Source: an optimization exercise on an open RTL-to-GDS flow (aim: small area, a short achievable clock period and few clock cycles). Production flows keep margins and buffers that such runs may drop. In this exercise RTL edits were held to simulation tests only and were not proved equivalent to the original. Some runs may be left out. An edit can pass the tests and still lose a function that they never use. Power and IR drop assume default switching activity.

==> run_1/floorplan.png <==
(1 px per um) Pins as bars on the die edge. Tap cells in gray.
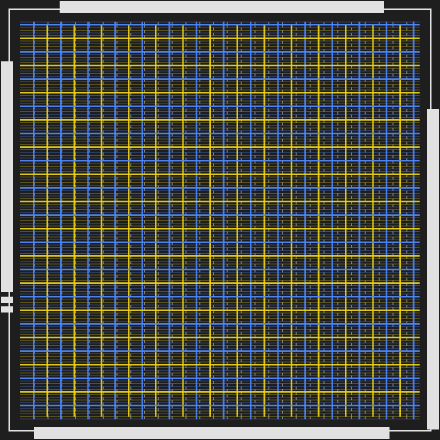
==> run_1/class_map.png <==
(1.5 px per um)
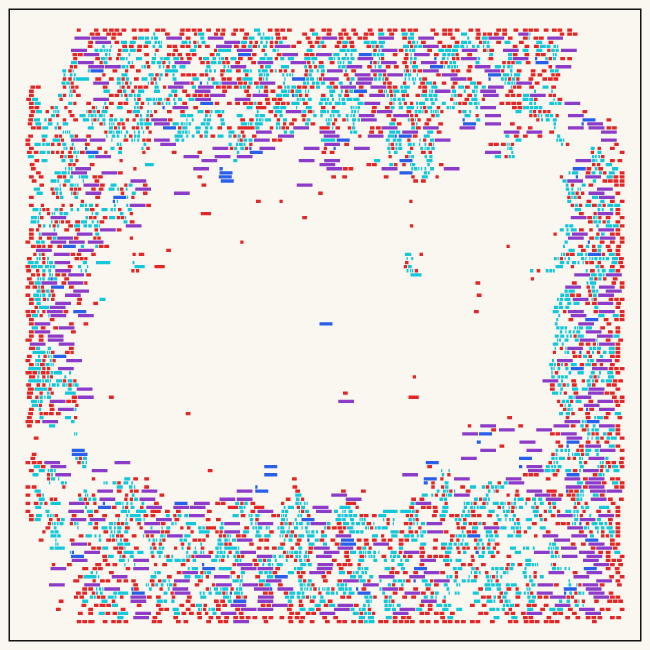
==> run_1/clock_wires.png <==
(1.5 px per um)
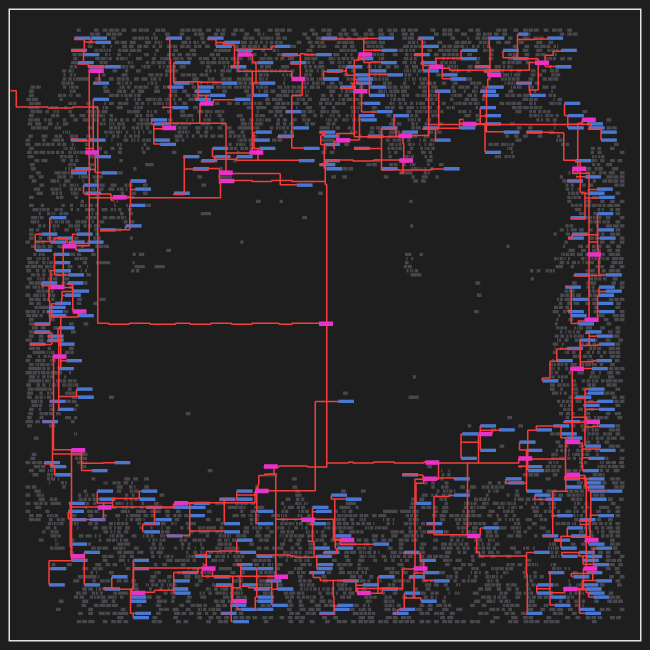
==> run_1/layers.png <==
(1.5 px per um)
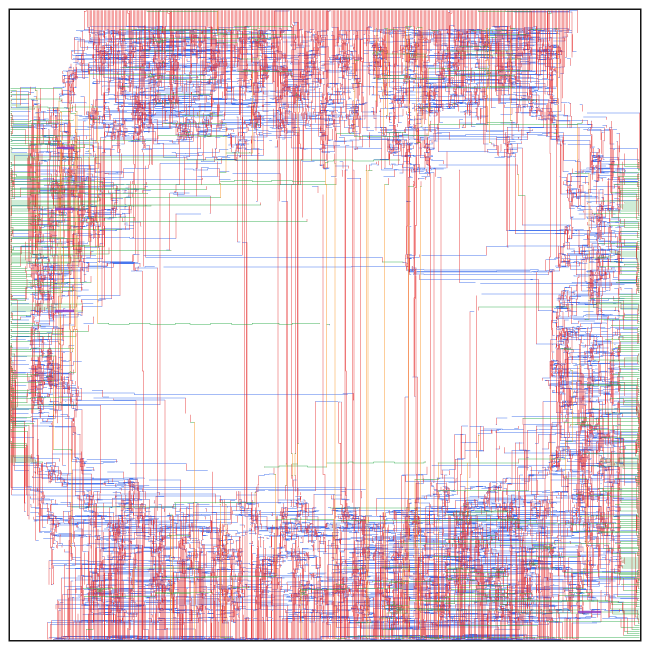
===== flow/constraint.sdc =====
create_clock -name core_clock -period 5.0 [get_ports {clk}]
set_input_delay 1.0000 -clock core_clock [delete_from_list [all_inputs] [get_ports {clk}]]
set_output_delay 1.0000 -clock core_clock [all_outputs]
set_load 0.01 [all_outputs]

===== flow/design.v =====
module adder(
    input wire [380:0] A,
    input wire [380:0] B,
    input wire clk,
    input wire reset,
    input wire start,
    output wire [380:0] S,
    output wire carry,
    output wire done
);
    wire [380:0] pb = A ^ B;
    wire [380:0] gb = A & B;
    wire [381:0] sum;
    wire g_1 = gb[1] | (pb[1] & gb[0]);
    wire p_1 = pb[1] & pb[0];
    wire g_2 = gb[3] | (pb[3] & gb[2]);
    wire p_2 = pb[3] & pb[2];
    wire g_3 = gb[5] | (pb[5] & gb[4]);
    wire p_3 = pb[5] & pb[4];
    wire g_4 = gb[7] | (pb[7] & gb[6]);
    wire p_4 = pb[7] & pb[6];
    wire g_5 = gb[9] | (pb[9] & gb[8]);
    wire p_5 = pb[9] & pb[8];
    wire g_6 = gb[11] | (pb[11] & gb[10]);
    wire p_6 = pb[11] & pb[10];
    wire g_7 = gb[13] | (pb[13] & gb[12]);
    wire p_7 = pb[13] & pb[12];
    wire g_8 = gb[15] | (pb[15] & gb[14]);
    wire p_8 = pb[15] & pb[14];
    wire g_9 = gb[17] | (pb[17] & gb[16]);
    wire p_9 = pb[17] & pb[16];
    wire g_10 = gb[19] | (pb[19] & gb[18]);
    wire p_10 = pb[19] & pb[18];
    wire g_11 = gb[21] | (pb[21] & gb[20]);
    wire p_11 = pb[21] & pb[20];
    wire g_12 = gb[23] | (pb[23] & gb[22]);
    wire p_12 = pb[23] & pb[22];
    wire g_13 = gb[25] | (pb[25] & gb[24]);
    wire p_13 = pb[25] & pb[24];
    wire g_14 = gb[27] | (pb[27] & gb[26]);
    wire p_14 = pb[27] & pb[26];
    wire g_15 = gb[29] | (pb[29] & gb[28]);
    wire p_15 = pb[29] & pb[28];
    wire g_16 = gb[31] | (pb[31] & gb[30]);
    wire p_16 = pb[31] & pb[30];
    wire g_17 = gb[33] | (pb[33] & gb[32]);
    wire p_17 = pb[33] & pb[32];
    wire g_18 = gb[35] | (pb[35] & gb[34]);
    wire p_18 = pb[35] & pb[34];
    wire g_19 = gb[37] | (pb[37] & gb[36]);
    wire p_19 = pb[37] & pb[36];
    wire g_20 = gb[39] | (pb[39] & gb[38]);
    wire p_20 = pb[39] & pb[38];
    wire g_21 = gb[41] | (pb[41] & gb[40]);
    wire p_21 = pb[41] & pb[40];
    wire g_22 = gb[43] | (pb[43] & gb[42]);
    wire p_22 = pb[43] & pb[42];
    wire g_23 = gb[45] | (pb[45] & gb[44]);
    wire p_23 = pb[45] & pb[44];
    wire g_24 = gb[47] | (pb[47] & gb[46]);
    wire p_24 = pb[47] & pb[46];
    wire g_25 = gb[49] | (pb[49] & gb[48]);
    wire p_25 = pb[49] & pb[48];
    wire g_26 = gb[51] | (pb[51] & gb[50]);
    wire p_26 = pb[51] & pb[50];
    wire g_27 = gb[53] | (pb[53] & gb[52]);
    wire p_27 = pb[53] & pb[52];
    wire g_28 = gb[55] | (pb[55] & gb[54]);
    wire p_28 = pb[55] & pb[54];
    wire g_29 = gb[57] | (pb[57] & gb[56]);
    wire p_29 = pb[57] & pb[56];
    wire g_30 = gb[59] | (pb[59] & gb[58]);
    wire p_30 = pb[59] & pb[58];
    wire g_31 = gb[61] | (pb[61] & gb[60]);
    wire p_31 = pb[61] & pb[60];
    wire g_32 = gb[63] | (pb[63] & gb[62]);
    wire p_32 = pb[63] & pb[62];
    wire g_33 = gb[65] | (pb[65] & gb[64]);
    wire p_33 = pb[65] & pb[64];
    wire g_34 = gb[67] | (pb[67] & gb[66]);
    wire p_34 = pb[67] & pb[66];
    wire g_35 = gb[69] | (pb[69] & gb[68]);
    wire p_35 = pb[69] & pb[68];
    wire g_36 = gb[71] | (pb[71] & gb[70]);
    wire p_36 = pb[71] & pb[70];
    wire g_37 = gb[73] | (pb[73] & gb[72]);
    wire p_37 = pb[73] & pb[72];
    wire g_38 = gb[75] | (pb[75] & gb[74]);
    wire p_38 = pb[75] & pb[74];
    wire g_39 = gb[77] | (pb[77] & gb[76]);
    wire p_39 = pb[77] & pb[76];
    wire g_40 = gb[79] | (pb[79] & gb[78]);
    wire p_40 = pb[79] & pb[78];
    wire g_41 = gb[81] | (pb[81] & gb[80]);
    wire p_41 = pb[81] & pb[80];
    wire g_42 = gb[83] | (pb[83] & gb[82]);
    wire p_42 = pb[83] & pb[82];
    wire g_43 = gb[85] | (pb[85] & gb[84]);
    wire p_43 = pb[85] & pb[84];
    wire g_44 = gb[87] | (pb[87] & gb[86]);
    wire p_44 = pb[87] & pb[86];
    wire g_45 = gb[89] | (pb[89] & gb[88]);
    wire p_45 = pb[89] & pb[88];
    wire g_46 = gb[91] | (pb[91] & gb[90]);
    wire p_46 = pb[91] & pb[90];
    wire g_47 = gb[93] | (pb[93] & gb[92]);
    wire p_47 = pb[93] & pb[92];
    wire g_48 = gb[95] | (pb[95] & gb[94]);
    wire p_48 = pb[95] & pb[94];
    wire g_49 = gb[97] | (pb[97] & gb[96]);
    wire p_49 = pb[97] & pb[96];
    wire g_50 = gb[99] | (pb[99] & gb[98]);
    wire p_50 = pb[99] & pb[98];
    wire g_51 = gb[101] | (pb[101] & gb[100]);
    wire p_51 = pb[101] & pb[100];
    wire g_52 = gb[103] | (pb[103] & gb[102]);
    wire p_52 = pb[103] & pb[102];
    wire g_53 = gb[105] | (pb[105] & gb[104]);
    wire p_53 = pb[105] & pb[104];
    wire g_54 = gb[107] | (pb[107] & gb[106]);
    wire p_54 = pb[107] & pb[106];
    wire g_55 = gb[109] | (pb[109] & gb[108]);
    wire p_55 = pb[109] & pb[108];
    wire g_56 = gb[111] | (pb[111] & gb[110]);
    wire p_56 = pb[111] & pb[110];
    wire g_57 = gb[113] | (pb[113] & gb[112]);
    wire p_57 = pb[113] & pb[112];
    wire g_58 = gb[115] | (pb[115] & gb[114]);
    wire p_58 = pb[115] & pb[114];
    wire g_59 = gb[117] | (pb[117] & gb[116]);
    wire p_59 = pb[117] & pb[116];
    wire g_60 = gb[119] | (pb[119] & gb[118]);
    wire p_60 = pb[119] & pb[118];
    wire g_61 = gb[121] | (pb[121] & gb[120]);
    wire p_61 = pb[121] & pb[120];
    wire g_62 = gb[123] | (pb[123] & gb[122]);
    wire p_62 = pb[123] & pb[122];
    wire g_63 = gb[125] | (pb[125] & gb[124]);
    wire p_63 = pb[125] & pb[124];
    wire g_64 = gb[127] | (pb[127] & gb[126]);
    wire p_64 = pb[127] & pb[126];
    wire g_65 = gb[129] | (pb[129] & gb[128]);
    wire p_65 = pb[129] & pb[128];
    wire g_66 = gb[131] | (pb[131] & gb[130]);
    wire p_66 = pb[131] & pb[130];
    wire g_67 = gb[133] | (pb[133] & gb[132]);
    wire p_67 = pb[133] & pb[132];
    wire g_68 = gb[135] | (pb[135] & gb[134]);
    wire p_68 = pb[135] & pb[134];
    wire g_69 = gb[137] | (pb[137] & gb[136]);
    wire p_69 = pb[137] & pb[136];
    wire g_70 = gb[139] | (pb[139] & gb[138]);
    wire p_70 = pb[139] & pb[138];
    wire g_71 = gb[141] | (pb[141] & gb[140]);
    wire p_71 = pb[141] & pb[140];
    wire g_72 = gb[143] | (pb[143] & gb[142]);
    wire p_72 = pb[143] & pb[142];
    wire g_73 = gb[145] | (pb[145] & gb[144]);
    wire p_73 = pb[145] & pb[144];
    wire g_74 = gb[147] | (pb[147] & gb[146]);
    wire p_74 = pb[147] & pb[146];
    wire g_75 = gb[149] | (pb[149] & gb[148]);
    wire p_75 = pb[149] & pb[148];
    wire g_76 = gb[151] | (pb[151] & gb[150]);
    wire p_76 = pb[151] & pb[150];
    wire g_77 = gb[153] | (pb[153] & gb[152]);
    wire p_77 = pb[153] & pb[152];
    wire g_78 = gb[155] | (pb[155] & gb[154]);
    wire p_78 = pb[155] & pb[154];
    wire g_79 = gb[157] | (pb[157] & gb[156]);
    wire p_79 = pb[157] & pb[156];
    wire g_80 = gb[159] | (pb[159] & gb[158]);
    wire p_80 = pb[159] & pb[158];
    wire g_81 = gb[161] | (pb[161] & gb[160]);
    wire p_81 = pb[161] & pb[160];
    wire g_82 = gb[163] | (pb[163] & gb[162]);
    wire p_82 = pb[163] & pb[162];
    wire g_83 = gb[165] | (pb[165] & gb[164]);
    wire p_83 = pb[165] & pb[164];
    wire g_84 = gb[167] | (pb[167] & gb[166]);
    wire p_84 = pb[167] & pb[166];
    wire g_85 = gb[169] | (pb[169] & gb[168]);
    wire p_85 = pb[169] & pb[168];
    wire g_86 = gb[171] | (pb[171] & gb[170]);
    wire p_86 = pb[171] & pb[170];
    wire g_87 = gb[173] | (pb[173] & gb[172]);
    wire p_87 = pb[173] & pb[172];
    wire g_88 = gb[175] | (pb[175] & gb[174]);
    wire p_88 = pb[175] & pb[174];
    wire g_89 = gb[177] | (pb[177] & gb[176]);
    wire p_89 = pb[177] & pb[176];
    wire g_90 = gb[179] | (pb[179] & gb[178]);
    wire p_90 = pb[179] & pb[178];
    wire g_91 = gb[181] | (pb[181] & gb[180]);
    wire p_91 = pb[181] & pb[180];
    wire g_92 = gb[183] | (pb[183] & gb[182]);
    wire p_92 = pb[183] & pb[182];
    wire g_93 = gb[185] | (pb[185] & gb[184]);
    wire p_93 = pb[185] & pb[184];
    wire g_94 = gb[187] | (pb[187] & gb[186]);
    wire p_94 = pb[187] & pb[186];
    wire g_95 = gb[189] | (pb[189] & gb[188]);
    wire p_95 = pb[189] & pb[188];
    wire g_96 = gb[191] | (pb[191] & gb[190]);
    wire p_96 = pb[191] & pb[190];
    wire g_97 = gb[193] | (pb[193] & gb[192]);
    wire p_97 = pb[193] & pb[192];
    wire g_98 = gb[195] | (pb[195] & gb[194]);
    wire p_98 = pb[195] & pb[194];
    wire g_99 = gb[197] | (pb[197] & gb[196]);
    wire p_99 = pb[197] & pb[196];
    wire g_100 = gb[199] | (pb[199] & gb[198]);
    wire p_100 = pb[199] & pb[198];
    wire g_101 = gb[201] | (pb[201] & gb[200]);
    wire p_101 = pb[201] & pb[200];
    wire g_102 = gb[203] | (pb[203] & gb[202]);
    wire p_102 = pb[203] & pb[202];
    wire g_103 = gb[205] | (pb[205] & gb[204]);
    wire p_103 = pb[205] & pb[204];
    wire g_104 = gb[207] | (pb[207] & gb[206]);
    wire p_104 = pb[207] & pb[206];
    wire g_105 = gb[209] | (pb[209] & gb[208]);
    wire p_105 = pb[209] & pb[208];
    wire g_106 = gb[211] | (pb[211] & gb[210]);
    wire p_106 = pb[211] & pb[210];
    wire g_107 = gb[213] | (pb[213] & gb[212]);
    wire p_107 = pb[213] & pb[212];
    wire g_108 = gb[215] | (pb[215] & gb[214]);
    wire p_108 = pb[215] & pb[214];
    wire g_109 = gb[217] | (pb[217] & gb[216]);
    wire p_109 = pb[217] & pb[216];
    wire g_110 = gb[219] | (pb[219] & gb[218]);
    wire p_110 = pb[219] & pb[218];
    wire g_111 = gb[221] | (pb[221] & gb[220]);
    wire p_111 = pb[221] & pb[220];
    wire g_112 = gb[223] | (pb[223] & gb[222]);
    wire p_112 = pb[223] & pb[222];
    wire g_113 = gb[225] | (pb[225] & gb[224]);
    wire p_113 = pb[225] & pb[224];
    wire g_114 = gb[227] | (pb[227] & gb[226]);
    wire p_114 = pb[227] & pb[226];
    wire g_115 = gb[229] | (pb[229] & gb[228]);
    wire p_115 = pb[229] & pb[228];
    wire g_116 = gb[231] | (pb[231] & gb[230]);
    wire p_116 = pb[231] & pb[230];
    wire g_117 = gb[233] | (pb[233] & gb[232]);
    wire p_117 = pb[233] & pb[232];
    wire g_118 = gb[235] | (pb[235] & gb[234]);
    wire p_118 = pb[235] & pb[234];
    wire g_119 = gb[237] | (pb[237] & gb[236]);
    wire p_119 = pb[237] & pb[236];
    wire g_120 = gb[239] | (pb[239] & gb[238]);
    wire p_120 = pb[239] & pb[238];
    wire g_121 = gb[241] | (pb[241] & gb[240]);
    wire p_121 = pb[241] & pb[240];
    wire g_122 = gb[243] | (pb[243] & gb[242]);
    wire p_122 = pb[243] & pb[242];
    wire g_123 = gb[245] | (pb[245] & gb[244]);
    wire p_123 = pb[245] & pb[244];
    wire g_124 = gb[247] | (pb[247] & gb[246]);
    wire p_124 = pb[247] & pb[246];
    wire g_125 = gb[249] | (pb[249] & gb[248]);
    wire p_125 = pb[249] & pb[248];
    wire g_126 = gb[251] | (pb[251] & gb[250]);
    wire p_126 = pb[251] & pb[250];
    wire g_127 = gb[253] | (pb[253] & gb[252]);
    wire p_127 = pb[253] & pb[252];
    wire g_128 = gb[255] | (pb[255] & gb[254]);
    wire p_128 = pb[255] & pb[254];
    wire g_129 = gb[257] | (pb[257] & gb[256]);
    wire p_129 = pb[257] & pb[256];
    wire g_130 = gb[259] | (pb[259] & gb[258]);
    wire p_130 = pb[259] & pb[258];
    wire g_131 = gb[261] | (pb[261] & gb[260]);
    wire p_131 = pb[261] & pb[260];
    wire g_132 = gb[263] | (pb[263] & gb[262]);
    wire p_132 = pb[263] & pb[262];
    wire g_133 = gb[265] | (pb[265] & gb[264]);
    wire p_133 = pb[265] & pb[264];
    wire g_134 = gb[267] | (pb[267] & gb[266]);
    wire p_134 = pb[267] & pb[266];
    wire g_135 = gb[269] | (pb[269] & gb[268]);
    wire p_135 = pb[269] & pb[268];
    wire g_136 = gb[271] | (pb[271] & gb[270]);
    wire p_136 = pb[271] & pb[270];
    wire g_137 = gb[273] | (pb[273] & gb[272]);
    wire p_137 = pb[273] & pb[272];
    wire g_138 = gb[275] | (pb[275] & gb[274]);
    wire p_138 = pb[275] & pb[274];
    wire g_139 = gb[277] | (pb[277] & gb[276]);
    wire p_139 = pb[277] & pb[276];
    wire g_140 = gb[279] | (pb[279] & gb[278]);
    wire p_140 = pb[279] & pb[278];
    wire g_141 = gb[281] | (pb[281] & gb[280]);
    wire p_141 = pb[281] & pb[280];
    wire g_142 = gb[283] | (pb[283] & gb[282]);
    wire p_142 = pb[283] & pb[282];
    wire g_143 = gb[285] | (pb[285] & gb[284]);
    wire p_143 = pb[285] & pb[284];
    wire g_144 = gb[287] | (pb[287] & gb[286]);
    wire p_144 = pb[287] & pb[286];
    wire g_145 = gb[289] | (pb[289] & gb[288]);
    wire p_145 = pb[289] & pb[288];
    wire g_146 = gb[291] | (pb[291] & gb[290]);
    wire p_146 = pb[291] & pb[290];
    wire g_147 = gb[293] | (pb[293] & gb[292]);
    wire p_147 = pb[293] & pb[292];
    wire g_148 = gb[295] | (pb[295] & gb[294]);
    wire p_148 = pb[295] & pb[294];
    wire g_149 = gb[297] | (pb[297] & gb[296]);
    wire p_149 = pb[297] & pb[296];
    wire g_150 = gb[299] | (pb[299] & gb[298]);
    wire p_150 = pb[299] & pb[298];
    wire g_151 = gb[301] | (pb[301] & gb[300]);
    wire p_151 = pb[301] & pb[300];
    wire g_152 = gb[303] | (pb[303] & gb[302]);
    wire p_152 = pb[303] & pb[302];
    wire g_153 = gb[305] | (pb[305] & gb[304]);
    wire p_153 = pb[305] & pb[304];
    wire g_154 = gb[307] | (pb[307] & gb[306]);
    wire p_154 = pb[307] & pb[306];
    wire g_155 = gb[309] | (pb[309] & gb[308]);
    wire p_155 = pb[309] & pb[308];
    wire g_156 = gb[311] | (pb[311] & gb[310]);
    wire p_156 = pb[311] & pb[310];
    wire g_157 = gb[313] | (pb[313] & gb[312]);
    wire p_157 = pb[313] & pb[312];
    wire g_158 = gb[315] | (pb[315] & gb[314]);
    wire p_158 = pb[315] & pb[314];
    wire g_159 = gb[317] | (pb[317] & gb[316]);
    wire p_159 = pb[317] & pb[316];
    wire g_160 = gb[319] | (pb[319] & gb[318]);
    wire p_160 = pb[319] & pb[318];
    wire g_161 = gb[321] | (pb[321] & gb[320]);
    wire p_161 = pb[321] & pb[320];
    wire g_162 = gb[323] | (pb[323] & gb[322]);
    wire p_162 = pb[323] & pb[322];
    wire g_163 = gb[325] | (pb[325] & gb[324]);
    wire p_163 = pb[325] & pb[324];
    wire g_164 = gb[327] | (pb[327] & gb[326]);
    wire p_164 = pb[327] & pb[326];
    wire g_165 = gb[329] | (pb[329] & gb[328]);
    wire p_165 = pb[329] & pb[328];
    wire g_166 = gb[331] | (pb[331] & gb[330]);
    wire p_166 = pb[331] & pb[330];
    wire g_167 = gb[333] | (pb[333] & gb[332]);
    wire p_167 = pb[333] & pb[332];
    wire g_168 = gb[335] | (pb[335] & gb[334]);
    wire p_168 = pb[335] & pb[334];
    wire g_169 = gb[337] | (pb[337] & gb[336]);
    wire p_169 = pb[337] & pb[336];
    wire g_170 = gb[339] | (pb[339] & gb[338]);
    wire p_170 = pb[339] & pb[338];
    wire g_171 = gb[341] | (pb[341] & gb[340]);
    wire p_171 = pb[341] & pb[340];
    wire g_172 = gb[343] | (pb[343] & gb[342]);
    wire p_172 = pb[343] & pb[342];
    wire g_173 = gb[345] | (pb[345] & gb[344]);
    wire p_173 = pb[345] & pb[344];
    wire g_174 = gb[347] | (pb[347] & gb[346]);
    wire p_174 = pb[347] & pb[346];
    wire g_175 = gb[349] | (pb[349] & gb[348]);
    wire p_175 = pb[349] & pb[348];
    wire g_176 = gb[351] | (pb[351] & gb[350]);
    wire p_176 = pb[351] & pb[350];
    wire g_177 = gb[353] | (pb[353] & gb[352]);
    wire p_177 = pb[353] & pb[352];
    wire g_178 = gb[355] | (pb[355] & gb[354]);
    wire p_178 = pb[355] & pb[354];
    wire g_179 = gb[357] | (pb[357] & gb[356]);
    wire p_179 = pb[357] & pb[356];
    wire g_180 = gb[359] | (pb[359] & gb[358]);
    wire p_180 = pb[359] & pb[358];
    wire g_181 = gb[361] | (pb[361] & gb[360]);
    wire p_181 = pb[361] & pb[360];
    wire g_182 = gb[363] | (pb[363] & gb[362]);
    wire p_182 = pb[363] & pb[362];
    wire g_183 = gb[365] | (pb[365] & gb[364]);
    wire p_183 = pb[365] & pb[364];
    wire g_184 = gb[367] | (pb[367] & gb[366]);
    wire p_184 = pb[367] & pb[366];
    wire g_185 = gb[369] | (pb[369] & gb[368]);
    wire p_185 = pb[369] & pb[368];
    wire g_186 = gb[371] | (pb[371] & gb[370]);
    wire p_186 = pb[371] & pb[370];
    wire g_187 = gb[373] | (pb[373] & gb[372]);
    wire p_187 = pb[373] & pb[372];
    wire g_188 = gb[375] | (pb[375] & gb[374]);
    wire p_188 = pb[375] & pb[374];
    wire g_189 = gb[377] | (pb[377] & gb[376]);
    wire p_189 = pb[377] & pb[376];
    wire g_190 = gb[379] | (pb[379] & gb[378]);
    wire p_190 = pb[379] & pb[378];
    wire g_191 = gb[2] | (pb[2] & g_1);
    wire p_191 = pb[2] & p_1;
    wire g_192 = g_2 | (p_2 & g_1);
    wire p_192 = p_2 & p_1;
    wire g_193 = gb[6] | (pb[6] & g_3);
    wire p_193 = pb[6] & p_3;
    wire g_194 = g_4 | (p_4 & g_3);
    wire p_194 = p_4 & p_3;
    wire g_195 = gb[10] | (pb[10] & g_5);
    wire p_195 = pb[10] & p_5;
    wire g_196 = g_6 | (p_6 & g_5);
    wire p_196 = p_6 & p_5;
    wire g_197 = gb[14] | (pb[14] & g_7);
    wire p_197 = pb[14] & p_7;
    wire g_198 = g_8 | (p_8 & g_7);
    wire p_198 = p_8 & p_7;
    wire g_199 = gb[18] | (pb[18] & g_9);
    wire p_199 = pb[18] & p_9;
    wire g_200 = g_10 | (p_10 & g_9);
    wire p_200 = p_10 & p_9;
    wire g_201 = gb[22] | (pb[22] & g_11);
    wire p_201 = pb[22] & p_11;
    wire g_202 = g_12 | (p_12 & g_11);
    wire p_202 = p_12 & p_11;
    wire g_203 = gb[26] | (pb[26] & g_13);
    wire p_203 = pb[26] & p_13;
    wire g_204 = g_14 | (p_14 & g_13);
    wire p_204 = p_14 & p_13;
    wire g_205 = gb[30] | (pb[30] & g_15);
    wire p_205 = pb[30] & p_15;
    wire g_206 = g_16 | (p_16 & g_15);
    wire p_206 = p_16 & p_15;
    wire g_207 = gb[34] | (pb[34] & g_17);
    wire p_207 = pb[34] & p_17;
    wire g_208 = g_18 | (p_18 & g_17);
    wire p_208 = p_18 & p_17;
    wire g_209 = gb[38] | (pb[38] & g_19);
    wire p_209 = pb[38] & p_19;
    wire g_210 = g_20 | (p_20 & g_19);
    wire p_210 = p_20 & p_19;
    wire g_211 = gb[42] | (pb[42] & g_21);
    wire p_211 = pb[42] & p_21;
    wire g_212 = g_22 | (p_22 & g_21);
    wire p_212 = p_22 & p_21;
    wire g_213 = gb[46] | (pb[46] & g_23);
    wire p_213 = pb[46] & p_23;
    wire g_214 = g_24 | (p_24 & g_23);
    wire p_214 = p_24 & p_23;
    wire g_215 = gb[50] | (pb[50] & g_25);
    wire p_215 = pb[50] & p_25;
    wire g_216 = g_26 | (p_26 & g_25);
    wire p_216 = p_26 & p_25;
    wire g_217 = gb[54] | (pb[54] & g_27);
    wire p_217 = pb[54] & p_27;
    wire g_218 = g_28 | (p_28 & g_27);
    wire p_218 = p_28 & p_27;
    wire g_219 = gb[58] | (pb[58] & g_29);
    wire p_219 = pb[58] & p_29;
    wire g_220 = g_30 | (p_30 & g_29);
    wire p_220 = p_30 & p_29;
    wire g_221 = gb[62] | (pb[62] & g_31);
    wire p_221 = pb[62] & p_31;
    wire g_222 = g_32 | (p_32 & g_31);
    wire p_222 = p_32 & p_31;
    wire g_223 = gb[66] | (pb[66] & g_33);
    wire p_223 = pb[66] & p_33;
    wire g_224 = g_34 | (p_34 & g_33);
    wire p_224 = p_34 & p_33;
    wire g_225 = gb[70] | (pb[70] & g_35);
    wire p_225 = pb[70] & p_35;
    wire g_226 = g_36 | (p_36 & g_35);
    wire p_226 = p_36 & p_35;
    wire g_227 = gb[74] | (pb[74] & g_37);
    wire p_227 = pb[74] & p_37;
    wire g_228 = g_38 | (p_38 & g_37);
    wire p_228 = p_38 & p_37;
    wire g_229 = gb[78] | (pb[78] & g_39);
    wire p_229 = pb[78] & p_39;
    wire g_230 = g_40 | (p_40 & g_39);
    wire p_230 = p_40 & p_39;
    wire g_231 = gb[82] | (pb[82] & g_41);
    wire p_231 = pb[82] & p_41;
    wire g_232 = g_42 | (p_42 & g_41);
    wire p_232 = p_42 & p_41;
    wire g_233 = gb[86] | (pb[86] & g_43);
    wire p_233 = pb[86] & p_43;
    wire g_234 = g_44 | (p_44 & g_43);
    wire p_234 = p_44 & p_43;
    wire g_235 = gb[90] | (pb[90] & g_45);
    wire p_235 = pb[90] & p_45;
    wire g_236 = g_46 | (p_46 & g_45);
    wire p_236 = p_46 & p_45;
    wire g_237 = gb[94] | (pb[94] & g_47);
    wire p_237 = pb[94] & p_47;
    wire g_238 = g_48 | (p_48 & g_47);
    wire p_238 = p_48 & p_47;
    wire g_239 = gb[98] | (pb[98] & g_49);
    wire p_239 = pb[98] & p_49;
    wire g_240 = g_50 | (p_50 & g_49);
    wire p_240 = p_50 & p_49;
    wire g_241 = gb[102] | (pb[102] & g_51);
    wire p_241 = pb[102] & p_51;
    wire g_242 = g_52 | (p_52 & g_51);
    wire p_242 = p_52 & p_51;
    wire g_243 = gb[106] | (pb[106] & g_53);
    wire p_243 = pb[106] & p_53;
    wire g_244 = g_54 | (p_54 & g_53);
    wire p_244 = p_54 & p_53;
    wire g_245 = gb[110] | (pb[110] & g_55);
    wire p_245 = pb[110] & p_55;
    wire g_246 = g_56 | (p_56 & g_55);
    wire p_246 = p_56 & p_55;
    wire g_247 = gb[114] | (pb[114] & g_57);
    wire p_247 = pb[114] & p_57;
    wire g_248 = g_58 | (p_58 & g_57);
    wire p_248 = p_58 & p_57;
    wire g_249 = gb[118] | (pb[118] & g_59);
    wire p_249 = pb[118] & p_59;
    wire g_250 = g_60 | (p_60 & g_59);
    wire p_250 = p_60 & p_59;
    wire g_251 = gb[122] | (pb[122] & g_61);
    wire p_251 = pb[122] & p_61;
    wire g_252 = g_62 | (p_62 & g_61);
    wire p_252 = p_62 & p_61;
    wire g_253 = gb[126] | (pb[126] & g_63);
    wire p_253 = pb[126] & p_63;
    wire g_254 = g_64 | (p_64 & g_63);
    wire p_254 = p_64 & p_63;
    wire g_255 = gb[130] | (pb[130] & g_65);
    wire p_255 = pb[130] & p_65;
    wire g_256 = g_66 | (p_66 & g_65);
    wire p_256 = p_66 & p_65;
    wire g_257 = gb[134] | (pb[134] & g_67);
    wire p_257 = pb[134] & p_67;
    wire g_258 = g_68 | (p_68 & g_67);
    wire p_258 = p_68 & p_67;
    wire g_259 = gb[138] | (pb[138] & g_69);
    wire p_259 = pb[138] & p_69;
    wire g_260 = g_70 | (p_70 & g_69);
    wire p_260 = p_70 & p_69;
    wire g_261 = gb[142] | (pb[142] & g_71);
    wire p_261 = pb[142] & p_71;
    wire g_262 = g_72 | (p_72 & g_71);
    wire p_262 = p_72 & p_71;
    wire g_263 = gb[146] | (pb[146] & g_73);
    wire p_263 = pb[146] & p_73;
    wire g_264 = g_74 | (p_74 & g_73);
    wire p_264 = p_74 & p_73;
    wire g_265 = gb[150] | (pb[150] & g_75);
    wire p_265 = pb[150] & p_75;
    wire g_266 = g_76 | (p_76 & g_75);
    wire p_266 = p_76 & p_75;
    wire g_267 = gb[154] | (pb[154] & g_77);
    wire p_267 = pb[154] & p_77;
    wire g_268 = g_78 | (p_78 & g_77);
    wire p_268 = p_78 & p_77;
    wire g_269 = gb[158] | (pb[158] & g_79);
    wire p_269 = pb[158] & p_79;
    wire g_270 = g_80 | (p_80 & g_79);
    wire p_270 = p_80 & p_79;
    wire g_271 = gb[162] | (pb[162] & g_81);
    wire p_271 = pb[162] & p_81;
    wire g_272 = g_82 | (p_82 & g_81);
    wire p_272 = p_82 & p_81;
    wire g_273 = gb[166] | (pb[166] & g_83);
    wire p_273 = pb[166] & p_83;
    wire g_274 = g_84 | (p_84 & g_83);
    wire p_274 = p_84 & p_83;
    wire g_275 = gb[170] | (pb[170] & g_85);
    wire p_275 = pb[170] & p_85;
    wire g_276 = g_86 | (p_86 & g_85);
    wire p_276 = p_86 & p_85;
    wire g_277 = gb[174] | (pb[174] & g_87);
    wire p_277 = pb[174] & p_87;
    wire g_278 = g_88 | (p_88 & g_87);
    wire p_278 = p_88 & p_87;
    wire g_279 = gb[178] | (pb[178] & g_89);
    wire p_279 = pb[178] & p_89;
    wire g_280 = g_90 | (p_90 & g_89);
    wire p_280 = p_90 & p_89;
    wire g_281 = gb[182] | (pb[182] & g_91);
    wire p_281 = pb[182] & p_91;
    wire g_282 = g_92 | (p_92 & g_91);
    wire p_282 = p_92 & p_91;
    wire g_283 = gb[186] | (pb[186] & g_93);
    wire p_283 = pb[186] & p_93;
    wire g_284 = g_94 | (p_94 & g_93);
    wire p_284 = p_94 & p_93;
    wire g_285 = gb[190] | (pb[190] & g_95);
    wire p_285 = pb[190] & p_95;
    wire g_286 = g_96 | (p_96 & g_95);
    wire p_286 = p_96 & p_95;
    wire g_287 = gb[194] | (pb[194] & g_97);
    wire p_287 = pb[194] & p_97;
    wire g_288 = g_98 | (p_98 & g_97);
    wire p_288 = p_98 & p_97;
    wire g_289 = gb[198] | (pb[198] & g_99);
    wire p_289 = pb[198] & p_99;
    wire g_290 = g_100 | (p_100 & g_99);
    wire p_290 = p_100 & p_99;
    wire g_291 = gb[202] | (pb[202] & g_101);
    wire p_291 = pb[202] & p_101;
    wire g_292 = g_102 | (p_102 & g_101);
    wire p_292 = p_102 & p_101;
    wire g_293 = gb[206] | (pb[206] & g_103);
    wire p_293 = pb[206] & p_103;
    wire g_294 = g_104 | (p_104 & g_103);
    wire p_294 = p_104 & p_103;
    wire g_295 = gb[210] | (pb[210] & g_105);
    wire p_295 = pb[210] & p_105;
    wire g_296 = g_106 | (p_106 & g_105);
    wire p_296 = p_106 & p_105;
    wire g_297 = gb[214] | (pb[214] & g_107);
    wire p_297 = pb[214] & p_107;
    wire g_298 = g_108 | (p_108 & g_107);
    wire p_298 = p_108 & p_107;
    wire g_299 = gb[218] | (pb[218] & g_109);
    wire p_299 = pb[218] & p_109;
    wire g_300 = g_110 | (p_110 & g_109);
    wire p_300 = p_110 & p_109;
    wire g_301 = gb[222] | (pb[222] & g_111);
    wire p_301 = pb[222] & p_111;
    wire g_302 = g_112 | (p_112 & g_111);
    wire p_302 = p_112 & p_111;
    wire g_303 = gb[226] | (pb[226] & g_113);
    wire p_303 = pb[226] & p_113;
    wire g_304 = g_114 | (p_114 & g_113);
    wire p_304 = p_114 & p_113;
    wire g_305 = gb[230] | (pb[230] & g_115);
    wire p_305 = pb[230] & p_115;
    wire g_306 = g_116 | (p_116 & g_115);
    wire p_306 = p_116 & p_115;
    wire g_307 = gb[234] | (pb[234] & g_117);
    wire p_307 = pb[234] & p_117;
    wire g_308 = g_118 | (p_118 & g_117);
    wire p_308 = p_118 & p_117;
    wire g_309 = gb[238] | (pb[238] & g_119);
    wire p_309 = pb[238] & p_119;
    wire g_310 = g_120 | (p_120 & g_119);
    wire p_310 = p_120 & p_119;
    wire g_311 = gb[242] | (pb[242] & g_121);
    wire p_311 = pb[242] & p_121;
    wire g_312 = g_122 | (p_122 & g_121);
    wire p_312 = p_122 & p_121;
    wire g_313 = gb[246] | (pb[246] & g_123);
    wire p_313 = pb[246] & p_123;
    wire g_314 = g_124 | (p_124 & g_123);
    wire p_314 = p_124 & p_123;
    wire g_315 = gb[250] | (pb[250] & g_125);
    wire p_315 = pb[250] & p_125;
    wire g_316 = g_126 | (p_126 & g_125);
    wire p_316 = p_126 & p_125;
    wire g_317 = gb[254] | (pb[254] & g_127);
    wire p_317 = pb[254] & p_127;
    wire g_318 = g_128 | (p_128 & g_127);
    wire p_318 = p_128 & p_127;
    wire g_319 = gb[258] | (pb[258] & g_129);
    wire p_319 = pb[258] & p_129;
    wire g_320 = g_130 | (p_130 & g_129);
    wire p_320 = p_130 & p_129;
    wire g_321 = gb[262] | (pb[262] & g_131);
    wire p_321 = pb[262] & p_131;
    wire g_322 = g_132 | (p_132 & g_131);
    wire p_322 = p_132 & p_131;
    wire g_323 = gb[266] | (pb[266] & g_133);
    wire p_323 = pb[266] & p_133;
    wire g_324 = g_134 | (p_134 & g_133);
    wire p_324 = p_134 & p_133;
    wire g_325 = gb[270] | (pb[270] & g_135);
    wire p_325 = pb[270] & p_135;
    wire g_326 = g_136 | (p_136 & g_135);
    wire p_326 = p_136 & p_135;
    wire g_327 = gb[274] | (pb[274] & g_137);
    wire p_327 = pb[274] & p_137;
    wire g_328 = g_138 | (p_138 & g_137);
    wire p_328 = p_138 & p_137;
    wire g_329 = gb[278] | (pb[278] & g_139);
    wire p_329 = pb[278] & p_139;
    wire g_330 = g_140 | (p_140 & g_139);
    wire p_330 = p_140 & p_139;
    wire g_331 = gb[282] | (pb[282] & g_141);
    wire p_331 = pb[282] & p_141;
    wire g_332 = g_142 | (p_142 & g_141);
    wire p_332 = p_142 & p_141;
    wire g_333 = gb[286] | (pb[286] & g_143);
    wire p_333 = pb[286] & p_143;
    wire g_334 = g_144 | (p_144 & g_143);
    wire p_334 = p_144 & p_143;
    wire g_335 = gb[290] | (pb[290] & g_145);
    wire p_335 = pb[290] & p_145;
    wire g_336 = g_146 | (p_146 & g_145);
    wire p_336 = p_146 & p_145;
    wire g_337 = gb[294] | (pb[294] & g_147);
    wire p_337 = pb[294] & p_147;
    wire g_338 = g_148 | (p_148 & g_147);
    wire p_338 = p_148 & p_147;
    wire g_339 = gb[298] | (pb[298] & g_149);
    wire p_339 = pb[298] & p_149;
    wire g_340 = g_150 | (p_150 & g_149);
    wire p_340 = p_150 & p_149;
    wire g_341 = gb[302] | (pb[302] & g_151);
    wire p_341 = pb[302] & p_151;
    wire g_342 = g_152 | (p_152 & g_151);
    wire p_342 = p_152 & p_151;
    wire g_343 = gb[306] | (pb[306] & g_153);
    wire p_343 = pb[306] & p_153;
    wire g_344 = g_154 | (p_154 & g_153);
    wire p_344 = p_154 & p_153;
    wire g_345 = gb[310] | (pb[310] & g_155);
    wire p_345 = pb[310] & p_155;
    wire g_346 = g_156 | (p_156 & g_155);
    wire p_346 = p_156 & p_155;
    wire g_347 = gb[314] | (pb[314] & g_157);
    wire p_347 = pb[314] & p_157;
    wire g_348 = g_158 | (p_158 & g_157);
    wire p_348 = p_158 & p_157;
    wire g_349 = gb[318] | (pb[318] & g_159);
    wire p_349 = pb[318] & p_159;
    wire g_350 = g_160 | (p_160 & g_159);
    wire p_350 = p_160 & p_159;
    wire g_351 = gb[322] | (pb[322] & g_161);
    wire p_351 = pb[322] & p_161;
    wire g_352 = g_162 | (p_162 & g_161);
    wire p_352 = p_162 & p_161;
    wire g_353 = gb[326] | (pb[326] & g_163);
    wire p_353 = pb[326] & p_163;
    wire g_354 = g_164 | (p_164 & g_163);
    wire p_354 = p_164 & p_163;
    wire g_355 = gb[330] | (pb[330] & g_165);
    wire p_355 = pb[330] & p_165;
    wire g_356 = g_166 | (p_166 & g_165);
    wire p_356 = p_166 & p_165;
    wire g_357 = gb[334] | (pb[334] & g_167);
    wire p_357 = pb[334] & p_167;
    wire g_358 = g_168 | (p_168 & g_167);
    wire p_358 = p_168 & p_167;
    wire g_359 = gb[338] | (pb[338] & g_169);
    wire p_359 = pb[338] & p_169;
    wire g_360 = g_170 | (p_170 & g_169);
    wire p_360 = p_170 & p_169;
    wire g_361 = gb[342] | (pb[342] & g_171);
    wire p_361 = pb[342] & p_171;
    wire g_362 = g_172 | (p_172 & g_171);
    wire p_362 = p_172 & p_171;
    wire g_363 = gb[346] | (pb[346] & g_173);
    wire p_363 = pb[346] & p_173;
    wire g_364 = g_174 | (p_174 & g_173);
    wire p_364 = p_174 & p_173;
    wire g_365 = gb[350] | (pb[350] & g_175);
    wire p_365 = pb[350] & p_175;
    wire g_366 = g_176 | (p_176 & g_175);
    wire p_366 = p_176 & p_175;
    wire g_367 = gb[354] | (pb[354] & g_177);
    wire p_367 = pb[354] & p_177;
    wire g_368 = g_178 | (p_178 & g_177);
    wire p_368 = p_178 & p_177;
    wire g_369 = gb[358] | (pb[358] & g_179);
    wire p_369 = pb[358] & p_179;
    wire g_370 = g_180 | (p_180 & g_179);
    wire p_370 = p_180 & p_179;
    wire g_371 = gb[362] | (pb[362] & g_181);
    wire p_371 = pb[362] & p_181;
    wire g_372 = g_182 | (p_182 & g_181);
    wire p_372 = p_182 & p_181;
    wire g_373 = gb[366] | (pb[366] & g_183);
    wire p_373 = pb[366] & p_183;
    wire g_374 = g_184 | (p_184 & g_183);
    wire p_374 = p_184 & p_183;
    wire g_375 = gb[370] | (pb[370] & g_185);
    wire p_375 = pb[370] & p_185;
    wire g_376 = g_186 | (p_186 & g_185);
    wire p_376 = p_186 & p_185;
    wire g_377 = gb[374] | (pb[374] & g_187);
    wire p_377 = pb[374] & p_187;
    wire g_378 = g_188 | (p_188 & g_187);
    wire p_378 = p_188 & p_187;
    wire g_379 = gb[378] | (pb[378] & g_189);
    wire p_379 = pb[378] & p_189;
    wire g_380 = g_190 | (p_190 & g_189);
    wire p_380 = p_190 & p_189;
    wire g_381 = gb[4] | (pb[4] & g_192);
    wire p_381 = pb[4] & p_192;
    wire g_382 = g_3 | (p_3 & g_192);
    wire p_382 = p_3 & p_192;
    wire g_383 = g_193 | (p_193 & g_192);
    wire p_383 = p_193 & p_192;
    wire g_384 = g_194 | (p_194 & g_192);
    wire p_384 = p_194 & p_192;
    wire g_385 = gb[12] | (pb[12] & g_196);
    wire p_385 = pb[12] & p_196;
    wire g_386 = g_7 | (p_7 & g_196);
    wire p_386 = p_7 & p_196;
    wire g_387 = g_197 | (p_197 & g_196);
    wire p_387 = p_197 & p_196;
    wire g_388 = g_198 | (p_198 & g_196);
    wire p_388 = p_198 & p_196;
    wire g_389 = gb[20] | (pb[20] & g_200);
    wire p_389 = pb[20] & p_200;
    wire g_390 = g_11 | (p_11 & g_200);
    wire p_390 = p_11 & p_200;
    wire g_391 = g_201 | (p_201 & g_200);
    wire p_391 = p_201 & p_200;
    wire g_392 = g_202 | (p_202 & g_200);
    wire p_392 = p_202 & p_200;
    wire g_393 = gb[28] | (pb[28] & g_204);
    wire p_393 = pb[28] & p_204;
    wire g_394 = g_15 | (p_15 & g_204);
    wire p_394 = p_15 & p_204;
    wire g_395 = g_205 | (p_205 & g_204);
    wire p_395 = p_205 & p_204;
    wire g_396 = g_206 | (p_206 & g_204);
    wire p_396 = p_206 & p_204;
    wire g_397 = gb[36] | (pb[36] & g_208);
    wire p_397 = pb[36] & p_208;
    wire g_398 = g_19 | (p_19 & g_208);
    wire p_398 = p_19 & p_208;
    wire g_399 = g_209 | (p_209 & g_208);
    wire p_399 = p_209 & p_208;
    wire g_400 = g_210 | (p_210 & g_208);
    wire p_400 = p_210 & p_208;
    wire g_401 = gb[44] | (pb[44] & g_212);
    wire p_401 = pb[44] & p_212;
    wire g_402 = g_23 | (p_23 & g_212);
    wire p_402 = p_23 & p_212;
    wire g_403 = g_213 | (p_213 & g_212);
    wire p_403 = p_213 & p_212;
    wire g_404 = g_214 | (p_214 & g_212);
    wire p_404 = p_214 & p_212;
    wire g_405 = gb[52] | (pb[52] & g_216);
    wire p_405 = pb[52] & p_216;
    wire g_406 = g_27 | (p_27 & g_216);
    wire p_406 = p_27 & p_216;
    wire g_407 = g_217 | (p_217 & g_216);
    wire p_407 = p_217 & p_216;
    wire g_408 = g_218 | (p_218 & g_216);
    wire p_408 = p_218 & p_216;
    wire g_409 = gb[60] | (pb[60] & g_220);
    wire p_409 = pb[60] & p_220;
    wire g_410 = g_31 | (p_31 & g_220);
    wire p_410 = p_31 & p_220;
    wire g_411 = g_221 | (p_221 & g_220);
    wire p_411 = p_221 & p_220;
    wire g_412 = g_222 | (p_222 & g_220);
    wire p_412 = p_222 & p_220;
    wire g_413 = gb[68] | (pb[68] & g_224);
    wire p_413 = pb[68] & p_224;
    wire g_414 = g_35 | (p_35 & g_224);
    wire p_414 = p_35 & p_224;
    wire g_415 = g_225 | (p_225 & g_224);
    wire p_415 = p_225 & p_224;
    wire g_416 = g_226 | (p_226 & g_224);
    wire p_416 = p_226 & p_224;
    wire g_417 = gb[76] | (pb[76] & g_228);
    wire p_417 = pb[76] & p_228;
    wire g_418 = g_39 | (p_39 & g_228);
    wire p_418 = p_39 & p_228;
    wire g_419 = g_229 | (p_229 & g_228);
    wire p_419 = p_229 & p_228;
    wire g_420 = g_230 | (p_230 & g_228);
    wire p_420 = p_230 & p_228;
    wire g_421 = gb[84] | (pb[84] & g_232);
    wire p_421 = pb[84] & p_232;
    wire g_422 = g_43 | (p_43 & g_232);
    wire p_422 = p_43 & p_232;
    wire g_423 = g_233 | (p_233 & g_232);
    wire p_423 = p_233 & p_232;
    wire g_424 = g_234 | (p_234 & g_232);
    wire p_424 = p_234 & p_232;
    wire g_425 = gb[92] | (pb[92] & g_236);
    wire p_425 = pb[92] & p_236;
    wire g_426 = g_47 | (p_47 & g_236);
    wire p_426 = p_47 & p_236;
    wire g_427 = g_237 | (p_237 & g_236);
    wire p_427 = p_237 & p_236;
    wire g_428 = g_238 | (p_238 & g_236);
    wire p_428 = p_238 & p_236;
    wire g_429 = gb[100] | (pb[100] & g_240);
    wire p_429 = pb[100] & p_240;
    wire g_430 = g_51 | (p_51 & g_240);
    wire p_430 = p_51 & p_240;
    wire g_431 = g_241 | (p_241 & g_240);
    wire p_431 = p_241 & p_240;
    wire g_432 = g_242 | (p_242 & g_240);
    wire p_432 = p_242 & p_240;
    wire g_433 = gb[108] | (pb[108] & g_244);
    wire p_433 = pb[108] & p_244;
    wire g_434 = g_55 | (p_55 & g_244);
    wire p_434 = p_55 & p_244;
    wire g_435 = g_245 | (p_245 & g_244);
    wire p_435 = p_245 & p_244;
    wire g_436 = g_246 | (p_246 & g_244);
    wire p_436 = p_246 & p_244;
    wire g_437 = gb[116] | (pb[116] & g_248);
    wire p_437 = pb[116] & p_248;
    wire g_438 = g_59 | (p_59 & g_248);
    wire p_438 = p_59 & p_248;
    wire g_439 = g_249 | (p_249 & g_248);
    wire p_439 = p_249 & p_248;
    wire g_440 = g_250 | (p_250 & g_248);
    wire p_440 = p_250 & p_248;
    wire g_441 = gb[124] | (pb[124] & g_252);
    wire p_441 = pb[124] & p_252;
    wire g_442 = g_63 | (p_63 & g_252);
    wire p_442 = p_63 & p_252;
    wire g_443 = g_253 | (p_253 & g_252);
    wire p_443 = p_253 & p_252;
    wire g_444 = g_254 | (p_254 & g_252);
    wire p_444 = p_254 & p_252;
    wire g_445 = gb[132] | (pb[132] & g_256);
    wire p_445 = pb[132] & p_256;
    wire g_446 = g_67 | (p_67 & g_256);
    wire p_446 = p_67 & p_256;
    wire g_447 = g_257 | (p_257 & g_256);
    wire p_447 = p_257 & p_256;
    wire g_448 = g_258 | (p_258 & g_256);
    wire p_448 = p_258 & p_256;
    wire g_449 = gb[140] | (pb[140] & g_260);
    wire p_449 = pb[140] & p_260;
    wire g_450 = g_71 | (p_71 & g_260);
    wire p_450 = p_71 & p_260;
    wire g_451 = g_261 | (p_261 & g_260);
    wire p_451 = p_261 & p_260;
    wire g_452 = g_262 | (p_262 & g_260);
    wire p_452 = p_262 & p_260;
    wire g_453 = gb[148] | (pb[148] & g_264);
    wire p_453 = pb[148] & p_264;
    wire g_454 = g_75 | (p_75 & g_264);
    wire p_454 = p_75 & p_264;
    wire g_455 = g_265 | (p_265 & g_264);
    wire p_455 = p_265 & p_264;
    wire g_456 = g_266 | (p_266 & g_264);
    wire p_456 = p_266 & p_264;
    wire g_457 = gb[156] | (pb[156] & g_268);
    wire p_457 = pb[156] & p_268;
    wire g_458 = g_79 | (p_79 & g_268);
    wire p_458 = p_79 & p_268;
    wire g_459 = g_269 | (p_269 & g_268);
    wire p_459 = p_269 & p_268;
    wire g_460 = g_270 | (p_270 & g_268);
    wire p_460 = p_270 & p_268;
    wire g_461 = gb[164] | (pb[164] & g_272);
    wire p_461 = pb[164] & p_272;
    wire g_462 = g_83 | (p_83 & g_272);
    wire p_462 = p_83 & p_272;
    wire g_463 = g_273 | (p_273 & g_272);
    wire p_463 = p_273 & p_272;
    wire g_464 = g_274 | (p_274 & g_272);
    wire p_464 = p_274 & p_272;
    wire g_465 = gb[172] | (pb[172] & g_276);
    wire p_465 = pb[172] & p_276;
    wire g_466 = g_87 | (p_87 & g_276);
    wire p_466 = p_87 & p_276;
    wire g_467 = g_277 | (p_277 & g_276);
    wire p_467 = p_277 & p_276;
    wire g_468 = g_278 | (p_278 & g_276);
    wire p_468 = p_278 & p_276;
    wire g_469 = gb[180] | (pb[180] & g_280);
    wire p_469 = pb[180] & p_280;
    wire g_470 = g_91 | (p_91 & g_280);
    wire p_470 = p_91 & p_280;
    wire g_471 = g_281 | (p_281 & g_280);
    wire p_471 = p_281 & p_280;
    wire g_472 = g_282 | (p_282 & g_280);
    wire p_472 = p_282 & p_280;
    wire g_473 = gb[188] | (pb[188] & g_284);
    wire p_473 = pb[188] & p_284;
    wire g_474 = g_95 | (p_95 & g_284);
    wire p_474 = p_95 & p_284;
    wire g_475 = g_285 | (p_285 & g_284);
    wire p_475 = p_285 & p_284;
    wire g_476 = g_286 | (p_286 & g_284);
    wire p_476 = p_286 & p_284;
    wire g_477 = gb[196] | (pb[196] & g_288);
    wire p_477 = pb[196] & p_288;
    wire g_478 = g_99 | (p_99 & g_288);
    wire p_478 = p_99 & p_288;
    wire g_479 = g_289 | (p_289 & g_288);
    wire p_479 = p_289 & p_288;
    wire g_480 = g_290 | (p_290 & g_288);
    wire p_480 = p_290 & p_288;
    wire g_481 = gb[204] | (pb[204] & g_292);
    wire p_481 = pb[204] & p_292;
    wire g_482 = g_103 | (p_103 & g_292);
    wire p_482 = p_103 & p_292;
    wire g_483 = g_293 | (p_293 & g_292);
    wire p_483 = p_293 & p_292;
    wire g_484 = g_294 | (p_294 & g_292);
    wire p_484 = p_294 & p_292;
    wire g_485 = gb[212] | (pb[212] & g_296);
    wire p_485 = pb[212] & p_296;
    wire g_486 = g_107 | (p_107 & g_296);
    wire p_486 = p_107 & p_296;
    wire g_487 = g_297 | (p_297 & g_296);
    wire p_487 = p_297 & p_296;
    wire g_488 = g_298 | (p_298 & g_296);
    wire p_488 = p_298 & p_296;
    wire g_489 = gb[220] | (pb[220] & g_300);
    wire p_489 = pb[220] & p_300;
    wire g_490 = g_111 | (p_111 & g_300);
    wire p_490 = p_111 & p_300;
    wire g_491 = g_301 | (p_301 & g_300);
    wire p_491 = p_301 & p_300;
    wire g_492 = g_302 | (p_302 & g_300);
    wire p_492 = p_302 & p_300;
    wire g_493 = gb[228] | (pb[228] & g_304);
    wire p_493 = pb[228] & p_304;
    wire g_494 = g_115 | (p_115 & g_304);
    wire p_494 = p_115 & p_304;
    wire g_495 = g_305 | (p_305 & g_304);
    wire p_495 = p_305 & p_304;
    wire g_496 = g_306 | (p_306 & g_304);
    wire p_496 = p_306 & p_304;
    wire g_497 = gb[236] | (pb[236] & g_308);
    wire p_497 = pb[236] & p_308;
    wire g_498 = g_119 | (p_119 & g_308);
    wire p_498 = p_119 & p_308;
    wire g_499 = g_309 | (p_309 & g_308);
    wire p_499 = p_309 & p_308;
    wire g_500 = g_310 | (p_310 & g_308);
    wire p_500 = p_310 & p_308;
    wire g_501 = gb[244] | (pb[244] & g_312);
    wire p_501 = pb[244] & p_312;
    wire g_502 = g_123 | (p_123 & g_312);
    wire p_502 = p_123 & p_312;
    wire g_503 = g_313 | (p_313 & g_312);
    wire p_503 = p_313 & p_312;
    wire g_504 = g_314 | (p_314 & g_312);
    wire p_504 = p_314 & p_312;
    wire g_505 = gb[252] | (pb[252] & g_316);
    wire p_505 = pb[252] & p_316;
    wire g_506 = g_127 | (p_127 & g_316);
    wire p_506 = p_127 & p_316;
    wire g_507 = g_317 | (p_317 & g_316);
    wire p_507 = p_317 & p_316;
    wire g_508 = g_318 | (p_318 & g_316);
    wire p_508 = p_318 & p_316;
    wire g_509 = gb[260] | (pb[260] & g_320);
    wire p_509 = pb[260] & p_320;
    wire g_510 = g_131 | (p_131 & g_320);
    wire p_510 = p_131 & p_320;
    wire g_511 = g_321 | (p_321 & g_320);
    wire p_511 = p_321 & p_320;
    wire g_512 = g_322 | (p_322 & g_320);
    wire p_512 = p_322 & p_320;
    wire g_513 = gb[268] | (pb[268] & g_324);
    wire p_513 = pb[268] & p_324;
    wire g_514 = g_135 | (p_135 & g_324);
    wire p_514 = p_135 & p_324;
    wire g_515 = g_325 | (p_325 & g_324);
    wire p_515 = p_325 & p_324;
    wire g_516 = g_326 | (p_326 & g_324);
    wire p_516 = p_326 & p_324;
    wire g_517 = gb[276] | (pb[276] & g_328);
    wire p_517 = pb[276] & p_328;
    wire g_518 = g_139 | (p_139 & g_328);
    wire p_518 = p_139 & p_328;
    wire g_519 = g_329 | (p_329 & g_328);
    wire p_519 = p_329 & p_328;
    wire g_520 = g_330 | (p_330 & g_328);
    wire p_520 = p_330 & p_328;
    wire g_521 = gb[284] | (pb[284] & g_332);
    wire p_521 = pb[284] & p_332;
    wire g_522 = g_143 | (p_143 & g_332);
    wire p_522 = p_143 & p_332;
    wire g_523 = g_333 | (p_333 & g_332);
    wire p_523 = p_333 & p_332;
    wire g_524 = g_334 | (p_334 & g_332);
    wire p_524 = p_334 & p_332;
    wire g_525 = gb[292] | (pb[292] & g_336);
    wire p_525 = pb[292] & p_336;
    wire g_526 = g_147 | (p_147 & g_336);
    wire p_526 = p_147 & p_336;
    wire g_527 = g_337 | (p_337 & g_336);
    wire p_527 = p_337 & p_336;
    wire g_528 = g_338 | (p_338 & g_336);
    wire p_528 = p_338 & p_336;
    wire g_529 = gb[300] | (pb[300] & g_340);
    wire p_529 = pb[300] & p_340;
    wire g_530 = g_151 | (p_151 & g_340);
    wire p_530 = p_151 & p_340;
    wire g_531 = g_341 | (p_341 & g_340);
    wire p_531 = p_341 & p_340;
    wire g_532 = g_342 | (p_342 & g_340);
    wire p_532 = p_342 & p_340;
    wire g_533 = gb[308] | (pb[308] & g_344);
    wire p_533 = pb[308] & p_344;
    wire g_534 = g_155 | (p_155 & g_344);
    wire p_534 = p_155 & p_344;
    wire g_535 = g_345 | (p_345 & g_344);
    wire p_535 = p_345 & p_344;
    wire g_536 = g_346 | (p_346 & g_344);
    wire p_536 = p_346 & p_344;
    wire g_537 = gb[316] | (pb[316] & g_348);
    wire p_537 = pb[316] & p_348;
    wire g_538 = g_159 | (p_159 & g_348);
    wire p_538 = p_159 & p_348;
    wire g_539 = g_349 | (p_349 & g_348);
    wire p_539 = p_349 & p_348;
    wire g_540 = g_350 | (p_350 & g_348);
    wire p_540 = p_350 & p_348;
    wire g_541 = gb[324] | (pb[324] & g_352);
    wire p_541 = pb[324] & p_352;
    wire g_542 = g_163 | (p_163 & g_352);
    wire p_542 = p_163 & p_352;
    wire g_543 = g_353 | (p_353 & g_352);
    wire p_543 = p_353 & p_352;
    wire g_544 = g_354 | (p_354 & g_352);
    wire p_544 = p_354 & p_352;
    wire g_545 = gb[332] | (pb[332] & g_356);
    wire p_545 = pb[332] & p_356;
    wire g_546 = g_167 | (p_167 & g_356);
    wire p_546 = p_167 & p_356;
    wire g_547 = g_357 | (p_357 & g_356);
    wire p_547 = p_357 & p_356;
    wire g_548 = g_358 | (p_358 & g_356);
    wire p_548 = p_358 & p_356;
    wire g_549 = gb[340] | (pb[340] & g_360);
    wire p_549 = pb[340] & p_360;
    wire g_550 = g_171 | (p_171 & g_360);
    wire p_550 = p_171 & p_360;
    wire g_551 = g_361 | (p_361 & g_360);
    wire p_551 = p_361 & p_360;
    wire g_552 = g_362 | (p_362 & g_360);
    wire p_552 = p_362 & p_360;
    wire g_553 = gb[348] | (pb[348] & g_364);
    wire p_553 = pb[348] & p_364;
    wire g_554 = g_175 | (p_175 & g_364);
    wire p_554 = p_175 & p_364;
    wire g_555 = g_365 | (p_365 & g_364);
    wire p_555 = p_365 & p_364;
    wire g_556 = g_366 | (p_366 & g_364);
    wire p_556 = p_366 & p_364;
    wire g_557 = gb[356] | (pb[356] & g_368);
    wire p_557 = pb[356] & p_368;
    wire g_558 = g_179 | (p_179 & g_368);
    wire p_558 = p_179 & p_368;
    wire g_559 = g_369 | (p_369 & g_368);
    wire p_559 = p_369 & p_368;
    wire g_560 = g_370 | (p_370 & g_368);
    wire p_560 = p_370 & p_368;
    wire g_561 = gb[364] | (pb[364] & g_372);
    wire p_561 = pb[364] & p_372;
    wire g_562 = g_183 | (p_183 & g_372);
    wire p_562 = p_183 & p_372;
    wire g_563 = g_373 | (p_373 & g_372);
    wire p_563 = p_373 & p_372;
    wire g_564 = g_374 | (p_374 & g_372);
    wire p_564 = p_374 & p_372;
    wire g_565 = gb[372] | (pb[372] & g_376);
    wire p_565 = pb[372] & p_376;
    wire g_566 = g_187 | (p_187 & g_376);
    wire p_566 = p_187 & p_376;
    wire g_567 = g_377 | (p_377 & g_376);
    wire p_567 = p_377 & p_376;
    wire g_568 = g_378 | (p_378 & g_376);
    wire p_568 = p_378 & p_376;
    wire g_569 = gb[380] | (pb[380] & g_380);
    wire p_569 = pb[380] & p_380;
    wire g_570 = gb[8] | (pb[8] & g_384);
    wire p_570 = pb[8] & p_384;
    wire g_571 = g_5 | (p_5 & g_384);
    wire p_571 = p_5 & p_384;
    wire g_572 = g_195 | (p_195 & g_384);
    wire p_572 = p_195 & p_384;
    wire g_573 = g_196 | (p_196 & g_384);
    wire p_573 = p_196 & p_384;
    wire g_574 = g_385 | (p_385 & g_384);
    wire p_574 = p_385 & p_384;
    wire g_575 = g_386 | (p_386 & g_384);
    wire p_575 = p_386 & p_384;
    wire g_576 = g_387 | (p_387 & g_384);
    wire p_576 = p_387 & p_384;
    wire g_577 = g_388 | (p_388 & g_384);
    wire p_577 = p_388 & p_384;
    wire g_578 = gb[24] | (pb[24] & g_392);
    wire p_578 = pb[24] & p_392;
    wire g_579 = g_13 | (p_13 & g_392);
    wire p_579 = p_13 & p_392;
    wire g_580 = g_203 | (p_203 & g_392);
    wire p_580 = p_203 & p_392;
    wire g_581 = g_204 | (p_204 & g_392);
    wire p_581 = p_204 & p_392;
    wire g_582 = g_393 | (p_393 & g_392);
    wire p_582 = p_393 & p_392;
    wire g_583 = g_394 | (p_394 & g_392);
    wire p_583 = p_394 & p_392;
    wire g_584 = g_395 | (p_395 & g_392);
    wire p_584 = p_395 & p_392;
    wire g_585 = g_396 | (p_396 & g_392);
    wire p_585 = p_396 & p_392;
    wire g_586 = gb[40] | (pb[40] & g_400);
    wire p_586 = pb[40] & p_400;
    wire g_587 = g_21 | (p_21 & g_400);
    wire p_587 = p_21 & p_400;
    wire g_588 = g_211 | (p_211 & g_400);
    wire p_588 = p_211 & p_400;
    wire g_589 = g_212 | (p_212 & g_400);
    wire p_589 = p_212 & p_400;
    wire g_590 = g_401 | (p_401 & g_400);
    wire p_590 = p_401 & p_400;
    wire g_591 = g_402 | (p_402 & g_400);
    wire p_591 = p_402 & p_400;
    wire g_592 = g_403 | (p_403 & g_400);
    wire p_592 = p_403 & p_400;
    wire g_593 = g_404 | (p_404 & g_400);
    wire p_593 = p_404 & p_400;
    wire g_594 = gb[56] | (pb[56] & g_408);
    wire p_594 = pb[56] & p_408;
    wire g_595 = g_29 | (p_29 & g_408);
    wire p_595 = p_29 & p_408;
    wire g_596 = g_219 | (p_219 & g_408);
    wire p_596 = p_219 & p_408;
    wire g_597 = g_220 | (p_220 & g_408);
    wire p_597 = p_220 & p_408;
    wire g_598 = g_409 | (p_409 & g_408);
    wire p_598 = p_409 & p_408;
    wire g_599 = g_410 | (p_410 & g_408);
    wire p_599 = p_410 & p_408;
    wire g_600 = g_411 | (p_411 & g_408);
    wire p_600 = p_411 & p_408;
    wire g_601 = g_412 | (p_412 & g_408);
    wire p_601 = p_412 & p_408;
    wire g_602 = gb[72] | (pb[72] & g_416);
    wire p_602 = pb[72] & p_416;
    wire g_603 = g_37 | (p_37 & g_416);
    wire p_603 = p_37 & p_416;
    wire g_604 = g_227 | (p_227 & g_416);
    wire p_604 = p_227 & p_416;
    wire g_605 = g_228 | (p_228 & g_416);
    wire p_605 = p_228 & p_416;
    wire g_606 = g_417 | (p_417 & g_416);
    wire p_606 = p_417 & p_416;
    wire g_607 = g_418 | (p_418 & g_416);
    wire p_607 = p_418 & p_416;
    wire g_608 = g_419 | (p_419 & g_416);
    wire p_608 = p_419 & p_416;
    wire g_609 = g_420 | (p_420 & g_416);
    wire p_609 = p_420 & p_416;
    wire g_610 = gb[88] | (pb[88] & g_424);
    wire p_610 = pb[88] & p_424;
    wire g_611 = g_45 | (p_45 & g_424);
    wire p_611 = p_45 & p_424;
    wire g_612 = g_235 | (p_235 & g_424);
    wire p_612 = p_235 & p_424;
    wire g_613 = g_236 | (p_236 & g_424);
    wire p_613 = p_236 & p_424;
    wire g_614 = g_425 | (p_425 & g_424);
    wire p_614 = p_425 & p_424;
    wire g_615 = g_426 | (p_426 & g_424);
    wire p_615 = p_426 & p_424;
    wire g_616 = g_427 | (p_427 & g_424);
    wire p_616 = p_427 & p_424;
    wire g_617 = g_428 | (p_428 & g_424);
    wire p_617 = p_428 & p_424;
    wire g_618 = gb[104] | (pb[104] & g_432);
    wire p_618 = pb[104] & p_432;
    wire g_619 = g_53 | (p_53 & g_432);
    wire p_619 = p_53 & p_432;
    wire g_620 = g_243 | (p_243 & g_432);
    wire p_620 = p_243 & p_432;
    wire g_621 = g_244 | (p_244 & g_432);
    wire p_621 = p_244 & p_432;
    wire g_622 = g_433 | (p_433 & g_432);
    wire p_622 = p_433 & p_432;
    wire g_623 = g_434 | (p_434 & g_432);
    wire p_623 = p_434 & p_432;
    wire g_624 = g_435 | (p_435 & g_432);
    wire p_624 = p_435 & p_432;
    wire g_625 = g_436 | (p_436 & g_432);
    wire p_625 = p_436 & p_432;
    wire g_626 = gb[120] | (pb[120] & g_440);
    wire p_626 = pb[120] & p_440;
    wire g_627 = g_61 | (p_61 & g_440);
    wire p_627 = p_61 & p_440;
    wire g_628 = g_251 | (p_251 & g_440);
    wire p_628 = p_251 & p_440;
    wire g_629 = g_252 | (p_252 & g_440);
    wire p_629 = p_252 & p_440;
    wire g_630 = g_441 | (p_441 & g_440);
    wire p_630 = p_441 & p_440;
    wire g_631 = g_442 | (p_442 & g_440);
    wire p_631 = p_442 & p_440;
    wire g_632 = g_443 | (p_443 & g_440);
    wire p_632 = p_443 & p_440;
    wire g_633 = g_444 | (p_444 & g_440);
    wire p_633 = p_444 & p_440;
    wire g_634 = gb[136] | (pb[136] & g_448);
    wire p_634 = pb[136] & p_448;
    wire g_635 = g_69 | (p_69 & g_448);
    wire p_635 = p_69 & p_448;
    wire g_636 = g_259 | (p_259 & g_448);
    wire p_636 = p_259 & p_448;
    wire g_637 = g_260 | (p_260 & g_448);
    wire p_637 = p_260 & p_448;
    wire g_638 = g_449 | (p_449 & g_448);
    wire p_638 = p_449 & p_448;
    wire g_639 = g_450 | (p_450 & g_448);
    wire p_639 = p_450 & p_448;
    wire g_640 = g_451 | (p_451 & g_448);
    wire p_640 = p_451 & p_448;
    wire g_641 = g_452 | (p_452 & g_448);
    wire p_641 = p_452 & p_448;
    wire g_642 = gb[152] | (pb[152] & g_456);
    wire p_642 = pb[152] & p_456;
    wire g_643 = g_77 | (p_77 & g_456);
    wire p_643 = p_77 & p_456;
    wire g_644 = g_267 | (p_267 & g_456);
    wire p_644 = p_267 & p_456;
    wire g_645 = g_268 | (p_268 & g_456);
    wire p_645 = p_268 & p_456;
    wire g_646 = g_457 | (p_457 & g_456);
    wire p_646 = p_457 & p_456;
    wire g_647 = g_458 | (p_458 & g_456);
    wire p_647 = p_458 & p_456;
    wire g_648 = g_459 | (p_459 & g_456);
    wire p_648 = p_459 & p_456;
    wire g_649 = g_460 | (p_460 & g_456);
    wire p_649 = p_460 & p_456;
    wire g_650 = gb[168] | (pb[168] & g_464);
    wire p_650 = pb[168] & p_464;
    wire g_651 = g_85 | (p_85 & g_464);
    wire p_651 = p_85 & p_464;
    wire g_652 = g_275 | (p_275 & g_464);
    wire p_652 = p_275 & p_464;
    wire g_653 = g_276 | (p_276 & g_464);
    wire p_653 = p_276 & p_464;
    wire g_654 = g_465 | (p_465 & g_464);
    wire p_654 = p_465 & p_464;
    wire g_655 = g_466 | (p_466 & g_464);
    wire p_655 = p_466 & p_464;
    wire g_656 = g_467 | (p_467 & g_464);
    wire p_656 = p_467 & p_464;
    wire g_657 = g_468 | (p_468 & g_464);
    wire p_657 = p_468 & p_464;
    wire g_658 = gb[184] | (pb[184] & g_472);
    wire p_658 = pb[184] & p_472;
    wire g_659 = g_93 | (p_93 & g_472);
    wire p_659 = p_93 & p_472;
    wire g_660 = g_283 | (p_283 & g_472);
    wire p_660 = p_283 & p_472;
    wire g_661 = g_284 | (p_284 & g_472);
    wire p_661 = p_284 & p_472;
    wire g_662 = g_473 | (p_473 & g_472);
    wire p_662 = p_473 & p_472;
    wire g_663 = g_474 | (p_474 & g_472);
    wire p_663 = p_474 & p_472;
    wire g_664 = g_475 | (p_475 & g_472);
    wire p_664 = p_475 & p_472;
    wire g_665 = g_476 | (p_476 & g_472);
    wire p_665 = p_476 & p_472;
    wire g_666 = gb[200] | (pb[200] & g_480);
    wire p_666 = pb[200] & p_480;
    wire g_667 = g_101 | (p_101 & g_480);
    wire p_667 = p_101 & p_480;
    wire g_668 = g_291 | (p_291 & g_480);
    wire p_668 = p_291 & p_480;
    wire g_669 = g_292 | (p_292 & g_480);
    wire p_669 = p_292 & p_480;
    wire g_670 = g_481 | (p_481 & g_480);
    wire p_670 = p_481 & p_480;
    wire g_671 = g_482 | (p_482 & g_480);
    wire p_671 = p_482 & p_480;
    wire g_672 = g_483 | (p_483 & g_480);
    wire p_672 = p_483 & p_480;
    wire g_673 = g_484 | (p_484 & g_480);
    wire p_673 = p_484 & p_480;
    wire g_674 = gb[216] | (pb[216] & g_488);
    wire p_674 = pb[216] & p_488;
    wire g_675 = g_109 | (p_109 & g_488);
    wire p_675 = p_109 & p_488;
    wire g_676 = g_299 | (p_299 & g_488);
    wire p_676 = p_299 & p_488;
    wire g_677 = g_300 | (p_300 & g_488);
    wire p_677 = p_300 & p_488;
    wire g_678 = g_489 | (p_489 & g_488);
    wire p_678 = p_489 & p_488;
    wire g_679 = g_490 | (p_490 & g_488);
    wire p_679 = p_490 & p_488;
    wire g_680 = g_491 | (p_491 & g_488);
    wire p_680 = p_491 & p_488;
    wire g_681 = g_492 | (p_492 & g_488);
    wire p_681 = p_492 & p_488;
    wire g_682 = gb[232] | (pb[232] & g_496);
    wire p_682 = pb[232] & p_496;
    wire g_683 = g_117 | (p_117 & g_496);
    wire p_683 = p_117 & p_496;
    wire g_684 = g_307 | (p_307 & g_496);
    wire p_684 = p_307 & p_496;
    wire g_685 = g_308 | (p_308 & g_496);
    wire p_685 = p_308 & p_496;
    wire g_686 = g_497 | (p_497 & g_496);
    wire p_686 = p_497 & p_496;
    wire g_687 = g_498 | (p_498 & g_496);
    wire p_687 = p_498 & p_496;
    wire g_688 = g_499 | (p_499 & g_496);
    wire p_688 = p_499 & p_496;
    wire g_689 = g_500 | (p_500 & g_496);
    wire p_689 = p_500 & p_496;
    wire g_690 = gb[248] | (pb[248] & g_504);
    wire p_690 = pb[248] & p_504;
    wire g_691 = g_125 | (p_125 & g_504);
    wire p_691 = p_125 & p_504;
    wire g_692 = g_315 | (p_315 & g_504);
    wire p_692 = p_315 & p_504;
    wire g_693 = g_316 | (p_316 & g_504);
    wire p_693 = p_316 & p_504;
    wire g_694 = g_505 | (p_505 & g_504);
    wire p_694 = p_505 & p_504;
    wire g_695 = g_506 | (p_506 & g_504);
    wire p_695 = p_506 & p_504;
    wire g_696 = g_507 | (p_507 & g_504);
    wire p_696 = p_507 & p_504;
    wire g_697 = g_508 | (p_508 & g_504);
    wire p_697 = p_508 & p_504;
    wire g_698 = gb[264] | (pb[264] & g_512);
    wire p_698 = pb[264] & p_512;
    wire g_699 = g_133 | (p_133 & g_512);
    wire p_699 = p_133 & p_512;
    wire g_700 = g_323 | (p_323 & g_512);
    wire p_700 = p_323 & p_512;
    wire g_701 = g_324 | (p_324 & g_512);
    wire p_701 = p_324 & p_512;
    wire g_702 = g_513 | (p_513 & g_512);
    wire p_702 = p_513 & p_512;
    wire g_703 = g_514 | (p_514 & g_512);
    wire p_703 = p_514 & p_512;
    wire g_704 = g_515 | (p_515 & g_512);
    wire p_704 = p_515 & p_512;
    wire g_705 = g_516 | (p_516 & g_512);
    wire p_705 = p_516 & p_512;
    wire g_706 = gb[280] | (pb[280] & g_520);
    wire p_706 = pb[280] & p_520;
    wire g_707 = g_141 | (p_141 & g_520);
    wire p_707 = p_141 & p_520;
    wire g_708 = g_331 | (p_331 & g_520);
    wire p_708 = p_331 & p_520;
    wire g_709 = g_332 | (p_332 & g_520);
    wire p_709 = p_332 & p_520;
    wire g_710 = g_521 | (p_521 & g_520);
    wire p_710 = p_521 & p_520;
    wire g_711 = g_522 | (p_522 & g_520);
    wire p_711 = p_522 & p_520;
    wire g_712 = g_523 | (p_523 & g_520);
    wire p_712 = p_523 & p_520;
    wire g_713 = g_524 | (p_524 & g_520);
    wire p_713 = p_524 & p_520;
    wire g_714 = gb[296] | (pb[296] & g_528);
    wire p_714 = pb[296] & p_528;
    wire g_715 = g_149 | (p_149 & g_528);
    wire p_715 = p_149 & p_528;
    wire g_716 = g_339 | (p_339 & g_528);
    wire p_716 = p_339 & p_528;
    wire g_717 = g_340 | (p_340 & g_528);
    wire p_717 = p_340 & p_528;
    wire g_718 = g_529 | (p_529 & g_528);
    wire p_718 = p_529 & p_528;
    wire g_719 = g_530 | (p_530 & g_528);
    wire p_719 = p_530 & p_528;
    wire g_720 = g_531 | (p_531 & g_528);
    wire p_720 = p_531 & p_528;
    wire g_721 = g_532 | (p_532 & g_528);
    wire p_721 = p_532 & p_528;
    wire g_722 = gb[312] | (pb[312] & g_536);
    wire p_722 = pb[312] & p_536;
    wire g_723 = g_157 | (p_157 & g_536);
    wire p_723 = p_157 & p_536;
    wire g_724 = g_347 | (p_347 & g_536);
    wire p_724 = p_347 & p_536;
    wire g_725 = g_348 | (p_348 & g_536);
    wire p_725 = p_348 & p_536;
    wire g_726 = g_537 | (p_537 & g_536);
    wire p_726 = p_537 & p_536;
    wire g_727 = g_538 | (p_538 & g_536);
    wire p_727 = p_538 & p_536;
    wire g_728 = g_539 | (p_539 & g_536);
    wire p_728 = p_539 & p_536;
    wire g_729 = g_540 | (p_540 & g_536);
    wire p_729 = p_540 & p_536;
    wire g_730 = gb[328] | (pb[328] & g_544);
    wire p_730 = pb[328] & p_544;
    wire g_731 = g_165 | (p_165 & g_544);
    wire p_731 = p_165 & p_544;
    wire g_732 = g_355 | (p_355 & g_544);
    wire p_732 = p_355 & p_544;
    wire g_733 = g_356 | (p_356 & g_544);
    wire p_733 = p_356 & p_544;
    wire g_734 = g_545 | (p_545 & g_544);
    wire p_734 = p_545 & p_544;
    wire g_735 = g_546 | (p_546 & g_544);
    wire p_735 = p_546 & p_544;
    wire g_736 = g_547 | (p_547 & g_544);
    wire p_736 = p_547 & p_544;
    wire g_737 = g_548 | (p_548 & g_544);
    wire p_737 = p_548 & p_544;
    wire g_738 = gb[344] | (pb[344] & g_552);
    wire p_738 = pb[344] & p_552;
    wire g_739 = g_173 | (p_173 & g_552);
    wire p_739 = p_173 & p_552;
    wire g_740 = g_363 | (p_363 & g_552);
    wire p_740 = p_363 & p_552;
    wire g_741 = g_364 | (p_364 & g_552);
    wire p_741 = p_364 & p_552;
    wire g_742 = g_553 | (p_553 & g_552);
    wire p_742 = p_553 & p_552;
    wire g_743 = g_554 | (p_554 & g_552);
    wire p_743 = p_554 & p_552;
    wire g_744 = g_555 | (p_555 & g_552);
    wire p_744 = p_555 & p_552;
    wire g_745 = g_556 | (p_556 & g_552);
    wire p_745 = p_556 & p_552;
    wire g_746 = gb[360] | (pb[360] & g_560);
    wire p_746 = pb[360] & p_560;
    wire g_747 = g_181 | (p_181 & g_560);
    wire p_747 = p_181 & p_560;
    wire g_748 = g_371 | (p_371 & g_560);
    wire p_748 = p_371 & p_560;
    wire g_749 = g_372 | (p_372 & g_560);
    wire p_749 = p_372 & p_560;
    wire g_750 = g_561 | (p_561 & g_560);
    wire p_750 = p_561 & p_560;
    wire g_751 = g_562 | (p_562 & g_560);
    wire p_751 = p_562 & p_560;
    wire g_752 = g_563 | (p_563 & g_560);
    wire p_752 = p_563 & p_560;
    wire g_753 = g_564 | (p_564 & g_560);
    wire p_753 = p_564 & p_560;
    wire g_754 = gb[376] | (pb[376] & g_568);
    wire p_754 = pb[376] & p_568;
    wire g_755 = g_189 | (p_189 & g_568);
    wire p_755 = p_189 & p_568;
    wire g_756 = g_379 | (p_379 & g_568);
    wire p_756 = p_379 & p_568;
    wire g_757 = g_380 | (p_380 & g_568);
    wire p_757 = p_380 & p_568;
    wire g_758 = g_569 | (p_569 & g_568);
    wire p_758 = p_569 & p_568;
    wire g_759 = gb[16] | (pb[16] & g_577);
    wire p_759 = pb[16] & p_577;
    wire g_760 = g_9 | (p_9 & g_577);
    wire p_760 = p_9 & p_577;
    wire g_761 = g_199 | (p_199 & g_577);
    wire p_761 = p_199 & p_577;
    wire g_762 = g_200 | (p_200 & g_577);
    wire p_762 = p_200 & p_577;
    wire g_763 = g_389 | (p_389 & g_577);
    wire p_763 = p_389 & p_577;
    wire g_764 = g_390 | (p_390 & g_577);
    wire p_764 = p_390 & p_577;
    wire g_765 = g_391 | (p_391 & g_577);
    wire p_765 = p_391 & p_577;
    wire g_766 = g_392 | (p_392 & g_577);
    wire p_766 = p_392 & p_577;
    wire g_767 = g_578 | (p_578 & g_577);
    wire p_767 = p_578 & p_577;
    wire g_768 = g_579 | (p_579 & g_577);
    wire p_768 = p_579 & p_577;
    wire g_769 = g_580 | (p_580 & g_577);
    wire p_769 = p_580 & p_577;
    wire g_770 = g_581 | (p_581 & g_577);
    wire p_770 = p_581 & p_577;
    wire g_771 = g_582 | (p_582 & g_577);
    wire p_771 = p_582 & p_577;
    wire g_772 = g_583 | (p_583 & g_577);
    wire p_772 = p_583 & p_577;
    wire g_773 = g_584 | (p_584 & g_577);
    wire p_773 = p_584 & p_577;
    wire g_774 = g_585 | (p_585 & g_577);
    wire p_774 = p_585 & p_577;
    wire g_775 = gb[48] | (pb[48] & g_593);
    wire p_775 = pb[48] & p_593;
    wire g_776 = g_25 | (p_25 & g_593);
    wire p_776 = p_25 & p_593;
    wire g_777 = g_215 | (p_215 & g_593);
    wire p_777 = p_215 & p_593;
    wire g_778 = g_216 | (p_216 & g_593);
    wire p_778 = p_216 & p_593;
    wire g_779 = g_405 | (p_405 & g_593);
    wire p_779 = p_405 & p_593;
    wire g_780 = g_406 | (p_406 & g_593);
    wire p_780 = p_406 & p_593;
    wire g_781 = g_407 | (p_407 & g_593);
    wire p_781 = p_407 & p_593;
    wire g_782 = g_408 | (p_408 & g_593);
    wire p_782 = p_408 & p_593;
    wire g_783 = g_594 | (p_594 & g_593);
    wire p_783 = p_594 & p_593;
    wire g_784 = g_595 | (p_595 & g_593);
    wire p_784 = p_595 & p_593;
    wire g_785 = g_596 | (p_596 & g_593);
    wire p_785 = p_596 & p_593;
    wire g_786 = g_597 | (p_597 & g_593);
    wire p_786 = p_597 & p_593;
    wire g_787 = g_598 | (p_598 & g_593);
    wire p_787 = p_598 & p_593;
    wire g_788 = g_599 | (p_599 & g_593);
    wire p_788 = p_599 & p_593;
    wire g_789 = g_600 | (p_600 & g_593);
    wire p_789 = p_600 & p_593;
    wire g_790 = g_601 | (p_601 & g_593);
    wire p_790 = p_601 & p_593;
    wire g_791 = gb[80] | (pb[80] & g_609);
    wire p_791 = pb[80] & p_609;
    wire g_792 = g_41 | (p_41 & g_609);
    wire p_792 = p_41 & p_609;
    wire g_793 = g_231 | (p_231 & g_609);
    wire p_793 = p_231 & p_609;
    wire g_794 = g_232 | (p_232 & g_609);
    wire p_794 = p_232 & p_609;
    wire g_795 = g_421 | (p_421 & g_609);
    wire p_795 = p_421 & p_609;
    wire g_796 = g_422 | (p_422 & g_609);
    wire p_796 = p_422 & p_609;
    wire g_797 = g_423 | (p_423 & g_609);
    wire p_797 = p_423 & p_609;
    wire g_798 = g_424 | (p_424 & g_609);
    wire p_798 = p_424 & p_609;
    wire g_799 = g_610 | (p_610 & g_609);
    wire p_799 = p_610 & p_609;
    wire g_800 = g_611 | (p_611 & g_609);
    wire p_800 = p_611 & p_609;
    wire g_801 = g_612 | (p_612 & g_609);
    wire p_801 = p_612 & p_609;
    wire g_802 = g_613 | (p_613 & g_609);
    wire p_802 = p_613 & p_609;
    wire g_803 = g_614 | (p_614 & g_609);
    wire p_803 = p_614 & p_609;
    wire g_804 = g_615 | (p_615 & g_609);
    wire p_804 = p_615 & p_609;
    wire g_805 = g_616 | (p_616 & g_609);
    wire p_805 = p_616 & p_609;
    wire g_806 = g_617 | (p_617 & g_609);
    wire p_806 = p_617 & p_609;
    wire g_807 = gb[112] | (pb[112] & g_625);
    wire p_807 = pb[112] & p_625;
    wire g_808 = g_57 | (p_57 & g_625);
    wire p_808 = p_57 & p_625;
    wire g_809 = g_247 | (p_247 & g_625);
    wire p_809 = p_247 & p_625;
    wire g_810 = g_248 | (p_248 & g_625);
    wire p_810 = p_248 & p_625;
    wire g_811 = g_437 | (p_437 & g_625);
    wire p_811 = p_437 & p_625;
    wire g_812 = g_438 | (p_438 & g_625);
    wire p_812 = p_438 & p_625;
    wire g_813 = g_439 | (p_439 & g_625);
    wire p_813 = p_439 & p_625;
    wire g_814 = g_440 | (p_440 & g_625);
    wire p_814 = p_440 & p_625;
    wire g_815 = g_626 | (p_626 & g_625);
    wire p_815 = p_626 & p_625;
    wire g_816 = g_627 | (p_627 & g_625);
    wire p_816 = p_627 & p_625;
    wire g_817 = g_628 | (p_628 & g_625);
    wire p_817 = p_628 & p_625;
    wire g_818 = g_629 | (p_629 & g_625);
    wire p_818 = p_629 & p_625;
    wire g_819 = g_630 | (p_630 & g_625);
    wire p_819 = p_630 & p_625;
    wire g_820 = g_631 | (p_631 & g_625);
    wire p_820 = p_631 & p_625;
    wire g_821 = g_632 | (p_632 & g_625);
    wire p_821 = p_632 & p_625;
    wire g_822 = g_633 | (p_633 & g_625);
    wire p_822 = p_633 & p_625;
    wire g_823 = gb[144] | (pb[144] & g_641);
    wire p_823 = pb[144] & p_641;
    wire g_824 = g_73 | (p_73 & g_641);
    wire p_824 = p_73 & p_641;
    wire g_825 = g_263 | (p_263 & g_641);
    wire p_825 = p_263 & p_641;
    wire g_826 = g_264 | (p_264 & g_641);
    wire p_826 = p_264 & p_641;
    wire g_827 = g_453 | (p_453 & g_641);
    wire p_827 = p_453 & p_641;
    wire g_828 = g_454 | (p_454 & g_641);
    wire p_828 = p_454 & p_641;
    wire g_829 = g_455 | (p_455 & g_641);
    wire p_829 = p_455 & p_641;
    wire g_830 = g_456 | (p_456 & g_641);
    wire p_830 = p_456 & p_641;
    wire g_831 = g_642 | (p_642 & g_641);
    wire p_831 = p_642 & p_641;
    wire g_832 = g_643 | (p_643 & g_641);
    wire p_832 = p_643 & p_641;
    wire g_833 = g_644 | (p_644 & g_641);
    wire p_833 = p_644 & p_641;
    wire g_834 = g_645 | (p_645 & g_641);
    wire p_834 = p_645 & p_641;
    wire g_835 = g_646 | (p_646 & g_641);
    wire p_835 = p_646 & p_641;
    wire g_836 = g_647 | (p_647 & g_641);
    wire p_836 = p_647 & p_641;
    wire g_837 = g_648 | (p_648 & g_641);
    wire p_837 = p_648 & p_641;
    wire g_838 = g_649 | (p_649 & g_641);
    wire p_838 = p_649 & p_641;
    wire g_839 = gb[176] | (pb[176] & g_657);
    wire p_839 = pb[176] & p_657;
    wire g_840 = g_89 | (p_89 & g_657);
    wire p_840 = p_89 & p_657;
    wire g_841 = g_279 | (p_279 & g_657);
    wire p_841 = p_279 & p_657;
    wire g_842 = g_280 | (p_280 & g_657);
    wire p_842 = p_280 & p_657;
    wire g_843 = g_469 | (p_469 & g_657);
    wire p_843 = p_469 & p_657;
    wire g_844 = g_470 | (p_470 & g_657);
    wire p_844 = p_470 & p_657;
    wire g_845 = g_471 | (p_471 & g_657);
    wire p_845 = p_471 & p_657;
    wire g_846 = g_472 | (p_472 & g_657);
    wire p_846 = p_472 & p_657;
    wire g_847 = g_658 | (p_658 & g_657);
    wire p_847 = p_658 & p_657;
    wire g_848 = g_659 | (p_659 & g_657);
    wire p_848 = p_659 & p_657;
    wire g_849 = g_660 | (p_660 & g_657);
    wire p_849 = p_660 & p_657;
    wire g_850 = g_661 | (p_661 & g_657);
    wire p_850 = p_661 & p_657;
    wire g_851 = g_662 | (p_662 & g_657);
    wire p_851 = p_662 & p_657;
    wire g_852 = g_663 | (p_663 & g_657);
    wire p_852 = p_663 & p_657;
    wire g_853 = g_664 | (p_664 & g_657);
    wire p_853 = p_664 & p_657;
    wire g_854 = g_665 | (p_665 & g_657);
    wire p_854 = p_665 & p_657;
    wire g_855 = gb[208] | (pb[208] & g_673);
    wire p_855 = pb[208] & p_673;
    wire g_856 = g_105 | (p_105 & g_673);
    wire p_856 = p_105 & p_673;
    wire g_857 = g_295 | (p_295 & g_673);
    wire p_857 = p_295 & p_673;
    wire g_858 = g_296 | (p_296 & g_673);
    wire p_858 = p_296 & p_673;
    wire g_859 = g_485 | (p_485 & g_673);
    wire p_859 = p_485 & p_673;
    wire g_860 = g_486 | (p_486 & g_673);
    wire p_860 = p_486 & p_673;
    wire g_861 = g_487 | (p_487 & g_673);
    wire p_861 = p_487 & p_673;
    wire g_862 = g_488 | (p_488 & g_673);
    wire p_862 = p_488 & p_673;
    wire g_863 = g_674 | (p_674 & g_673);
    wire p_863 = p_674 & p_673;
    wire g_864 = g_675 | (p_675 & g_673);
    wire p_864 = p_675 & p_673;
    wire g_865 = g_676 | (p_676 & g_673);
    wire p_865 = p_676 & p_673;
    wire g_866 = g_677 | (p_677 & g_673);
    wire p_866 = p_677 & p_673;
    wire g_867 = g_678 | (p_678 & g_673);
    wire p_867 = p_678 & p_673;
    wire g_868 = g_679 | (p_679 & g_673);
    wire p_868 = p_679 & p_673;
    wire g_869 = g_680 | (p_680 & g_673);
    wire p_869 = p_680 & p_673;
    wire g_870 = g_681 | (p_681 & g_673);
    wire p_870 = p_681 & p_673;
    wire g_871 = gb[240] | (pb[240] & g_689);
    wire p_871 = pb[240] & p_689;
    wire g_872 = g_121 | (p_121 & g_689);
    wire p_872 = p_121 & p_689;
    wire g_873 = g_311 | (p_311 & g_689);
    wire p_873 = p_311 & p_689;
    wire g_874 = g_312 | (p_312 & g_689);
    wire p_874 = p_312 & p_689;
    wire g_875 = g_501 | (p_501 & g_689);
    wire p_875 = p_501 & p_689;
    wire g_876 = g_502 | (p_502 & g_689);
    wire p_876 = p_502 & p_689;
    wire g_877 = g_503 | (p_503 & g_689);
    wire p_877 = p_503 & p_689;
    wire g_878 = g_504 | (p_504 & g_689);
    wire p_878 = p_504 & p_689;
    wire g_879 = g_690 | (p_690 & g_689);
    wire p_879 = p_690 & p_689;
    wire g_880 = g_691 | (p_691 & g_689);
    wire p_880 = p_691 & p_689;
    wire g_881 = g_692 | (p_692 & g_689);
    wire p_881 = p_692 & p_689;
    wire g_882 = g_693 | (p_693 & g_689);
    wire p_882 = p_693 & p_689;
    wire g_883 = g_694 | (p_694 & g_689);
    wire p_883 = p_694 & p_689;
    wire g_884 = g_695 | (p_695 & g_689);
    wire p_884 = p_695 & p_689;
    wire g_885 = g_696 | (p_696 & g_689);
    wire p_885 = p_696 & p_689;
    wire g_886 = g_697 | (p_697 & g_689);
    wire p_886 = p_697 & p_689;
    wire g_887 = gb[272] | (pb[272] & g_705);
    wire p_887 = pb[272] & p_705;
    wire g_888 = g_137 | (p_137 & g_705);
    wire p_888 = p_137 & p_705;
    wire g_889 = g_327 | (p_327 & g_705);
    wire p_889 = p_327 & p_705;
    wire g_890 = g_328 | (p_328 & g_705);
    wire p_890 = p_328 & p_705;
    wire g_891 = g_517 | (p_517 & g_705);
    wire p_891 = p_517 & p_705;
    wire g_892 = g_518 | (p_518 & g_705);
    wire p_892 = p_518 & p_705;
    wire g_893 = g_519 | (p_519 & g_705);
    wire p_893 = p_519 & p_705;
    wire g_894 = g_520 | (p_520 & g_705);
    wire p_894 = p_520 & p_705;
    wire g_895 = g_706 | (p_706 & g_705);
    wire p_895 = p_706 & p_705;
    wire g_896 = g_707 | (p_707 & g_705);
    wire p_896 = p_707 & p_705;
    wire g_897 = g_708 | (p_708 & g_705);
    wire p_897 = p_708 & p_705;
    wire g_898 = g_709 | (p_709 & g_705);
    wire p_898 = p_709 & p_705;
    wire g_899 = g_710 | (p_710 & g_705);
    wire p_899 = p_710 & p_705;
    wire g_900 = g_711 | (p_711 & g_705);
    wire p_900 = p_711 & p_705;
    wire g_901 = g_712 | (p_712 & g_705);
    wire p_901 = p_712 & p_705;
    wire g_902 = g_713 | (p_713 & g_705);
    wire p_902 = p_713 & p_705;
    wire g_903 = gb[304] | (pb[304] & g_721);
    wire p_903 = pb[304] & p_721;
    wire g_904 = g_153 | (p_153 & g_721);
    wire p_904 = p_153 & p_721;
    wire g_905 = g_343 | (p_343 & g_721);
    wire p_905 = p_343 & p_721;
    wire g_906 = g_344 | (p_344 & g_721);
    wire p_906 = p_344 & p_721;
    wire g_907 = g_533 | (p_533 & g_721);
    wire p_907 = p_533 & p_721;
    wire g_908 = g_534 | (p_534 & g_721);
    wire p_908 = p_534 & p_721;
    wire g_909 = g_535 | (p_535 & g_721);
    wire p_909 = p_535 & p_721;
    wire g_910 = g_536 | (p_536 & g_721);
    wire p_910 = p_536 & p_721;
    wire g_911 = g_722 | (p_722 & g_721);
    wire p_911 = p_722 & p_721;
    wire g_912 = g_723 | (p_723 & g_721);
    wire p_912 = p_723 & p_721;
    wire g_913 = g_724 | (p_724 & g_721);
    wire p_913 = p_724 & p_721;
    wire g_914 = g_725 | (p_725 & g_721);
    wire p_914 = p_725 & p_721;
    wire g_915 = g_726 | (p_726 & g_721);
    wire p_915 = p_726 & p_721;
    wire g_916 = g_727 | (p_727 & g_721);
    wire p_916 = p_727 & p_721;
    wire g_917 = g_728 | (p_728 & g_721);
    wire p_917 = p_728 & p_721;
    wire g_918 = g_729 | (p_729 & g_721);
    wire p_918 = p_729 & p_721;
    wire g_919 = gb[336] | (pb[336] & g_737);
    wire p_919 = pb[336] & p_737;
    wire g_920 = g_169 | (p_169 & g_737);
    wire p_920 = p_169 & p_737;
    wire g_921 = g_359 | (p_359 & g_737);
    wire p_921 = p_359 & p_737;
    wire g_922 = g_360 | (p_360 & g_737);
    wire p_922 = p_360 & p_737;
    wire g_923 = g_549 | (p_549 & g_737);
    wire p_923 = p_549 & p_737;
    wire g_924 = g_550 | (p_550 & g_737);
    wire p_924 = p_550 & p_737;
    wire g_925 = g_551 | (p_551 & g_737);
    wire p_925 = p_551 & p_737;
    wire g_926 = g_552 | (p_552 & g_737);
    wire p_926 = p_552 & p_737;
    wire g_927 = g_738 | (p_738 & g_737);
    wire p_927 = p_738 & p_737;
    wire g_928 = g_739 | (p_739 & g_737);
    wire p_928 = p_739 & p_737;
    wire g_929 = g_740 | (p_740 & g_737);
    wire p_929 = p_740 & p_737;
    wire g_930 = g_741 | (p_741 & g_737);
    wire p_930 = p_741 & p_737;
    wire g_931 = g_742 | (p_742 & g_737);
    wire p_931 = p_742 & p_737;
    wire g_932 = g_743 | (p_743 & g_737);
    wire p_932 = p_743 & p_737;
    wire g_933 = g_744 | (p_744 & g_737);
    wire p_933 = p_744 & p_737;
    wire g_934 = g_745 | (p_745 & g_737);
    wire p_934 = p_745 & p_737;
    wire g_935 = gb[368] | (pb[368] & g_753);
    wire p_935 = pb[368] & p_753;
    wire g_936 = g_185 | (p_185 & g_753);
    wire p_936 = p_185 & p_753;
    wire g_937 = g_375 | (p_375 & g_753);
    wire p_937 = p_375 & p_753;
    wire g_938 = g_376 | (p_376 & g_753);
    wire p_938 = p_376 & p_753;
    wire g_939 = g_565 | (p_565 & g_753);
    wire p_939 = p_565 & p_753;
    wire g_940 = g_566 | (p_566 & g_753);
    wire p_940 = p_566 & p_753;
    wire g_941 = g_567 | (p_567 & g_753);
    wire p_941 = p_567 & p_753;
    wire g_942 = g_568 | (p_568 & g_753);
    wire p_942 = p_568 & p_753;
    wire g_943 = g_754 | (p_754 & g_753);
    wire p_943 = p_754 & p_753;
    wire g_944 = g_755 | (p_755 & g_753);
    wire p_944 = p_755 & p_753;
    wire g_945 = g_756 | (p_756 & g_753);
    wire p_945 = p_756 & p_753;
    wire g_946 = g_757 | (p_757 & g_753);
    wire p_946 = p_757 & p_753;
    wire g_947 = g_758 | (p_758 & g_753);
    wire p_947 = p_758 & p_753;
    wire g_948 = gb[32] | (pb[32] & g_774);
    wire p_948 = pb[32] & p_774;
    wire g_949 = g_17 | (p_17 & g_774);
    wire p_949 = p_17 & p_774;
    wire g_950 = g_207 | (p_207 & g_774);
    wire p_950 = p_207 & p_774;
    wire g_951 = g_208 | (p_208 & g_774);
    wire p_951 = p_208 & p_774;
    wire g_952 = g_397 | (p_397 & g_774);
    wire p_952 = p_397 & p_774;
    wire g_953 = g_398 | (p_398 & g_774);
    wire p_953 = p_398 & p_774;
    wire g_954 = g_399 | (p_399 & g_774);
    wire p_954 = p_399 & p_774;
    wire g_955 = g_400 | (p_400 & g_774);
    wire p_955 = p_400 & p_774;
    wire g_956 = g_586 | (p_586 & g_774);
    wire p_956 = p_586 & p_774;
    wire g_957 = g_587 | (p_587 & g_774);
    wire p_957 = p_587 & p_774;
    wire g_958 = g_588 | (p_588 & g_774);
    wire p_958 = p_588 & p_774;
    wire g_959 = g_589 | (p_589 & g_774);
    wire p_959 = p_589 & p_774;
    wire g_960 = g_590 | (p_590 & g_774);
    wire p_960 = p_590 & p_774;
    wire g_961 = g_591 | (p_591 & g_774);
    wire p_961 = p_591 & p_774;
    wire g_962 = g_592 | (p_592 & g_774);
    wire p_962 = p_592 & p_774;
    wire g_963 = g_593 | (p_593 & g_774);
    wire p_963 = p_593 & p_774;
    wire g_964 = g_775 | (p_775 & g_774);
    wire p_964 = p_775 & p_774;
    wire g_965 = g_776 | (p_776 & g_774);
    wire p_965 = p_776 & p_774;
    wire g_966 = g_777 | (p_777 & g_774);
    wire p_966 = p_777 & p_774;
    wire g_967 = g_778 | (p_778 & g_774);
    wire p_967 = p_778 & p_774;
    wire g_968 = g_779 | (p_779 & g_774);
    wire p_968 = p_779 & p_774;
    wire g_969 = g_780 | (p_780 & g_774);
    wire p_969 = p_780 & p_774;
    wire g_970 = g_781 | (p_781 & g_774);
    wire p_970 = p_781 & p_774;
    wire g_971 = g_782 | (p_782 & g_774);
    wire p_971 = p_782 & p_774;
    wire g_972 = g_783 | (p_783 & g_774);
    wire p_972 = p_783 & p_774;
    wire g_973 = g_784 | (p_784 & g_774);
    wire p_973 = p_784 & p_774;
    wire g_974 = g_785 | (p_785 & g_774);
    wire p_974 = p_785 & p_774;
    wire g_975 = g_786 | (p_786 & g_774);
    wire p_975 = p_786 & p_774;
    wire g_976 = g_787 | (p_787 & g_774);
    wire p_976 = p_787 & p_774;
    wire g_977 = g_788 | (p_788 & g_774);
    wire p_977 = p_788 & p_774;
    wire g_978 = g_789 | (p_789 & g_774);
    wire p_978 = p_789 & p_774;
    wire g_979 = g_790 | (p_790 & g_774);
    wire p_979 = p_790 & p_774;
    wire g_980 = gb[96] | (pb[96] & g_806);
    wire p_980 = pb[96] & p_806;
    wire g_981 = g_49 | (p_49 & g_806);
    wire p_981 = p_49 & p_806;
    wire g_982 = g_239 | (p_239 & g_806);
    wire p_982 = p_239 & p_806;
    wire g_983 = g_240 | (p_240 & g_806);
    wire p_983 = p_240 & p_806;
    wire g_984 = g_429 | (p_429 & g_806);
    wire p_984 = p_429 & p_806;
    wire g_985 = g_430 | (p_430 & g_806);
    wire p_985 = p_430 & p_806;
    wire g_986 = g_431 | (p_431 & g_806);
    wire p_986 = p_431 & p_806;
    wire g_987 = g_432 | (p_432 & g_806);
    wire p_987 = p_432 & p_806;
    wire g_988 = g_618 | (p_618 & g_806);
    wire p_988 = p_618 & p_806;
    wire g_989 = g_619 | (p_619 & g_806);
    wire p_989 = p_619 & p_806;
    wire g_990 = g_620 | (p_620 & g_806);
    wire p_990 = p_620 & p_806;
    wire g_991 = g_621 | (p_621 & g_806);
    wire p_991 = p_621 & p_806;
    wire g_992 = g_622 | (p_622 & g_806);
    wire p_992 = p_622 & p_806;
    wire g_993 = g_623 | (p_623 & g_806);
    wire p_993 = p_623 & p_806;
    wire g_994 = g_624 | (p_624 & g_806);
    wire p_994 = p_624 & p_806;
    wire g_995 = g_625 | (p_625 & g_806);
    wire p_995 = p_625 & p_806;
    wire g_996 = g_807 | (p_807 & g_806);
    wire p_996 = p_807 & p_806;
    wire g_997 = g_808 | (p_808 & g_806);
    wire p_997 = p_808 & p_806;
    wire g_998 = g_809 | (p_809 & g_806);
    wire p_998 = p_809 & p_806;
    wire g_999 = g_810 | (p_810 & g_806);
    wire p_999 = p_810 & p_806;
    wire g_1000 = g_811 | (p_811 & g_806);
    wire p_1000 = p_811 & p_806;
    wire g_1001 = g_812 | (p_812 & g_806);
    wire p_1001 = p_812 & p_806;
    wire g_1002 = g_813 | (p_813 & g_806);
    wire p_1002 = p_813 & p_806;
    wire g_1003 = g_814 | (p_814 & g_806);
    wire p_1003 = p_814 & p_806;
    wire g_1004 = g_815 | (p_815 & g_806);
    wire p_1004 = p_815 & p_806;
    wire g_1005 = g_816 | (p_816 & g_806);
    wire p_1005 = p_816 & p_806;
    wire g_1006 = g_817 | (p_817 & g_806);
    wire p_1006 = p_817 & p_806;
    wire g_1007 = g_818 | (p_818 & g_806);
    wire p_1007 = p_818 & p_806;
    wire g_1008 = g_819 | (p_819 & g_806);
    wire p_1008 = p_819 & p_806;
    wire g_1009 = g_820 | (p_820 & g_806);
    wire p_1009 = p_820 & p_806;
    wire g_1010 = g_821 | (p_821 & g_806);
    wire p_1010 = p_821 & p_806;
    wire g_1011 = g_822 | (p_822 & g_806);
    wire p_1011 = p_822 & p_806;
    wire g_1012 = gb[160] | (pb[160] & g_838);
    wire p_1012 = pb[160] & p_838;
    wire g_1013 = g_81 | (p_81 & g_838);
    wire p_1013 = p_81 & p_838;
    wire g_1014 = g_271 | (p_271 & g_838);
    wire p_1014 = p_271 & p_838;
    wire g_1015 = g_272 | (p_272 & g_838);
    wire p_1015 = p_272 & p_838;
    wire g_1016 = g_461 | (p_461 & g_838);
    wire p_1016 = p_461 & p_838;
    wire g_1017 = g_462 | (p_462 & g_838);
    wire p_1017 = p_462 & p_838;
    wire g_1018 = g_463 | (p_463 & g_838);
    wire p_1018 = p_463 & p_838;
    wire g_1019 = g_464 | (p_464 & g_838);
    wire p_1019 = p_464 & p_838;
    wire g_1020 = g_650 | (p_650 & g_838);
    wire p_1020 = p_650 & p_838;
    wire g_1021 = g_651 | (p_651 & g_838);
    wire p_1021 = p_651 & p_838;
    wire g_1022 = g_652 | (p_652 & g_838);
    wire p_1022 = p_652 & p_838;
    wire g_1023 = g_653 | (p_653 & g_838);
    wire p_1023 = p_653 & p_838;
    wire g_1024 = g_654 | (p_654 & g_838);
    wire p_1024 = p_654 & p_838;
    wire g_1025 = g_655 | (p_655 & g_838);
    wire p_1025 = p_655 & p_838;
    wire g_1026 = g_656 | (p_656 & g_838);
    wire p_1026 = p_656 & p_838;
    wire g_1027 = g_657 | (p_657 & g_838);
    wire p_1027 = p_657 & p_838;
    wire g_1028 = g_839 | (p_839 & g_838);
    wire p_1028 = p_839 & p_838;
    wire g_1029 = g_840 | (p_840 & g_838);
    wire p_1029 = p_840 & p_838;
    wire g_1030 = g_841 | (p_841 & g_838);
    wire p_1030 = p_841 & p_838;
    wire g_1031 = g_842 | (p_842 & g_838);
    wire p_1031 = p_842 & p_838;
    wire g_1032 = g_843 | (p_843 & g_838);
    wire p_1032 = p_843 & p_838;
    wire g_1033 = g_844 | (p_844 & g_838);
    wire p_1033 = p_844 & p_838;
    wire g_1034 = g_845 | (p_845 & g_838);
    wire p_1034 = p_845 & p_838;
    wire g_1035 = g_846 | (p_846 & g_838);
    wire p_1035 = p_846 & p_838;
    wire g_1036 = g_847 | (p_847 & g_838);
    wire p_1036 = p_847 & p_838;
    wire g_1037 = g_848 | (p_848 & g_838);
    wire p_1037 = p_848 & p_838;
    wire g_1038 = g_849 | (p_849 & g_838);
    wire p_1038 = p_849 & p_838;
    wire g_1039 = g_850 | (p_850 & g_838);
    wire p_1039 = p_850 & p_838;
    wire g_1040 = g_851 | (p_851 & g_838);
    wire p_1040 = p_851 & p_838;
    wire g_1041 = g_852 | (p_852 & g_838);
    wire p_1041 = p_852 & p_838;
    wire g_1042 = g_853 | (p_853 & g_838);
    wire p_1042 = p_853 & p_838;
    wire g_1043 = g_854 | (p_854 & g_838);
    wire p_1043 = p_854 & p_838;
    wire g_1044 = gb[224] | (pb[224] & g_870);
    wire p_1044 = pb[224] & p_870;
    wire g_1045 = g_113 | (p_113 & g_870);
    wire p_1045 = p_113 & p_870;
    wire g_1046 = g_303 | (p_303 & g_870);
    wire p_1046 = p_303 & p_870;
    wire g_1047 = g_304 | (p_304 & g_870);
    wire p_1047 = p_304 & p_870;
    wire g_1048 = g_493 | (p_493 & g_870);
    wire p_1048 = p_493 & p_870;
    wire g_1049 = g_494 | (p_494 & g_870);
    wire p_1049 = p_494 & p_870;
    wire g_1050 = g_495 | (p_495 & g_870);
    wire p_1050 = p_495 & p_870;
    wire g_1051 = g_496 | (p_496 & g_870);
    wire p_1051 = p_496 & p_870;
    wire g_1052 = g_682 | (p_682 & g_870);
    wire p_1052 = p_682 & p_870;
    wire g_1053 = g_683 | (p_683 & g_870);
    wire p_1053 = p_683 & p_870;
    wire g_1054 = g_684 | (p_684 & g_870);
    wire p_1054 = p_684 & p_870;
    wire g_1055 = g_685 | (p_685 & g_870);
    wire p_1055 = p_685 & p_870;
    wire g_1056 = g_686 | (p_686 & g_870);
    wire p_1056 = p_686 & p_870;
    wire g_1057 = g_687 | (p_687 & g_870);
    wire p_1057 = p_687 & p_870;
    wire g_1058 = g_688 | (p_688 & g_870);
    wire p_1058 = p_688 & p_870;
    wire g_1059 = g_689 | (p_689 & g_870);
    wire p_1059 = p_689 & p_870;
    wire g_1060 = g_871 | (p_871 & g_870);
    wire p_1060 = p_871 & p_870;
    wire g_1061 = g_872 | (p_872 & g_870);
    wire p_1061 = p_872 & p_870;
    wire g_1062 = g_873 | (p_873 & g_870);
    wire p_1062 = p_873 & p_870;
    wire g_1063 = g_874 | (p_874 & g_870);
    wire p_1063 = p_874 & p_870;
    wire g_1064 = g_875 | (p_875 & g_870);
    wire p_1064 = p_875 & p_870;
    wire g_1065 = g_876 | (p_876 & g_870);
    wire p_1065 = p_876 & p_870;
    wire g_1066 = g_877 | (p_877 & g_870);
    wire p_1066 = p_877 & p_870;
    wire g_1067 = g_878 | (p_878 & g_870);
    wire p_1067 = p_878 & p_870;
    wire g_1068 = g_879 | (p_879 & g_870);
    wire p_1068 = p_879 & p_870;
    wire g_1069 = g_880 | (p_880 & g_870);
    wire p_1069 = p_880 & p_870;
    wire g_1070 = g_881 | (p_881 & g_870);
    wire p_1070 = p_881 & p_870;
    wire g_1071 = g_882 | (p_882 & g_870);
    wire p_1071 = p_882 & p_870;
    wire g_1072 = g_883 | (p_883 & g_870);
    wire p_1072 = p_883 & p_870;
    wire g_1073 = g_884 | (p_884 & g_870);
    wire p_1073 = p_884 & p_870;
    wire g_1074 = g_885 | (p_885 & g_870);
    wire p_1074 = p_885 & p_870;
    wire g_1075 = g_886 | (p_886 & g_870);
    wire p_1075 = p_886 & p_870;
    wire g_1076 = gb[288] | (pb[288] & g_902);
    wire p_1076 = pb[288] & p_902;
    wire g_1077 = g_145 | (p_145 & g_902);
    wire p_1077 = p_145 & p_902;
    wire g_1078 = g_335 | (p_335 & g_902);
    wire p_1078 = p_335 & p_902;
    wire g_1079 = g_336 | (p_336 & g_902);
    wire p_1079 = p_336 & p_902;
    wire g_1080 = g_525 | (p_525 & g_902);
    wire p_1080 = p_525 & p_902;
    wire g_1081 = g_526 | (p_526 & g_902);
    wire p_1081 = p_526 & p_902;
    wire g_1082 = g_527 | (p_527 & g_902);
    wire p_1082 = p_527 & p_902;
    wire g_1083 = g_528 | (p_528 & g_902);
    wire p_1083 = p_528 & p_902;
    wire g_1084 = g_714 | (p_714 & g_902);
    wire p_1084 = p_714 & p_902;
    wire g_1085 = g_715 | (p_715 & g_902);
    wire p_1085 = p_715 & p_902;
    wire g_1086 = g_716 | (p_716 & g_902);
    wire p_1086 = p_716 & p_902;
    wire g_1087 = g_717 | (p_717 & g_902);
    wire p_1087 = p_717 & p_902;
    wire g_1088 = g_718 | (p_718 & g_902);
    wire p_1088 = p_718 & p_902;
    wire g_1089 = g_719 | (p_719 & g_902);
    wire p_1089 = p_719 & p_902;
    wire g_1090 = g_720 | (p_720 & g_902);
    wire p_1090 = p_720 & p_902;
    wire g_1091 = g_721 | (p_721 & g_902);
    wire p_1091 = p_721 & p_902;
    wire g_1092 = g_903 | (p_903 & g_902);
    wire p_1092 = p_903 & p_902;
    wire g_1093 = g_904 | (p_904 & g_902);
    wire p_1093 = p_904 & p_902;
    wire g_1094 = g_905 | (p_905 & g_902);
    wire p_1094 = p_905 & p_902;
    wire g_1095 = g_906 | (p_906 & g_902);
    wire p_1095 = p_906 & p_902;
    wire g_1096 = g_907 | (p_907 & g_902);
    wire p_1096 = p_907 & p_902;
    wire g_1097 = g_908 | (p_908 & g_902);
    wire p_1097 = p_908 & p_902;
    wire g_1098 = g_909 | (p_909 & g_902);
    wire p_1098 = p_909 & p_902;
    wire g_1099 = g_910 | (p_910 & g_902);
    wire p_1099 = p_910 & p_902;
    wire g_1100 = g_911 | (p_911 & g_902);
    wire p_1100 = p_911 & p_902;
    wire g_1101 = g_912 | (p_912 & g_902);
    wire p_1101 = p_912 & p_902;
    wire g_1102 = g_913 | (p_913 & g_902);
    wire p_1102 = p_913 & p_902;
    wire g_1103 = g_914 | (p_914 & g_902);
    wire p_1103 = p_914 & p_902;
    wire g_1104 = g_915 | (p_915 & g_902);
    wire p_1104 = p_915 & p_902;
    wire g_1105 = g_916 | (p_916 & g_902);
    wire p_1105 = p_916 & p_902;
    wire g_1106 = g_917 | (p_917 & g_902);
    wire p_1106 = p_917 & p_902;
    wire g_1107 = g_918 | (p_918 & g_902);
    wire p_1107 = p_918 & p_902;
    wire g_1108 = gb[352] | (pb[352] & g_934);
    wire p_1108 = pb[352] & p_934;
    wire g_1109 = g_177 | (p_177 & g_934);
    wire p_1109 = p_177 & p_934;
    wire g_1110 = g_367 | (p_367 & g_934);
    wire p_1110 = p_367 & p_934;
    wire g_1111 = g_368 | (p_368 & g_934);
    wire p_1111 = p_368 & p_934;
    wire g_1112 = g_557 | (p_557 & g_934);
    wire p_1112 = p_557 & p_934;
    wire g_1113 = g_558 | (p_558 & g_934);
    wire p_1113 = p_558 & p_934;
    wire g_1114 = g_559 | (p_559 & g_934);
    wire p_1114 = p_559 & p_934;
    wire g_1115 = g_560 | (p_560 & g_934);
    wire p_1115 = p_560 & p_934;
    wire g_1116 = g_746 | (p_746 & g_934);
    wire p_1116 = p_746 & p_934;
    wire g_1117 = g_747 | (p_747 & g_934);
    wire p_1117 = p_747 & p_934;
    wire g_1118 = g_748 | (p_748 & g_934);
    wire p_1118 = p_748 & p_934;
    wire g_1119 = g_749 | (p_749 & g_934);
    wire p_1119 = p_749 & p_934;
    wire g_1120 = g_750 | (p_750 & g_934);
    wire p_1120 = p_750 & p_934;
    wire g_1121 = g_751 | (p_751 & g_934);
    wire p_1121 = p_751 & p_934;
    wire g_1122 = g_752 | (p_752 & g_934);
    wire p_1122 = p_752 & p_934;
    wire g_1123 = g_753 | (p_753 & g_934);
    wire p_1123 = p_753 & p_934;
    wire g_1124 = g_935 | (p_935 & g_934);
    wire p_1124 = p_935 & p_934;
    wire g_1125 = g_936 | (p_936 & g_934);
    wire p_1125 = p_936 & p_934;
    wire g_1126 = g_937 | (p_937 & g_934);
    wire p_1126 = p_937 & p_934;
    wire g_1127 = g_938 | (p_938 & g_934);
    wire p_1127 = p_938 & p_934;
    wire g_1128 = g_939 | (p_939 & g_934);
    wire p_1128 = p_939 & p_934;
    wire g_1129 = g_940 | (p_940 & g_934);
    wire p_1129 = p_940 & p_934;
    wire g_1130 = g_941 | (p_941 & g_934);
    wire p_1130 = p_941 & p_934;
    wire g_1131 = g_942 | (p_942 & g_934);
    wire p_1131 = p_942 & p_934;
    wire g_1132 = g_943 | (p_943 & g_934);
    wire p_1132 = p_943 & p_934;
    wire g_1133 = g_944 | (p_944 & g_934);
    wire p_1133 = p_944 & p_934;
    wire g_1134 = g_945 | (p_945 & g_934);
    wire p_1134 = p_945 & p_934;
    wire g_1135 = g_946 | (p_946 & g_934);
    wire p_1135 = p_946 & p_934;
    wire g_1136 = g_947 | (p_947 & g_934);
    wire p_1136 = p_947 & p_934;
    wire g_1137 = gb[64] | (pb[64] & g_979);
    wire p_1137 = pb[64] & p_979;
    wire g_1138 = g_33 | (p_33 & g_979);
    wire p_1138 = p_33 & p_979;
    wire g_1139 = g_223 | (p_223 & g_979);
    wire p_1139 = p_223 & p_979;
    wire g_1140 = g_224 | (p_224 & g_979);
    wire p_1140 = p_224 & p_979;
    wire g_1141 = g_413 | (p_413 & g_979);
    wire p_1141 = p_413 & p_979;
    wire g_1142 = g_414 | (p_414 & g_979);
    wire p_1142 = p_414 & p_979;
    wire g_1143 = g_415 | (p_415 & g_979);
    wire p_1143 = p_415 & p_979;
    wire g_1144 = g_416 | (p_416 & g_979);
    wire p_1144 = p_416 & p_979;
    wire g_1145 = g_602 | (p_602 & g_979);
    wire p_1145 = p_602 & p_979;
    wire g_1146 = g_603 | (p_603 & g_979);
    wire p_1146 = p_603 & p_979;
    wire g_1147 = g_604 | (p_604 & g_979);
    wire p_1147 = p_604 & p_979;
    wire g_1148 = g_605 | (p_605 & g_979);
    wire p_1148 = p_605 & p_979;
    wire g_1149 = g_606 | (p_606 & g_979);
    wire p_1149 = p_606 & p_979;
    wire g_1150 = g_607 | (p_607 & g_979);
    wire p_1150 = p_607 & p_979;
    wire g_1151 = g_608 | (p_608 & g_979);
    wire p_1151 = p_608 & p_979;
    wire g_1152 = g_609 | (p_609 & g_979);
    wire p_1152 = p_609 & p_979;
    wire g_1153 = g_791 | (p_791 & g_979);
    wire p_1153 = p_791 & p_979;
    wire g_1154 = g_792 | (p_792 & g_979);
    wire p_1154 = p_792 & p_979;
    wire g_1155 = g_793 | (p_793 & g_979);
    wire p_1155 = p_793 & p_979;
    wire g_1156 = g_794 | (p_794 & g_979);
    wire p_1156 = p_794 & p_979;
    wire g_1157 = g_795 | (p_795 & g_979);
    wire p_1157 = p_795 & p_979;
    wire g_1158 = g_796 | (p_796 & g_979);
    wire p_1158 = p_796 & p_979;
    wire g_1159 = g_797 | (p_797 & g_979);
    wire p_1159 = p_797 & p_979;
    wire g_1160 = g_798 | (p_798 & g_979);
    wire p_1160 = p_798 & p_979;
    wire g_1161 = g_799 | (p_799 & g_979);
    wire p_1161 = p_799 & p_979;
    wire g_1162 = g_800 | (p_800 & g_979);
    wire p_1162 = p_800 & p_979;
    wire g_1163 = g_801 | (p_801 & g_979);
    wire p_1163 = p_801 & p_979;
    wire g_1164 = g_802 | (p_802 & g_979);
    wire p_1164 = p_802 & p_979;
    wire g_1165 = g_803 | (p_803 & g_979);
    wire p_1165 = p_803 & p_979;
    wire g_1166 = g_804 | (p_804 & g_979);
    wire p_1166 = p_804 & p_979;
    wire g_1167 = g_805 | (p_805 & g_979);
    wire p_1167 = p_805 & p_979;
    wire g_1168 = g_806 | (p_806 & g_979);
    wire p_1168 = p_806 & p_979;
    wire g_1169 = g_980 | (p_980 & g_979);
    wire p_1169 = p_980 & p_979;
    wire g_1170 = g_981 | (p_981 & g_979);
    wire p_1170 = p_981 & p_979;
    wire g_1171 = g_982 | (p_982 & g_979);
    wire p_1171 = p_982 & p_979;
    wire g_1172 = g_983 | (p_983 & g_979);
    wire p_1172 = p_983 & p_979;
    wire g_1173 = g_984 | (p_984 & g_979);
    wire p_1173 = p_984 & p_979;
    wire g_1174 = g_985 | (p_985 & g_979);
    wire p_1174 = p_985 & p_979;
    wire g_1175 = g_986 | (p_986 & g_979);
    wire p_1175 = p_986 & p_979;
    wire g_1176 = g_987 | (p_987 & g_979);
    wire p_1176 = p_987 & p_979;
    wire g_1177 = g_988 | (p_988 & g_979);
    wire p_1177 = p_988 & p_979;
    wire g_1178 = g_989 | (p_989 & g_979);
    wire p_1178 = p_989 & p_979;
    wire g_1179 = g_990 | (p_990 & g_979);
    wire p_1179 = p_990 & p_979;
    wire g_1180 = g_991 | (p_991 & g_979);
    wire p_1180 = p_991 & p_979;
    wire g_1181 = g_992 | (p_992 & g_979);
    wire p_1181 = p_992 & p_979;
    wire g_1182 = g_993 | (p_993 & g_979);
    wire p_1182 = p_993 & p_979;
    wire g_1183 = g_994 | (p_994 & g_979);
    wire p_1183 = p_994 & p_979;
    wire g_1184 = g_995 | (p_995 & g_979);
    wire p_1184 = p_995 & p_979;
    wire g_1185 = g_996 | (p_996 & g_979);
    wire p_1185 = p_996 & p_979;
    wire g_1186 = g_997 | (p_997 & g_979);
    wire p_1186 = p_997 & p_979;
    wire g_1187 = g_998 | (p_998 & g_979);
    wire p_1187 = p_998 & p_979;
    wire g_1188 = g_999 | (p_999 & g_979);
    wire p_1188 = p_999 & p_979;
    wire g_1189 = g_1000 | (p_1000 & g_979);
    wire p_1189 = p_1000 & p_979;
    wire g_1190 = g_1001 | (p_1001 & g_979);
    wire p_1190 = p_1001 & p_979;
    wire g_1191 = g_1002 | (p_1002 & g_979);
    wire p_1191 = p_1002 & p_979;
    wire g_1192 = g_1003 | (p_1003 & g_979);
    wire p_1192 = p_1003 & p_979;
    wire g_1193 = g_1004 | (p_1004 & g_979);
    wire p_1193 = p_1004 & p_979;
    wire g_1194 = g_1005 | (p_1005 & g_979);
    wire p_1194 = p_1005 & p_979;
    wire g_1195 = g_1006 | (p_1006 & g_979);
    wire p_1195 = p_1006 & p_979;
    wire g_1196 = g_1007 | (p_1007 & g_979);
    wire p_1196 = p_1007 & p_979;
    wire g_1197 = g_1008 | (p_1008 & g_979);
    wire p_1197 = p_1008 & p_979;
    wire g_1198 = g_1009 | (p_1009 & g_979);
    wire p_1198 = p_1009 & p_979;
    wire g_1199 = g_1010 | (p_1010 & g_979);
    wire p_1199 = p_1010 & p_979;
    wire g_1200 = g_1011 | (p_1011 & g_979);
    wire p_1200 = p_1011 & p_979;
    wire g_1201 = gb[192] | (pb[192] & g_1043);
    wire p_1201 = pb[192] & p_1043;
    wire g_1202 = g_97 | (p_97 & g_1043);
    wire p_1202 = p_97 & p_1043;
    wire g_1203 = g_287 | (p_287 & g_1043);
    wire p_1203 = p_287 & p_1043;
    wire g_1204 = g_288 | (p_288 & g_1043);
    wire p_1204 = p_288 & p_1043;
    wire g_1205 = g_477 | (p_477 & g_1043);
    wire p_1205 = p_477 & p_1043;
    wire g_1206 = g_478 | (p_478 & g_1043);
    wire p_1206 = p_478 & p_1043;
    wire g_1207 = g_479 | (p_479 & g_1043);
    wire p_1207 = p_479 & p_1043;
    wire g_1208 = g_480 | (p_480 & g_1043);
    wire p_1208 = p_480 & p_1043;
    wire g_1209 = g_666 | (p_666 & g_1043);
    wire p_1209 = p_666 & p_1043;
    wire g_1210 = g_667 | (p_667 & g_1043);
    wire p_1210 = p_667 & p_1043;
    wire g_1211 = g_668 | (p_668 & g_1043);
    wire p_1211 = p_668 & p_1043;
    wire g_1212 = g_669 | (p_669 & g_1043);
    wire p_1212 = p_669 & p_1043;
    wire g_1213 = g_670 | (p_670 & g_1043);
    wire p_1213 = p_670 & p_1043;
    wire g_1214 = g_671 | (p_671 & g_1043);
    wire p_1214 = p_671 & p_1043;
    wire g_1215 = g_672 | (p_672 & g_1043);
    wire p_1215 = p_672 & p_1043;
    wire g_1216 = g_673 | (p_673 & g_1043);
    wire p_1216 = p_673 & p_1043;
    wire g_1217 = g_855 | (p_855 & g_1043);
    wire p_1217 = p_855 & p_1043;
    wire g_1218 = g_856 | (p_856 & g_1043);
    wire p_1218 = p_856 & p_1043;
    wire g_1219 = g_857 | (p_857 & g_1043);
    wire p_1219 = p_857 & p_1043;
    wire g_1220 = g_858 | (p_858 & g_1043);
    wire p_1220 = p_858 & p_1043;
    wire g_1221 = g_859 | (p_859 & g_1043);
    wire p_1221 = p_859 & p_1043;
    wire g_1222 = g_860 | (p_860 & g_1043);
    wire p_1222 = p_860 & p_1043;
    wire g_1223 = g_861 | (p_861 & g_1043);
    wire p_1223 = p_861 & p_1043;
    wire g_1224 = g_862 | (p_862 & g_1043);
    wire p_1224 = p_862 & p_1043;
    wire g_1225 = g_863 | (p_863 & g_1043);
    wire p_1225 = p_863 & p_1043;
    wire g_1226 = g_864 | (p_864 & g_1043);
    wire p_1226 = p_864 & p_1043;
    wire g_1227 = g_865 | (p_865 & g_1043);
    wire p_1227 = p_865 & p_1043;
    wire g_1228 = g_866 | (p_866 & g_1043);
    wire p_1228 = p_866 & p_1043;
    wire g_1229 = g_867 | (p_867 & g_1043);
    wire p_1229 = p_867 & p_1043;
    wire g_1230 = g_868 | (p_868 & g_1043);
    wire p_1230 = p_868 & p_1043;
    wire g_1231 = g_869 | (p_869 & g_1043);
    wire p_1231 = p_869 & p_1043;
    wire g_1232 = g_870 | (p_870 & g_1043);
    wire p_1232 = p_870 & p_1043;
    wire g_1233 = g_1044 | (p_1044 & g_1043);
    wire p_1233 = p_1044 & p_1043;
    wire g_1234 = g_1045 | (p_1045 & g_1043);
    wire p_1234 = p_1045 & p_1043;
    wire g_1235 = g_1046 | (p_1046 & g_1043);
    wire p_1235 = p_1046 & p_1043;
    wire g_1236 = g_1047 | (p_1047 & g_1043);
    wire p_1236 = p_1047 & p_1043;
    wire g_1237 = g_1048 | (p_1048 & g_1043);
    wire p_1237 = p_1048 & p_1043;
    wire g_1238 = g_1049 | (p_1049 & g_1043);
    wire p_1238 = p_1049 & p_1043;
    wire g_1239 = g_1050 | (p_1050 & g_1043);
    wire p_1239 = p_1050 & p_1043;
    wire g_1240 = g_1051 | (p_1051 & g_1043);
    wire p_1240 = p_1051 & p_1043;
    wire g_1241 = g_1052 | (p_1052 & g_1043);
    wire p_1241 = p_1052 & p_1043;
    wire g_1242 = g_1053 | (p_1053 & g_1043);
    wire p_1242 = p_1053 & p_1043;
    wire g_1243 = g_1054 | (p_1054 & g_1043);
    wire p_1243 = p_1054 & p_1043;
    wire g_1244 = g_1055 | (p_1055 & g_1043);
    wire p_1244 = p_1055 & p_1043;
    wire g_1245 = g_1056 | (p_1056 & g_1043);
    wire p_1245 = p_1056 & p_1043;
    wire g_1246 = g_1057 | (p_1057 & g_1043);
    wire p_1246 = p_1057 & p_1043;
    wire g_1247 = g_1058 | (p_1058 & g_1043);
    wire p_1247 = p_1058 & p_1043;
    wire g_1248 = g_1059 | (p_1059 & g_1043);
    wire p_1248 = p_1059 & p_1043;
    wire g_1249 = g_1060 | (p_1060 & g_1043);
    wire p_1249 = p_1060 & p_1043;
    wire g_1250 = g_1061 | (p_1061 & g_1043);
    wire p_1250 = p_1061 & p_1043;
    wire g_1251 = g_1062 | (p_1062 & g_1043);
    wire p_1251 = p_1062 & p_1043;
    wire g_1252 = g_1063 | (p_1063 & g_1043);
    wire p_1252 = p_1063 & p_1043;
    wire g_1253 = g_1064 | (p_1064 & g_1043);
    wire p_1253 = p_1064 & p_1043;
    wire g_1254 = g_1065 | (p_1065 & g_1043);
    wire p_1254 = p_1065 & p_1043;
    wire g_1255 = g_1066 | (p_1066 & g_1043);
    wire p_1255 = p_1066 & p_1043;
    wire g_1256 = g_1067 | (p_1067 & g_1043);
    wire p_1256 = p_1067 & p_1043;
    wire g_1257 = g_1068 | (p_1068 & g_1043);
    wire p_1257 = p_1068 & p_1043;
    wire g_1258 = g_1069 | (p_1069 & g_1043);
    wire p_1258 = p_1069 & p_1043;
    wire g_1259 = g_1070 | (p_1070 & g_1043);
    wire p_1259 = p_1070 & p_1043;
    wire g_1260 = g_1071 | (p_1071 & g_1043);
    wire p_1260 = p_1071 & p_1043;
    wire g_1261 = g_1072 | (p_1072 & g_1043);
    wire p_1261 = p_1072 & p_1043;
    wire g_1262 = g_1073 | (p_1073 & g_1043);
    wire p_1262 = p_1073 & p_1043;
    wire g_1263 = g_1074 | (p_1074 & g_1043);
    wire p_1263 = p_1074 & p_1043;
    wire g_1264 = g_1075 | (p_1075 & g_1043);
    wire p_1264 = p_1075 & p_1043;
    wire g_1265 = gb[320] | (pb[320] & g_1107);
    wire p_1265 = pb[320] & p_1107;
    wire g_1266 = g_161 | (p_161 & g_1107);
    wire p_1266 = p_161 & p_1107;
    wire g_1267 = g_351 | (p_351 & g_1107);
    wire p_1267 = p_351 & p_1107;
    wire g_1268 = g_352 | (p_352 & g_1107);
    wire p_1268 = p_352 & p_1107;
    wire g_1269 = g_541 | (p_541 & g_1107);
    wire p_1269 = p_541 & p_1107;
    wire g_1270 = g_542 | (p_542 & g_1107);
    wire p_1270 = p_542 & p_1107;
    wire g_1271 = g_543 | (p_543 & g_1107);
    wire p_1271 = p_543 & p_1107;
    wire g_1272 = g_544 | (p_544 & g_1107);
    wire p_1272 = p_544 & p_1107;
    wire g_1273 = g_730 | (p_730 & g_1107);
    wire p_1273 = p_730 & p_1107;
    wire g_1274 = g_731 | (p_731 & g_1107);
    wire p_1274 = p_731 & p_1107;
    wire g_1275 = g_732 | (p_732 & g_1107);
    wire p_1275 = p_732 & p_1107;
    wire g_1276 = g_733 | (p_733 & g_1107);
    wire p_1276 = p_733 & p_1107;
    wire g_1277 = g_734 | (p_734 & g_1107);
    wire p_1277 = p_734 & p_1107;
    wire g_1278 = g_735 | (p_735 & g_1107);
    wire p_1278 = p_735 & p_1107;
    wire g_1279 = g_736 | (p_736 & g_1107);
    wire p_1279 = p_736 & p_1107;
    wire g_1280 = g_737 | (p_737 & g_1107);
    wire p_1280 = p_737 & p_1107;
    wire g_1281 = g_919 | (p_919 & g_1107);
    wire p_1281 = p_919 & p_1107;
    wire g_1282 = g_920 | (p_920 & g_1107);
    wire p_1282 = p_920 & p_1107;
    wire g_1283 = g_921 | (p_921 & g_1107);
    wire p_1283 = p_921 & p_1107;
    wire g_1284 = g_922 | (p_922 & g_1107);
    wire p_1284 = p_922 & p_1107;
    wire g_1285 = g_923 | (p_923 & g_1107);
    wire p_1285 = p_923 & p_1107;
    wire g_1286 = g_924 | (p_924 & g_1107);
    wire p_1286 = p_924 & p_1107;
    wire g_1287 = g_925 | (p_925 & g_1107);
    wire p_1287 = p_925 & p_1107;
    wire g_1288 = g_926 | (p_926 & g_1107);
    wire p_1288 = p_926 & p_1107;
    wire g_1289 = g_927 | (p_927 & g_1107);
    wire p_1289 = p_927 & p_1107;
    wire g_1290 = g_928 | (p_928 & g_1107);
    wire p_1290 = p_928 & p_1107;
    wire g_1291 = g_929 | (p_929 & g_1107);
    wire p_1291 = p_929 & p_1107;
    wire g_1292 = g_930 | (p_930 & g_1107);
    wire p_1292 = p_930 & p_1107;
    wire g_1293 = g_931 | (p_931 & g_1107);
    wire p_1293 = p_931 & p_1107;
    wire g_1294 = g_932 | (p_932 & g_1107);
    wire p_1294 = p_932 & p_1107;
    wire g_1295 = g_933 | (p_933 & g_1107);
    wire p_1295 = p_933 & p_1107;
    wire g_1296 = g_934 | (p_934 & g_1107);
    wire p_1296 = p_934 & p_1107;
    wire g_1297 = g_1108 | (p_1108 & g_1107);
    wire p_1297 = p_1108 & p_1107;
    wire g_1298 = g_1109 | (p_1109 & g_1107);
    wire p_1298 = p_1109 & p_1107;
    wire g_1299 = g_1110 | (p_1110 & g_1107);
    wire p_1299 = p_1110 & p_1107;
    wire g_1300 = g_1111 | (p_1111 & g_1107);
    wire p_1300 = p_1111 & p_1107;
    wire g_1301 = g_1112 | (p_1112 & g_1107);
    wire p_1301 = p_1112 & p_1107;
    wire g_1302 = g_1113 | (p_1113 & g_1107);
    wire p_1302 = p_1113 & p_1107;
    wire g_1303 = g_1114 | (p_1114 & g_1107);
    wire p_1303 = p_1114 & p_1107;
    wire g_1304 = g_1115 | (p_1115 & g_1107);
    wire p_1304 = p_1115 & p_1107;
    wire g_1305 = g_1116 | (p_1116 & g_1107);
    wire p_1305 = p_1116 & p_1107;
    wire g_1306 = g_1117 | (p_1117 & g_1107);
    wire p_1306 = p_1117 & p_1107;
    wire g_1307 = g_1118 | (p_1118 & g_1107);
    wire p_1307 = p_1118 & p_1107;
    wire g_1308 = g_1119 | (p_1119 & g_1107);
    wire p_1308 = p_1119 & p_1107;
    wire g_1309 = g_1120 | (p_1120 & g_1107);
    wire p_1309 = p_1120 & p_1107;
    wire g_1310 = g_1121 | (p_1121 & g_1107);
    wire p_1310 = p_1121 & p_1107;
    wire g_1311 = g_1122 | (p_1122 & g_1107);
    wire p_1311 = p_1122 & p_1107;
    wire g_1312 = g_1123 | (p_1123 & g_1107);
    wire p_1312 = p_1123 & p_1107;
    wire g_1313 = g_1124 | (p_1124 & g_1107);
    wire p_1313 = p_1124 & p_1107;
    wire g_1314 = g_1125 | (p_1125 & g_1107);
    wire p_1314 = p_1125 & p_1107;
    wire g_1315 = g_1126 | (p_1126 & g_1107);
    wire p_1315 = p_1126 & p_1107;
    wire g_1316 = g_1127 | (p_1127 & g_1107);
    wire p_1316 = p_1127 & p_1107;
    wire g_1317 = g_1128 | (p_1128 & g_1107);
    wire p_1317 = p_1128 & p_1107;
    wire g_1318 = g_1129 | (p_1129 & g_1107);
    wire p_1318 = p_1129 & p_1107;
    wire g_1319 = g_1130 | (p_1130 & g_1107);
    wire p_1319 = p_1130 & p_1107;
    wire g_1320 = g_1131 | (p_1131 & g_1107);
    wire p_1320 = p_1131 & p_1107;
    wire g_1321 = g_1132 | (p_1132 & g_1107);
    wire p_1321 = p_1132 & p_1107;
    wire g_1322 = g_1133 | (p_1133 & g_1107);
    wire p_1322 = p_1133 & p_1107;
    wire g_1323 = g_1134 | (p_1134 & g_1107);
    wire p_1323 = p_1134 & p_1107;
    wire g_1324 = g_1135 | (p_1135 & g_1107);
    wire p_1324 = p_1135 & p_1107;
    wire g_1325 = g_1136 | (p_1136 & g_1107);
    wire p_1325 = p_1136 & p_1107;
    wire g_1326 = gb[128] | (pb[128] & g_1200);
    wire p_1326 = pb[128] & p_1200;
    wire g_1327 = g_65 | (p_65 & g_1200);
    wire p_1327 = p_65 & p_1200;
    wire g_1328 = g_255 | (p_255 & g_1200);
    wire p_1328 = p_255 & p_1200;
    wire g_1329 = g_256 | (p_256 & g_1200);
    wire p_1329 = p_256 & p_1200;
    wire g_1330 = g_445 | (p_445 & g_1200);
    wire p_1330 = p_445 & p_1200;
    wire g_1331 = g_446 | (p_446 & g_1200);
    wire p_1331 = p_446 & p_1200;
    wire g_1332 = g_447 | (p_447 & g_1200);
    wire p_1332 = p_447 & p_1200;
    wire g_1333 = g_448 | (p_448 & g_1200);
    wire p_1333 = p_448 & p_1200;
    wire g_1334 = g_634 | (p_634 & g_1200);
    wire p_1334 = p_634 & p_1200;
    wire g_1335 = g_635 | (p_635 & g_1200);
    wire p_1335 = p_635 & p_1200;
    wire g_1336 = g_636 | (p_636 & g_1200);
    wire p_1336 = p_636 & p_1200;
    wire g_1337 = g_637 | (p_637 & g_1200);
    wire p_1337 = p_637 & p_1200;
    wire g_1338 = g_638 | (p_638 & g_1200);
    wire p_1338 = p_638 & p_1200;
    wire g_1339 = g_639 | (p_639 & g_1200);
    wire p_1339 = p_639 & p_1200;
    wire g_1340 = g_640 | (p_640 & g_1200);
    wire p_1340 = p_640 & p_1200;
    wire g_1341 = g_641 | (p_641 & g_1200);
    wire p_1341 = p_641 & p_1200;
    wire g_1342 = g_823 | (p_823 & g_1200);
    wire p_1342 = p_823 & p_1200;
    wire g_1343 = g_824 | (p_824 & g_1200);
    wire p_1343 = p_824 & p_1200;
    wire g_1344 = g_825 | (p_825 & g_1200);
    wire p_1344 = p_825 & p_1200;
    wire g_1345 = g_826 | (p_826 & g_1200);
    wire p_1345 = p_826 & p_1200;
    wire g_1346 = g_827 | (p_827 & g_1200);
    wire p_1346 = p_827 & p_1200;
    wire g_1347 = g_828 | (p_828 & g_1200);
    wire p_1347 = p_828 & p_1200;
    wire g_1348 = g_829 | (p_829 & g_1200);
    wire p_1348 = p_829 & p_1200;
    wire g_1349 = g_830 | (p_830 & g_1200);
    wire p_1349 = p_830 & p_1200;
    wire g_1350 = g_831 | (p_831 & g_1200);
    wire p_1350 = p_831 & p_1200;
    wire g_1351 = g_832 | (p_832 & g_1200);
    wire p_1351 = p_832 & p_1200;
    wire g_1352 = g_833 | (p_833 & g_1200);
    wire p_1352 = p_833 & p_1200;
    wire g_1353 = g_834 | (p_834 & g_1200);
    wire p_1353 = p_834 & p_1200;
    wire g_1354 = g_835 | (p_835 & g_1200);
    wire p_1354 = p_835 & p_1200;
    wire g_1355 = g_836 | (p_836 & g_1200);
    wire p_1355 = p_836 & p_1200;
    wire g_1356 = g_837 | (p_837 & g_1200);
    wire p_1356 = p_837 & p_1200;
    wire g_1357 = g_838 | (p_838 & g_1200);
    wire p_1357 = p_838 & p_1200;
    wire g_1358 = g_1012 | (p_1012 & g_1200);
    wire p_1358 = p_1012 & p_1200;
    wire g_1359 = g_1013 | (p_1013 & g_1200);
    wire p_1359 = p_1013 & p_1200;
    wire g_1360 = g_1014 | (p_1014 & g_1200);
    wire p_1360 = p_1014 & p_1200;
    wire g_1361 = g_1015 | (p_1015 & g_1200);
    wire p_1361 = p_1015 & p_1200;
    wire g_1362 = g_1016 | (p_1016 & g_1200);
    wire p_1362 = p_1016 & p_1200;
    wire g_1363 = g_1017 | (p_1017 & g_1200);
    wire p_1363 = p_1017 & p_1200;
    wire g_1364 = g_1018 | (p_1018 & g_1200);
    wire p_1364 = p_1018 & p_1200;
    wire g_1365 = g_1019 | (p_1019 & g_1200);
    wire p_1365 = p_1019 & p_1200;
    wire g_1366 = g_1020 | (p_1020 & g_1200);
    wire p_1366 = p_1020 & p_1200;
    wire g_1367 = g_1021 | (p_1021 & g_1200);
    wire p_1367 = p_1021 & p_1200;
    wire g_1368 = g_1022 | (p_1022 & g_1200);
    wire p_1368 = p_1022 & p_1200;
    wire g_1369 = g_1023 | (p_1023 & g_1200);
    wire p_1369 = p_1023 & p_1200;
    wire g_1370 = g_1024 | (p_1024 & g_1200);
    wire p_1370 = p_1024 & p_1200;
    wire g_1371 = g_1025 | (p_1025 & g_1200);
    wire p_1371 = p_1025 & p_1200;
    wire g_1372 = g_1026 | (p_1026 & g_1200);
    wire p_1372 = p_1026 & p_1200;
    wire g_1373 = g_1027 | (p_1027 & g_1200);
    wire p_1373 = p_1027 & p_1200;
    wire g_1374 = g_1028 | (p_1028 & g_1200);
    wire p_1374 = p_1028 & p_1200;
    wire g_1375 = g_1029 | (p_1029 & g_1200);
    wire p_1375 = p_1029 & p_1200;
    wire g_1376 = g_1030 | (p_1030 & g_1200);
    wire p_1376 = p_1030 & p_1200;
    wire g_1377 = g_1031 | (p_1031 & g_1200);
    wire p_1377 = p_1031 & p_1200;
    wire g_1378 = g_1032 | (p_1032 & g_1200);
    wire p_1378 = p_1032 & p_1200;
    wire g_1379 = g_1033 | (p_1033 & g_1200);
    wire p_1379 = p_1033 & p_1200;
    wire g_1380 = g_1034 | (p_1034 & g_1200);
    wire p_1380 = p_1034 & p_1200;
    wire g_1381 = g_1035 | (p_1035 & g_1200);
    wire p_1381 = p_1035 & p_1200;
    wire g_1382 = g_1036 | (p_1036 & g_1200);
    wire p_1382 = p_1036 & p_1200;
    wire g_1383 = g_1037 | (p_1037 & g_1200);
    wire p_1383 = p_1037 & p_1200;
    wire g_1384 = g_1038 | (p_1038 & g_1200);
    wire p_1384 = p_1038 & p_1200;
    wire g_1385 = g_1039 | (p_1039 & g_1200);
    wire p_1385 = p_1039 & p_1200;
    wire g_1386 = g_1040 | (p_1040 & g_1200);
    wire p_1386 = p_1040 & p_1200;
    wire g_1387 = g_1041 | (p_1041 & g_1200);
    wire p_1387 = p_1041 & p_1200;
    wire g_1388 = g_1042 | (p_1042 & g_1200);
    wire p_1388 = p_1042 & p_1200;
    wire g_1389 = g_1043 | (p_1043 & g_1200);
    wire p_1389 = p_1043 & p_1200;
    wire g_1390 = g_1201 | (p_1201 & g_1200);
    wire p_1390 = p_1201 & p_1200;
    wire g_1391 = g_1202 | (p_1202 & g_1200);
    wire p_1391 = p_1202 & p_1200;
    wire g_1392 = g_1203 | (p_1203 & g_1200);
    wire p_1392 = p_1203 & p_1200;
    wire g_1393 = g_1204 | (p_1204 & g_1200);
    wire p_1393 = p_1204 & p_1200;
    wire g_1394 = g_1205 | (p_1205 & g_1200);
    wire p_1394 = p_1205 & p_1200;
    wire g_1395 = g_1206 | (p_1206 & g_1200);
    wire p_1395 = p_1206 & p_1200;
    wire g_1396 = g_1207 | (p_1207 & g_1200);
    wire p_1396 = p_1207 & p_1200;
    wire g_1397 = g_1208 | (p_1208 & g_1200);
    wire p_1397 = p_1208 & p_1200;
    wire g_1398 = g_1209 | (p_1209 & g_1200);
    wire p_1398 = p_1209 & p_1200;
    wire g_1399 = g_1210 | (p_1210 & g_1200);
    wire p_1399 = p_1210 & p_1200;
    wire g_1400 = g_1211 | (p_1211 & g_1200);
    wire p_1400 = p_1211 & p_1200;
    wire g_1401 = g_1212 | (p_1212 & g_1200);
    wire p_1401 = p_1212 & p_1200;
    wire g_1402 = g_1213 | (p_1213 & g_1200);
    wire p_1402 = p_1213 & p_1200;
    wire g_1403 = g_1214 | (p_1214 & g_1200);
    wire p_1403 = p_1214 & p_1200;
    wire g_1404 = g_1215 | (p_1215 & g_1200);
    wire p_1404 = p_1215 & p_1200;
    wire g_1405 = g_1216 | (p_1216 & g_1200);
    wire p_1405 = p_1216 & p_1200;
    wire g_1406 = g_1217 | (p_1217 & g_1200);
    wire p_1406 = p_1217 & p_1200;
    wire g_1407 = g_1218 | (p_1218 & g_1200);
    wire p_1407 = p_1218 & p_1200;
    wire g_1408 = g_1219 | (p_1219 & g_1200);
    wire p_1408 = p_1219 & p_1200;
    wire g_1409 = g_1220 | (p_1220 & g_1200);
    wire p_1409 = p_1220 & p_1200;
    wire g_1410 = g_1221 | (p_1221 & g_1200);
    wire p_1410 = p_1221 & p_1200;
    wire g_1411 = g_1222 | (p_1222 & g_1200);
    wire p_1411 = p_1222 & p_1200;
    wire g_1412 = g_1223 | (p_1223 & g_1200);
    wire p_1412 = p_1223 & p_1200;
    wire g_1413 = g_1224 | (p_1224 & g_1200);
    wire p_1413 = p_1224 & p_1200;
    wire g_1414 = g_1225 | (p_1225 & g_1200);
    wire p_1414 = p_1225 & p_1200;
    wire g_1415 = g_1226 | (p_1226 & g_1200);
    wire p_1415 = p_1226 & p_1200;
    wire g_1416 = g_1227 | (p_1227 & g_1200);
    wire p_1416 = p_1227 & p_1200;
    wire g_1417 = g_1228 | (p_1228 & g_1200);
    wire p_1417 = p_1228 & p_1200;
    wire g_1418 = g_1229 | (p_1229 & g_1200);
    wire p_1418 = p_1229 & p_1200;
    wire g_1419 = g_1230 | (p_1230 & g_1200);
    wire p_1419 = p_1230 & p_1200;
    wire g_1420 = g_1231 | (p_1231 & g_1200);
    wire p_1420 = p_1231 & p_1200;
    wire g_1421 = g_1232 | (p_1232 & g_1200);
    wire p_1421 = p_1232 & p_1200;
    wire g_1422 = g_1233 | (p_1233 & g_1200);
    wire p_1422 = p_1233 & p_1200;
    wire g_1423 = g_1234 | (p_1234 & g_1200);
    wire p_1423 = p_1234 & p_1200;
    wire g_1424 = g_1235 | (p_1235 & g_1200);
    wire p_1424 = p_1235 & p_1200;
    wire g_1425 = g_1236 | (p_1236 & g_1200);
    wire p_1425 = p_1236 & p_1200;
    wire g_1426 = g_1237 | (p_1237 & g_1200);
    wire p_1426 = p_1237 & p_1200;
    wire g_1427 = g_1238 | (p_1238 & g_1200);
    wire p_1427 = p_1238 & p_1200;
    wire g_1428 = g_1239 | (p_1239 & g_1200);
    wire p_1428 = p_1239 & p_1200;
    wire g_1429 = g_1240 | (p_1240 & g_1200);
    wire p_1429 = p_1240 & p_1200;
    wire g_1430 = g_1241 | (p_1241 & g_1200);
    wire p_1430 = p_1241 & p_1200;
    wire g_1431 = g_1242 | (p_1242 & g_1200);
    wire p_1431 = p_1242 & p_1200;
    wire g_1432 = g_1243 | (p_1243 & g_1200);
    wire p_1432 = p_1243 & p_1200;
    wire g_1433 = g_1244 | (p_1244 & g_1200);
    wire p_1433 = p_1244 & p_1200;
    wire g_1434 = g_1245 | (p_1245 & g_1200);
    wire p_1434 = p_1245 & p_1200;
    wire g_1435 = g_1246 | (p_1246 & g_1200);
    wire p_1435 = p_1246 & p_1200;
    wire g_1436 = g_1247 | (p_1247 & g_1200);
    wire p_1436 = p_1247 & p_1200;
    wire g_1437 = g_1248 | (p_1248 & g_1200);
    wire p_1437 = p_1248 & p_1200;
    wire g_1438 = g_1249 | (p_1249 & g_1200);
    wire p_1438 = p_1249 & p_1200;
    wire g_1439 = g_1250 | (p_1250 & g_1200);
    wire p_1439 = p_1250 & p_1200;
    wire g_1440 = g_1251 | (p_1251 & g_1200);
    wire p_1440 = p_1251 & p_1200;
    wire g_1441 = g_1252 | (p_1252 & g_1200);
    wire p_1441 = p_1252 & p_1200;
    wire g_1442 = g_1253 | (p_1253 & g_1200);
    wire p_1442 = p_1253 & p_1200;
    wire g_1443 = g_1254 | (p_1254 & g_1200);
    wire p_1443 = p_1254 & p_1200;
    wire g_1444 = g_1255 | (p_1255 & g_1200);
    wire p_1444 = p_1255 & p_1200;
    wire g_1445 = g_1256 | (p_1256 & g_1200);
    wire p_1445 = p_1256 & p_1200;
    wire g_1446 = g_1257 | (p_1257 & g_1200);
    wire p_1446 = p_1257 & p_1200;
    wire g_1447 = g_1258 | (p_1258 & g_1200);
    wire p_1447 = p_1258 & p_1200;
    wire g_1448 = g_1259 | (p_1259 & g_1200);
    wire p_1448 = p_1259 & p_1200;
    wire g_1449 = g_1260 | (p_1260 & g_1200);
    wire p_1449 = p_1260 & p_1200;
    wire g_1450 = g_1261 | (p_1261 & g_1200);
    wire p_1450 = p_1261 & p_1200;
    wire g_1451 = g_1262 | (p_1262 & g_1200);
    wire p_1451 = p_1262 & p_1200;
    wire g_1452 = g_1263 | (p_1263 & g_1200);
    wire p_1452 = p_1263 & p_1200;
    wire g_1453 = g_1264 | (p_1264 & g_1200);
    wire p_1453 = p_1264 & p_1200;
    wire g_1454 = gb[256] | (pb[256] & g_1453);
    wire p_1454 = pb[256] & p_1453;
    wire g_1455 = g_129 | (p_129 & g_1453);
    wire p_1455 = p_129 & p_1453;
    wire g_1456 = g_319 | (p_319 & g_1453);
    wire p_1456 = p_319 & p_1453;
    wire g_1457 = g_320 | (p_320 & g_1453);
    wire p_1457 = p_320 & p_1453;
    wire g_1458 = g_509 | (p_509 & g_1453);
    wire p_1458 = p_509 & p_1453;
    wire g_1459 = g_510 | (p_510 & g_1453);
    wire p_1459 = p_510 & p_1453;
    wire g_1460 = g_511 | (p_511 & g_1453);
    wire p_1460 = p_511 & p_1453;
    wire g_1461 = g_512 | (p_512 & g_1453);
    wire p_1461 = p_512 & p_1453;
    wire g_1462 = g_698 | (p_698 & g_1453);
    wire p_1462 = p_698 & p_1453;
    wire g_1463 = g_699 | (p_699 & g_1453);
    wire p_1463 = p_699 & p_1453;
    wire g_1464 = g_700 | (p_700 & g_1453);
    wire p_1464 = p_700 & p_1453;
    wire g_1465 = g_701 | (p_701 & g_1453);
    wire p_1465 = p_701 & p_1453;
    wire g_1466 = g_702 | (p_702 & g_1453);
    wire p_1466 = p_702 & p_1453;
    wire g_1467 = g_703 | (p_703 & g_1453);
    wire p_1467 = p_703 & p_1453;
    wire g_1468 = g_704 | (p_704 & g_1453);
    wire p_1468 = p_704 & p_1453;
    wire g_1469 = g_705 | (p_705 & g_1453);
    wire p_1469 = p_705 & p_1453;
    wire g_1470 = g_887 | (p_887 & g_1453);
    wire p_1470 = p_887 & p_1453;
    wire g_1471 = g_888 | (p_888 & g_1453);
    wire p_1471 = p_888 & p_1453;
    wire g_1472 = g_889 | (p_889 & g_1453);
    wire p_1472 = p_889 & p_1453;
    wire g_1473 = g_890 | (p_890 & g_1453);
    wire p_1473 = p_890 & p_1453;
    wire g_1474 = g_891 | (p_891 & g_1453);
    wire p_1474 = p_891 & p_1453;
    wire g_1475 = g_892 | (p_892 & g_1453);
    wire p_1475 = p_892 & p_1453;
    wire g_1476 = g_893 | (p_893 & g_1453);
    wire p_1476 = p_893 & p_1453;
    wire g_1477 = g_894 | (p_894 & g_1453);
    wire p_1477 = p_894 & p_1453;
    wire g_1478 = g_895 | (p_895 & g_1453);
    wire p_1478 = p_895 & p_1453;
    wire g_1479 = g_896 | (p_896 & g_1453);
    wire p_1479 = p_896 & p_1453;
    wire g_1480 = g_897 | (p_897 & g_1453);
    wire p_1480 = p_897 & p_1453;
    wire g_1481 = g_898 | (p_898 & g_1453);
    wire p_1481 = p_898 & p_1453;
    wire g_1482 = g_899 | (p_899 & g_1453);
    wire p_1482 = p_899 & p_1453;
    wire g_1483 = g_900 | (p_900 & g_1453);
    wire p_1483 = p_900 & p_1453;
    wire g_1484 = g_901 | (p_901 & g_1453);
    wire p_1484 = p_901 & p_1453;
    wire g_1485 = g_902 | (p_902 & g_1453);
    wire p_1485 = p_902 & p_1453;
    wire g_1486 = g_1076 | (p_1076 & g_1453);
    wire p_1486 = p_1076 & p_1453;
    wire g_1487 = g_1077 | (p_1077 & g_1453);
    wire p_1487 = p_1077 & p_1453;
    wire g_1488 = g_1078 | (p_1078 & g_1453);
    wire p_1488 = p_1078 & p_1453;
    wire g_1489 = g_1079 | (p_1079 & g_1453);
    wire p_1489 = p_1079 & p_1453;
    wire g_1490 = g_1080 | (p_1080 & g_1453);
    wire p_1490 = p_1080 & p_1453;
    wire g_1491 = g_1081 | (p_1081 & g_1453);
    wire p_1491 = p_1081 & p_1453;
    wire g_1492 = g_1082 | (p_1082 & g_1453);
    wire p_1492 = p_1082 & p_1453;
    wire g_1493 = g_1083 | (p_1083 & g_1453);
    wire p_1493 = p_1083 & p_1453;
    wire g_1494 = g_1084 | (p_1084 & g_1453);
    wire p_1494 = p_1084 & p_1453;
    wire g_1495 = g_1085 | (p_1085 & g_1453);
    wire p_1495 = p_1085 & p_1453;
    wire g_1496 = g_1086 | (p_1086 & g_1453);
    wire p_1496 = p_1086 & p_1453;
    wire g_1497 = g_1087 | (p_1087 & g_1453);
    wire p_1497 = p_1087 & p_1453;
    wire g_1498 = g_1088 | (p_1088 & g_1453);
    wire p_1498 = p_1088 & p_1453;
    wire g_1499 = g_1089 | (p_1089 & g_1453);
    wire p_1499 = p_1089 & p_1453;
    wire g_1500 = g_1090 | (p_1090 & g_1453);
    wire p_1500 = p_1090 & p_1453;
    wire g_1501 = g_1091 | (p_1091 & g_1453);
    wire p_1501 = p_1091 & p_1453;
    wire g_1502 = g_1092 | (p_1092 & g_1453);
    wire p_1502 = p_1092 & p_1453;
    wire g_1503 = g_1093 | (p_1093 & g_1453);
    wire p_1503 = p_1093 & p_1453;
    wire g_1504 = g_1094 | (p_1094 & g_1453);
    wire p_1504 = p_1094 & p_1453;
    wire g_1505 = g_1095 | (p_1095 & g_1453);
    wire p_1505 = p_1095 & p_1453;
    wire g_1506 = g_1096 | (p_1096 & g_1453);
    wire p_1506 = p_1096 & p_1453;
    wire g_1507 = g_1097 | (p_1097 & g_1453);
    wire p_1507 = p_1097 & p_1453;
    wire g_1508 = g_1098 | (p_1098 & g_1453);
    wire p_1508 = p_1098 & p_1453;
    wire g_1509 = g_1099 | (p_1099 & g_1453);
    wire p_1509 = p_1099 & p_1453;
    wire g_1510 = g_1100 | (p_1100 & g_1453);
    wire p_1510 = p_1100 & p_1453;
    wire g_1511 = g_1101 | (p_1101 & g_1453);
    wire p_1511 = p_1101 & p_1453;
    wire g_1512 = g_1102 | (p_1102 & g_1453);
    wire p_1512 = p_1102 & p_1453;
    wire g_1513 = g_1103 | (p_1103 & g_1453);
    wire p_1513 = p_1103 & p_1453;
    wire g_1514 = g_1104 | (p_1104 & g_1453);
    wire p_1514 = p_1104 & p_1453;
    wire g_1515 = g_1105 | (p_1105 & g_1453);
    wire p_1515 = p_1105 & p_1453;
    wire g_1516 = g_1106 | (p_1106 & g_1453);
    wire p_1516 = p_1106 & p_1453;
    wire g_1517 = g_1107 | (p_1107 & g_1453);
    wire p_1517 = p_1107 & p_1453;
    wire g_1518 = g_1265 | (p_1265 & g_1453);
    wire p_1518 = p_1265 & p_1453;
    wire g_1519 = g_1266 | (p_1266 & g_1453);
    wire p_1519 = p_1266 & p_1453;
    wire g_1520 = g_1267 | (p_1267 & g_1453);
    wire p_1520 = p_1267 & p_1453;
    wire g_1521 = g_1268 | (p_1268 & g_1453);
    wire p_1521 = p_1268 & p_1453;
    wire g_1522 = g_1269 | (p_1269 & g_1453);
    wire p_1522 = p_1269 & p_1453;
    wire g_1523 = g_1270 | (p_1270 & g_1453);
    wire p_1523 = p_1270 & p_1453;
    wire g_1524 = g_1271 | (p_1271 & g_1453);
    wire p_1524 = p_1271 & p_1453;
    wire g_1525 = g_1272 | (p_1272 & g_1453);
    wire p_1525 = p_1272 & p_1453;
    wire g_1526 = g_1273 | (p_1273 & g_1453);
    wire p_1526 = p_1273 & p_1453;
    wire g_1527 = g_1274 | (p_1274 & g_1453);
    wire p_1527 = p_1274 & p_1453;
    wire g_1528 = g_1275 | (p_1275 & g_1453);
    wire p_1528 = p_1275 & p_1453;
    wire g_1529 = g_1276 | (p_1276 & g_1453);
    wire p_1529 = p_1276 & p_1453;
    wire g_1530 = g_1277 | (p_1277 & g_1453);
    wire p_1530 = p_1277 & p_1453;
    wire g_1531 = g_1278 | (p_1278 & g_1453);
    wire p_1531 = p_1278 & p_1453;
    wire g_1532 = g_1279 | (p_1279 & g_1453);
    wire p_1532 = p_1279 & p_1453;
    wire g_1533 = g_1280 | (p_1280 & g_1453);
    wire p_1533 = p_1280 & p_1453;
    wire g_1534 = g_1281 | (p_1281 & g_1453);
    wire p_1534 = p_1281 & p_1453;
    wire g_1535 = g_1282 | (p_1282 & g_1453);
    wire p_1535 = p_1282 & p_1453;
    wire g_1536 = g_1283 | (p_1283 & g_1453);
    wire p_1536 = p_1283 & p_1453;
    wire g_1537 = g_1284 | (p_1284 & g_1453);
    wire p_1537 = p_1284 & p_1453;
    wire g_1538 = g_1285 | (p_1285 & g_1453);
    wire p_1538 = p_1285 & p_1453;
    wire g_1539 = g_1286 | (p_1286 & g_1453);
    wire p_1539 = p_1286 & p_1453;
    wire g_1540 = g_1287 | (p_1287 & g_1453);
    wire p_1540 = p_1287 & p_1453;
    wire g_1541 = g_1288 | (p_1288 & g_1453);
    wire p_1541 = p_1288 & p_1453;
    wire g_1542 = g_1289 | (p_1289 & g_1453);
    wire p_1542 = p_1289 & p_1453;
    wire g_1543 = g_1290 | (p_1290 & g_1453);
    wire p_1543 = p_1290 & p_1453;
    wire g_1544 = g_1291 | (p_1291 & g_1453);
    wire p_1544 = p_1291 & p_1453;
    wire g_1545 = g_1292 | (p_1292 & g_1453);
    wire p_1545 = p_1292 & p_1453;
    wire g_1546 = g_1293 | (p_1293 & g_1453);
    wire p_1546 = p_1293 & p_1453;
    wire g_1547 = g_1294 | (p_1294 & g_1453);
    wire p_1547 = p_1294 & p_1453;
    wire g_1548 = g_1295 | (p_1295 & g_1453);
    wire p_1548 = p_1295 & p_1453;
    wire g_1549 = g_1296 | (p_1296 & g_1453);
    wire p_1549 = p_1296 & p_1453;
    wire g_1550 = g_1297 | (p_1297 & g_1453);
    wire p_1550 = p_1297 & p_1453;
    wire g_1551 = g_1298 | (p_1298 & g_1453);
    wire p_1551 = p_1298 & p_1453;
    wire g_1552 = g_1299 | (p_1299 & g_1453);
    wire p_1552 = p_1299 & p_1453;
    wire g_1553 = g_1300 | (p_1300 & g_1453);
    wire p_1553 = p_1300 & p_1453;
    wire g_1554 = g_1301 | (p_1301 & g_1453);
    wire p_1554 = p_1301 & p_1453;
    wire g_1555 = g_1302 | (p_1302 & g_1453);
    wire p_1555 = p_1302 & p_1453;
    wire g_1556 = g_1303 | (p_1303 & g_1453);
    wire p_1556 = p_1303 & p_1453;
    wire g_1557 = g_1304 | (p_1304 & g_1453);
    wire p_1557 = p_1304 & p_1453;
    wire g_1558 = g_1305 | (p_1305 & g_1453);
    wire p_1558 = p_1305 & p_1453;
    wire g_1559 = g_1306 | (p_1306 & g_1453);
    wire p_1559 = p_1306 & p_1453;
    wire g_1560 = g_1307 | (p_1307 & g_1453);
    wire p_1560 = p_1307 & p_1453;
    wire g_1561 = g_1308 | (p_1308 & g_1453);
    wire p_1561 = p_1308 & p_1453;
    wire g_1562 = g_1309 | (p_1309 & g_1453);
    wire p_1562 = p_1309 & p_1453;
    wire g_1563 = g_1310 | (p_1310 & g_1453);
    wire p_1563 = p_1310 & p_1453;
    wire g_1564 = g_1311 | (p_1311 & g_1453);
    wire p_1564 = p_1311 & p_1453;
    wire g_1565 = g_1312 | (p_1312 & g_1453);
    wire p_1565 = p_1312 & p_1453;
    wire g_1566 = g_1313 | (p_1313 & g_1453);
    wire p_1566 = p_1313 & p_1453;
    wire g_1567 = g_1314 | (p_1314 & g_1453);
    wire p_1567 = p_1314 & p_1453;
    wire g_1568 = g_1315 | (p_1315 & g_1453);
    wire p_1568 = p_1315 & p_1453;
    wire g_1569 = g_1316 | (p_1316 & g_1453);
    wire p_1569 = p_1316 & p_1453;
    wire g_1570 = g_1317 | (p_1317 & g_1453);
    wire p_1570 = p_1317 & p_1453;
    wire g_1571 = g_1318 | (p_1318 & g_1453);
    wire p_1571 = p_1318 & p_1453;
    wire g_1572 = g_1319 | (p_1319 & g_1453);
    wire p_1572 = p_1319 & p_1453;
    wire g_1573 = g_1320 | (p_1320 & g_1453);
    wire p_1573 = p_1320 & p_1453;
    wire g_1574 = g_1321 | (p_1321 & g_1453);
    wire p_1574 = p_1321 & p_1453;
    wire g_1575 = g_1322 | (p_1322 & g_1453);
    wire p_1575 = p_1322 & p_1453;
    wire g_1576 = g_1323 | (p_1323 & g_1453);
    wire p_1576 = p_1323 & p_1453;
    wire g_1577 = g_1324 | (p_1324 & g_1453);
    wire p_1577 = p_1324 & p_1453;
    wire g_1578 = g_1325 | (p_1325 & g_1453);
    wire p_1578 = p_1325 & p_1453;
    assign sum[0] = pb[0];
    assign sum[1] = pb[1] ^ gb[0];
    assign sum[2] = pb[2] ^ g_1;
    assign sum[3] = pb[3] ^ g_191;
    assign sum[4] = pb[4] ^ g_192;
    assign sum[5] = pb[5] ^ g_381;
    assign sum[6] = pb[6] ^ g_382;
    assign sum[7] = pb[7] ^ g_383;
    assign sum[8] = pb[8] ^ g_384;
    assign sum[9] = pb[9] ^ g_570;
    assign sum[10] = pb[10] ^ g_571;
    assign sum[11] = pb[11] ^ g_572;
    assign sum[12] = pb[12] ^ g_573;
    assign sum[13] = pb[13] ^ g_574;
    assign sum[14] = pb[14] ^ g_575;
    assign sum[15] = pb[15] ^ g_576;
    assign sum[16] = pb[16] ^ g_577;
    assign sum[17] = pb[17] ^ g_759;
    assign sum[18] = pb[18] ^ g_760;
    assign sum[19] = pb[19] ^ g_761;
    assign sum[20] = pb[20] ^ g_762;
    assign sum[21] = pb[21] ^ g_763;
    assign sum[22] = pb[22] ^ g_764;
    assign sum[23] = pb[23] ^ g_765;
    assign sum[24] = pb[24] ^ g_766;
    assign sum[25] = pb[25] ^ g_767;
    assign sum[26] = pb[26] ^ g_768;
    assign sum[27] = pb[27] ^ g_769;
    assign sum[28] = pb[28] ^ g_770;
    assign sum[29] = pb[29] ^ g_771;
    assign sum[30] = pb[30] ^ g_772;
    assign sum[31] = pb[31] ^ g_773;
    assign sum[32] = pb[32] ^ g_774;
    assign sum[33] = pb[33] ^ g_948;
    assign sum[34] = pb[34] ^ g_949;
    assign sum[35] = pb[35] ^ g_950;
    assign sum[36] = pb[36] ^ g_951;
    assign sum[37] = pb[37] ^ g_952;
    assign sum[38] = pb[38] ^ g_953;
    assign sum[39] = pb[39] ^ g_954;
    assign sum[40] = pb[40] ^ g_955;
    assign sum[41] = pb[41] ^ g_956;
    assign sum[42] = pb[42] ^ g_957;
    assign sum[43] = pb[43] ^ g_958;
    assign sum[44] = pb[44] ^ g_959;
    assign sum[45] = pb[45] ^ g_960;
    assign sum[46] = pb[46] ^ g_961;
    assign sum[47] = pb[47] ^ g_962;
    assign sum[48] = pb[48] ^ g_963;
    assign sum[49] = pb[49] ^ g_964;
    assign sum[50] = pb[50] ^ g_965;
    assign sum[51] = pb[51] ^ g_966;
    assign sum[52] = pb[52] ^ g_967;
    assign sum[53] = pb[53] ^ g_968;
    assign sum[54] = pb[54] ^ g_969;
    assign sum[55] = pb[55] ^ g_970;
    assign sum[56] = pb[56] ^ g_971;
    assign sum[57] = pb[57] ^ g_972;
    assign sum[58] = pb[58] ^ g_973;
    assign sum[59] = pb[59] ^ g_974;
    assign sum[60] = pb[60] ^ g_975;
    assign sum[61] = pb[61] ^ g_976;
    assign sum[62] = pb[62] ^ g_977;
    assign sum[63] = pb[63] ^ g_978;
    assign sum[64] = pb[64] ^ g_979;
    assign sum[65] = pb[65] ^ g_1137;
    assign sum[66] = pb[66] ^ g_1138;
    assign sum[67] = pb[67] ^ g_1139;
    assign sum[68] = pb[68] ^ g_1140;
    assign sum[69] = pb[69] ^ g_1141;
    assign sum[70] = pb[70] ^ g_1142;
    assign sum[71] = pb[71] ^ g_1143;
    assign sum[72] = pb[72] ^ g_1144;
    assign sum[73] = pb[73] ^ g_1145;
    assign sum[74] = pb[74] ^ g_1146;
    assign sum[75] = pb[75] ^ g_1147;
    assign sum[76] = pb[76] ^ g_1148;
    assign sum[77] = pb[77] ^ g_1149;
    assign sum[78] = pb[78] ^ g_1150;
    assign sum[79] = pb[79] ^ g_1151;
    assign sum[80] = pb[80] ^ g_1152;
    assign sum[81] = pb[81] ^ g_1153;
    assign sum[82] = pb[82] ^ g_1154;
    assign sum[83] = pb[83] ^ g_1155;
    assign sum[84] = pb[84] ^ g_1156;
    assign sum[85] = pb[85] ^ g_1157;
    assign sum[86] = pb[86] ^ g_1158;
    assign sum[87] = pb[87] ^ g_1159;
    assign sum[88] = pb[88] ^ g_1160;
    assign sum[89] = pb[89] ^ g_1161;
    assign sum[90] = pb[90] ^ g_1162;
    assign sum[91] = pb[91] ^ g_1163;
    assign sum[92] = pb[92] ^ g_1164;
    assign sum[93] = pb[93] ^ g_1165;
    assign sum[94] = pb[94] ^ g_1166;
    assign sum[95] = pb[95] ^ g_1167;
    assign sum[96] = pb[96] ^ g_1168;
    assign sum[97] = pb[97] ^ g_1169;
    assign sum[98] = pb[98] ^ g_1170;
    assign sum[99] = pb[99] ^ g_1171;
    assign sum[100] = pb[100] ^ g_1172;
    assign sum[101] = pb[101] ^ g_1173;
    assign sum[102] = pb[102] ^ g_1174;
    assign sum[103] = pb[103] ^ g_1175;
    assign sum[104] = pb[104] ^ g_1176;
    assign sum[105] = pb[105] ^ g_1177;
    assign sum[106] = pb[106] ^ g_1178;
    assign sum[107] = pb[107] ^ g_1179;
    assign sum[108] = pb[108] ^ g_1180;
    assign sum[109] = pb[109] ^ g_1181;
    assign sum[110] = pb[110] ^ g_1182;
    assign sum[111] = pb[111] ^ g_1183;
    assign sum[112] = pb[112] ^ g_1184;
    assign sum[113] = pb[113] ^ g_1185;
    assign sum[114] = pb[114] ^ g_1186;
    assign sum[115] = pb[115] ^ g_1187;
    assign sum[116] = pb[116] ^ g_1188;
    assign sum[117] = pb[117] ^ g_1189;
    assign sum[118] = pb[118] ^ g_1190;
    assign sum[119] = pb[119] ^ g_1191;
    assign sum[120] = pb[120] ^ g_1192;
    assign sum[121] = pb[121] ^ g_1193;
    assign sum[122] = pb[122] ^ g_1194;
    assign sum[123] = pb[123] ^ g_1195;
    assign sum[124] = pb[124] ^ g_1196;
    assign sum[125] = pb[125] ^ g_1197;
    assign sum[126] = pb[126] ^ g_1198;
    assign sum[127] = pb[127] ^ g_1199;
    assign sum[128] = pb[128] ^ g_1200;
    assign sum[129] = pb[129] ^ g_1326;
    assign sum[130] = pb[130] ^ g_1327;
    assign sum[131] = pb[131] ^ g_1328;
    assign sum[132] = pb[132] ^ g_1329;
    assign sum[133] = pb[133] ^ g_1330;
    assign sum[134] = pb[134] ^ g_1331;
    assign sum[135] = pb[135] ^ g_1332;
    assign sum[136] = pb[136] ^ g_1333;
    assign sum[137] = pb[137] ^ g_1334;
    assign sum[138] = pb[138] ^ g_1335;
    assign sum[139] = pb[139] ^ g_1336;
    assign sum[140] = pb[140] ^ g_1337;
    assign sum[141] = pb[141] ^ g_1338;
    assign sum[142] = pb[142] ^ g_1339;
    assign sum[143] = pb[143] ^ g_1340;
    assign sum[144] = pb[144] ^ g_1341;
    assign sum[145] = pb[145] ^ g_1342;
    assign sum[146] = pb[146] ^ g_1343;
    assign sum[147] = pb[147] ^ g_1344;
    assign sum[148] = pb[148] ^ g_1345;
    assign sum[149] = pb[149] ^ g_1346;
    assign sum[150] = pb[150] ^ g_1347;
    assign sum[151] = pb[151] ^ g_1348;
    assign sum[152] = pb[152] ^ g_1349;
    assign sum[153] = pb[153] ^ g_1350;
    assign sum[154] = pb[154] ^ g_1351;
    assign sum[155] = pb[155] ^ g_1352;
    assign sum[156] = pb[156] ^ g_1353;
    assign sum[157] = pb[157] ^ g_1354;
    assign sum[158] = pb[158] ^ g_1355;
    assign sum[159] = pb[159] ^ g_1356;
    assign sum[160] = pb[160] ^ g_1357;
    assign sum[161] = pb[161] ^ g_1358;
    assign sum[162] = pb[162] ^ g_1359;
    assign sum[163] = pb[163] ^ g_1360;
    assign sum[164] = pb[164] ^ g_1361;
    assign sum[165] = pb[165] ^ g_1362;
    assign sum[166] = pb[166] ^ g_1363;
    assign sum[167] = pb[167] ^ g_1364;
    assign sum[168] = pb[168] ^ g_1365;
    assign sum[169] = pb[169] ^ g_1366;
    assign sum[170] = pb[170] ^ g_1367;
    assign sum[171] = pb[171] ^ g_1368;
    assign sum[172] = pb[172] ^ g_1369;
    assign sum[173] = pb[173] ^ g_1370;
    assign sum[174] = pb[174] ^ g_1371;
    assign sum[175] = pb[175] ^ g_1372;
    assign sum[176] = pb[176] ^ g_1373;
    assign sum[177] = pb[177] ^ g_1374;
    assign sum[178] = pb[178] ^ g_1375;
    assign sum[179] = pb[179] ^ g_1376;
    assign sum[180] = pb[180] ^ g_1377;
    assign sum[181] = pb[181] ^ g_1378;
    assign sum[182] = pb[182] ^ g_1379;
    assign sum[183] = pb[183] ^ g_1380;
    assign sum[184] = pb[184] ^ g_1381;
    assign sum[185] = pb[185] ^ g_1382;
    assign sum[186] = pb[186] ^ g_1383;
    assign sum[187] = pb[187] ^ g_1384;
    assign sum[188] = pb[188] ^ g_1385;
    assign sum[189] = pb[189] ^ g_1386;
    assign sum[190] = pb[190] ^ g_1387;
    assign sum[191] = pb[191] ^ g_1388;
    assign sum[192] = pb[192] ^ g_1389;
    assign sum[193] = pb[193] ^ g_1390;
    assign sum[194] = pb[194] ^ g_1391;
    assign sum[195] = pb[195] ^ g_1392;
    assign sum[196] = pb[196] ^ g_1393;
    assign sum[197] = pb[197] ^ g_1394;
    assign sum[198] = pb[198] ^ g_1395;
    assign sum[199] = pb[199] ^ g_1396;
    assign sum[200] = pb[200] ^ g_1397;
    assign sum[201] = pb[201] ^ g_1398;
    assign sum[202] = pb[202] ^ g_1399;
    assign sum[203] = pb[203] ^ g_1400;
    assign sum[204] = pb[204] ^ g_1401;
    assign sum[205] = pb[205] ^ g_1402;
    assign sum[206] = pb[206] ^ g_1403;
    assign sum[207] = pb[207] ^ g_1404;
    assign sum[208] = pb[208] ^ g_1405;
    assign sum[209] = pb[209] ^ g_1406;
    assign sum[210] = pb[210] ^ g_1407;
    assign sum[211] = pb[211] ^ g_1408;
    assign sum[212] = pb[212] ^ g_1409;
    assign sum[213] = pb[213] ^ g_1410;
    assign sum[214] = pb[214] ^ g_1411;
    assign sum[215] = pb[215] ^ g_1412;
    assign sum[216] = pb[216] ^ g_1413;
    assign sum[217] = pb[217] ^ g_1414;
    assign sum[218] = pb[218] ^ g_1415;
    assign sum[219] = pb[219] ^ g_1416;
    assign sum[220] = pb[220] ^ g_1417;
    assign sum[221] = pb[221] ^ g_1418;
    assign sum[222] = pb[222] ^ g_1419;
    assign sum[223] = pb[223] ^ g_1420;
    assign sum[224] = pb[224] ^ g_1421;
    assign sum[225] = pb[225] ^ g_1422;
    assign sum[226] = pb[226] ^ g_1423;
    assign sum[227] = pb[227] ^ g_1424;
    assign sum[228] = pb[228] ^ g_1425;
    assign sum[229] = pb[229] ^ g_1426;
    assign sum[230] = pb[230] ^ g_1427;
    assign sum[231] = pb[231] ^ g_1428;
    assign sum[232] = pb[232] ^ g_1429;
    assign sum[233] = pb[233] ^ g_1430;
    assign sum[234] = pb[234] ^ g_1431;
    assign sum[235] = pb[235] ^ g_1432;
    assign sum[236] = pb[236] ^ g_1433;
    assign sum[237] = pb[237] ^ g_1434;
    assign sum[238] = pb[238] ^ g_1435;
    assign sum[239] = pb[239] ^ g_1436;
    assign sum[240] = pb[240] ^ g_1437;
    assign sum[241] = pb[241] ^ g_1438;
    assign sum[242] = pb[242] ^ g_1439;
    assign sum[243] = pb[243] ^ g_1440;
    assign sum[244] = pb[244] ^ g_1441;
    assign sum[245] = pb[245] ^ g_1442;
    assign sum[246] = pb[246] ^ g_1443;
    assign sum[247] = pb[247] ^ g_1444;
    assign sum[248] = pb[248] ^ g_1445;
    assign sum[249] = pb[249] ^ g_1446;
    assign sum[250] = pb[250] ^ g_1447;
    assign sum[251] = pb[251] ^ g_1448;
    assign sum[252] = pb[252] ^ g_1449;
    assign sum[253] = pb[253] ^ g_1450;
    assign sum[254] = pb[254] ^ g_1451;
    assign sum[255] = pb[255] ^ g_1452;
    assign sum[256] = pb[256] ^ g_1453;
    assign sum[257] = pb[257] ^ g_1454;
    assign sum[258] = pb[258] ^ g_1455;
    assign sum[259] = pb[259] ^ g_1456;
    assign sum[260] = pb[260] ^ g_1457;
    assign sum[261] = pb[261] ^ g_1458;
    assign sum[262] = pb[262] ^ g_1459;
    assign sum[263] = pb[263] ^ g_1460;
    assign sum[264] = pb[264] ^ g_1461;
    assign sum[265] = pb[265] ^ g_1462;
    assign sum[266] = pb[266] ^ g_1463;
    assign sum[267] = pb[267] ^ g_1464;
    assign sum[268] = pb[268] ^ g_1465;
    assign sum[269] = pb[269] ^ g_1466;
    assign sum[270] = pb[270] ^ g_1467;
    assign sum[271] = pb[271] ^ g_1468;
    assign sum[272] = pb[272] ^ g_1469;
    assign sum[273] = pb[273] ^ g_1470;
    assign sum[274] = pb[274] ^ g_1471;
    assign sum[275] = pb[275] ^ g_1472;
    assign sum[276] = pb[276] ^ g_1473;
    assign sum[277] = pb[277] ^ g_1474;
    assign sum[278] = pb[278] ^ g_1475;
    assign sum[279] = pb[279] ^ g_1476;
    assign sum[280] = pb[280] ^ g_1477;
    assign sum[281] = pb[281] ^ g_1478;
    assign sum[282] = pb[282] ^ g_1479;
    assign sum[283] = pb[283] ^ g_1480;
    assign sum[284] = pb[284] ^ g_1481;
    assign sum[285] = pb[285] ^ g_1482;
    assign sum[286] = pb[286] ^ g_1483;
    assign sum[287] = pb[287] ^ g_1484;
    assign sum[288] = pb[288] ^ g_1485;
    assign sum[289] = pb[289] ^ g_1486;
    assign sum[290] = pb[290] ^ g_1487;
    assign sum[291] = pb[291] ^ g_1488;
    assign sum[292] = pb[292] ^ g_1489;
    assign sum[293] = pb[293] ^ g_1490;
    assign sum[294] = pb[294] ^ g_1491;
    assign sum[295] = pb[295] ^ g_1492;
    assign sum[296] = pb[296] ^ g_1493;
    assign sum[297] = pb[297] ^ g_1494;
    assign sum[298] = pb[298] ^ g_1495;
    assign sum[299] = pb[299] ^ g_1496;
    assign sum[300] = pb[300] ^ g_1497;
    assign sum[301] = pb[301] ^ g_1498;
    assign sum[302] = pb[302] ^ g_1499;
    assign sum[303] = pb[303] ^ g_1500;
    assign sum[304] = pb[304] ^ g_1501;
    assign sum[305] = pb[305] ^ g_1502;
    assign sum[306] = pb[306] ^ g_1503;
    assign sum[307] = pb[307] ^ g_1504;
    assign sum[308] = pb[308] ^ g_1505;
    assign sum[309] = pb[309] ^ g_1506;
    assign sum[310] = pb[310] ^ g_1507;
    assign sum[311] = pb[311] ^ g_1508;
    assign sum[312] = pb[312] ^ g_1509;
    assign sum[313] = pb[313] ^ g_1510;
    assign sum[314] = pb[314] ^ g_1511;
    assign sum[315] = pb[315] ^ g_1512;
    assign sum[316] = pb[316] ^ g_1513;
    assign sum[317] = pb[317] ^ g_1514;
    assign sum[318] = pb[318] ^ g_1515;
    assign sum[319] = pb[319] ^ g_1516;
    assign sum[320] = pb[320] ^ g_1517;
    assign sum[321] = pb[321] ^ g_1518;
    assign sum[322] = pb[322] ^ g_1519;
    assign sum[323] = pb[323] ^ g_1520;
    assign sum[324] = pb[324] ^ g_1521;
    assign sum[325] = pb[325] ^ g_1522;
    assign sum[326] = pb[326] ^ g_1523;
    assign sum[327] = pb[327] ^ g_1524;
    assign sum[328] = pb[328] ^ g_1525;
    assign sum[329] = pb[329] ^ g_1526;
    assign sum[330] = pb[330] ^ g_1527;
    assign sum[331] = pb[331] ^ g_1528;
    assign sum[332] = pb[332] ^ g_1529;
    assign sum[333] = pb[333] ^ g_1530;
    assign sum[334] = pb[334] ^ g_1531;
    assign sum[335] = pb[335] ^ g_1532;
    assign sum[336] = pb[336] ^ g_1533;
    assign sum[337] = pb[337] ^ g_1534;
    assign sum[338] = pb[338] ^ g_1535;
    assign sum[339] = pb[339] ^ g_1536;
    assign sum[340] = pb[340] ^ g_1537;
    assign sum[341] = pb[341] ^ g_1538;
    assign sum[342] = pb[342] ^ g_1539;
    assign sum[343] = pb[343] ^ g_1540;
    assign sum[344] = pb[344] ^ g_1541;
    assign sum[345] = pb[345] ^ g_1542;
    assign sum[346] = pb[346] ^ g_1543;
    assign sum[347] = pb[347] ^ g_1544;
    assign sum[348] = pb[348] ^ g_1545;
    assign sum[349] = pb[349] ^ g_1546;
    assign sum[350] = pb[350] ^ g_1547;
    assign sum[351] = pb[351] ^ g_1548;
    assign sum[352] = pb[352] ^ g_1549;
    assign sum[353] = pb[353] ^ g_1550;
    assign sum[354] = pb[354] ^ g_1551;
    assign sum[355] = pb[355] ^ g_1552;
    assign sum[356] = pb[356] ^ g_1553;
    assign sum[357] = pb[357] ^ g_1554;
    assign sum[358] = pb[358] ^ g_1555;
    assign sum[359] = pb[359] ^ g_1556;
    assign sum[360] = pb[360] ^ g_1557;
    assign sum[361] = pb[361] ^ g_1558;
    assign sum[362] = pb[362] ^ g_1559;
    assign sum[363] = pb[363] ^ g_1560;
    assign sum[364] = pb[364] ^ g_1561;
    assign sum[365] = pb[365] ^ g_1562;
    assign sum[366] = pb[366] ^ g_1563;
    assign sum[367] = pb[367] ^ g_1564;
    assign sum[368] = pb[368] ^ g_1565;
    assign sum[369] = pb[369] ^ g_1566;
    assign sum[370] = pb[370] ^ g_1567;
    assign sum[371] = pb[371] ^ g_1568;
    assign sum[372] = pb[372] ^ g_1569;
    assign sum[373] = pb[373] ^ g_1570;
    assign sum[374] = pb[374] ^ g_1571;
    assign sum[375] = pb[375] ^ g_1572;
    assign sum[376] = pb[376] ^ g_1573;
    assign sum[377] = pb[377] ^ g_1574;
    assign sum[378] = pb[378] ^ g_1575;
    assign sum[379] = pb[379] ^ g_1576;
    assign sum[380] = pb[380] ^ g_1577;
    assign sum[381] = g_1578;
    reg [381:0] sum_q;
    reg done_q;
    always @(posedge clk) begin
        if (reset) done_q <= 1'b0;
        else if (start) done_q <= 1'b1;
    end
    always @(posedge clk) begin
        if (start) sum_q <= sum;
    end
    assign S = sum_q[380:0];
    assign carry = sum_q[381];
    assign done = done_q;
endmodule

===== flow/run.sh =====
#!/bin/bash
# synth_recipe.tcl (not shown) runs the flow's synth.tcl, then flattens the netlist and writes it again
# the make line also repeats each setting of config.mk as NAME=value (left out here)
make -C /OpenROAD-flow-scripts/flow DESIGN_CONFIG=/design/flow/config.mk WORK_HOME=/design/flow/orfs CLKGATE_MAP_FILE= SYNTH_SCRIPT=/design/flow/synth_recipe.tcl finish

===== flow/config.mk =====
export PLATFORM = sky130hd
export DESIGN_NAME = adder
export DESIGN_NICKNAME = adder
export VERILOG_FILES = /design/flow/design.v
export SDC_FILE = /design/flow/constraint.sdc
export NUM_CORES = 4
export LEC_CHECK = 0
export CAP_MARGIN = 20
export CORE_AREA = 10 10 410 410
export DIE_AREA = 0 0 420 420
export SLEW_MARGIN = 20

==> reports/qor.yml, run 1 <==
status: "finished clean"
p_sw_uw: 4380
power_frac_seq: 0.328
synth-simple-area-share: 0.120
largest_reg_flops: 382
num_antenna_cells: 14
critical_path.top_delay_family: "buffers and inverters"
drc: 0
overflow: 0
p_comb_frac: 0.397
use_met3: 0.0487
pre_cts_ws_ns: -1.28
netlist_area_um2: 27100
tightest_slew_ns: 0.980
synth_seq_cells: 383
crit_type: "in -> reg"
grt.met1_usage: 0.188
slew_viol_final: 0
met3_length_um: 12400
finalNetCount: 5496
cts_hold_buf: 0
nWellTaps: 2072
dpl-instance-area_um2: 46300
cts_resized: 40
htree_levels: 2
multi_input_cells: 1984
p_seq_uw: 4490
min_to: "done_q"
r2r-end: "done_q"
synthAdderAreaFrac: 0.182
yosysTopAreaCell: "edfxtp_1"
cp-start-kind: "input port"
timing.fmax_mhz: 204
r2r-start: "done_q"
first_global_vias: 28200
syn_to_final_growth_pct: 79.3
worst_slack_ns: 0.102
clk_share: 0.0343
path_clk_slew_ns: 0.06
drtAntennaViolNets: 0
cp_num_cells: 23
syn_area_per_cell_um2: 11.1
cts_setup_buffers: 8
multi_input_area_share: 0.322
antenna_found_initial: 31
synth-edff-count: 382
grt_max_degree: 87
rows: 146
synthXorXnorAreaFrac: 0.0973
async_flop_share: 0
track_usage: 0.170
wl_per_cell_um: 24.8
dr.pass1.iters: 5
io_pins: 1148
clk_path_buf_depth: 3
clock_buffers: 65
vias_per_cell: 4.21
internal_power_uw: 9330
p_per_area_nw_per_um2: 282
port_buffers: 1147
powerComb_uw: 5450
finalCriticalPeriod_ns: 4.90
largest_cell_class: "non-clock buffers"
nonClkBufAreaFrac: 0.347
hold_ws_ns: 0.557
largest-register: "sum_q"
top_power_group: "combinational logic"
num-nonclk-buffers: 1837
fin_util: 0.306
synth_top_area_frac: 0.423
crit_end: "sum_q[374]"
drive_gt1_frac: 0.195
synth_common_cells: "edfxtp_1 (382), ha_1 (380), nor2_1 (206)"
crit_slowest_cell: "clkdlybuf4s50_1"
dp_hpwl_um: 142000
multiInputGateArea_um2: 15600
crit_path_end_kind: "register"
ys_types: 86
power_uw: 13700
hold_violations: 0
design.seq.count: 383
netSwitchingFraction: 0.319
slew_headroom: 0.347
powerClk_uw: 3770
ys_dominant_reg_cell: "edfxtp_1"
instances_no_fill: 6470
critPathLaunch: "A[52]"
crit_top_cell: "buf_12"
slowest_delay_ns: 0.41
drt_iter0_markers: 1710
fin_skew_ns: 0
yosysMostFrequentCell: "edfxtp_1"
synth_cells: 2450
routed.top_layer: "met5"
Testbench counts for the RTL of run 1, summed over its fixed seeds: cycles 200.
Notes on floorplan.png above:
yellow -> VDD
blue -> VSS
met5 straps = 29
rows = 146
tap cells = 2072
met4 straps = 29
met1 rails = 147
Peak VDD IR: 0.221 mV
core area: 159000 um2
chip height: 420 um
Die X: 420 um

Notes on class_map.png above:
red -> remaining buffers and delay cells  # cells 1837
blue -> clock drivers and dummy loads  # cells 98
cyan -> remaining logic cells  # cells 2066
purple -> registers  # cells 383

Notes on clock_wires.png above:
magenta -> clock-net drivers  # count 54
blue -> flip-flops  # count 383
red -> clock wires  # length 7990 um
flops lie = all over the die
Worst-Skew Late Latency: 0.63 ns
clock share of power: 0.275

Notes on layers.png above:
blue -> M1  # wire length 60.5 mm
red -> M2  # wire length 81.3 mm
orange -> M4  # wire length 5910 um
green -> M3  # wire length 12400 um
purple -> M5  # wire length 46.0 um

==> run_1/cts.png <==
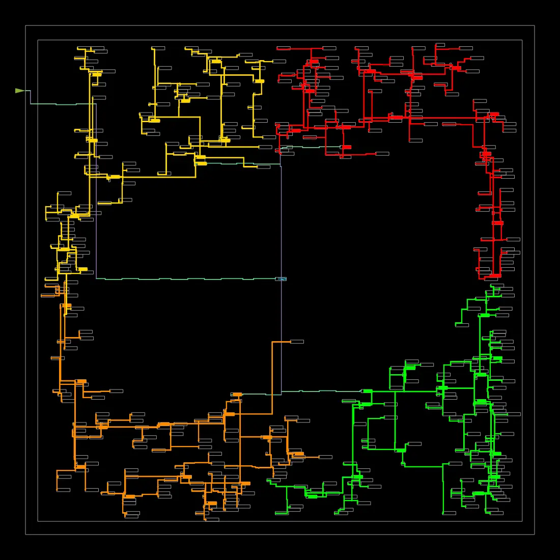

==> inputs of run 2 (changes only) <==
==> flow/flow/run.sh (new file) <==
#!/bin/bash
# Own flow: the standard layout (standard synthesis included), with every
# input and output port buffered by a plain buf_1 instead of the delay buffer
# buffer_ports picks by default. make's full output goes to flow_make.log.
set -euo pipefail
bash standard.sh "BUFFER_PORTS_ARGS=-buffer_cell sky130_fd_sc_hd__buf_1" finish > flow_make.log 2>&1
==> flow/standard.sh (new file) <==
#!/bin/bash
# synth_recipe.tcl (not shown) runs the flow's synth.tcl, then flattens the netlist and writes it again
# the make line also repeats each setting of config.mk as NAME=value (left out here)
make -C /OpenROAD-flow-scripts/flow DESIGN_CONFIG=/design/flow/config.mk WORK_HOME=/design/flow/orfs CLKGATE_MAP_FILE= SYNTH_SCRIPT=/design/flow/synth_recipe.tcl "${@:-finish}"
removed: flow/run.sh
==> run_2/cts.png <==
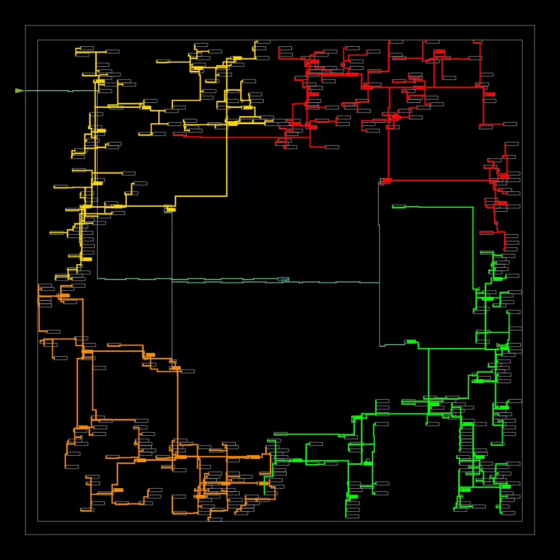
H-Tree Depth: 2
clk sinks: 383
TritonCTS buffer count: 53
sequential cell count: 383

==> run_2/clock_wires.png <==
(1.5 px per um)
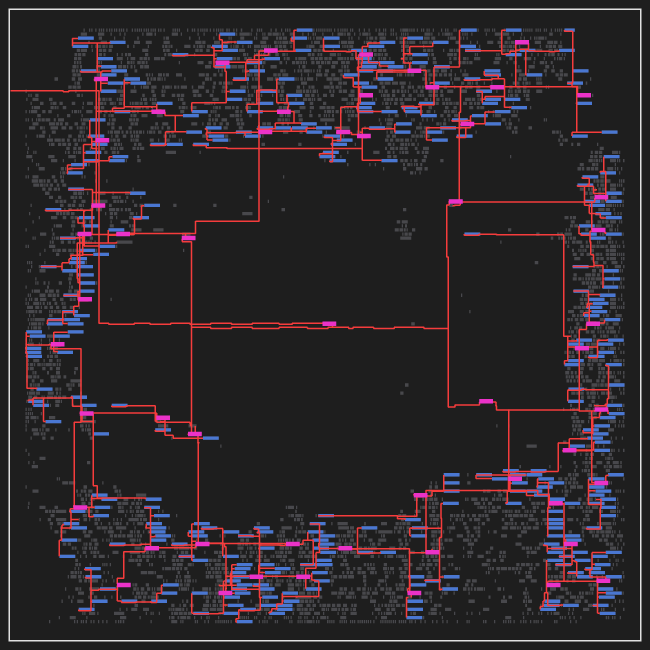
blue -> flip-flops  # count 383
red -> clock wires  # length 7810 um
magenta -> clock-net drivers  # count 53
routed clock nets = 54
flops lie = all over the die
clock share of power: 0.304
Layout Skew: 0 ns
clk pwr: 3850 uW

==> run_2/layers.png <==
(1.5 px per um)
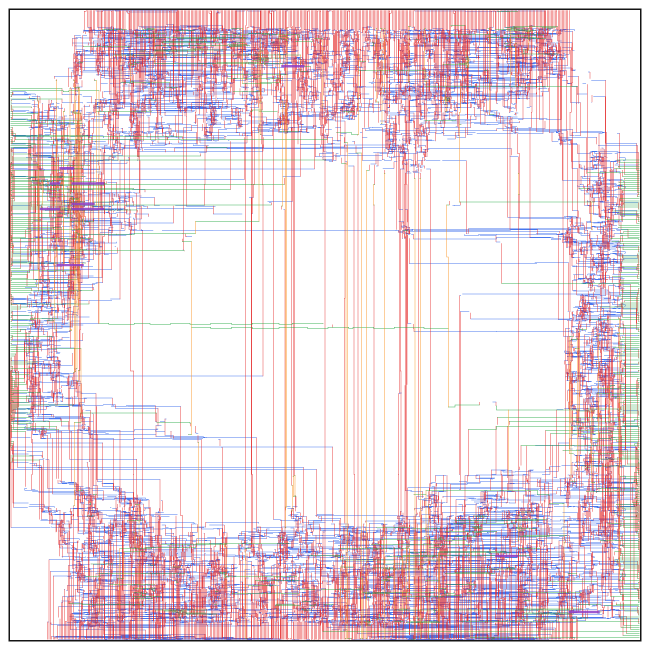
blue -> M1  # wire length 60.2 mm
orange -> M4  # wire length 7600 um
purple -> M5  # wire length 144 um
red -> M2  # wire length 77.1 mm
green -> M3  # wire length 12500 um

==> reports/qor.yml, run 2 <==
crit_slowest_cell: "fa_1"
p_seq_uw: 4510  # about the same
cp_num_cells: 22  # -4.3%
crit_path_end_kind: "register"
ys_dominant_reg_cell: "edfxtp_1"
first_global_vias: 28100  # -0.38%
hold_ws_ns: 0.487  # -0.0703 ns
largest_cell_class: "multi-input gates"
nWellTaps: 2072  # unchanged
instances_no_fill: 6350  # -1.9%
io_pins: 1148  # unchanged
dpl-instance-area_um2: 38300  # -17%
cts_hold_buf: 0  # unchanged
synth_top_area_frac: 0.423  # unchanged
power_uw: 12700  # -7.6%
netSwitchingFraction: 0.348  # +0.0288
cts_resized: 1  # -98%
top_power_group: "sequential cells"
path_clk_slew_ns: 0.06  # about the same
status: "finished clean"
synth_cells: 2450  # unchanged
critical_path.top_delay_family: "compound AO/OA/AOI/OAI gates"
power_frac_seq: 0.356  # +0.028
met3_length_um: 12500  # +0.35%
r2r-end: "done_q"
finalNetCount: 5379  # -2.1%
track_usage: 0.168  # -0.00247
nonClkBufAreaFrac: 0.217  # -0.130
synth-simple-area-share: 0.120  # unchanged
multiInputGateArea_um2: 15300  # -2.0%
port_buffers: 1147  # unchanged
pre_cts_ws_ns: -0.933  # +0.343 ns
antenna_found_initial: 32  # +3.2%
dp_hpwl_um: 140000  # -0.94%
synth_common_cells: "edfxtp_1 (382), ha_1 (380), nor2_1 (206)"
worstSkewPairLatency_ns: 0.62  # about the same
syn_area_per_cell_um2: 11.1  # unchanged
powerComb_uw: 4310  # -21%
grt.met1_usage: 0.189  # +0.000984
async_flop_share: 0  # unchanged
==> run_2/class_map.png <==
(1.5 px per um)
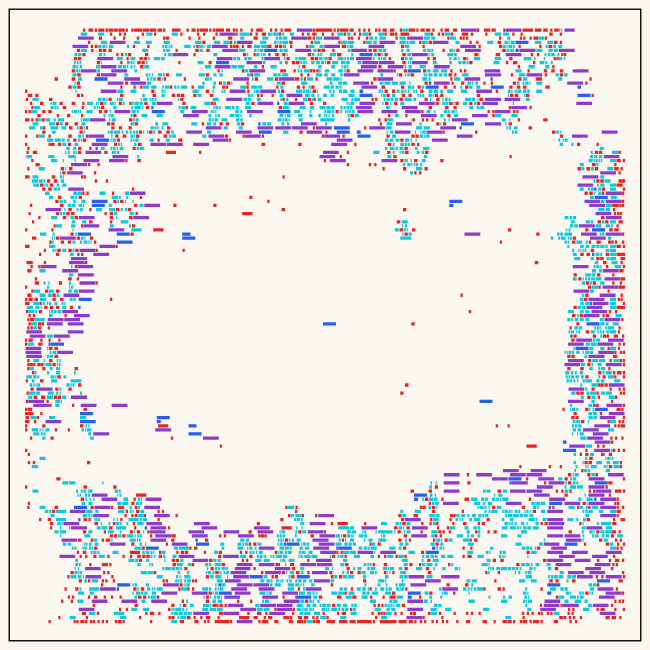

--- run 3: outline of the changes from run 2 ---
flow/design.v: 3564 -> 6049 lines; modules unchanged: 0
  adder: edited, 3564 -> 6028 lines
  g_inv: new, 3 lines
  g_nand2: new, 3 lines
  g_nor2: new, 3 lines
  g_xor2: new, 3 lines
  g_xnor2: new, 3 lines
  g_a21oi: new, 3 lines
  g_o21ai: new, 3 lines
==> module g_xor2 as of run 3 <==
module g_xor2(input wire A, input wire B, output wire X);
    assign X = A ^ B;
endmodule
==> module g_o21ai as of run 3 <==
module g_o21ai(input wire A1, input wire A2, input wire B1, output wire Y);
    assign Y = ~((A1 | A2) & B1);
endmodule
==> module g_inv as of run 3 <==
module g_inv(input wire A, output wire Y);
    assign Y = ~A;
endmodule
==> module g_nand2 as of run 3 <==
module g_nand2(input wire A, input wire B, output wire Y);
    assign Y = ~(A & B);
endmodule
==> module g_xnor2 as of run 3 <==
module g_xnor2(input wire A, input wire B, output wire Y);
    assign Y = ~(A ^ B);
endmodule
==> module g_nor2 as of run 3 <==
module g_nor2(input wire A, input wire B, output wire Y);
    assign Y = ~(A | B);
endmodule
==> module g_a21oi as of run 3 <==
module g_a21oi(input wire A1, input wire A2, input wire B1, output wire Y);
    assign Y = ~((A1 & A2) | B1);
endmodule
==> flow/flow/run.sh (replaced) <==
#!/bin/bash
# Own flow: the standard layout through standard.sh, with two changes:
#  - during synthesis, SYNTH_CANONICALIZE_TCL (flow/map_gates.tcl) turns the
#    RTL's g_* gate modules into the sky130 cells they stand for, so the carry
#    network keeps the structure the RTL gives it; everything else, the
#    registers and their names included, is the standard synthesis;
#  - every input and output port is buffered by a plain buf_1 instead of the
#    delay buffer buffer_ports picks by default.
# make's full output goes to flow_make.log; ORFS keeps each step's log too.
set -euo pipefail
here=$(pwd)
bash standard.sh "SYNTH_CANONICALIZE_TCL=$here/flow/map_gates.tcl" \
  "BUFFER_PORTS_ARGS=-buffer_cell sky130_fd_sc_hd__buf_1" finish > flow_make.log 2>&1
==> flow/flow/map_gates.tcl (new file) <==
# Turn the g_* gate modules of the RTL into the sky130 cells they stand for.
foreach {g c} {g_inv inv_1 g_nand2 nand2_1 g_nor2 nor2_1 g_xor2 xor2_1 g_xnor2 xnor2_1 g_a21oi a21oi_1 g_o21ai o21ai_1} {
  chtype -map $g sky130_fd_sc_hd__$c
}
hierarchy -top $::env(DESIGN_NAME)
--- a/flow/config.mk
+++ b/flow/config.mk
@@ -9,3 +9,4 @@
 export CORE_AREA = 10 10 410 410
 export DIE_AREA = 0 0 420 420
+export SETUP_SLACK_MARGIN = 1.5
 export SLEW_MARGIN = 20
==> run_3/class_map.png <==
(1.5 px per um)
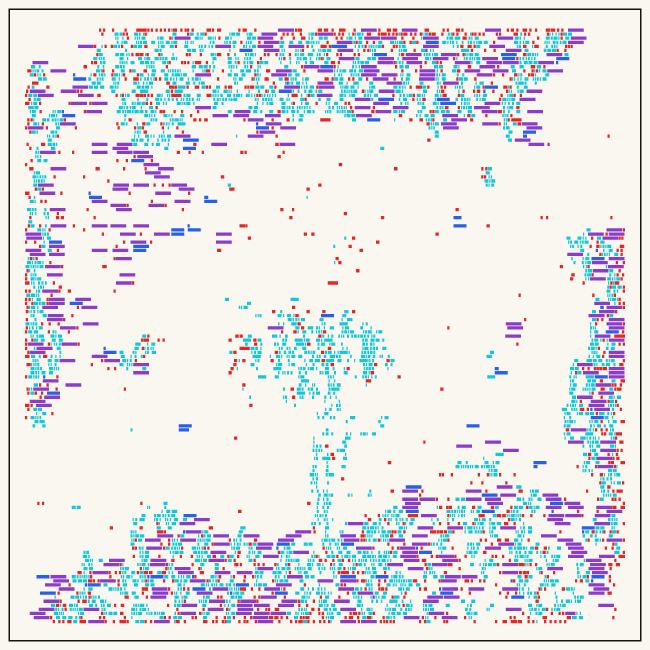
red -> remaining buffers and delay cells  # cells 1329
blue -> clock drivers and dummy loads  # cells 97
cyan -> remaining logic cells  # cells 3003
purple -> registers  # cells 383
sequential cell area share: 0.293
# rows: 146
Final Util: 0.247
Final Cell Area: 39300 um2

==> run_3/placed.png <==
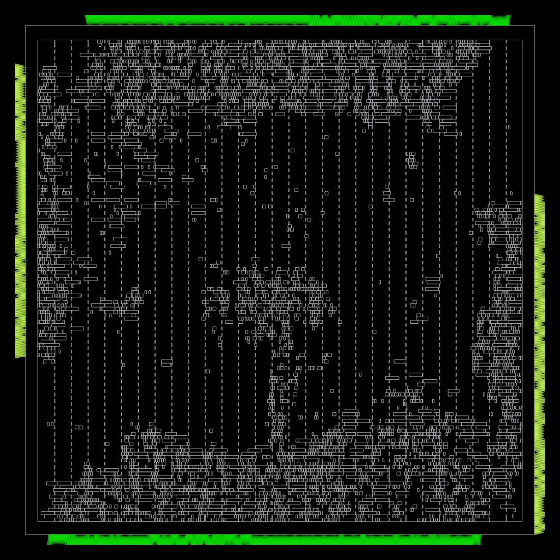
# Taps: 2072
FILL cells: 17500
Post-Layout Cell Count: 6899

==> run_3/floorplan.png <==
(1 px per um) Pins as bars on the die edge. Tap cells in gray.
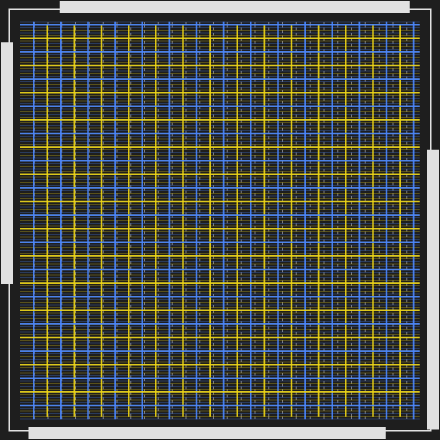
blue -> VSS
yellow -> VDD
met4 straps = 29
met1 rails = 147
met5 straps = 29
tap cells = 2072
rows = 146
Peak VDD IR: 0.247 mV

==> reports/qor.yml, run 3 <==
largest-register: "sum_q"
synth-simple-area-share: 0.171  # +0.0515
worstSkewPairLatency_ns: 0.67  # +0.05 ns
met2_usage: 0.336
clkSinkCount: 383  # unchanged
final_common_cell: "buf_1"
cp_num_cells: 17  # -23%
hp-start: "done_q"
ys_types: 10
synth_compound_area_frac: 0.160
clkPwrFrac: 0.313  # +0.009
async_flop_share: 0  # unchanged
yosysTopAreaCell: "edfxtp_1"
htree_levels: 2  # unchanged
syn_to_final_growth_pct: 41.8
drc: 0
num_antenna_cells: 15
synth_common_cells: "nor2_1 (689), xor2_1 (666), nand2_1 (574)"
path_clk_slew_ns: 0.07  # about the same
critical_path.top_delay_family: "simple AND/OR/NAND/NOR gates"
ys_dominant_reg_cell: "edfxtp_1"
p_seq_uw: 4540  # about the same
use_met3: 0.0702
hold_ws_ns: 0.486  # -0.000758 ns
synth_cells: 3386  # +38%
clock_buffers: 63
grt_first_pass_wirelength_um: 237000
tightest_slew_ns: 0.810
setup_viol: 0
synthXorXnorAreaFrac: 0.241
gp_congestion: 1.05
synth_top_family_by_area: "XOR/XNOR gates"
powerComb_uw: 4510  # +4.6%
p_sw_uw: 4960
syn_area_per_cell_um2: 8.18  # -26%
crit_path_end_kind: "register"
top_power_group: "sequential cells"
antenna_found_initial: 30  # -6.3%
dieArea_um2: 176000
reg2reg_slack_ns: 4.41
finalNetCount: 5535  # +2.9%
cts_made_buffers: 53  # unchanged
dp_hpwl_um: 162000  # +16%
nonClkBufAreaFrac: 0.148  # -0.0696
critPathLaunch: "A[243]"
power_frac_seq: 0.344  # -0.012
track_usage: 0.193  # +0.0248
critical_path_arrival_ns: 3.94
fin_skew_ns: 0  # unchanged
synthAdderAreaFrac: 0
ys_seq_area_frac: 0.415
powerClk_uw: 4130  # +7.3%
cts_resized: 123  # +122
design.seq.count: 383  # unchanged
crit_slowest_cell: "xor2_1"
synth_top_area_frac: 0.414  # -0.00899
slowest_delay_ns: 0.30
hp-class: "reg -> reg"
syn_nets: 4151
r2r-end: "done_q"
cts_hold_buf: 0  # unchanged
netSwitchingFraction: 0.377  # +0.0284
num-nonclk-buffers: 1329
first_global_vias: 29500  # +5.0%
cp_max_fo: 3
worst_r2r_path_depth: 1
ff_latch_area_um2: 11500
hold_violations: 0
cp-start-kind: "input port"
overflow: 0
crit_top_cell: "nand2_1"
m1WireLength_um: 69500
largest_cell_class: "multi-input gates"
wl_met2_um: 89300
pre_cts_ws_ns: 0.207  # +1.14 ns
internal_power_uw: 8210
power_uw: 13200  # +4.0%
dpl-instance-area_um2: 35900  # -6.3%
crit_buf_inv: 4
met3_length_um: 18500  # +48%
grt_max_degree: 117
initial_utilization: 0.174
port_buffers: 1147  # unchanged
vias: 30500
crit_end: "sum_q[269]"
multiInputGateArea_um2: 17100  # +12%
multi_input_area_share: 0.436
wl_per_cell_um: 26.4
io_pins: 1148  # unchanged
top_regs: "sum_q: 382 flops, done_q: 1 flops"
status: "finished clean"
drt_iter0_markers: 2932
setup_tns_ns: 0
multi_input_cells: 2907
min_to: "done_q"
crit_type: "in -> reg"
cts_tree: "yes"
nNonClkInverters: 96
yosys_warnings: 1
finalCriticalPeriod_ns: 3.51
crit_chain: "buf_1 > nor2_1 > nor2_1 > nand2_1 > nor2_4 > nand2_1 > nor2_2 > nand2_1 > nor2_2 > nand2_1 > o21ai_2 > buf_4 > inv_1 > o21ai_2 > inv_1 > o21ai_1 > xor2_1"
drtAntennaViolNets: 0
grt.met1_usage: 0.222  # +0.0324
Testbench counts for the RTL of run 3, summed over its fixed seeds: cycles 200.
==> run_3/clock_wires.png <==
(1.5 px per um)
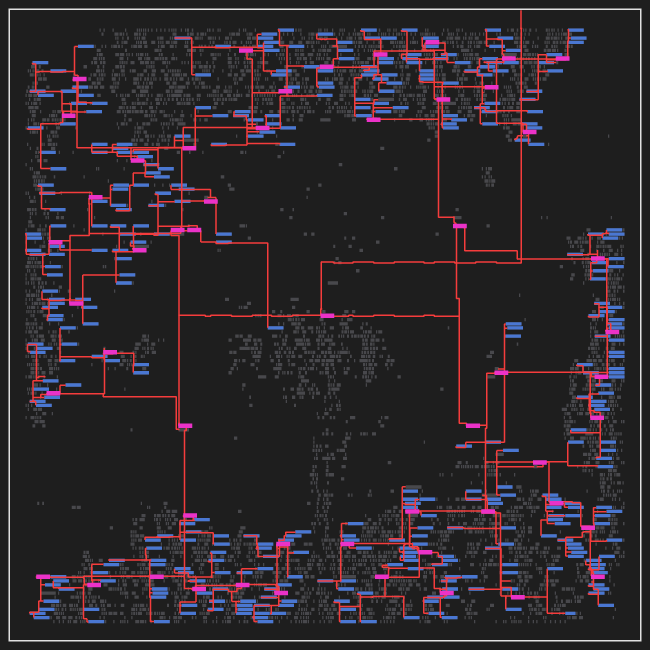

==> inputs of run 4 (changes only) <==
==> flow/flow/run.sh (replaced) <==
#!/bin/bash
# Own flow: the standard layout through standard.sh, with three changes:
#  - during synthesis, SYNTH_CANONICALIZE_TCL (flow/map_gates.tcl) turns the
#    RTL's g_* gate modules into the sky130 cells they stand for, so the carry
#    network keeps the structure the RTL gives it; everything else, the
#    registers and their names included, is the standard synthesis;
#  - every input and output port is buffered by a plain buf_1 instead of the
#    delay buffer buffer_ports picks by default;
#  - the pins may also go on met4 (besides met2 and met3), so that the 1148
#    pins fit on the edge of a smaller die.
# make's full output goes to flow_make.log; ORFS keeps each step's log too.
set -euo pipefail
here=$(pwd)
bash standard.sh "SYNTH_CANONICALIZE_TCL=$here/flow/map_gates.tcl" \
  "BUFFER_PORTS_ARGS=-buffer_cell sky130_fd_sc_hd__buf_1" \
  "IO_PLACER_V=met2 met4" finish > flow_make.log 2>&1
--- a/flow/config.mk
+++ b/flow/config.mk
@@ -6,7 +6,7 @@
 export NUM_CORES = 4
 export LEC_CHECK = 0
 export CAP_MARGIN = 20
-export CORE_AREA = 10 10 410 410
-export DIE_AREA = 0 0 420 420
+export CORE_AREA = 5 5 265 265
+export DIE_AREA = 0 0 270 270
 export SETUP_SLACK_MARGIN = 1.5
 export SLEW_MARGIN = 20
==> run_4/clock_wires.png <==
(2 px per um)
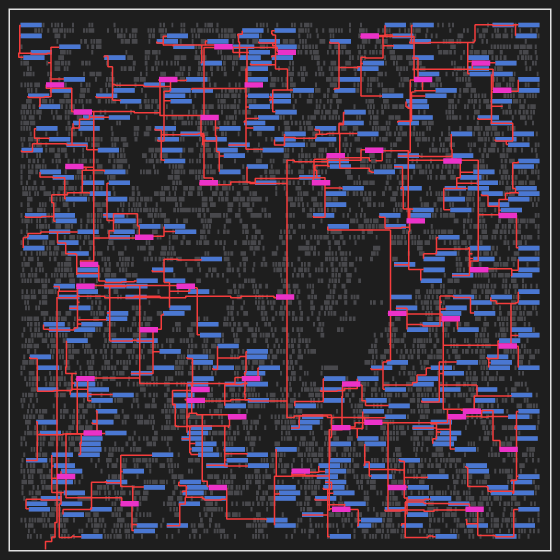
blue -> flip-flops  # count 383
magenta -> clock-net drivers  # count 48
red -> clock wires  # length 6290 um
routed clock nets = 49
flops lie = all over the die
clock share of power: 0.280
clk pwr: 3220 uW
Worst-Skew Late Latency: 0.59 ns

==> run_4/placed.png <==
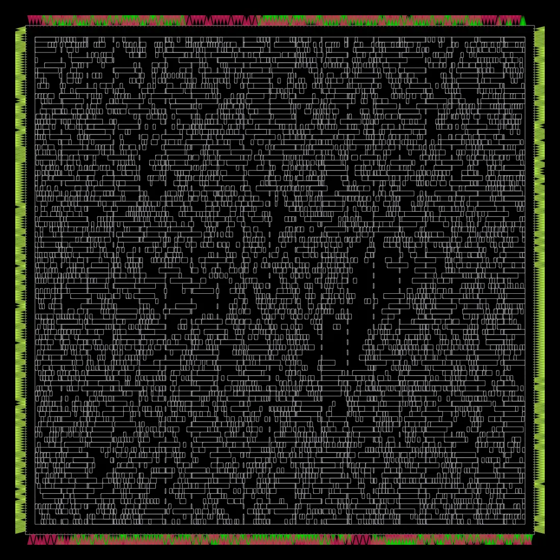
# rows: 95
core area: 67200 um2

==> reports/qor.yml, run 4 <==
ff_latch_area_um2: 11500  # unchanged
cts_resized: 55  # -55%
synth_top_family_by_area: "XOR/XNOR gates"
grt_first_pass_wirelength_um: 194000  # -18%
top_regs: "sum_q: 382 flops, done_q: 1 flops"
ys_dominant_reg_cell: "edfxtp_1"
power_frac_seq: 0.391  # +0.047
sh_seq_area: 0.321  # +0.0288
crit_buf_inv: 4  # unchanged
powerComb_uw: 3790  # -16%
fill_cells: 6770  # -61%
met2_usage: 0.594  # +0.258
cts_made_buffers: 48  # -9.4%
netSwitchingFraction: 0.367  # -0.00962
cts_hold_buf: 0  # unchanged
syn_nets: 4151  # unchanged
crit_chain: "buf_1 > nor2_1 > o21ai_1 > a21oi_1 > o21ai_2 > a21oi_2 > buf_4 > inv_1 > a21oi_4 > inv_1 > a21oi_2 > o21ai_1 > a21oi_1 > o21ai_1 > xor2_1"
ir_drop_mv: 0.244  # -1.3%
gp_congestion: 1.06  # +0.19%
slowest_delay_ns: 0.29  # about the same
synth_top_area_frac: 0.414  # unchanged
finalNetCount: 5393  # -2.6%
dieArea_um2: 72900  # -59%
yosys_warnings: 1  # unchanged
crit_slowest_cell: "a21oi_2"
io_pins: 1148  # unchanged
syn_to_final_growth_pct: 29.1
synth_common_cells: "nor2_1 (689), xor2_1 (666), nand2_1 (574)"
crit_top_cell: "o21ai_1"
ys_seq_area_frac: 0.415  # unchanged
synthXorXnorAreaFrac: 0.241  # unchanged
critPathLaunch: "A[13]"
cp_num_cells: 15  # -2
pre_cts_ws_ns: 0.228  # +0.0218 ns
drc: 0  # unchanged
cts_tree: "yes"
num-nonclk-buffers: 1192  # -10%
yosysTopAreaCell: "edfxtp_1"
multi_input_cells: 2907  # unchanged
first_global_vias: 27900  # -5.2%
path_clk_slew_ns: 0.06  # about the same
status: "finished clean"
dpl-instance-area_um2: 33400  # -6.9%
design.seq.count: 383  # unchanged
num_antenna_cells: 74  # +59
grt_max_degree: 116  # -0.85%
ys_types: 10  # unchanged
synth-simple-area-share: 0.171  # unchanged
largest-register: "sum_q"
r2r-end: "done_q"
hp-class: "reg -> reg"
drtAntennaViolNets: 0  # unchanged
tightest_slew_ns: 0.698  # -0.112 ns
hold_ws_ns: 0.473  # -0.0129 ns
worst_r2r_path_depth: 1  # unchanged
crit_type: "in -> reg"
htree_levels: 2  # unchanged
met3_length_um: 13500  # -27%
wl_met2_um: 64500  # -28%
initial_utilization: 0.412  # +0.238
setup_tns_ns: 0  # unchanged
async_flop_share: 0  # unchanged
largest_cell_class: "multi-input gates"
crit_path_end_kind: "register"
instances_no_fill: 5607  # -19%
grt.met1_usage: 0.381  # +0.159
m1WireLength_um: 48900  # -30%
power_uw: 11500  # -13%
fin_skew_ns: 0  # unchanged
multi_input_area_share: 0.463  # +0.0269
port_buffers: 1147  # unchanged
dp_hpwl_um: 124000  # -23%
min_to: "done_q"
overflow: 0  # unchanged
finalCriticalPeriod_ns: 3.46  # -0.0445 ns
cp_max_fo: 5  # +2
synth_cells: 3386  # unchanged
critical_path_arrival_ns: 3.80  # -0.14 ns
use_met3: 0.131  # +0.0608
multiInputGateArea_um2: 16600  # -3.3%
p_sw_uw: 4230  # -15%
final_common_cell: "buf_1"
==> run_4/class_map.png <==
(2 px per um)
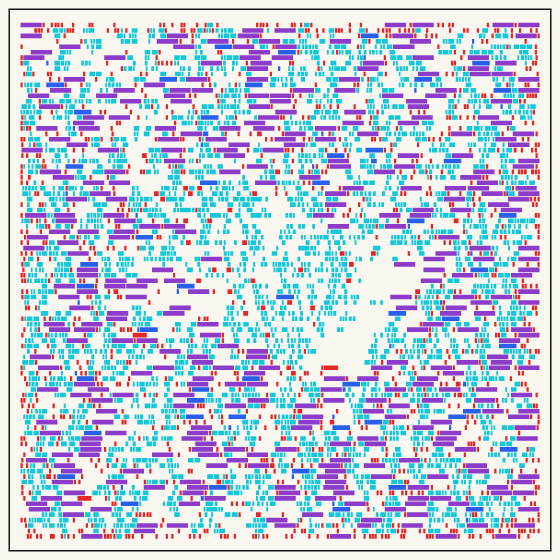
purple -> registers  # cells 383
blue -> clock drivers and dummy loads  # cells 82
red -> remaining buffers and delay cells  # cells 1192
cyan -> remaining logic cells  # cells 3003

==> run_4/floorplan.png <==
(2 px per um) Pins as bars on the die edge. Tap cells in gray.
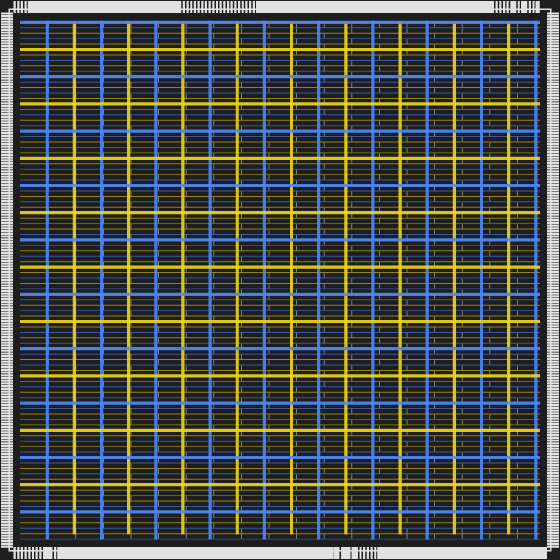

## Run 5: large edit since run 4, in outline
flow/design.v: 6049 -> 6054 lines; modules unchanged: 7
  adder: edited, 6028 -> 6030 lines
  g_nor2b: new, 3 lines
==> module g_nor2b as of run 5 <==
module g_nor2b(input wire A, input wire B_N, output wire Y);
    assign Y = ~(A | ~B_N);
endmodule
==> flow/flow/map_gates.tcl (replaced) <==
# Turn the g_* gate modules of the RTL into the sky130 cells they stand for.
foreach {g c} {g_inv inv_1 g_nand2 nand2_1 g_nor2 nor2_1 g_nor2b nor2b_1 g_xor2 xor2_1 g_xnor2 xnor2_1 g_a21oi a21oi_1 g_o21ai o21ai_1} {
  chtype -map $g sky130_fd_sc_hd__$c
}
hierarchy -top $::env(DESIGN_NAME)
==> run_5/floorplan.png <==
(2 px per um) Pins as bars on the die edge. Tap cells in gray.
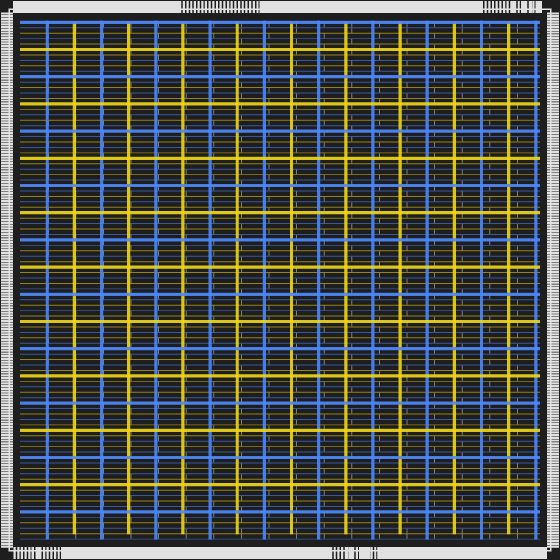
yellow -> VDD
blue -> VSS
rows = 95
met5 straps = 19
tap cells = 873
met1 rails = 96
met4 straps = 19
Die X: 270 um
Peak VDD IR: 0.240 mV
chip height: 270 um

==> run_5/cts.png <==
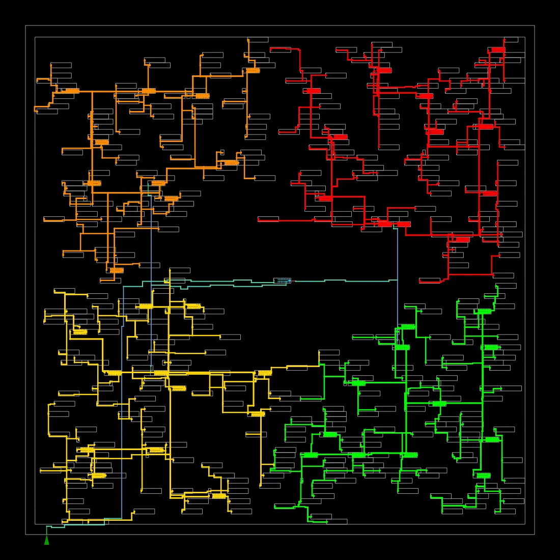
CTS root buf: clkbuf_16
TritonCTS buffer count: 47

==> reports/qor.yml, run 5 <==
status: "finished clean"
worstSkewPairLatency_ns: 0.58  # about the same
io_pins: 1148  # unchanged
synth_top_family_by_area: "simple AND/OR/NAND/NOR gates"
cts_hold_buf: 0  # unchanged
crit_type: "in -> reg"
slowest_delay_ns: 0.26  # -0.03 ns
ys_dominant_reg_cell: "edfxtp_1"
multi_input_cells: 2908  # +0.034%
dpl-instance-area_um2: 32400  # -3.0%
initial_utilization: 0.398  # -0.0141
crit_slowest_cell: "o21ai_2"
clkPwrFrac: 0.296  # +0.016
cp_num_cells: 17  # +2
finalCriticalPeriod_ns: 3.49  # +0.0258 ns
drtAntennaViolNets: 0  # unchanged
sh_seq_area: 0.328  # +0.00654
num-nonclk-buffers: 1194  # +0.17%
top_regs: "sum_q: 382 flops, done_q: 1 flops"
dieArea_um2: 72900  # unchanged
gp_congestion: 1.08  # +2.1%
multi_input_area_share: 0.450  # -0.0130
cp_max_fo: 3  # -2
met2_usage: 0.589  # -0.00561
hold_ws_ns: 0.473  # +0.000190 ns
tightest_slew_ns: 0.926  # +0.229 ns
synth_common_cells: "nor2_1 (690), nand2_1 (574), o21ai_1 (573)"
yosysTopAreaCell: "edfxtp_1"
htree_levels: 2  # unchanged
pre_cts_ws_ns: 0.360  # +0.132 ns
drc: 0  # unchanged
cts_tree: "yes"
crit_buf_inv: 3  # -1
path_clk_slew_ns: 0.06  # about the same
met3_length_um: 13200  # -2.5%
final_common_cell: "buf_1"
powerComb_uw: 3600  # -5%
grt_max_degree: 91  # -22%
critPathLaunch: "B[63]"
syn_nets: 4152  # +0.024%
multiInputGateArea_um2: 15800  # -4.8%
worst_r2r_path_depth: 1  # unchanged
rows: 95  # unchanged
p_sw_uw: 4050  # -4.2%
Testbench counts for the RTL of run 5, summed over its fixed seeds: cycles 200.
==> run_5/class_map.png <==
(2 px per um)
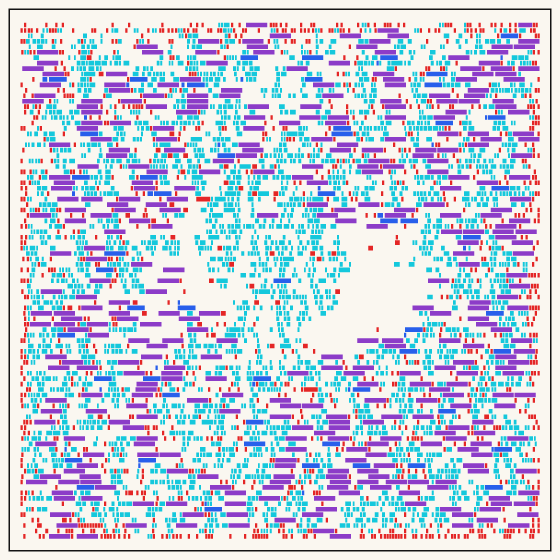
blue -> clock drivers and dummy loads  # cells 78
red -> remaining buffers and delay cells  # cells 1194
cyan -> remaining logic cells  # cells 3004
purple -> registers  # cells 383

==> run_5/layers.png <==
(2 px per um)
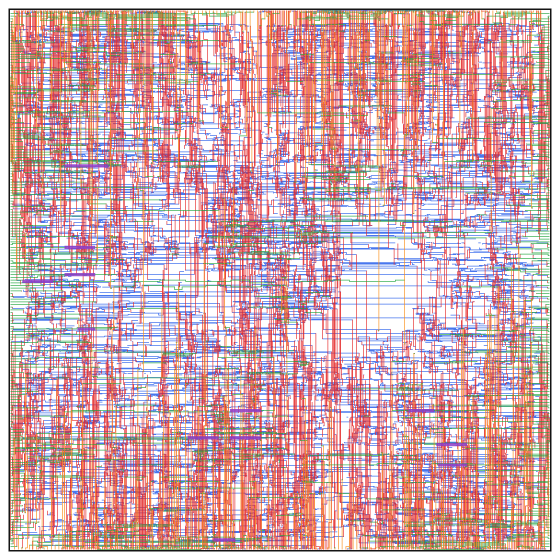

==> inputs of run 6 (changes only) <==
--- a/flow/config.mk
+++ b/flow/config.mk
@@ -8,5 +8,5 @@
 export CAP_MARGIN = 20
 export CORE_AREA = 5 5 265 265
 export DIE_AREA = 0 0 270 270
-export SETUP_SLACK_MARGIN = 1.5
+export SETUP_SLACK_MARGIN = 1.8
 export SLEW_MARGIN = 20
==> run_6/layers.png <==
(2 px per um)
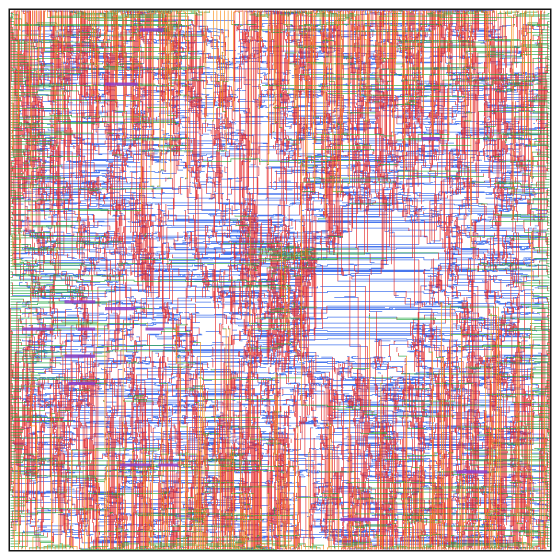
blue -> M1  # wire length 48.5 mm
green -> M3  # wire length 13200 um
purple -> M5  # wire length 167 um
red -> M2  # wire length 65.5 mm
orange -> M4  # wire length 11800 um
drt total wl: 139000 um
Total GRT Usage: 0.354
Via Count: 29700

==> run_6/placed.png <==
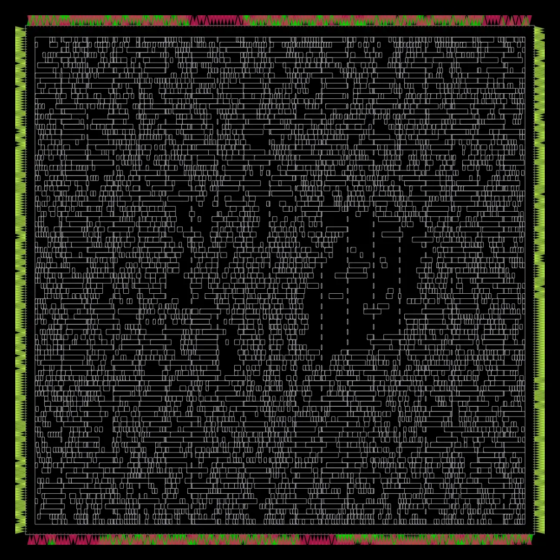
sequential cell area share: 0.309
Post-Layout Cell Count: 5641
Final Util: 0.554
FILL cells: 6610
# Taps: 873

==> run_6/cts.png <==
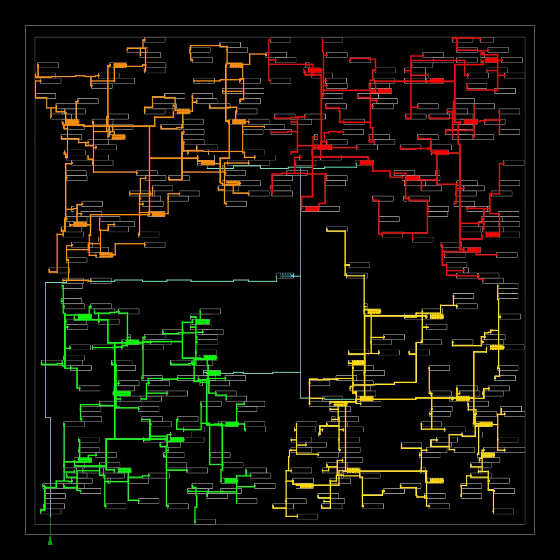

==> reports/qor.yml, run 6 <==
status: "finished clean"
tightest_slew_ns: 0.864  # -0.0624 ns
rows: 95  # unchanged
clkPwrFrac: 0.298  # +0.002
worstSkewPairLatency_ns: 0.59  # about the same
powerComb_uw: 3860  # +7.2%
cp_max_fo: 3  # unchanged
cp_num_cells: 16  # -1
yosysTopAreaCell: "edfxtp_1"
crit_buf_inv: 2  # -1
drtAntennaViolNets: 0  # unchanged
dieArea_um2: 72900  # unchanged
multi_input_area_share: 0.470  # +0.0198
clock-root-buffer: "clkbuf_16"
top_regs: "sum_q: 382 flops, done_q: 1 flops"
use_met3: 0.125
drc: 0  # unchanged
die_w_um: 270  # unchanged
slew_viol_final: 0
syn_nets: 4152  # unchanged
met2_usage: 0.593  # +0.00407
met3_length_um: 13200  # -0.14%
finalCriticalPeriod_ns: 3.22  # -0.269 ns
path_clk_slew_ns: 0.06  # about the same
die_h_um: 270  # unchanged
hold_ws_ns: 0.480  # +0.00628 ns
synth_top_family_by_area: "simple AND/OR/NAND/NOR gates"
htree_levels: 2  # unchanged
gp_congestion: 1.04  # -3.5%
hp-start: "done_q"
grt_max_degree: 90  # -1.1%
cts_made_buffers: 47  # unchanged
slowest_delay_ns: 0.27  # about the same
wl_met2_um: 65500
final_common_cell: "buf_1"
worst_r2r_path_depth: 1  # unchanged
critPathRequiredTime_ns: 5.34
pre_cts_ws_ns: 0.461  # +0.101 ns
p_sw_uw: 4220  # +4.4%
critical_path_arrival_ns: 3.56
multiInputGateArea_um2: 17500  # +11%
ys_dominant_reg_cell: "edfxtp_1"
ir_drop_mv: 0.255  # +6.4%
cts_tree: "yes"
num-nonclk-buffers: 1224  # +2.5%
synth_common_cells: "nor2_1 (690), nand2_1 (574), o21ai_1 (573)"
critPathLaunch: "A[125]"
crit_chain: "buf_1 > nor2_1 > o21ai_1 > a21oi_2 > o21ai_2 > a21oi_2 > o21ai_1 > a21oi_1 > o21ai_1 > a21oi_2 > o21ai_4 > inv_1 > o21ai_2 > a21oi_2 > o21ai_1 > xor2_1"
crit_type: "in -> reg"
dpl-instance-area_um2: 32500  # +0.20%
crit_slowest_cell: "a21oi_2"
cts_hold_buf: 0  # unchanged
final_cell_area_um2: 37200
drive_gt1_frac: 0.159
initial_utilization: 0.398  # unchanged
==> run_6/class_map.png <==
(2 px per um)
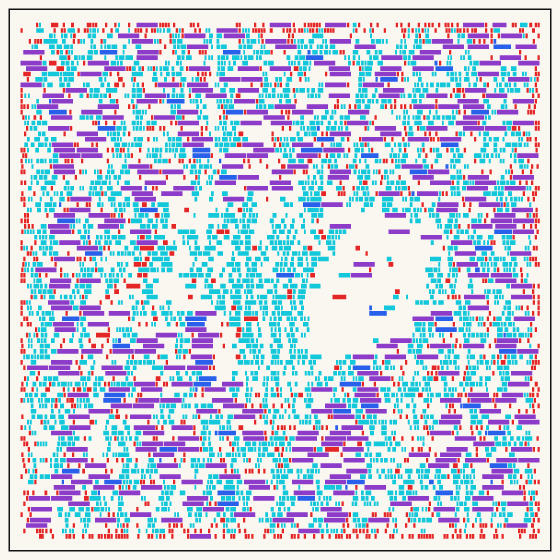

--- run 7: outline of the changes from run 6 ---
flow/design.v: 6054 -> 7784 lines; modules unchanged: 8
  adder: edited, 6030 -> 7742 lines
  g_nand3: new, 3 lines
  g_nand4: new, 3 lines
  g_nor3: new, 3 lines
  g_nor4: new, 3 lines
  g_a211oi: new, 3 lines
  g_o211ai: new, 3 lines
==> module g_nor4 as of run 7 <==
module g_nor4(input wire A, input wire B, input wire C, input wire D, output wire Y);
    assign Y = ~(A | B | C | D);
endmodule
==> module g_nand3 as of run 7 <==
module g_nand3(input wire A, input wire B, input wire C, output wire Y);
    assign Y = ~(A & B & C);
endmodule
==> module g_nand4 as of run 7 <==
module g_nand4(input wire A, input wire B, input wire C, input wire D, output wire Y);
    assign Y = ~(A & B & C & D);
endmodule
==> module g_a211oi as of run 7 <==
module g_a211oi(input wire A1, input wire A2, input wire B1, input wire C1, output wire Y);
    assign Y = ~((A1 & A2) | B1 | C1);
endmodule
==> module g_nor3 as of run 7 <==
module g_nor3(input wire A, input wire B, input wire C, output wire Y);
    assign Y = ~(A | B | C);
endmodule
==> module g_o211ai as of run 7 <==
module g_o211ai(input wire A1, input wire A2, input wire B1, input wire C1, output wire Y);
    assign Y = ~((A1 | A2) & B1 & C1);
endmodule
==> flow/flow/map_gates.tcl (replaced) <==
# Turn the g_* gate modules of the RTL into the sky130 cells they stand for.
foreach {g c} {g_inv inv_1 g_nand2 nand2_1 g_nand3 nand3_1 g_nand4 nand4_1 g_nor2 nor2_1 g_nor3 nor3_1 g_nor4 nor4_1 g_nor2b nor2b_1 g_xor2 xor2_1 g_xnor2 xnor2_1 g_a21oi a21oi_1 g_o21ai o21ai_1 g_a211oi a211oi_1 g_o211ai o211ai_1} {
  chtype -map $g sky130_fd_sc_hd__$c
}
hierarchy -top $::env(DESIGN_NAME)
--- a/flow/config.mk
+++ b/flow/config.mk
@@ -9,4 +9,4 @@
 export CORE_AREA = 5 5 265 265
 export DIE_AREA = 0 0 270 270
-export SETUP_SLACK_MARGIN = 1.8
+export SETUP_SLACK_MARGIN = 2.3
 export SLEW_MARGIN = 20
==> run_7/class_map.png <==
(2 px per um)
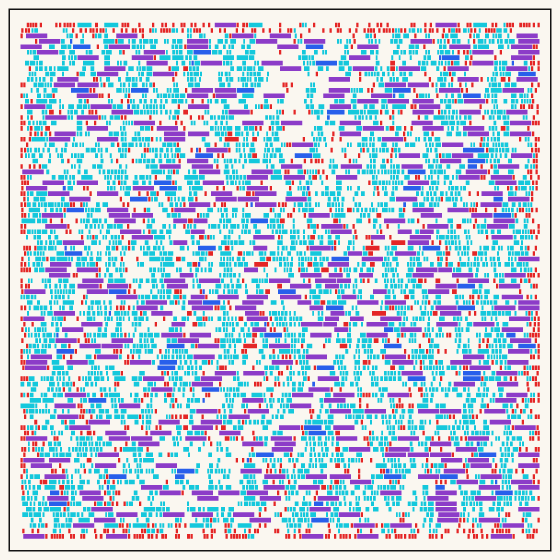
cyan -> remaining logic cells  # cells 3886
red -> remaining buffers and delay cells  # cells 1222
blue -> clock drivers and dummy loads  # cells 93
purple -> registers  # cells 412
Final Cell Area: 41100 um2
sequential cell area share: 0.294

==> run_7/placed.png <==
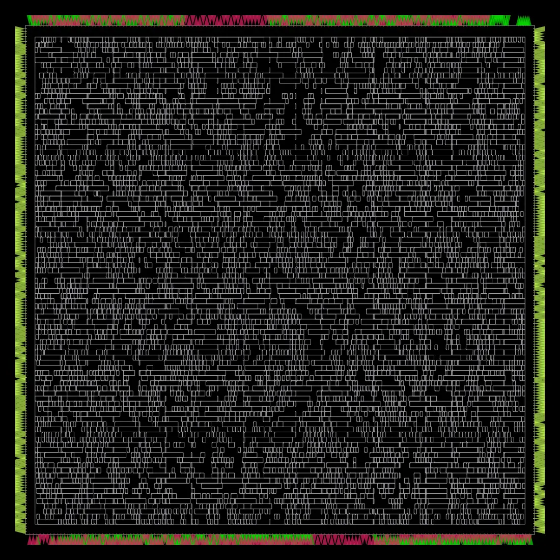
Final Util: 0.612
FILL cells: 6380
sequential cell count: 412
Post-Layout Cell Count: 6566

==> run_7/layers.png <==
(2 px per um)
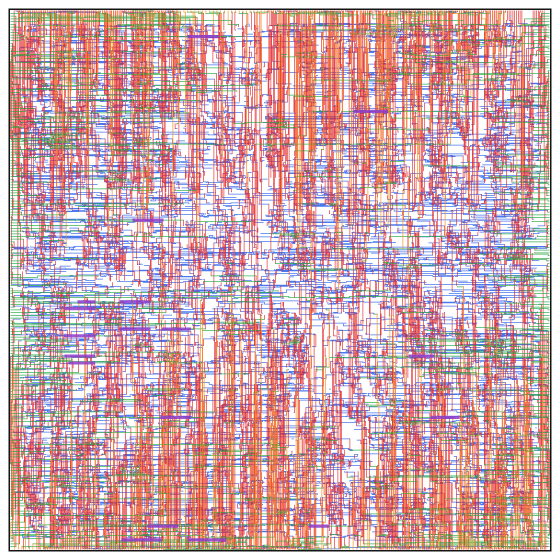
green -> M3  # wire length 14000 um
red -> M2  # wire length 67.7 mm
purple -> M5  # wire length 240 um
blue -> M1  # wire length 48.9 mm
orange -> M4  # wire length 14300 um
Via Count: 34800
drt wl/cell: 22.1 um
drt total wl: 145000 um
Total GRT Usage: 0.371

==> reports/qor.yml, run 7 <==
dieArea_um2: 72900  # unchanged
rows: 95  # unchanged
hold_depth: 2
top_regs: "sum_q: 382 flops, cq: 23 flops, cnt_q: 5 flops"
critical_path_arrival_ns: 3.08  # -0.48 ns
rsz0062_at_grt: "true"
syn_area_per_cell_um2: 7.24
finalCriticalPeriod_ns: 2.73  # -0.492 ns
synth_top_family_by_area: "simple AND/OR/NAND/NOR gates"
nWellTaps: 873  # unchanged
final_common_cell: "buf_1"
drtAntennaViolNets: 0  # unchanged
die_h_um: 270  # unchanged
m1WireLength_um: 48900
synth-edff-count: 382
yosys_warnings: 1
drive_gt1_frac: 0.105  # -0.0541
clkPwrFrac: 0.299  # about the same
met3_length_um: 14000  # +6.5%
largest_reg_flops: 382
hp-start: "cnt_q[4]"
powerComb_uw: 4260  # +10%
worst_slack_ns: 2.27
drc: 0  # unchanged
r2r-start: "busy_q"
ir_drop_mv: 0.239  # -6.3%
synthAdderAreaFrac: 0.000402
critPathRequiredTime_ns: 5.35  # about the same
finalNetCount: 6339
routed.top_layer: "met5"
multiInputGateArea_um2: 19600  # +12%
grt_first_pass_wirelength_um: 205000
hold_ws_ns: 0.534  # +0.0548 ns
clock-root-buffer: "clkbuf_16"
r2r-end: "sum_q[145]"
drt_iter0_markers: 2908
top_power_group: "sequential cells"
initial_utilization: 0.464  # +0.0659
htree_levels: 2  # unchanged
path_clk_slew_ns: 0.06  # about the same
grt_max_degree: 71  # -21%
cp_num_cells: 12  # -4
synthXorXnorAreaFrac: 0.108
p_comb_frac: 0.333
critPathLaunch: "B[20]"
cts_made_buffers: 51  # +8.5%
crit_buf_inv: 4  # +2
fin_skew_ns: 0.0262
reg2reg_slack_ns: 2.66
crit_slowest_cell: "o211ai_1"
yosysTopAreaCell: "edfxtp_1"
critical_path.top_delay_family: "compound AO/OA/AOI/OAI gates"
multi_input_area_share: 0.478  # +0.00768
final_cell_mix: "buf_1 (1133), nor2_1 (692), nand2_1 (684), o21ai_1 (461), a21oi_1 (430)"
slew_viol_final: 0  # unchanged
setup_viol: 0
hp-class: "reg -> reg"
worst_r2r_path_depth: 2  # +1
p_sw_uw: 4610  # +9.1%
met2_usage: 0.612  # +0.0190
gp_congestion: 1.02  # -2.0%
async_flop_share: 0
multi_input_cells: 3509
cts_tree: "yes"
num-nonclk-buffers: 1222  # -0.16%
synth_seq_cells: 412
ff_latch_area_um2: 12100
cts_setup_buffers: 2
crit_type: "in -> reg"
largest-register: "sum_q"
ys_dominant_reg_cell: "edfxtp_1"
synth_compound_area_frac: 0.186
port_buffers: 1147
use_met3: 0.131  # +0.00666
die_w_um: 270  # unchanged
tightest_slew_ns: 0.826  # -0.0383 ns
num_antenna_cells: 80
dpl-instance-area_um2: 38300  # +18%
io_pins: 1148
syn_nets: 5067  # +22%
first_global_vias: 32200
synth_common_cells: "nor2_1 (830), nand2_1 (728), o21ai_1 (611)"
power.leakage_uw: 0.0155
slowest_delay_ns: 0.34  # +0.07 ns
slew_headroom: 0.450
cp_max_fo: 7  # +4
status: "finished clean"
wl_met2_um: 67700  # +3.5%
crit_chain: "buf_1 > nor2_2 > nor2_2 > nand2_1 > o21ai_1 > buf_4 > a21oi_2 > o211ai_1 > buf_6 > clkinvlp_4 > o21ai_1 > xor2_1"
pre_cts_ws_ns: 1.08  # +0.616 ns
worstSkewPairLatency_ns: 0.61  # +0.02 ns
syn_to_final_growth_pct: 31.8
cts_hold_buf: 0  # unchanged
nonClkBufAreaFrac: 0.121
crit_end: "sum_q[54]"
Testbench counts for the RTL of run 7, summed over its fixed seeds: cycles 200.

==> screenshots <==
Routed clock nets over the placement.
(2 px per um)
panel A
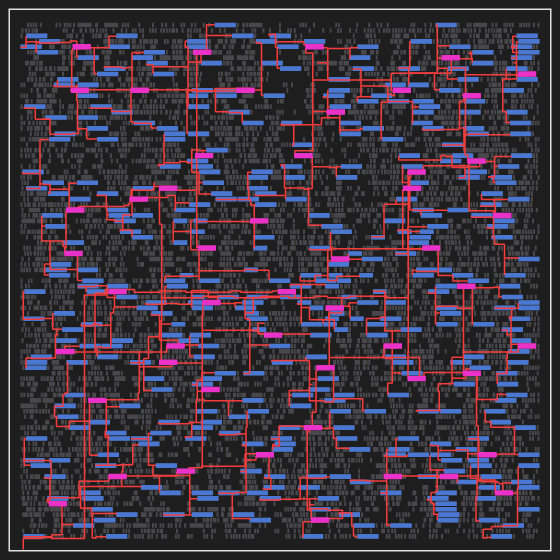
panel B
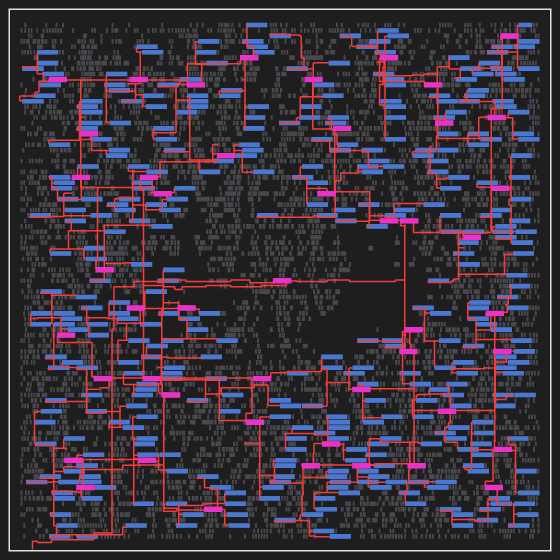
panel C
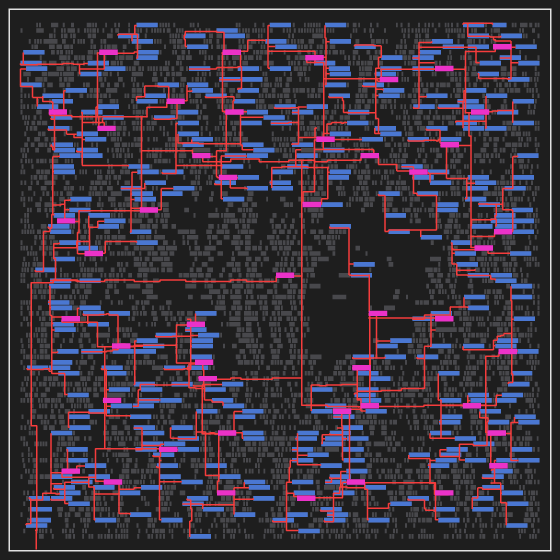
run 7 -> panel A
run 5 -> panel B
run 6 -> panel C

Key to panel A:
blue -> flip-flops  # count 412
magenta -> clock-net drivers  # count 51
red -> clock wires  # length 6830 um
routed clock nets = 52
flops lie = all over the die


## Gallery

Placed standard cells.
image #1
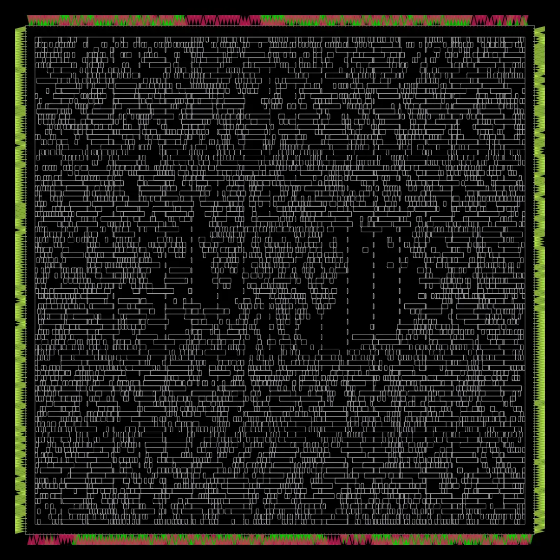
image #2
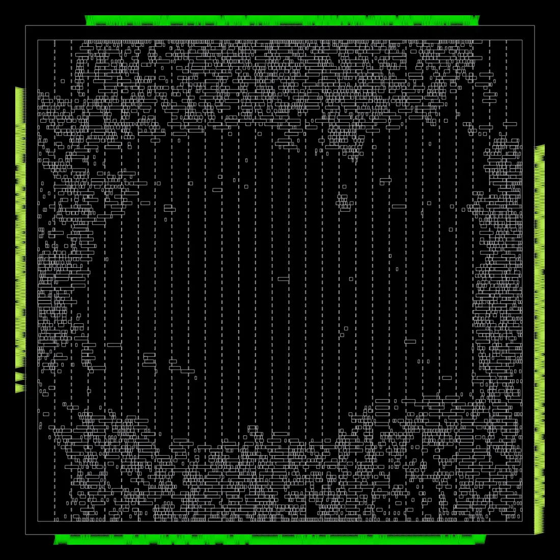
| from | picture |
|---|---|
| run 2 | image #2 |
| run 5 | image #1 |
- highest utilization: image #1

[static timing again, ports no longer ideal]
Ports are ideal in the flow. The routed layouts listed here were re-timed in OpenROAD. Step 1 assumes that a clkbuf_16 drives the clock port and a buf_2 every other input. Step 2 adds t to the input delays and takes it off the output delays; t is the mean of the earliest and latest rising clock arrival at the registers after step 1. Input paths then give back, and output paths get back, about the clock's delay inside the block. a / b / c = ideal / step 1 / step 2; a / b = the first two.
run	t (ns)	setup WS [ns]	cell pins on the clock port's net
run 1	0.698	0.102 / 0.115 / -0.583	1
run 2	0.707	0.181 / 0.232 / -0.475	1
run 3	0.724	1.491 / 1.499 / 0.776	1
run 4	0.659	1.536 / 1.572 / 0.913	1
run 5	0.637	1.510 / 1.497 / 0.860	1
run 6	0.652	1.779 / 1.790 / 1.138	1
run 7	0.666	2.271 / 2.316 / 1.650	1
With both steps, setup timing fails in run 1 and run 2, where it was met with ideal ports. The setup slack of run 3, which loses most, moves by +0.008 ns with the drivers and by -0.715 ns with both steps.
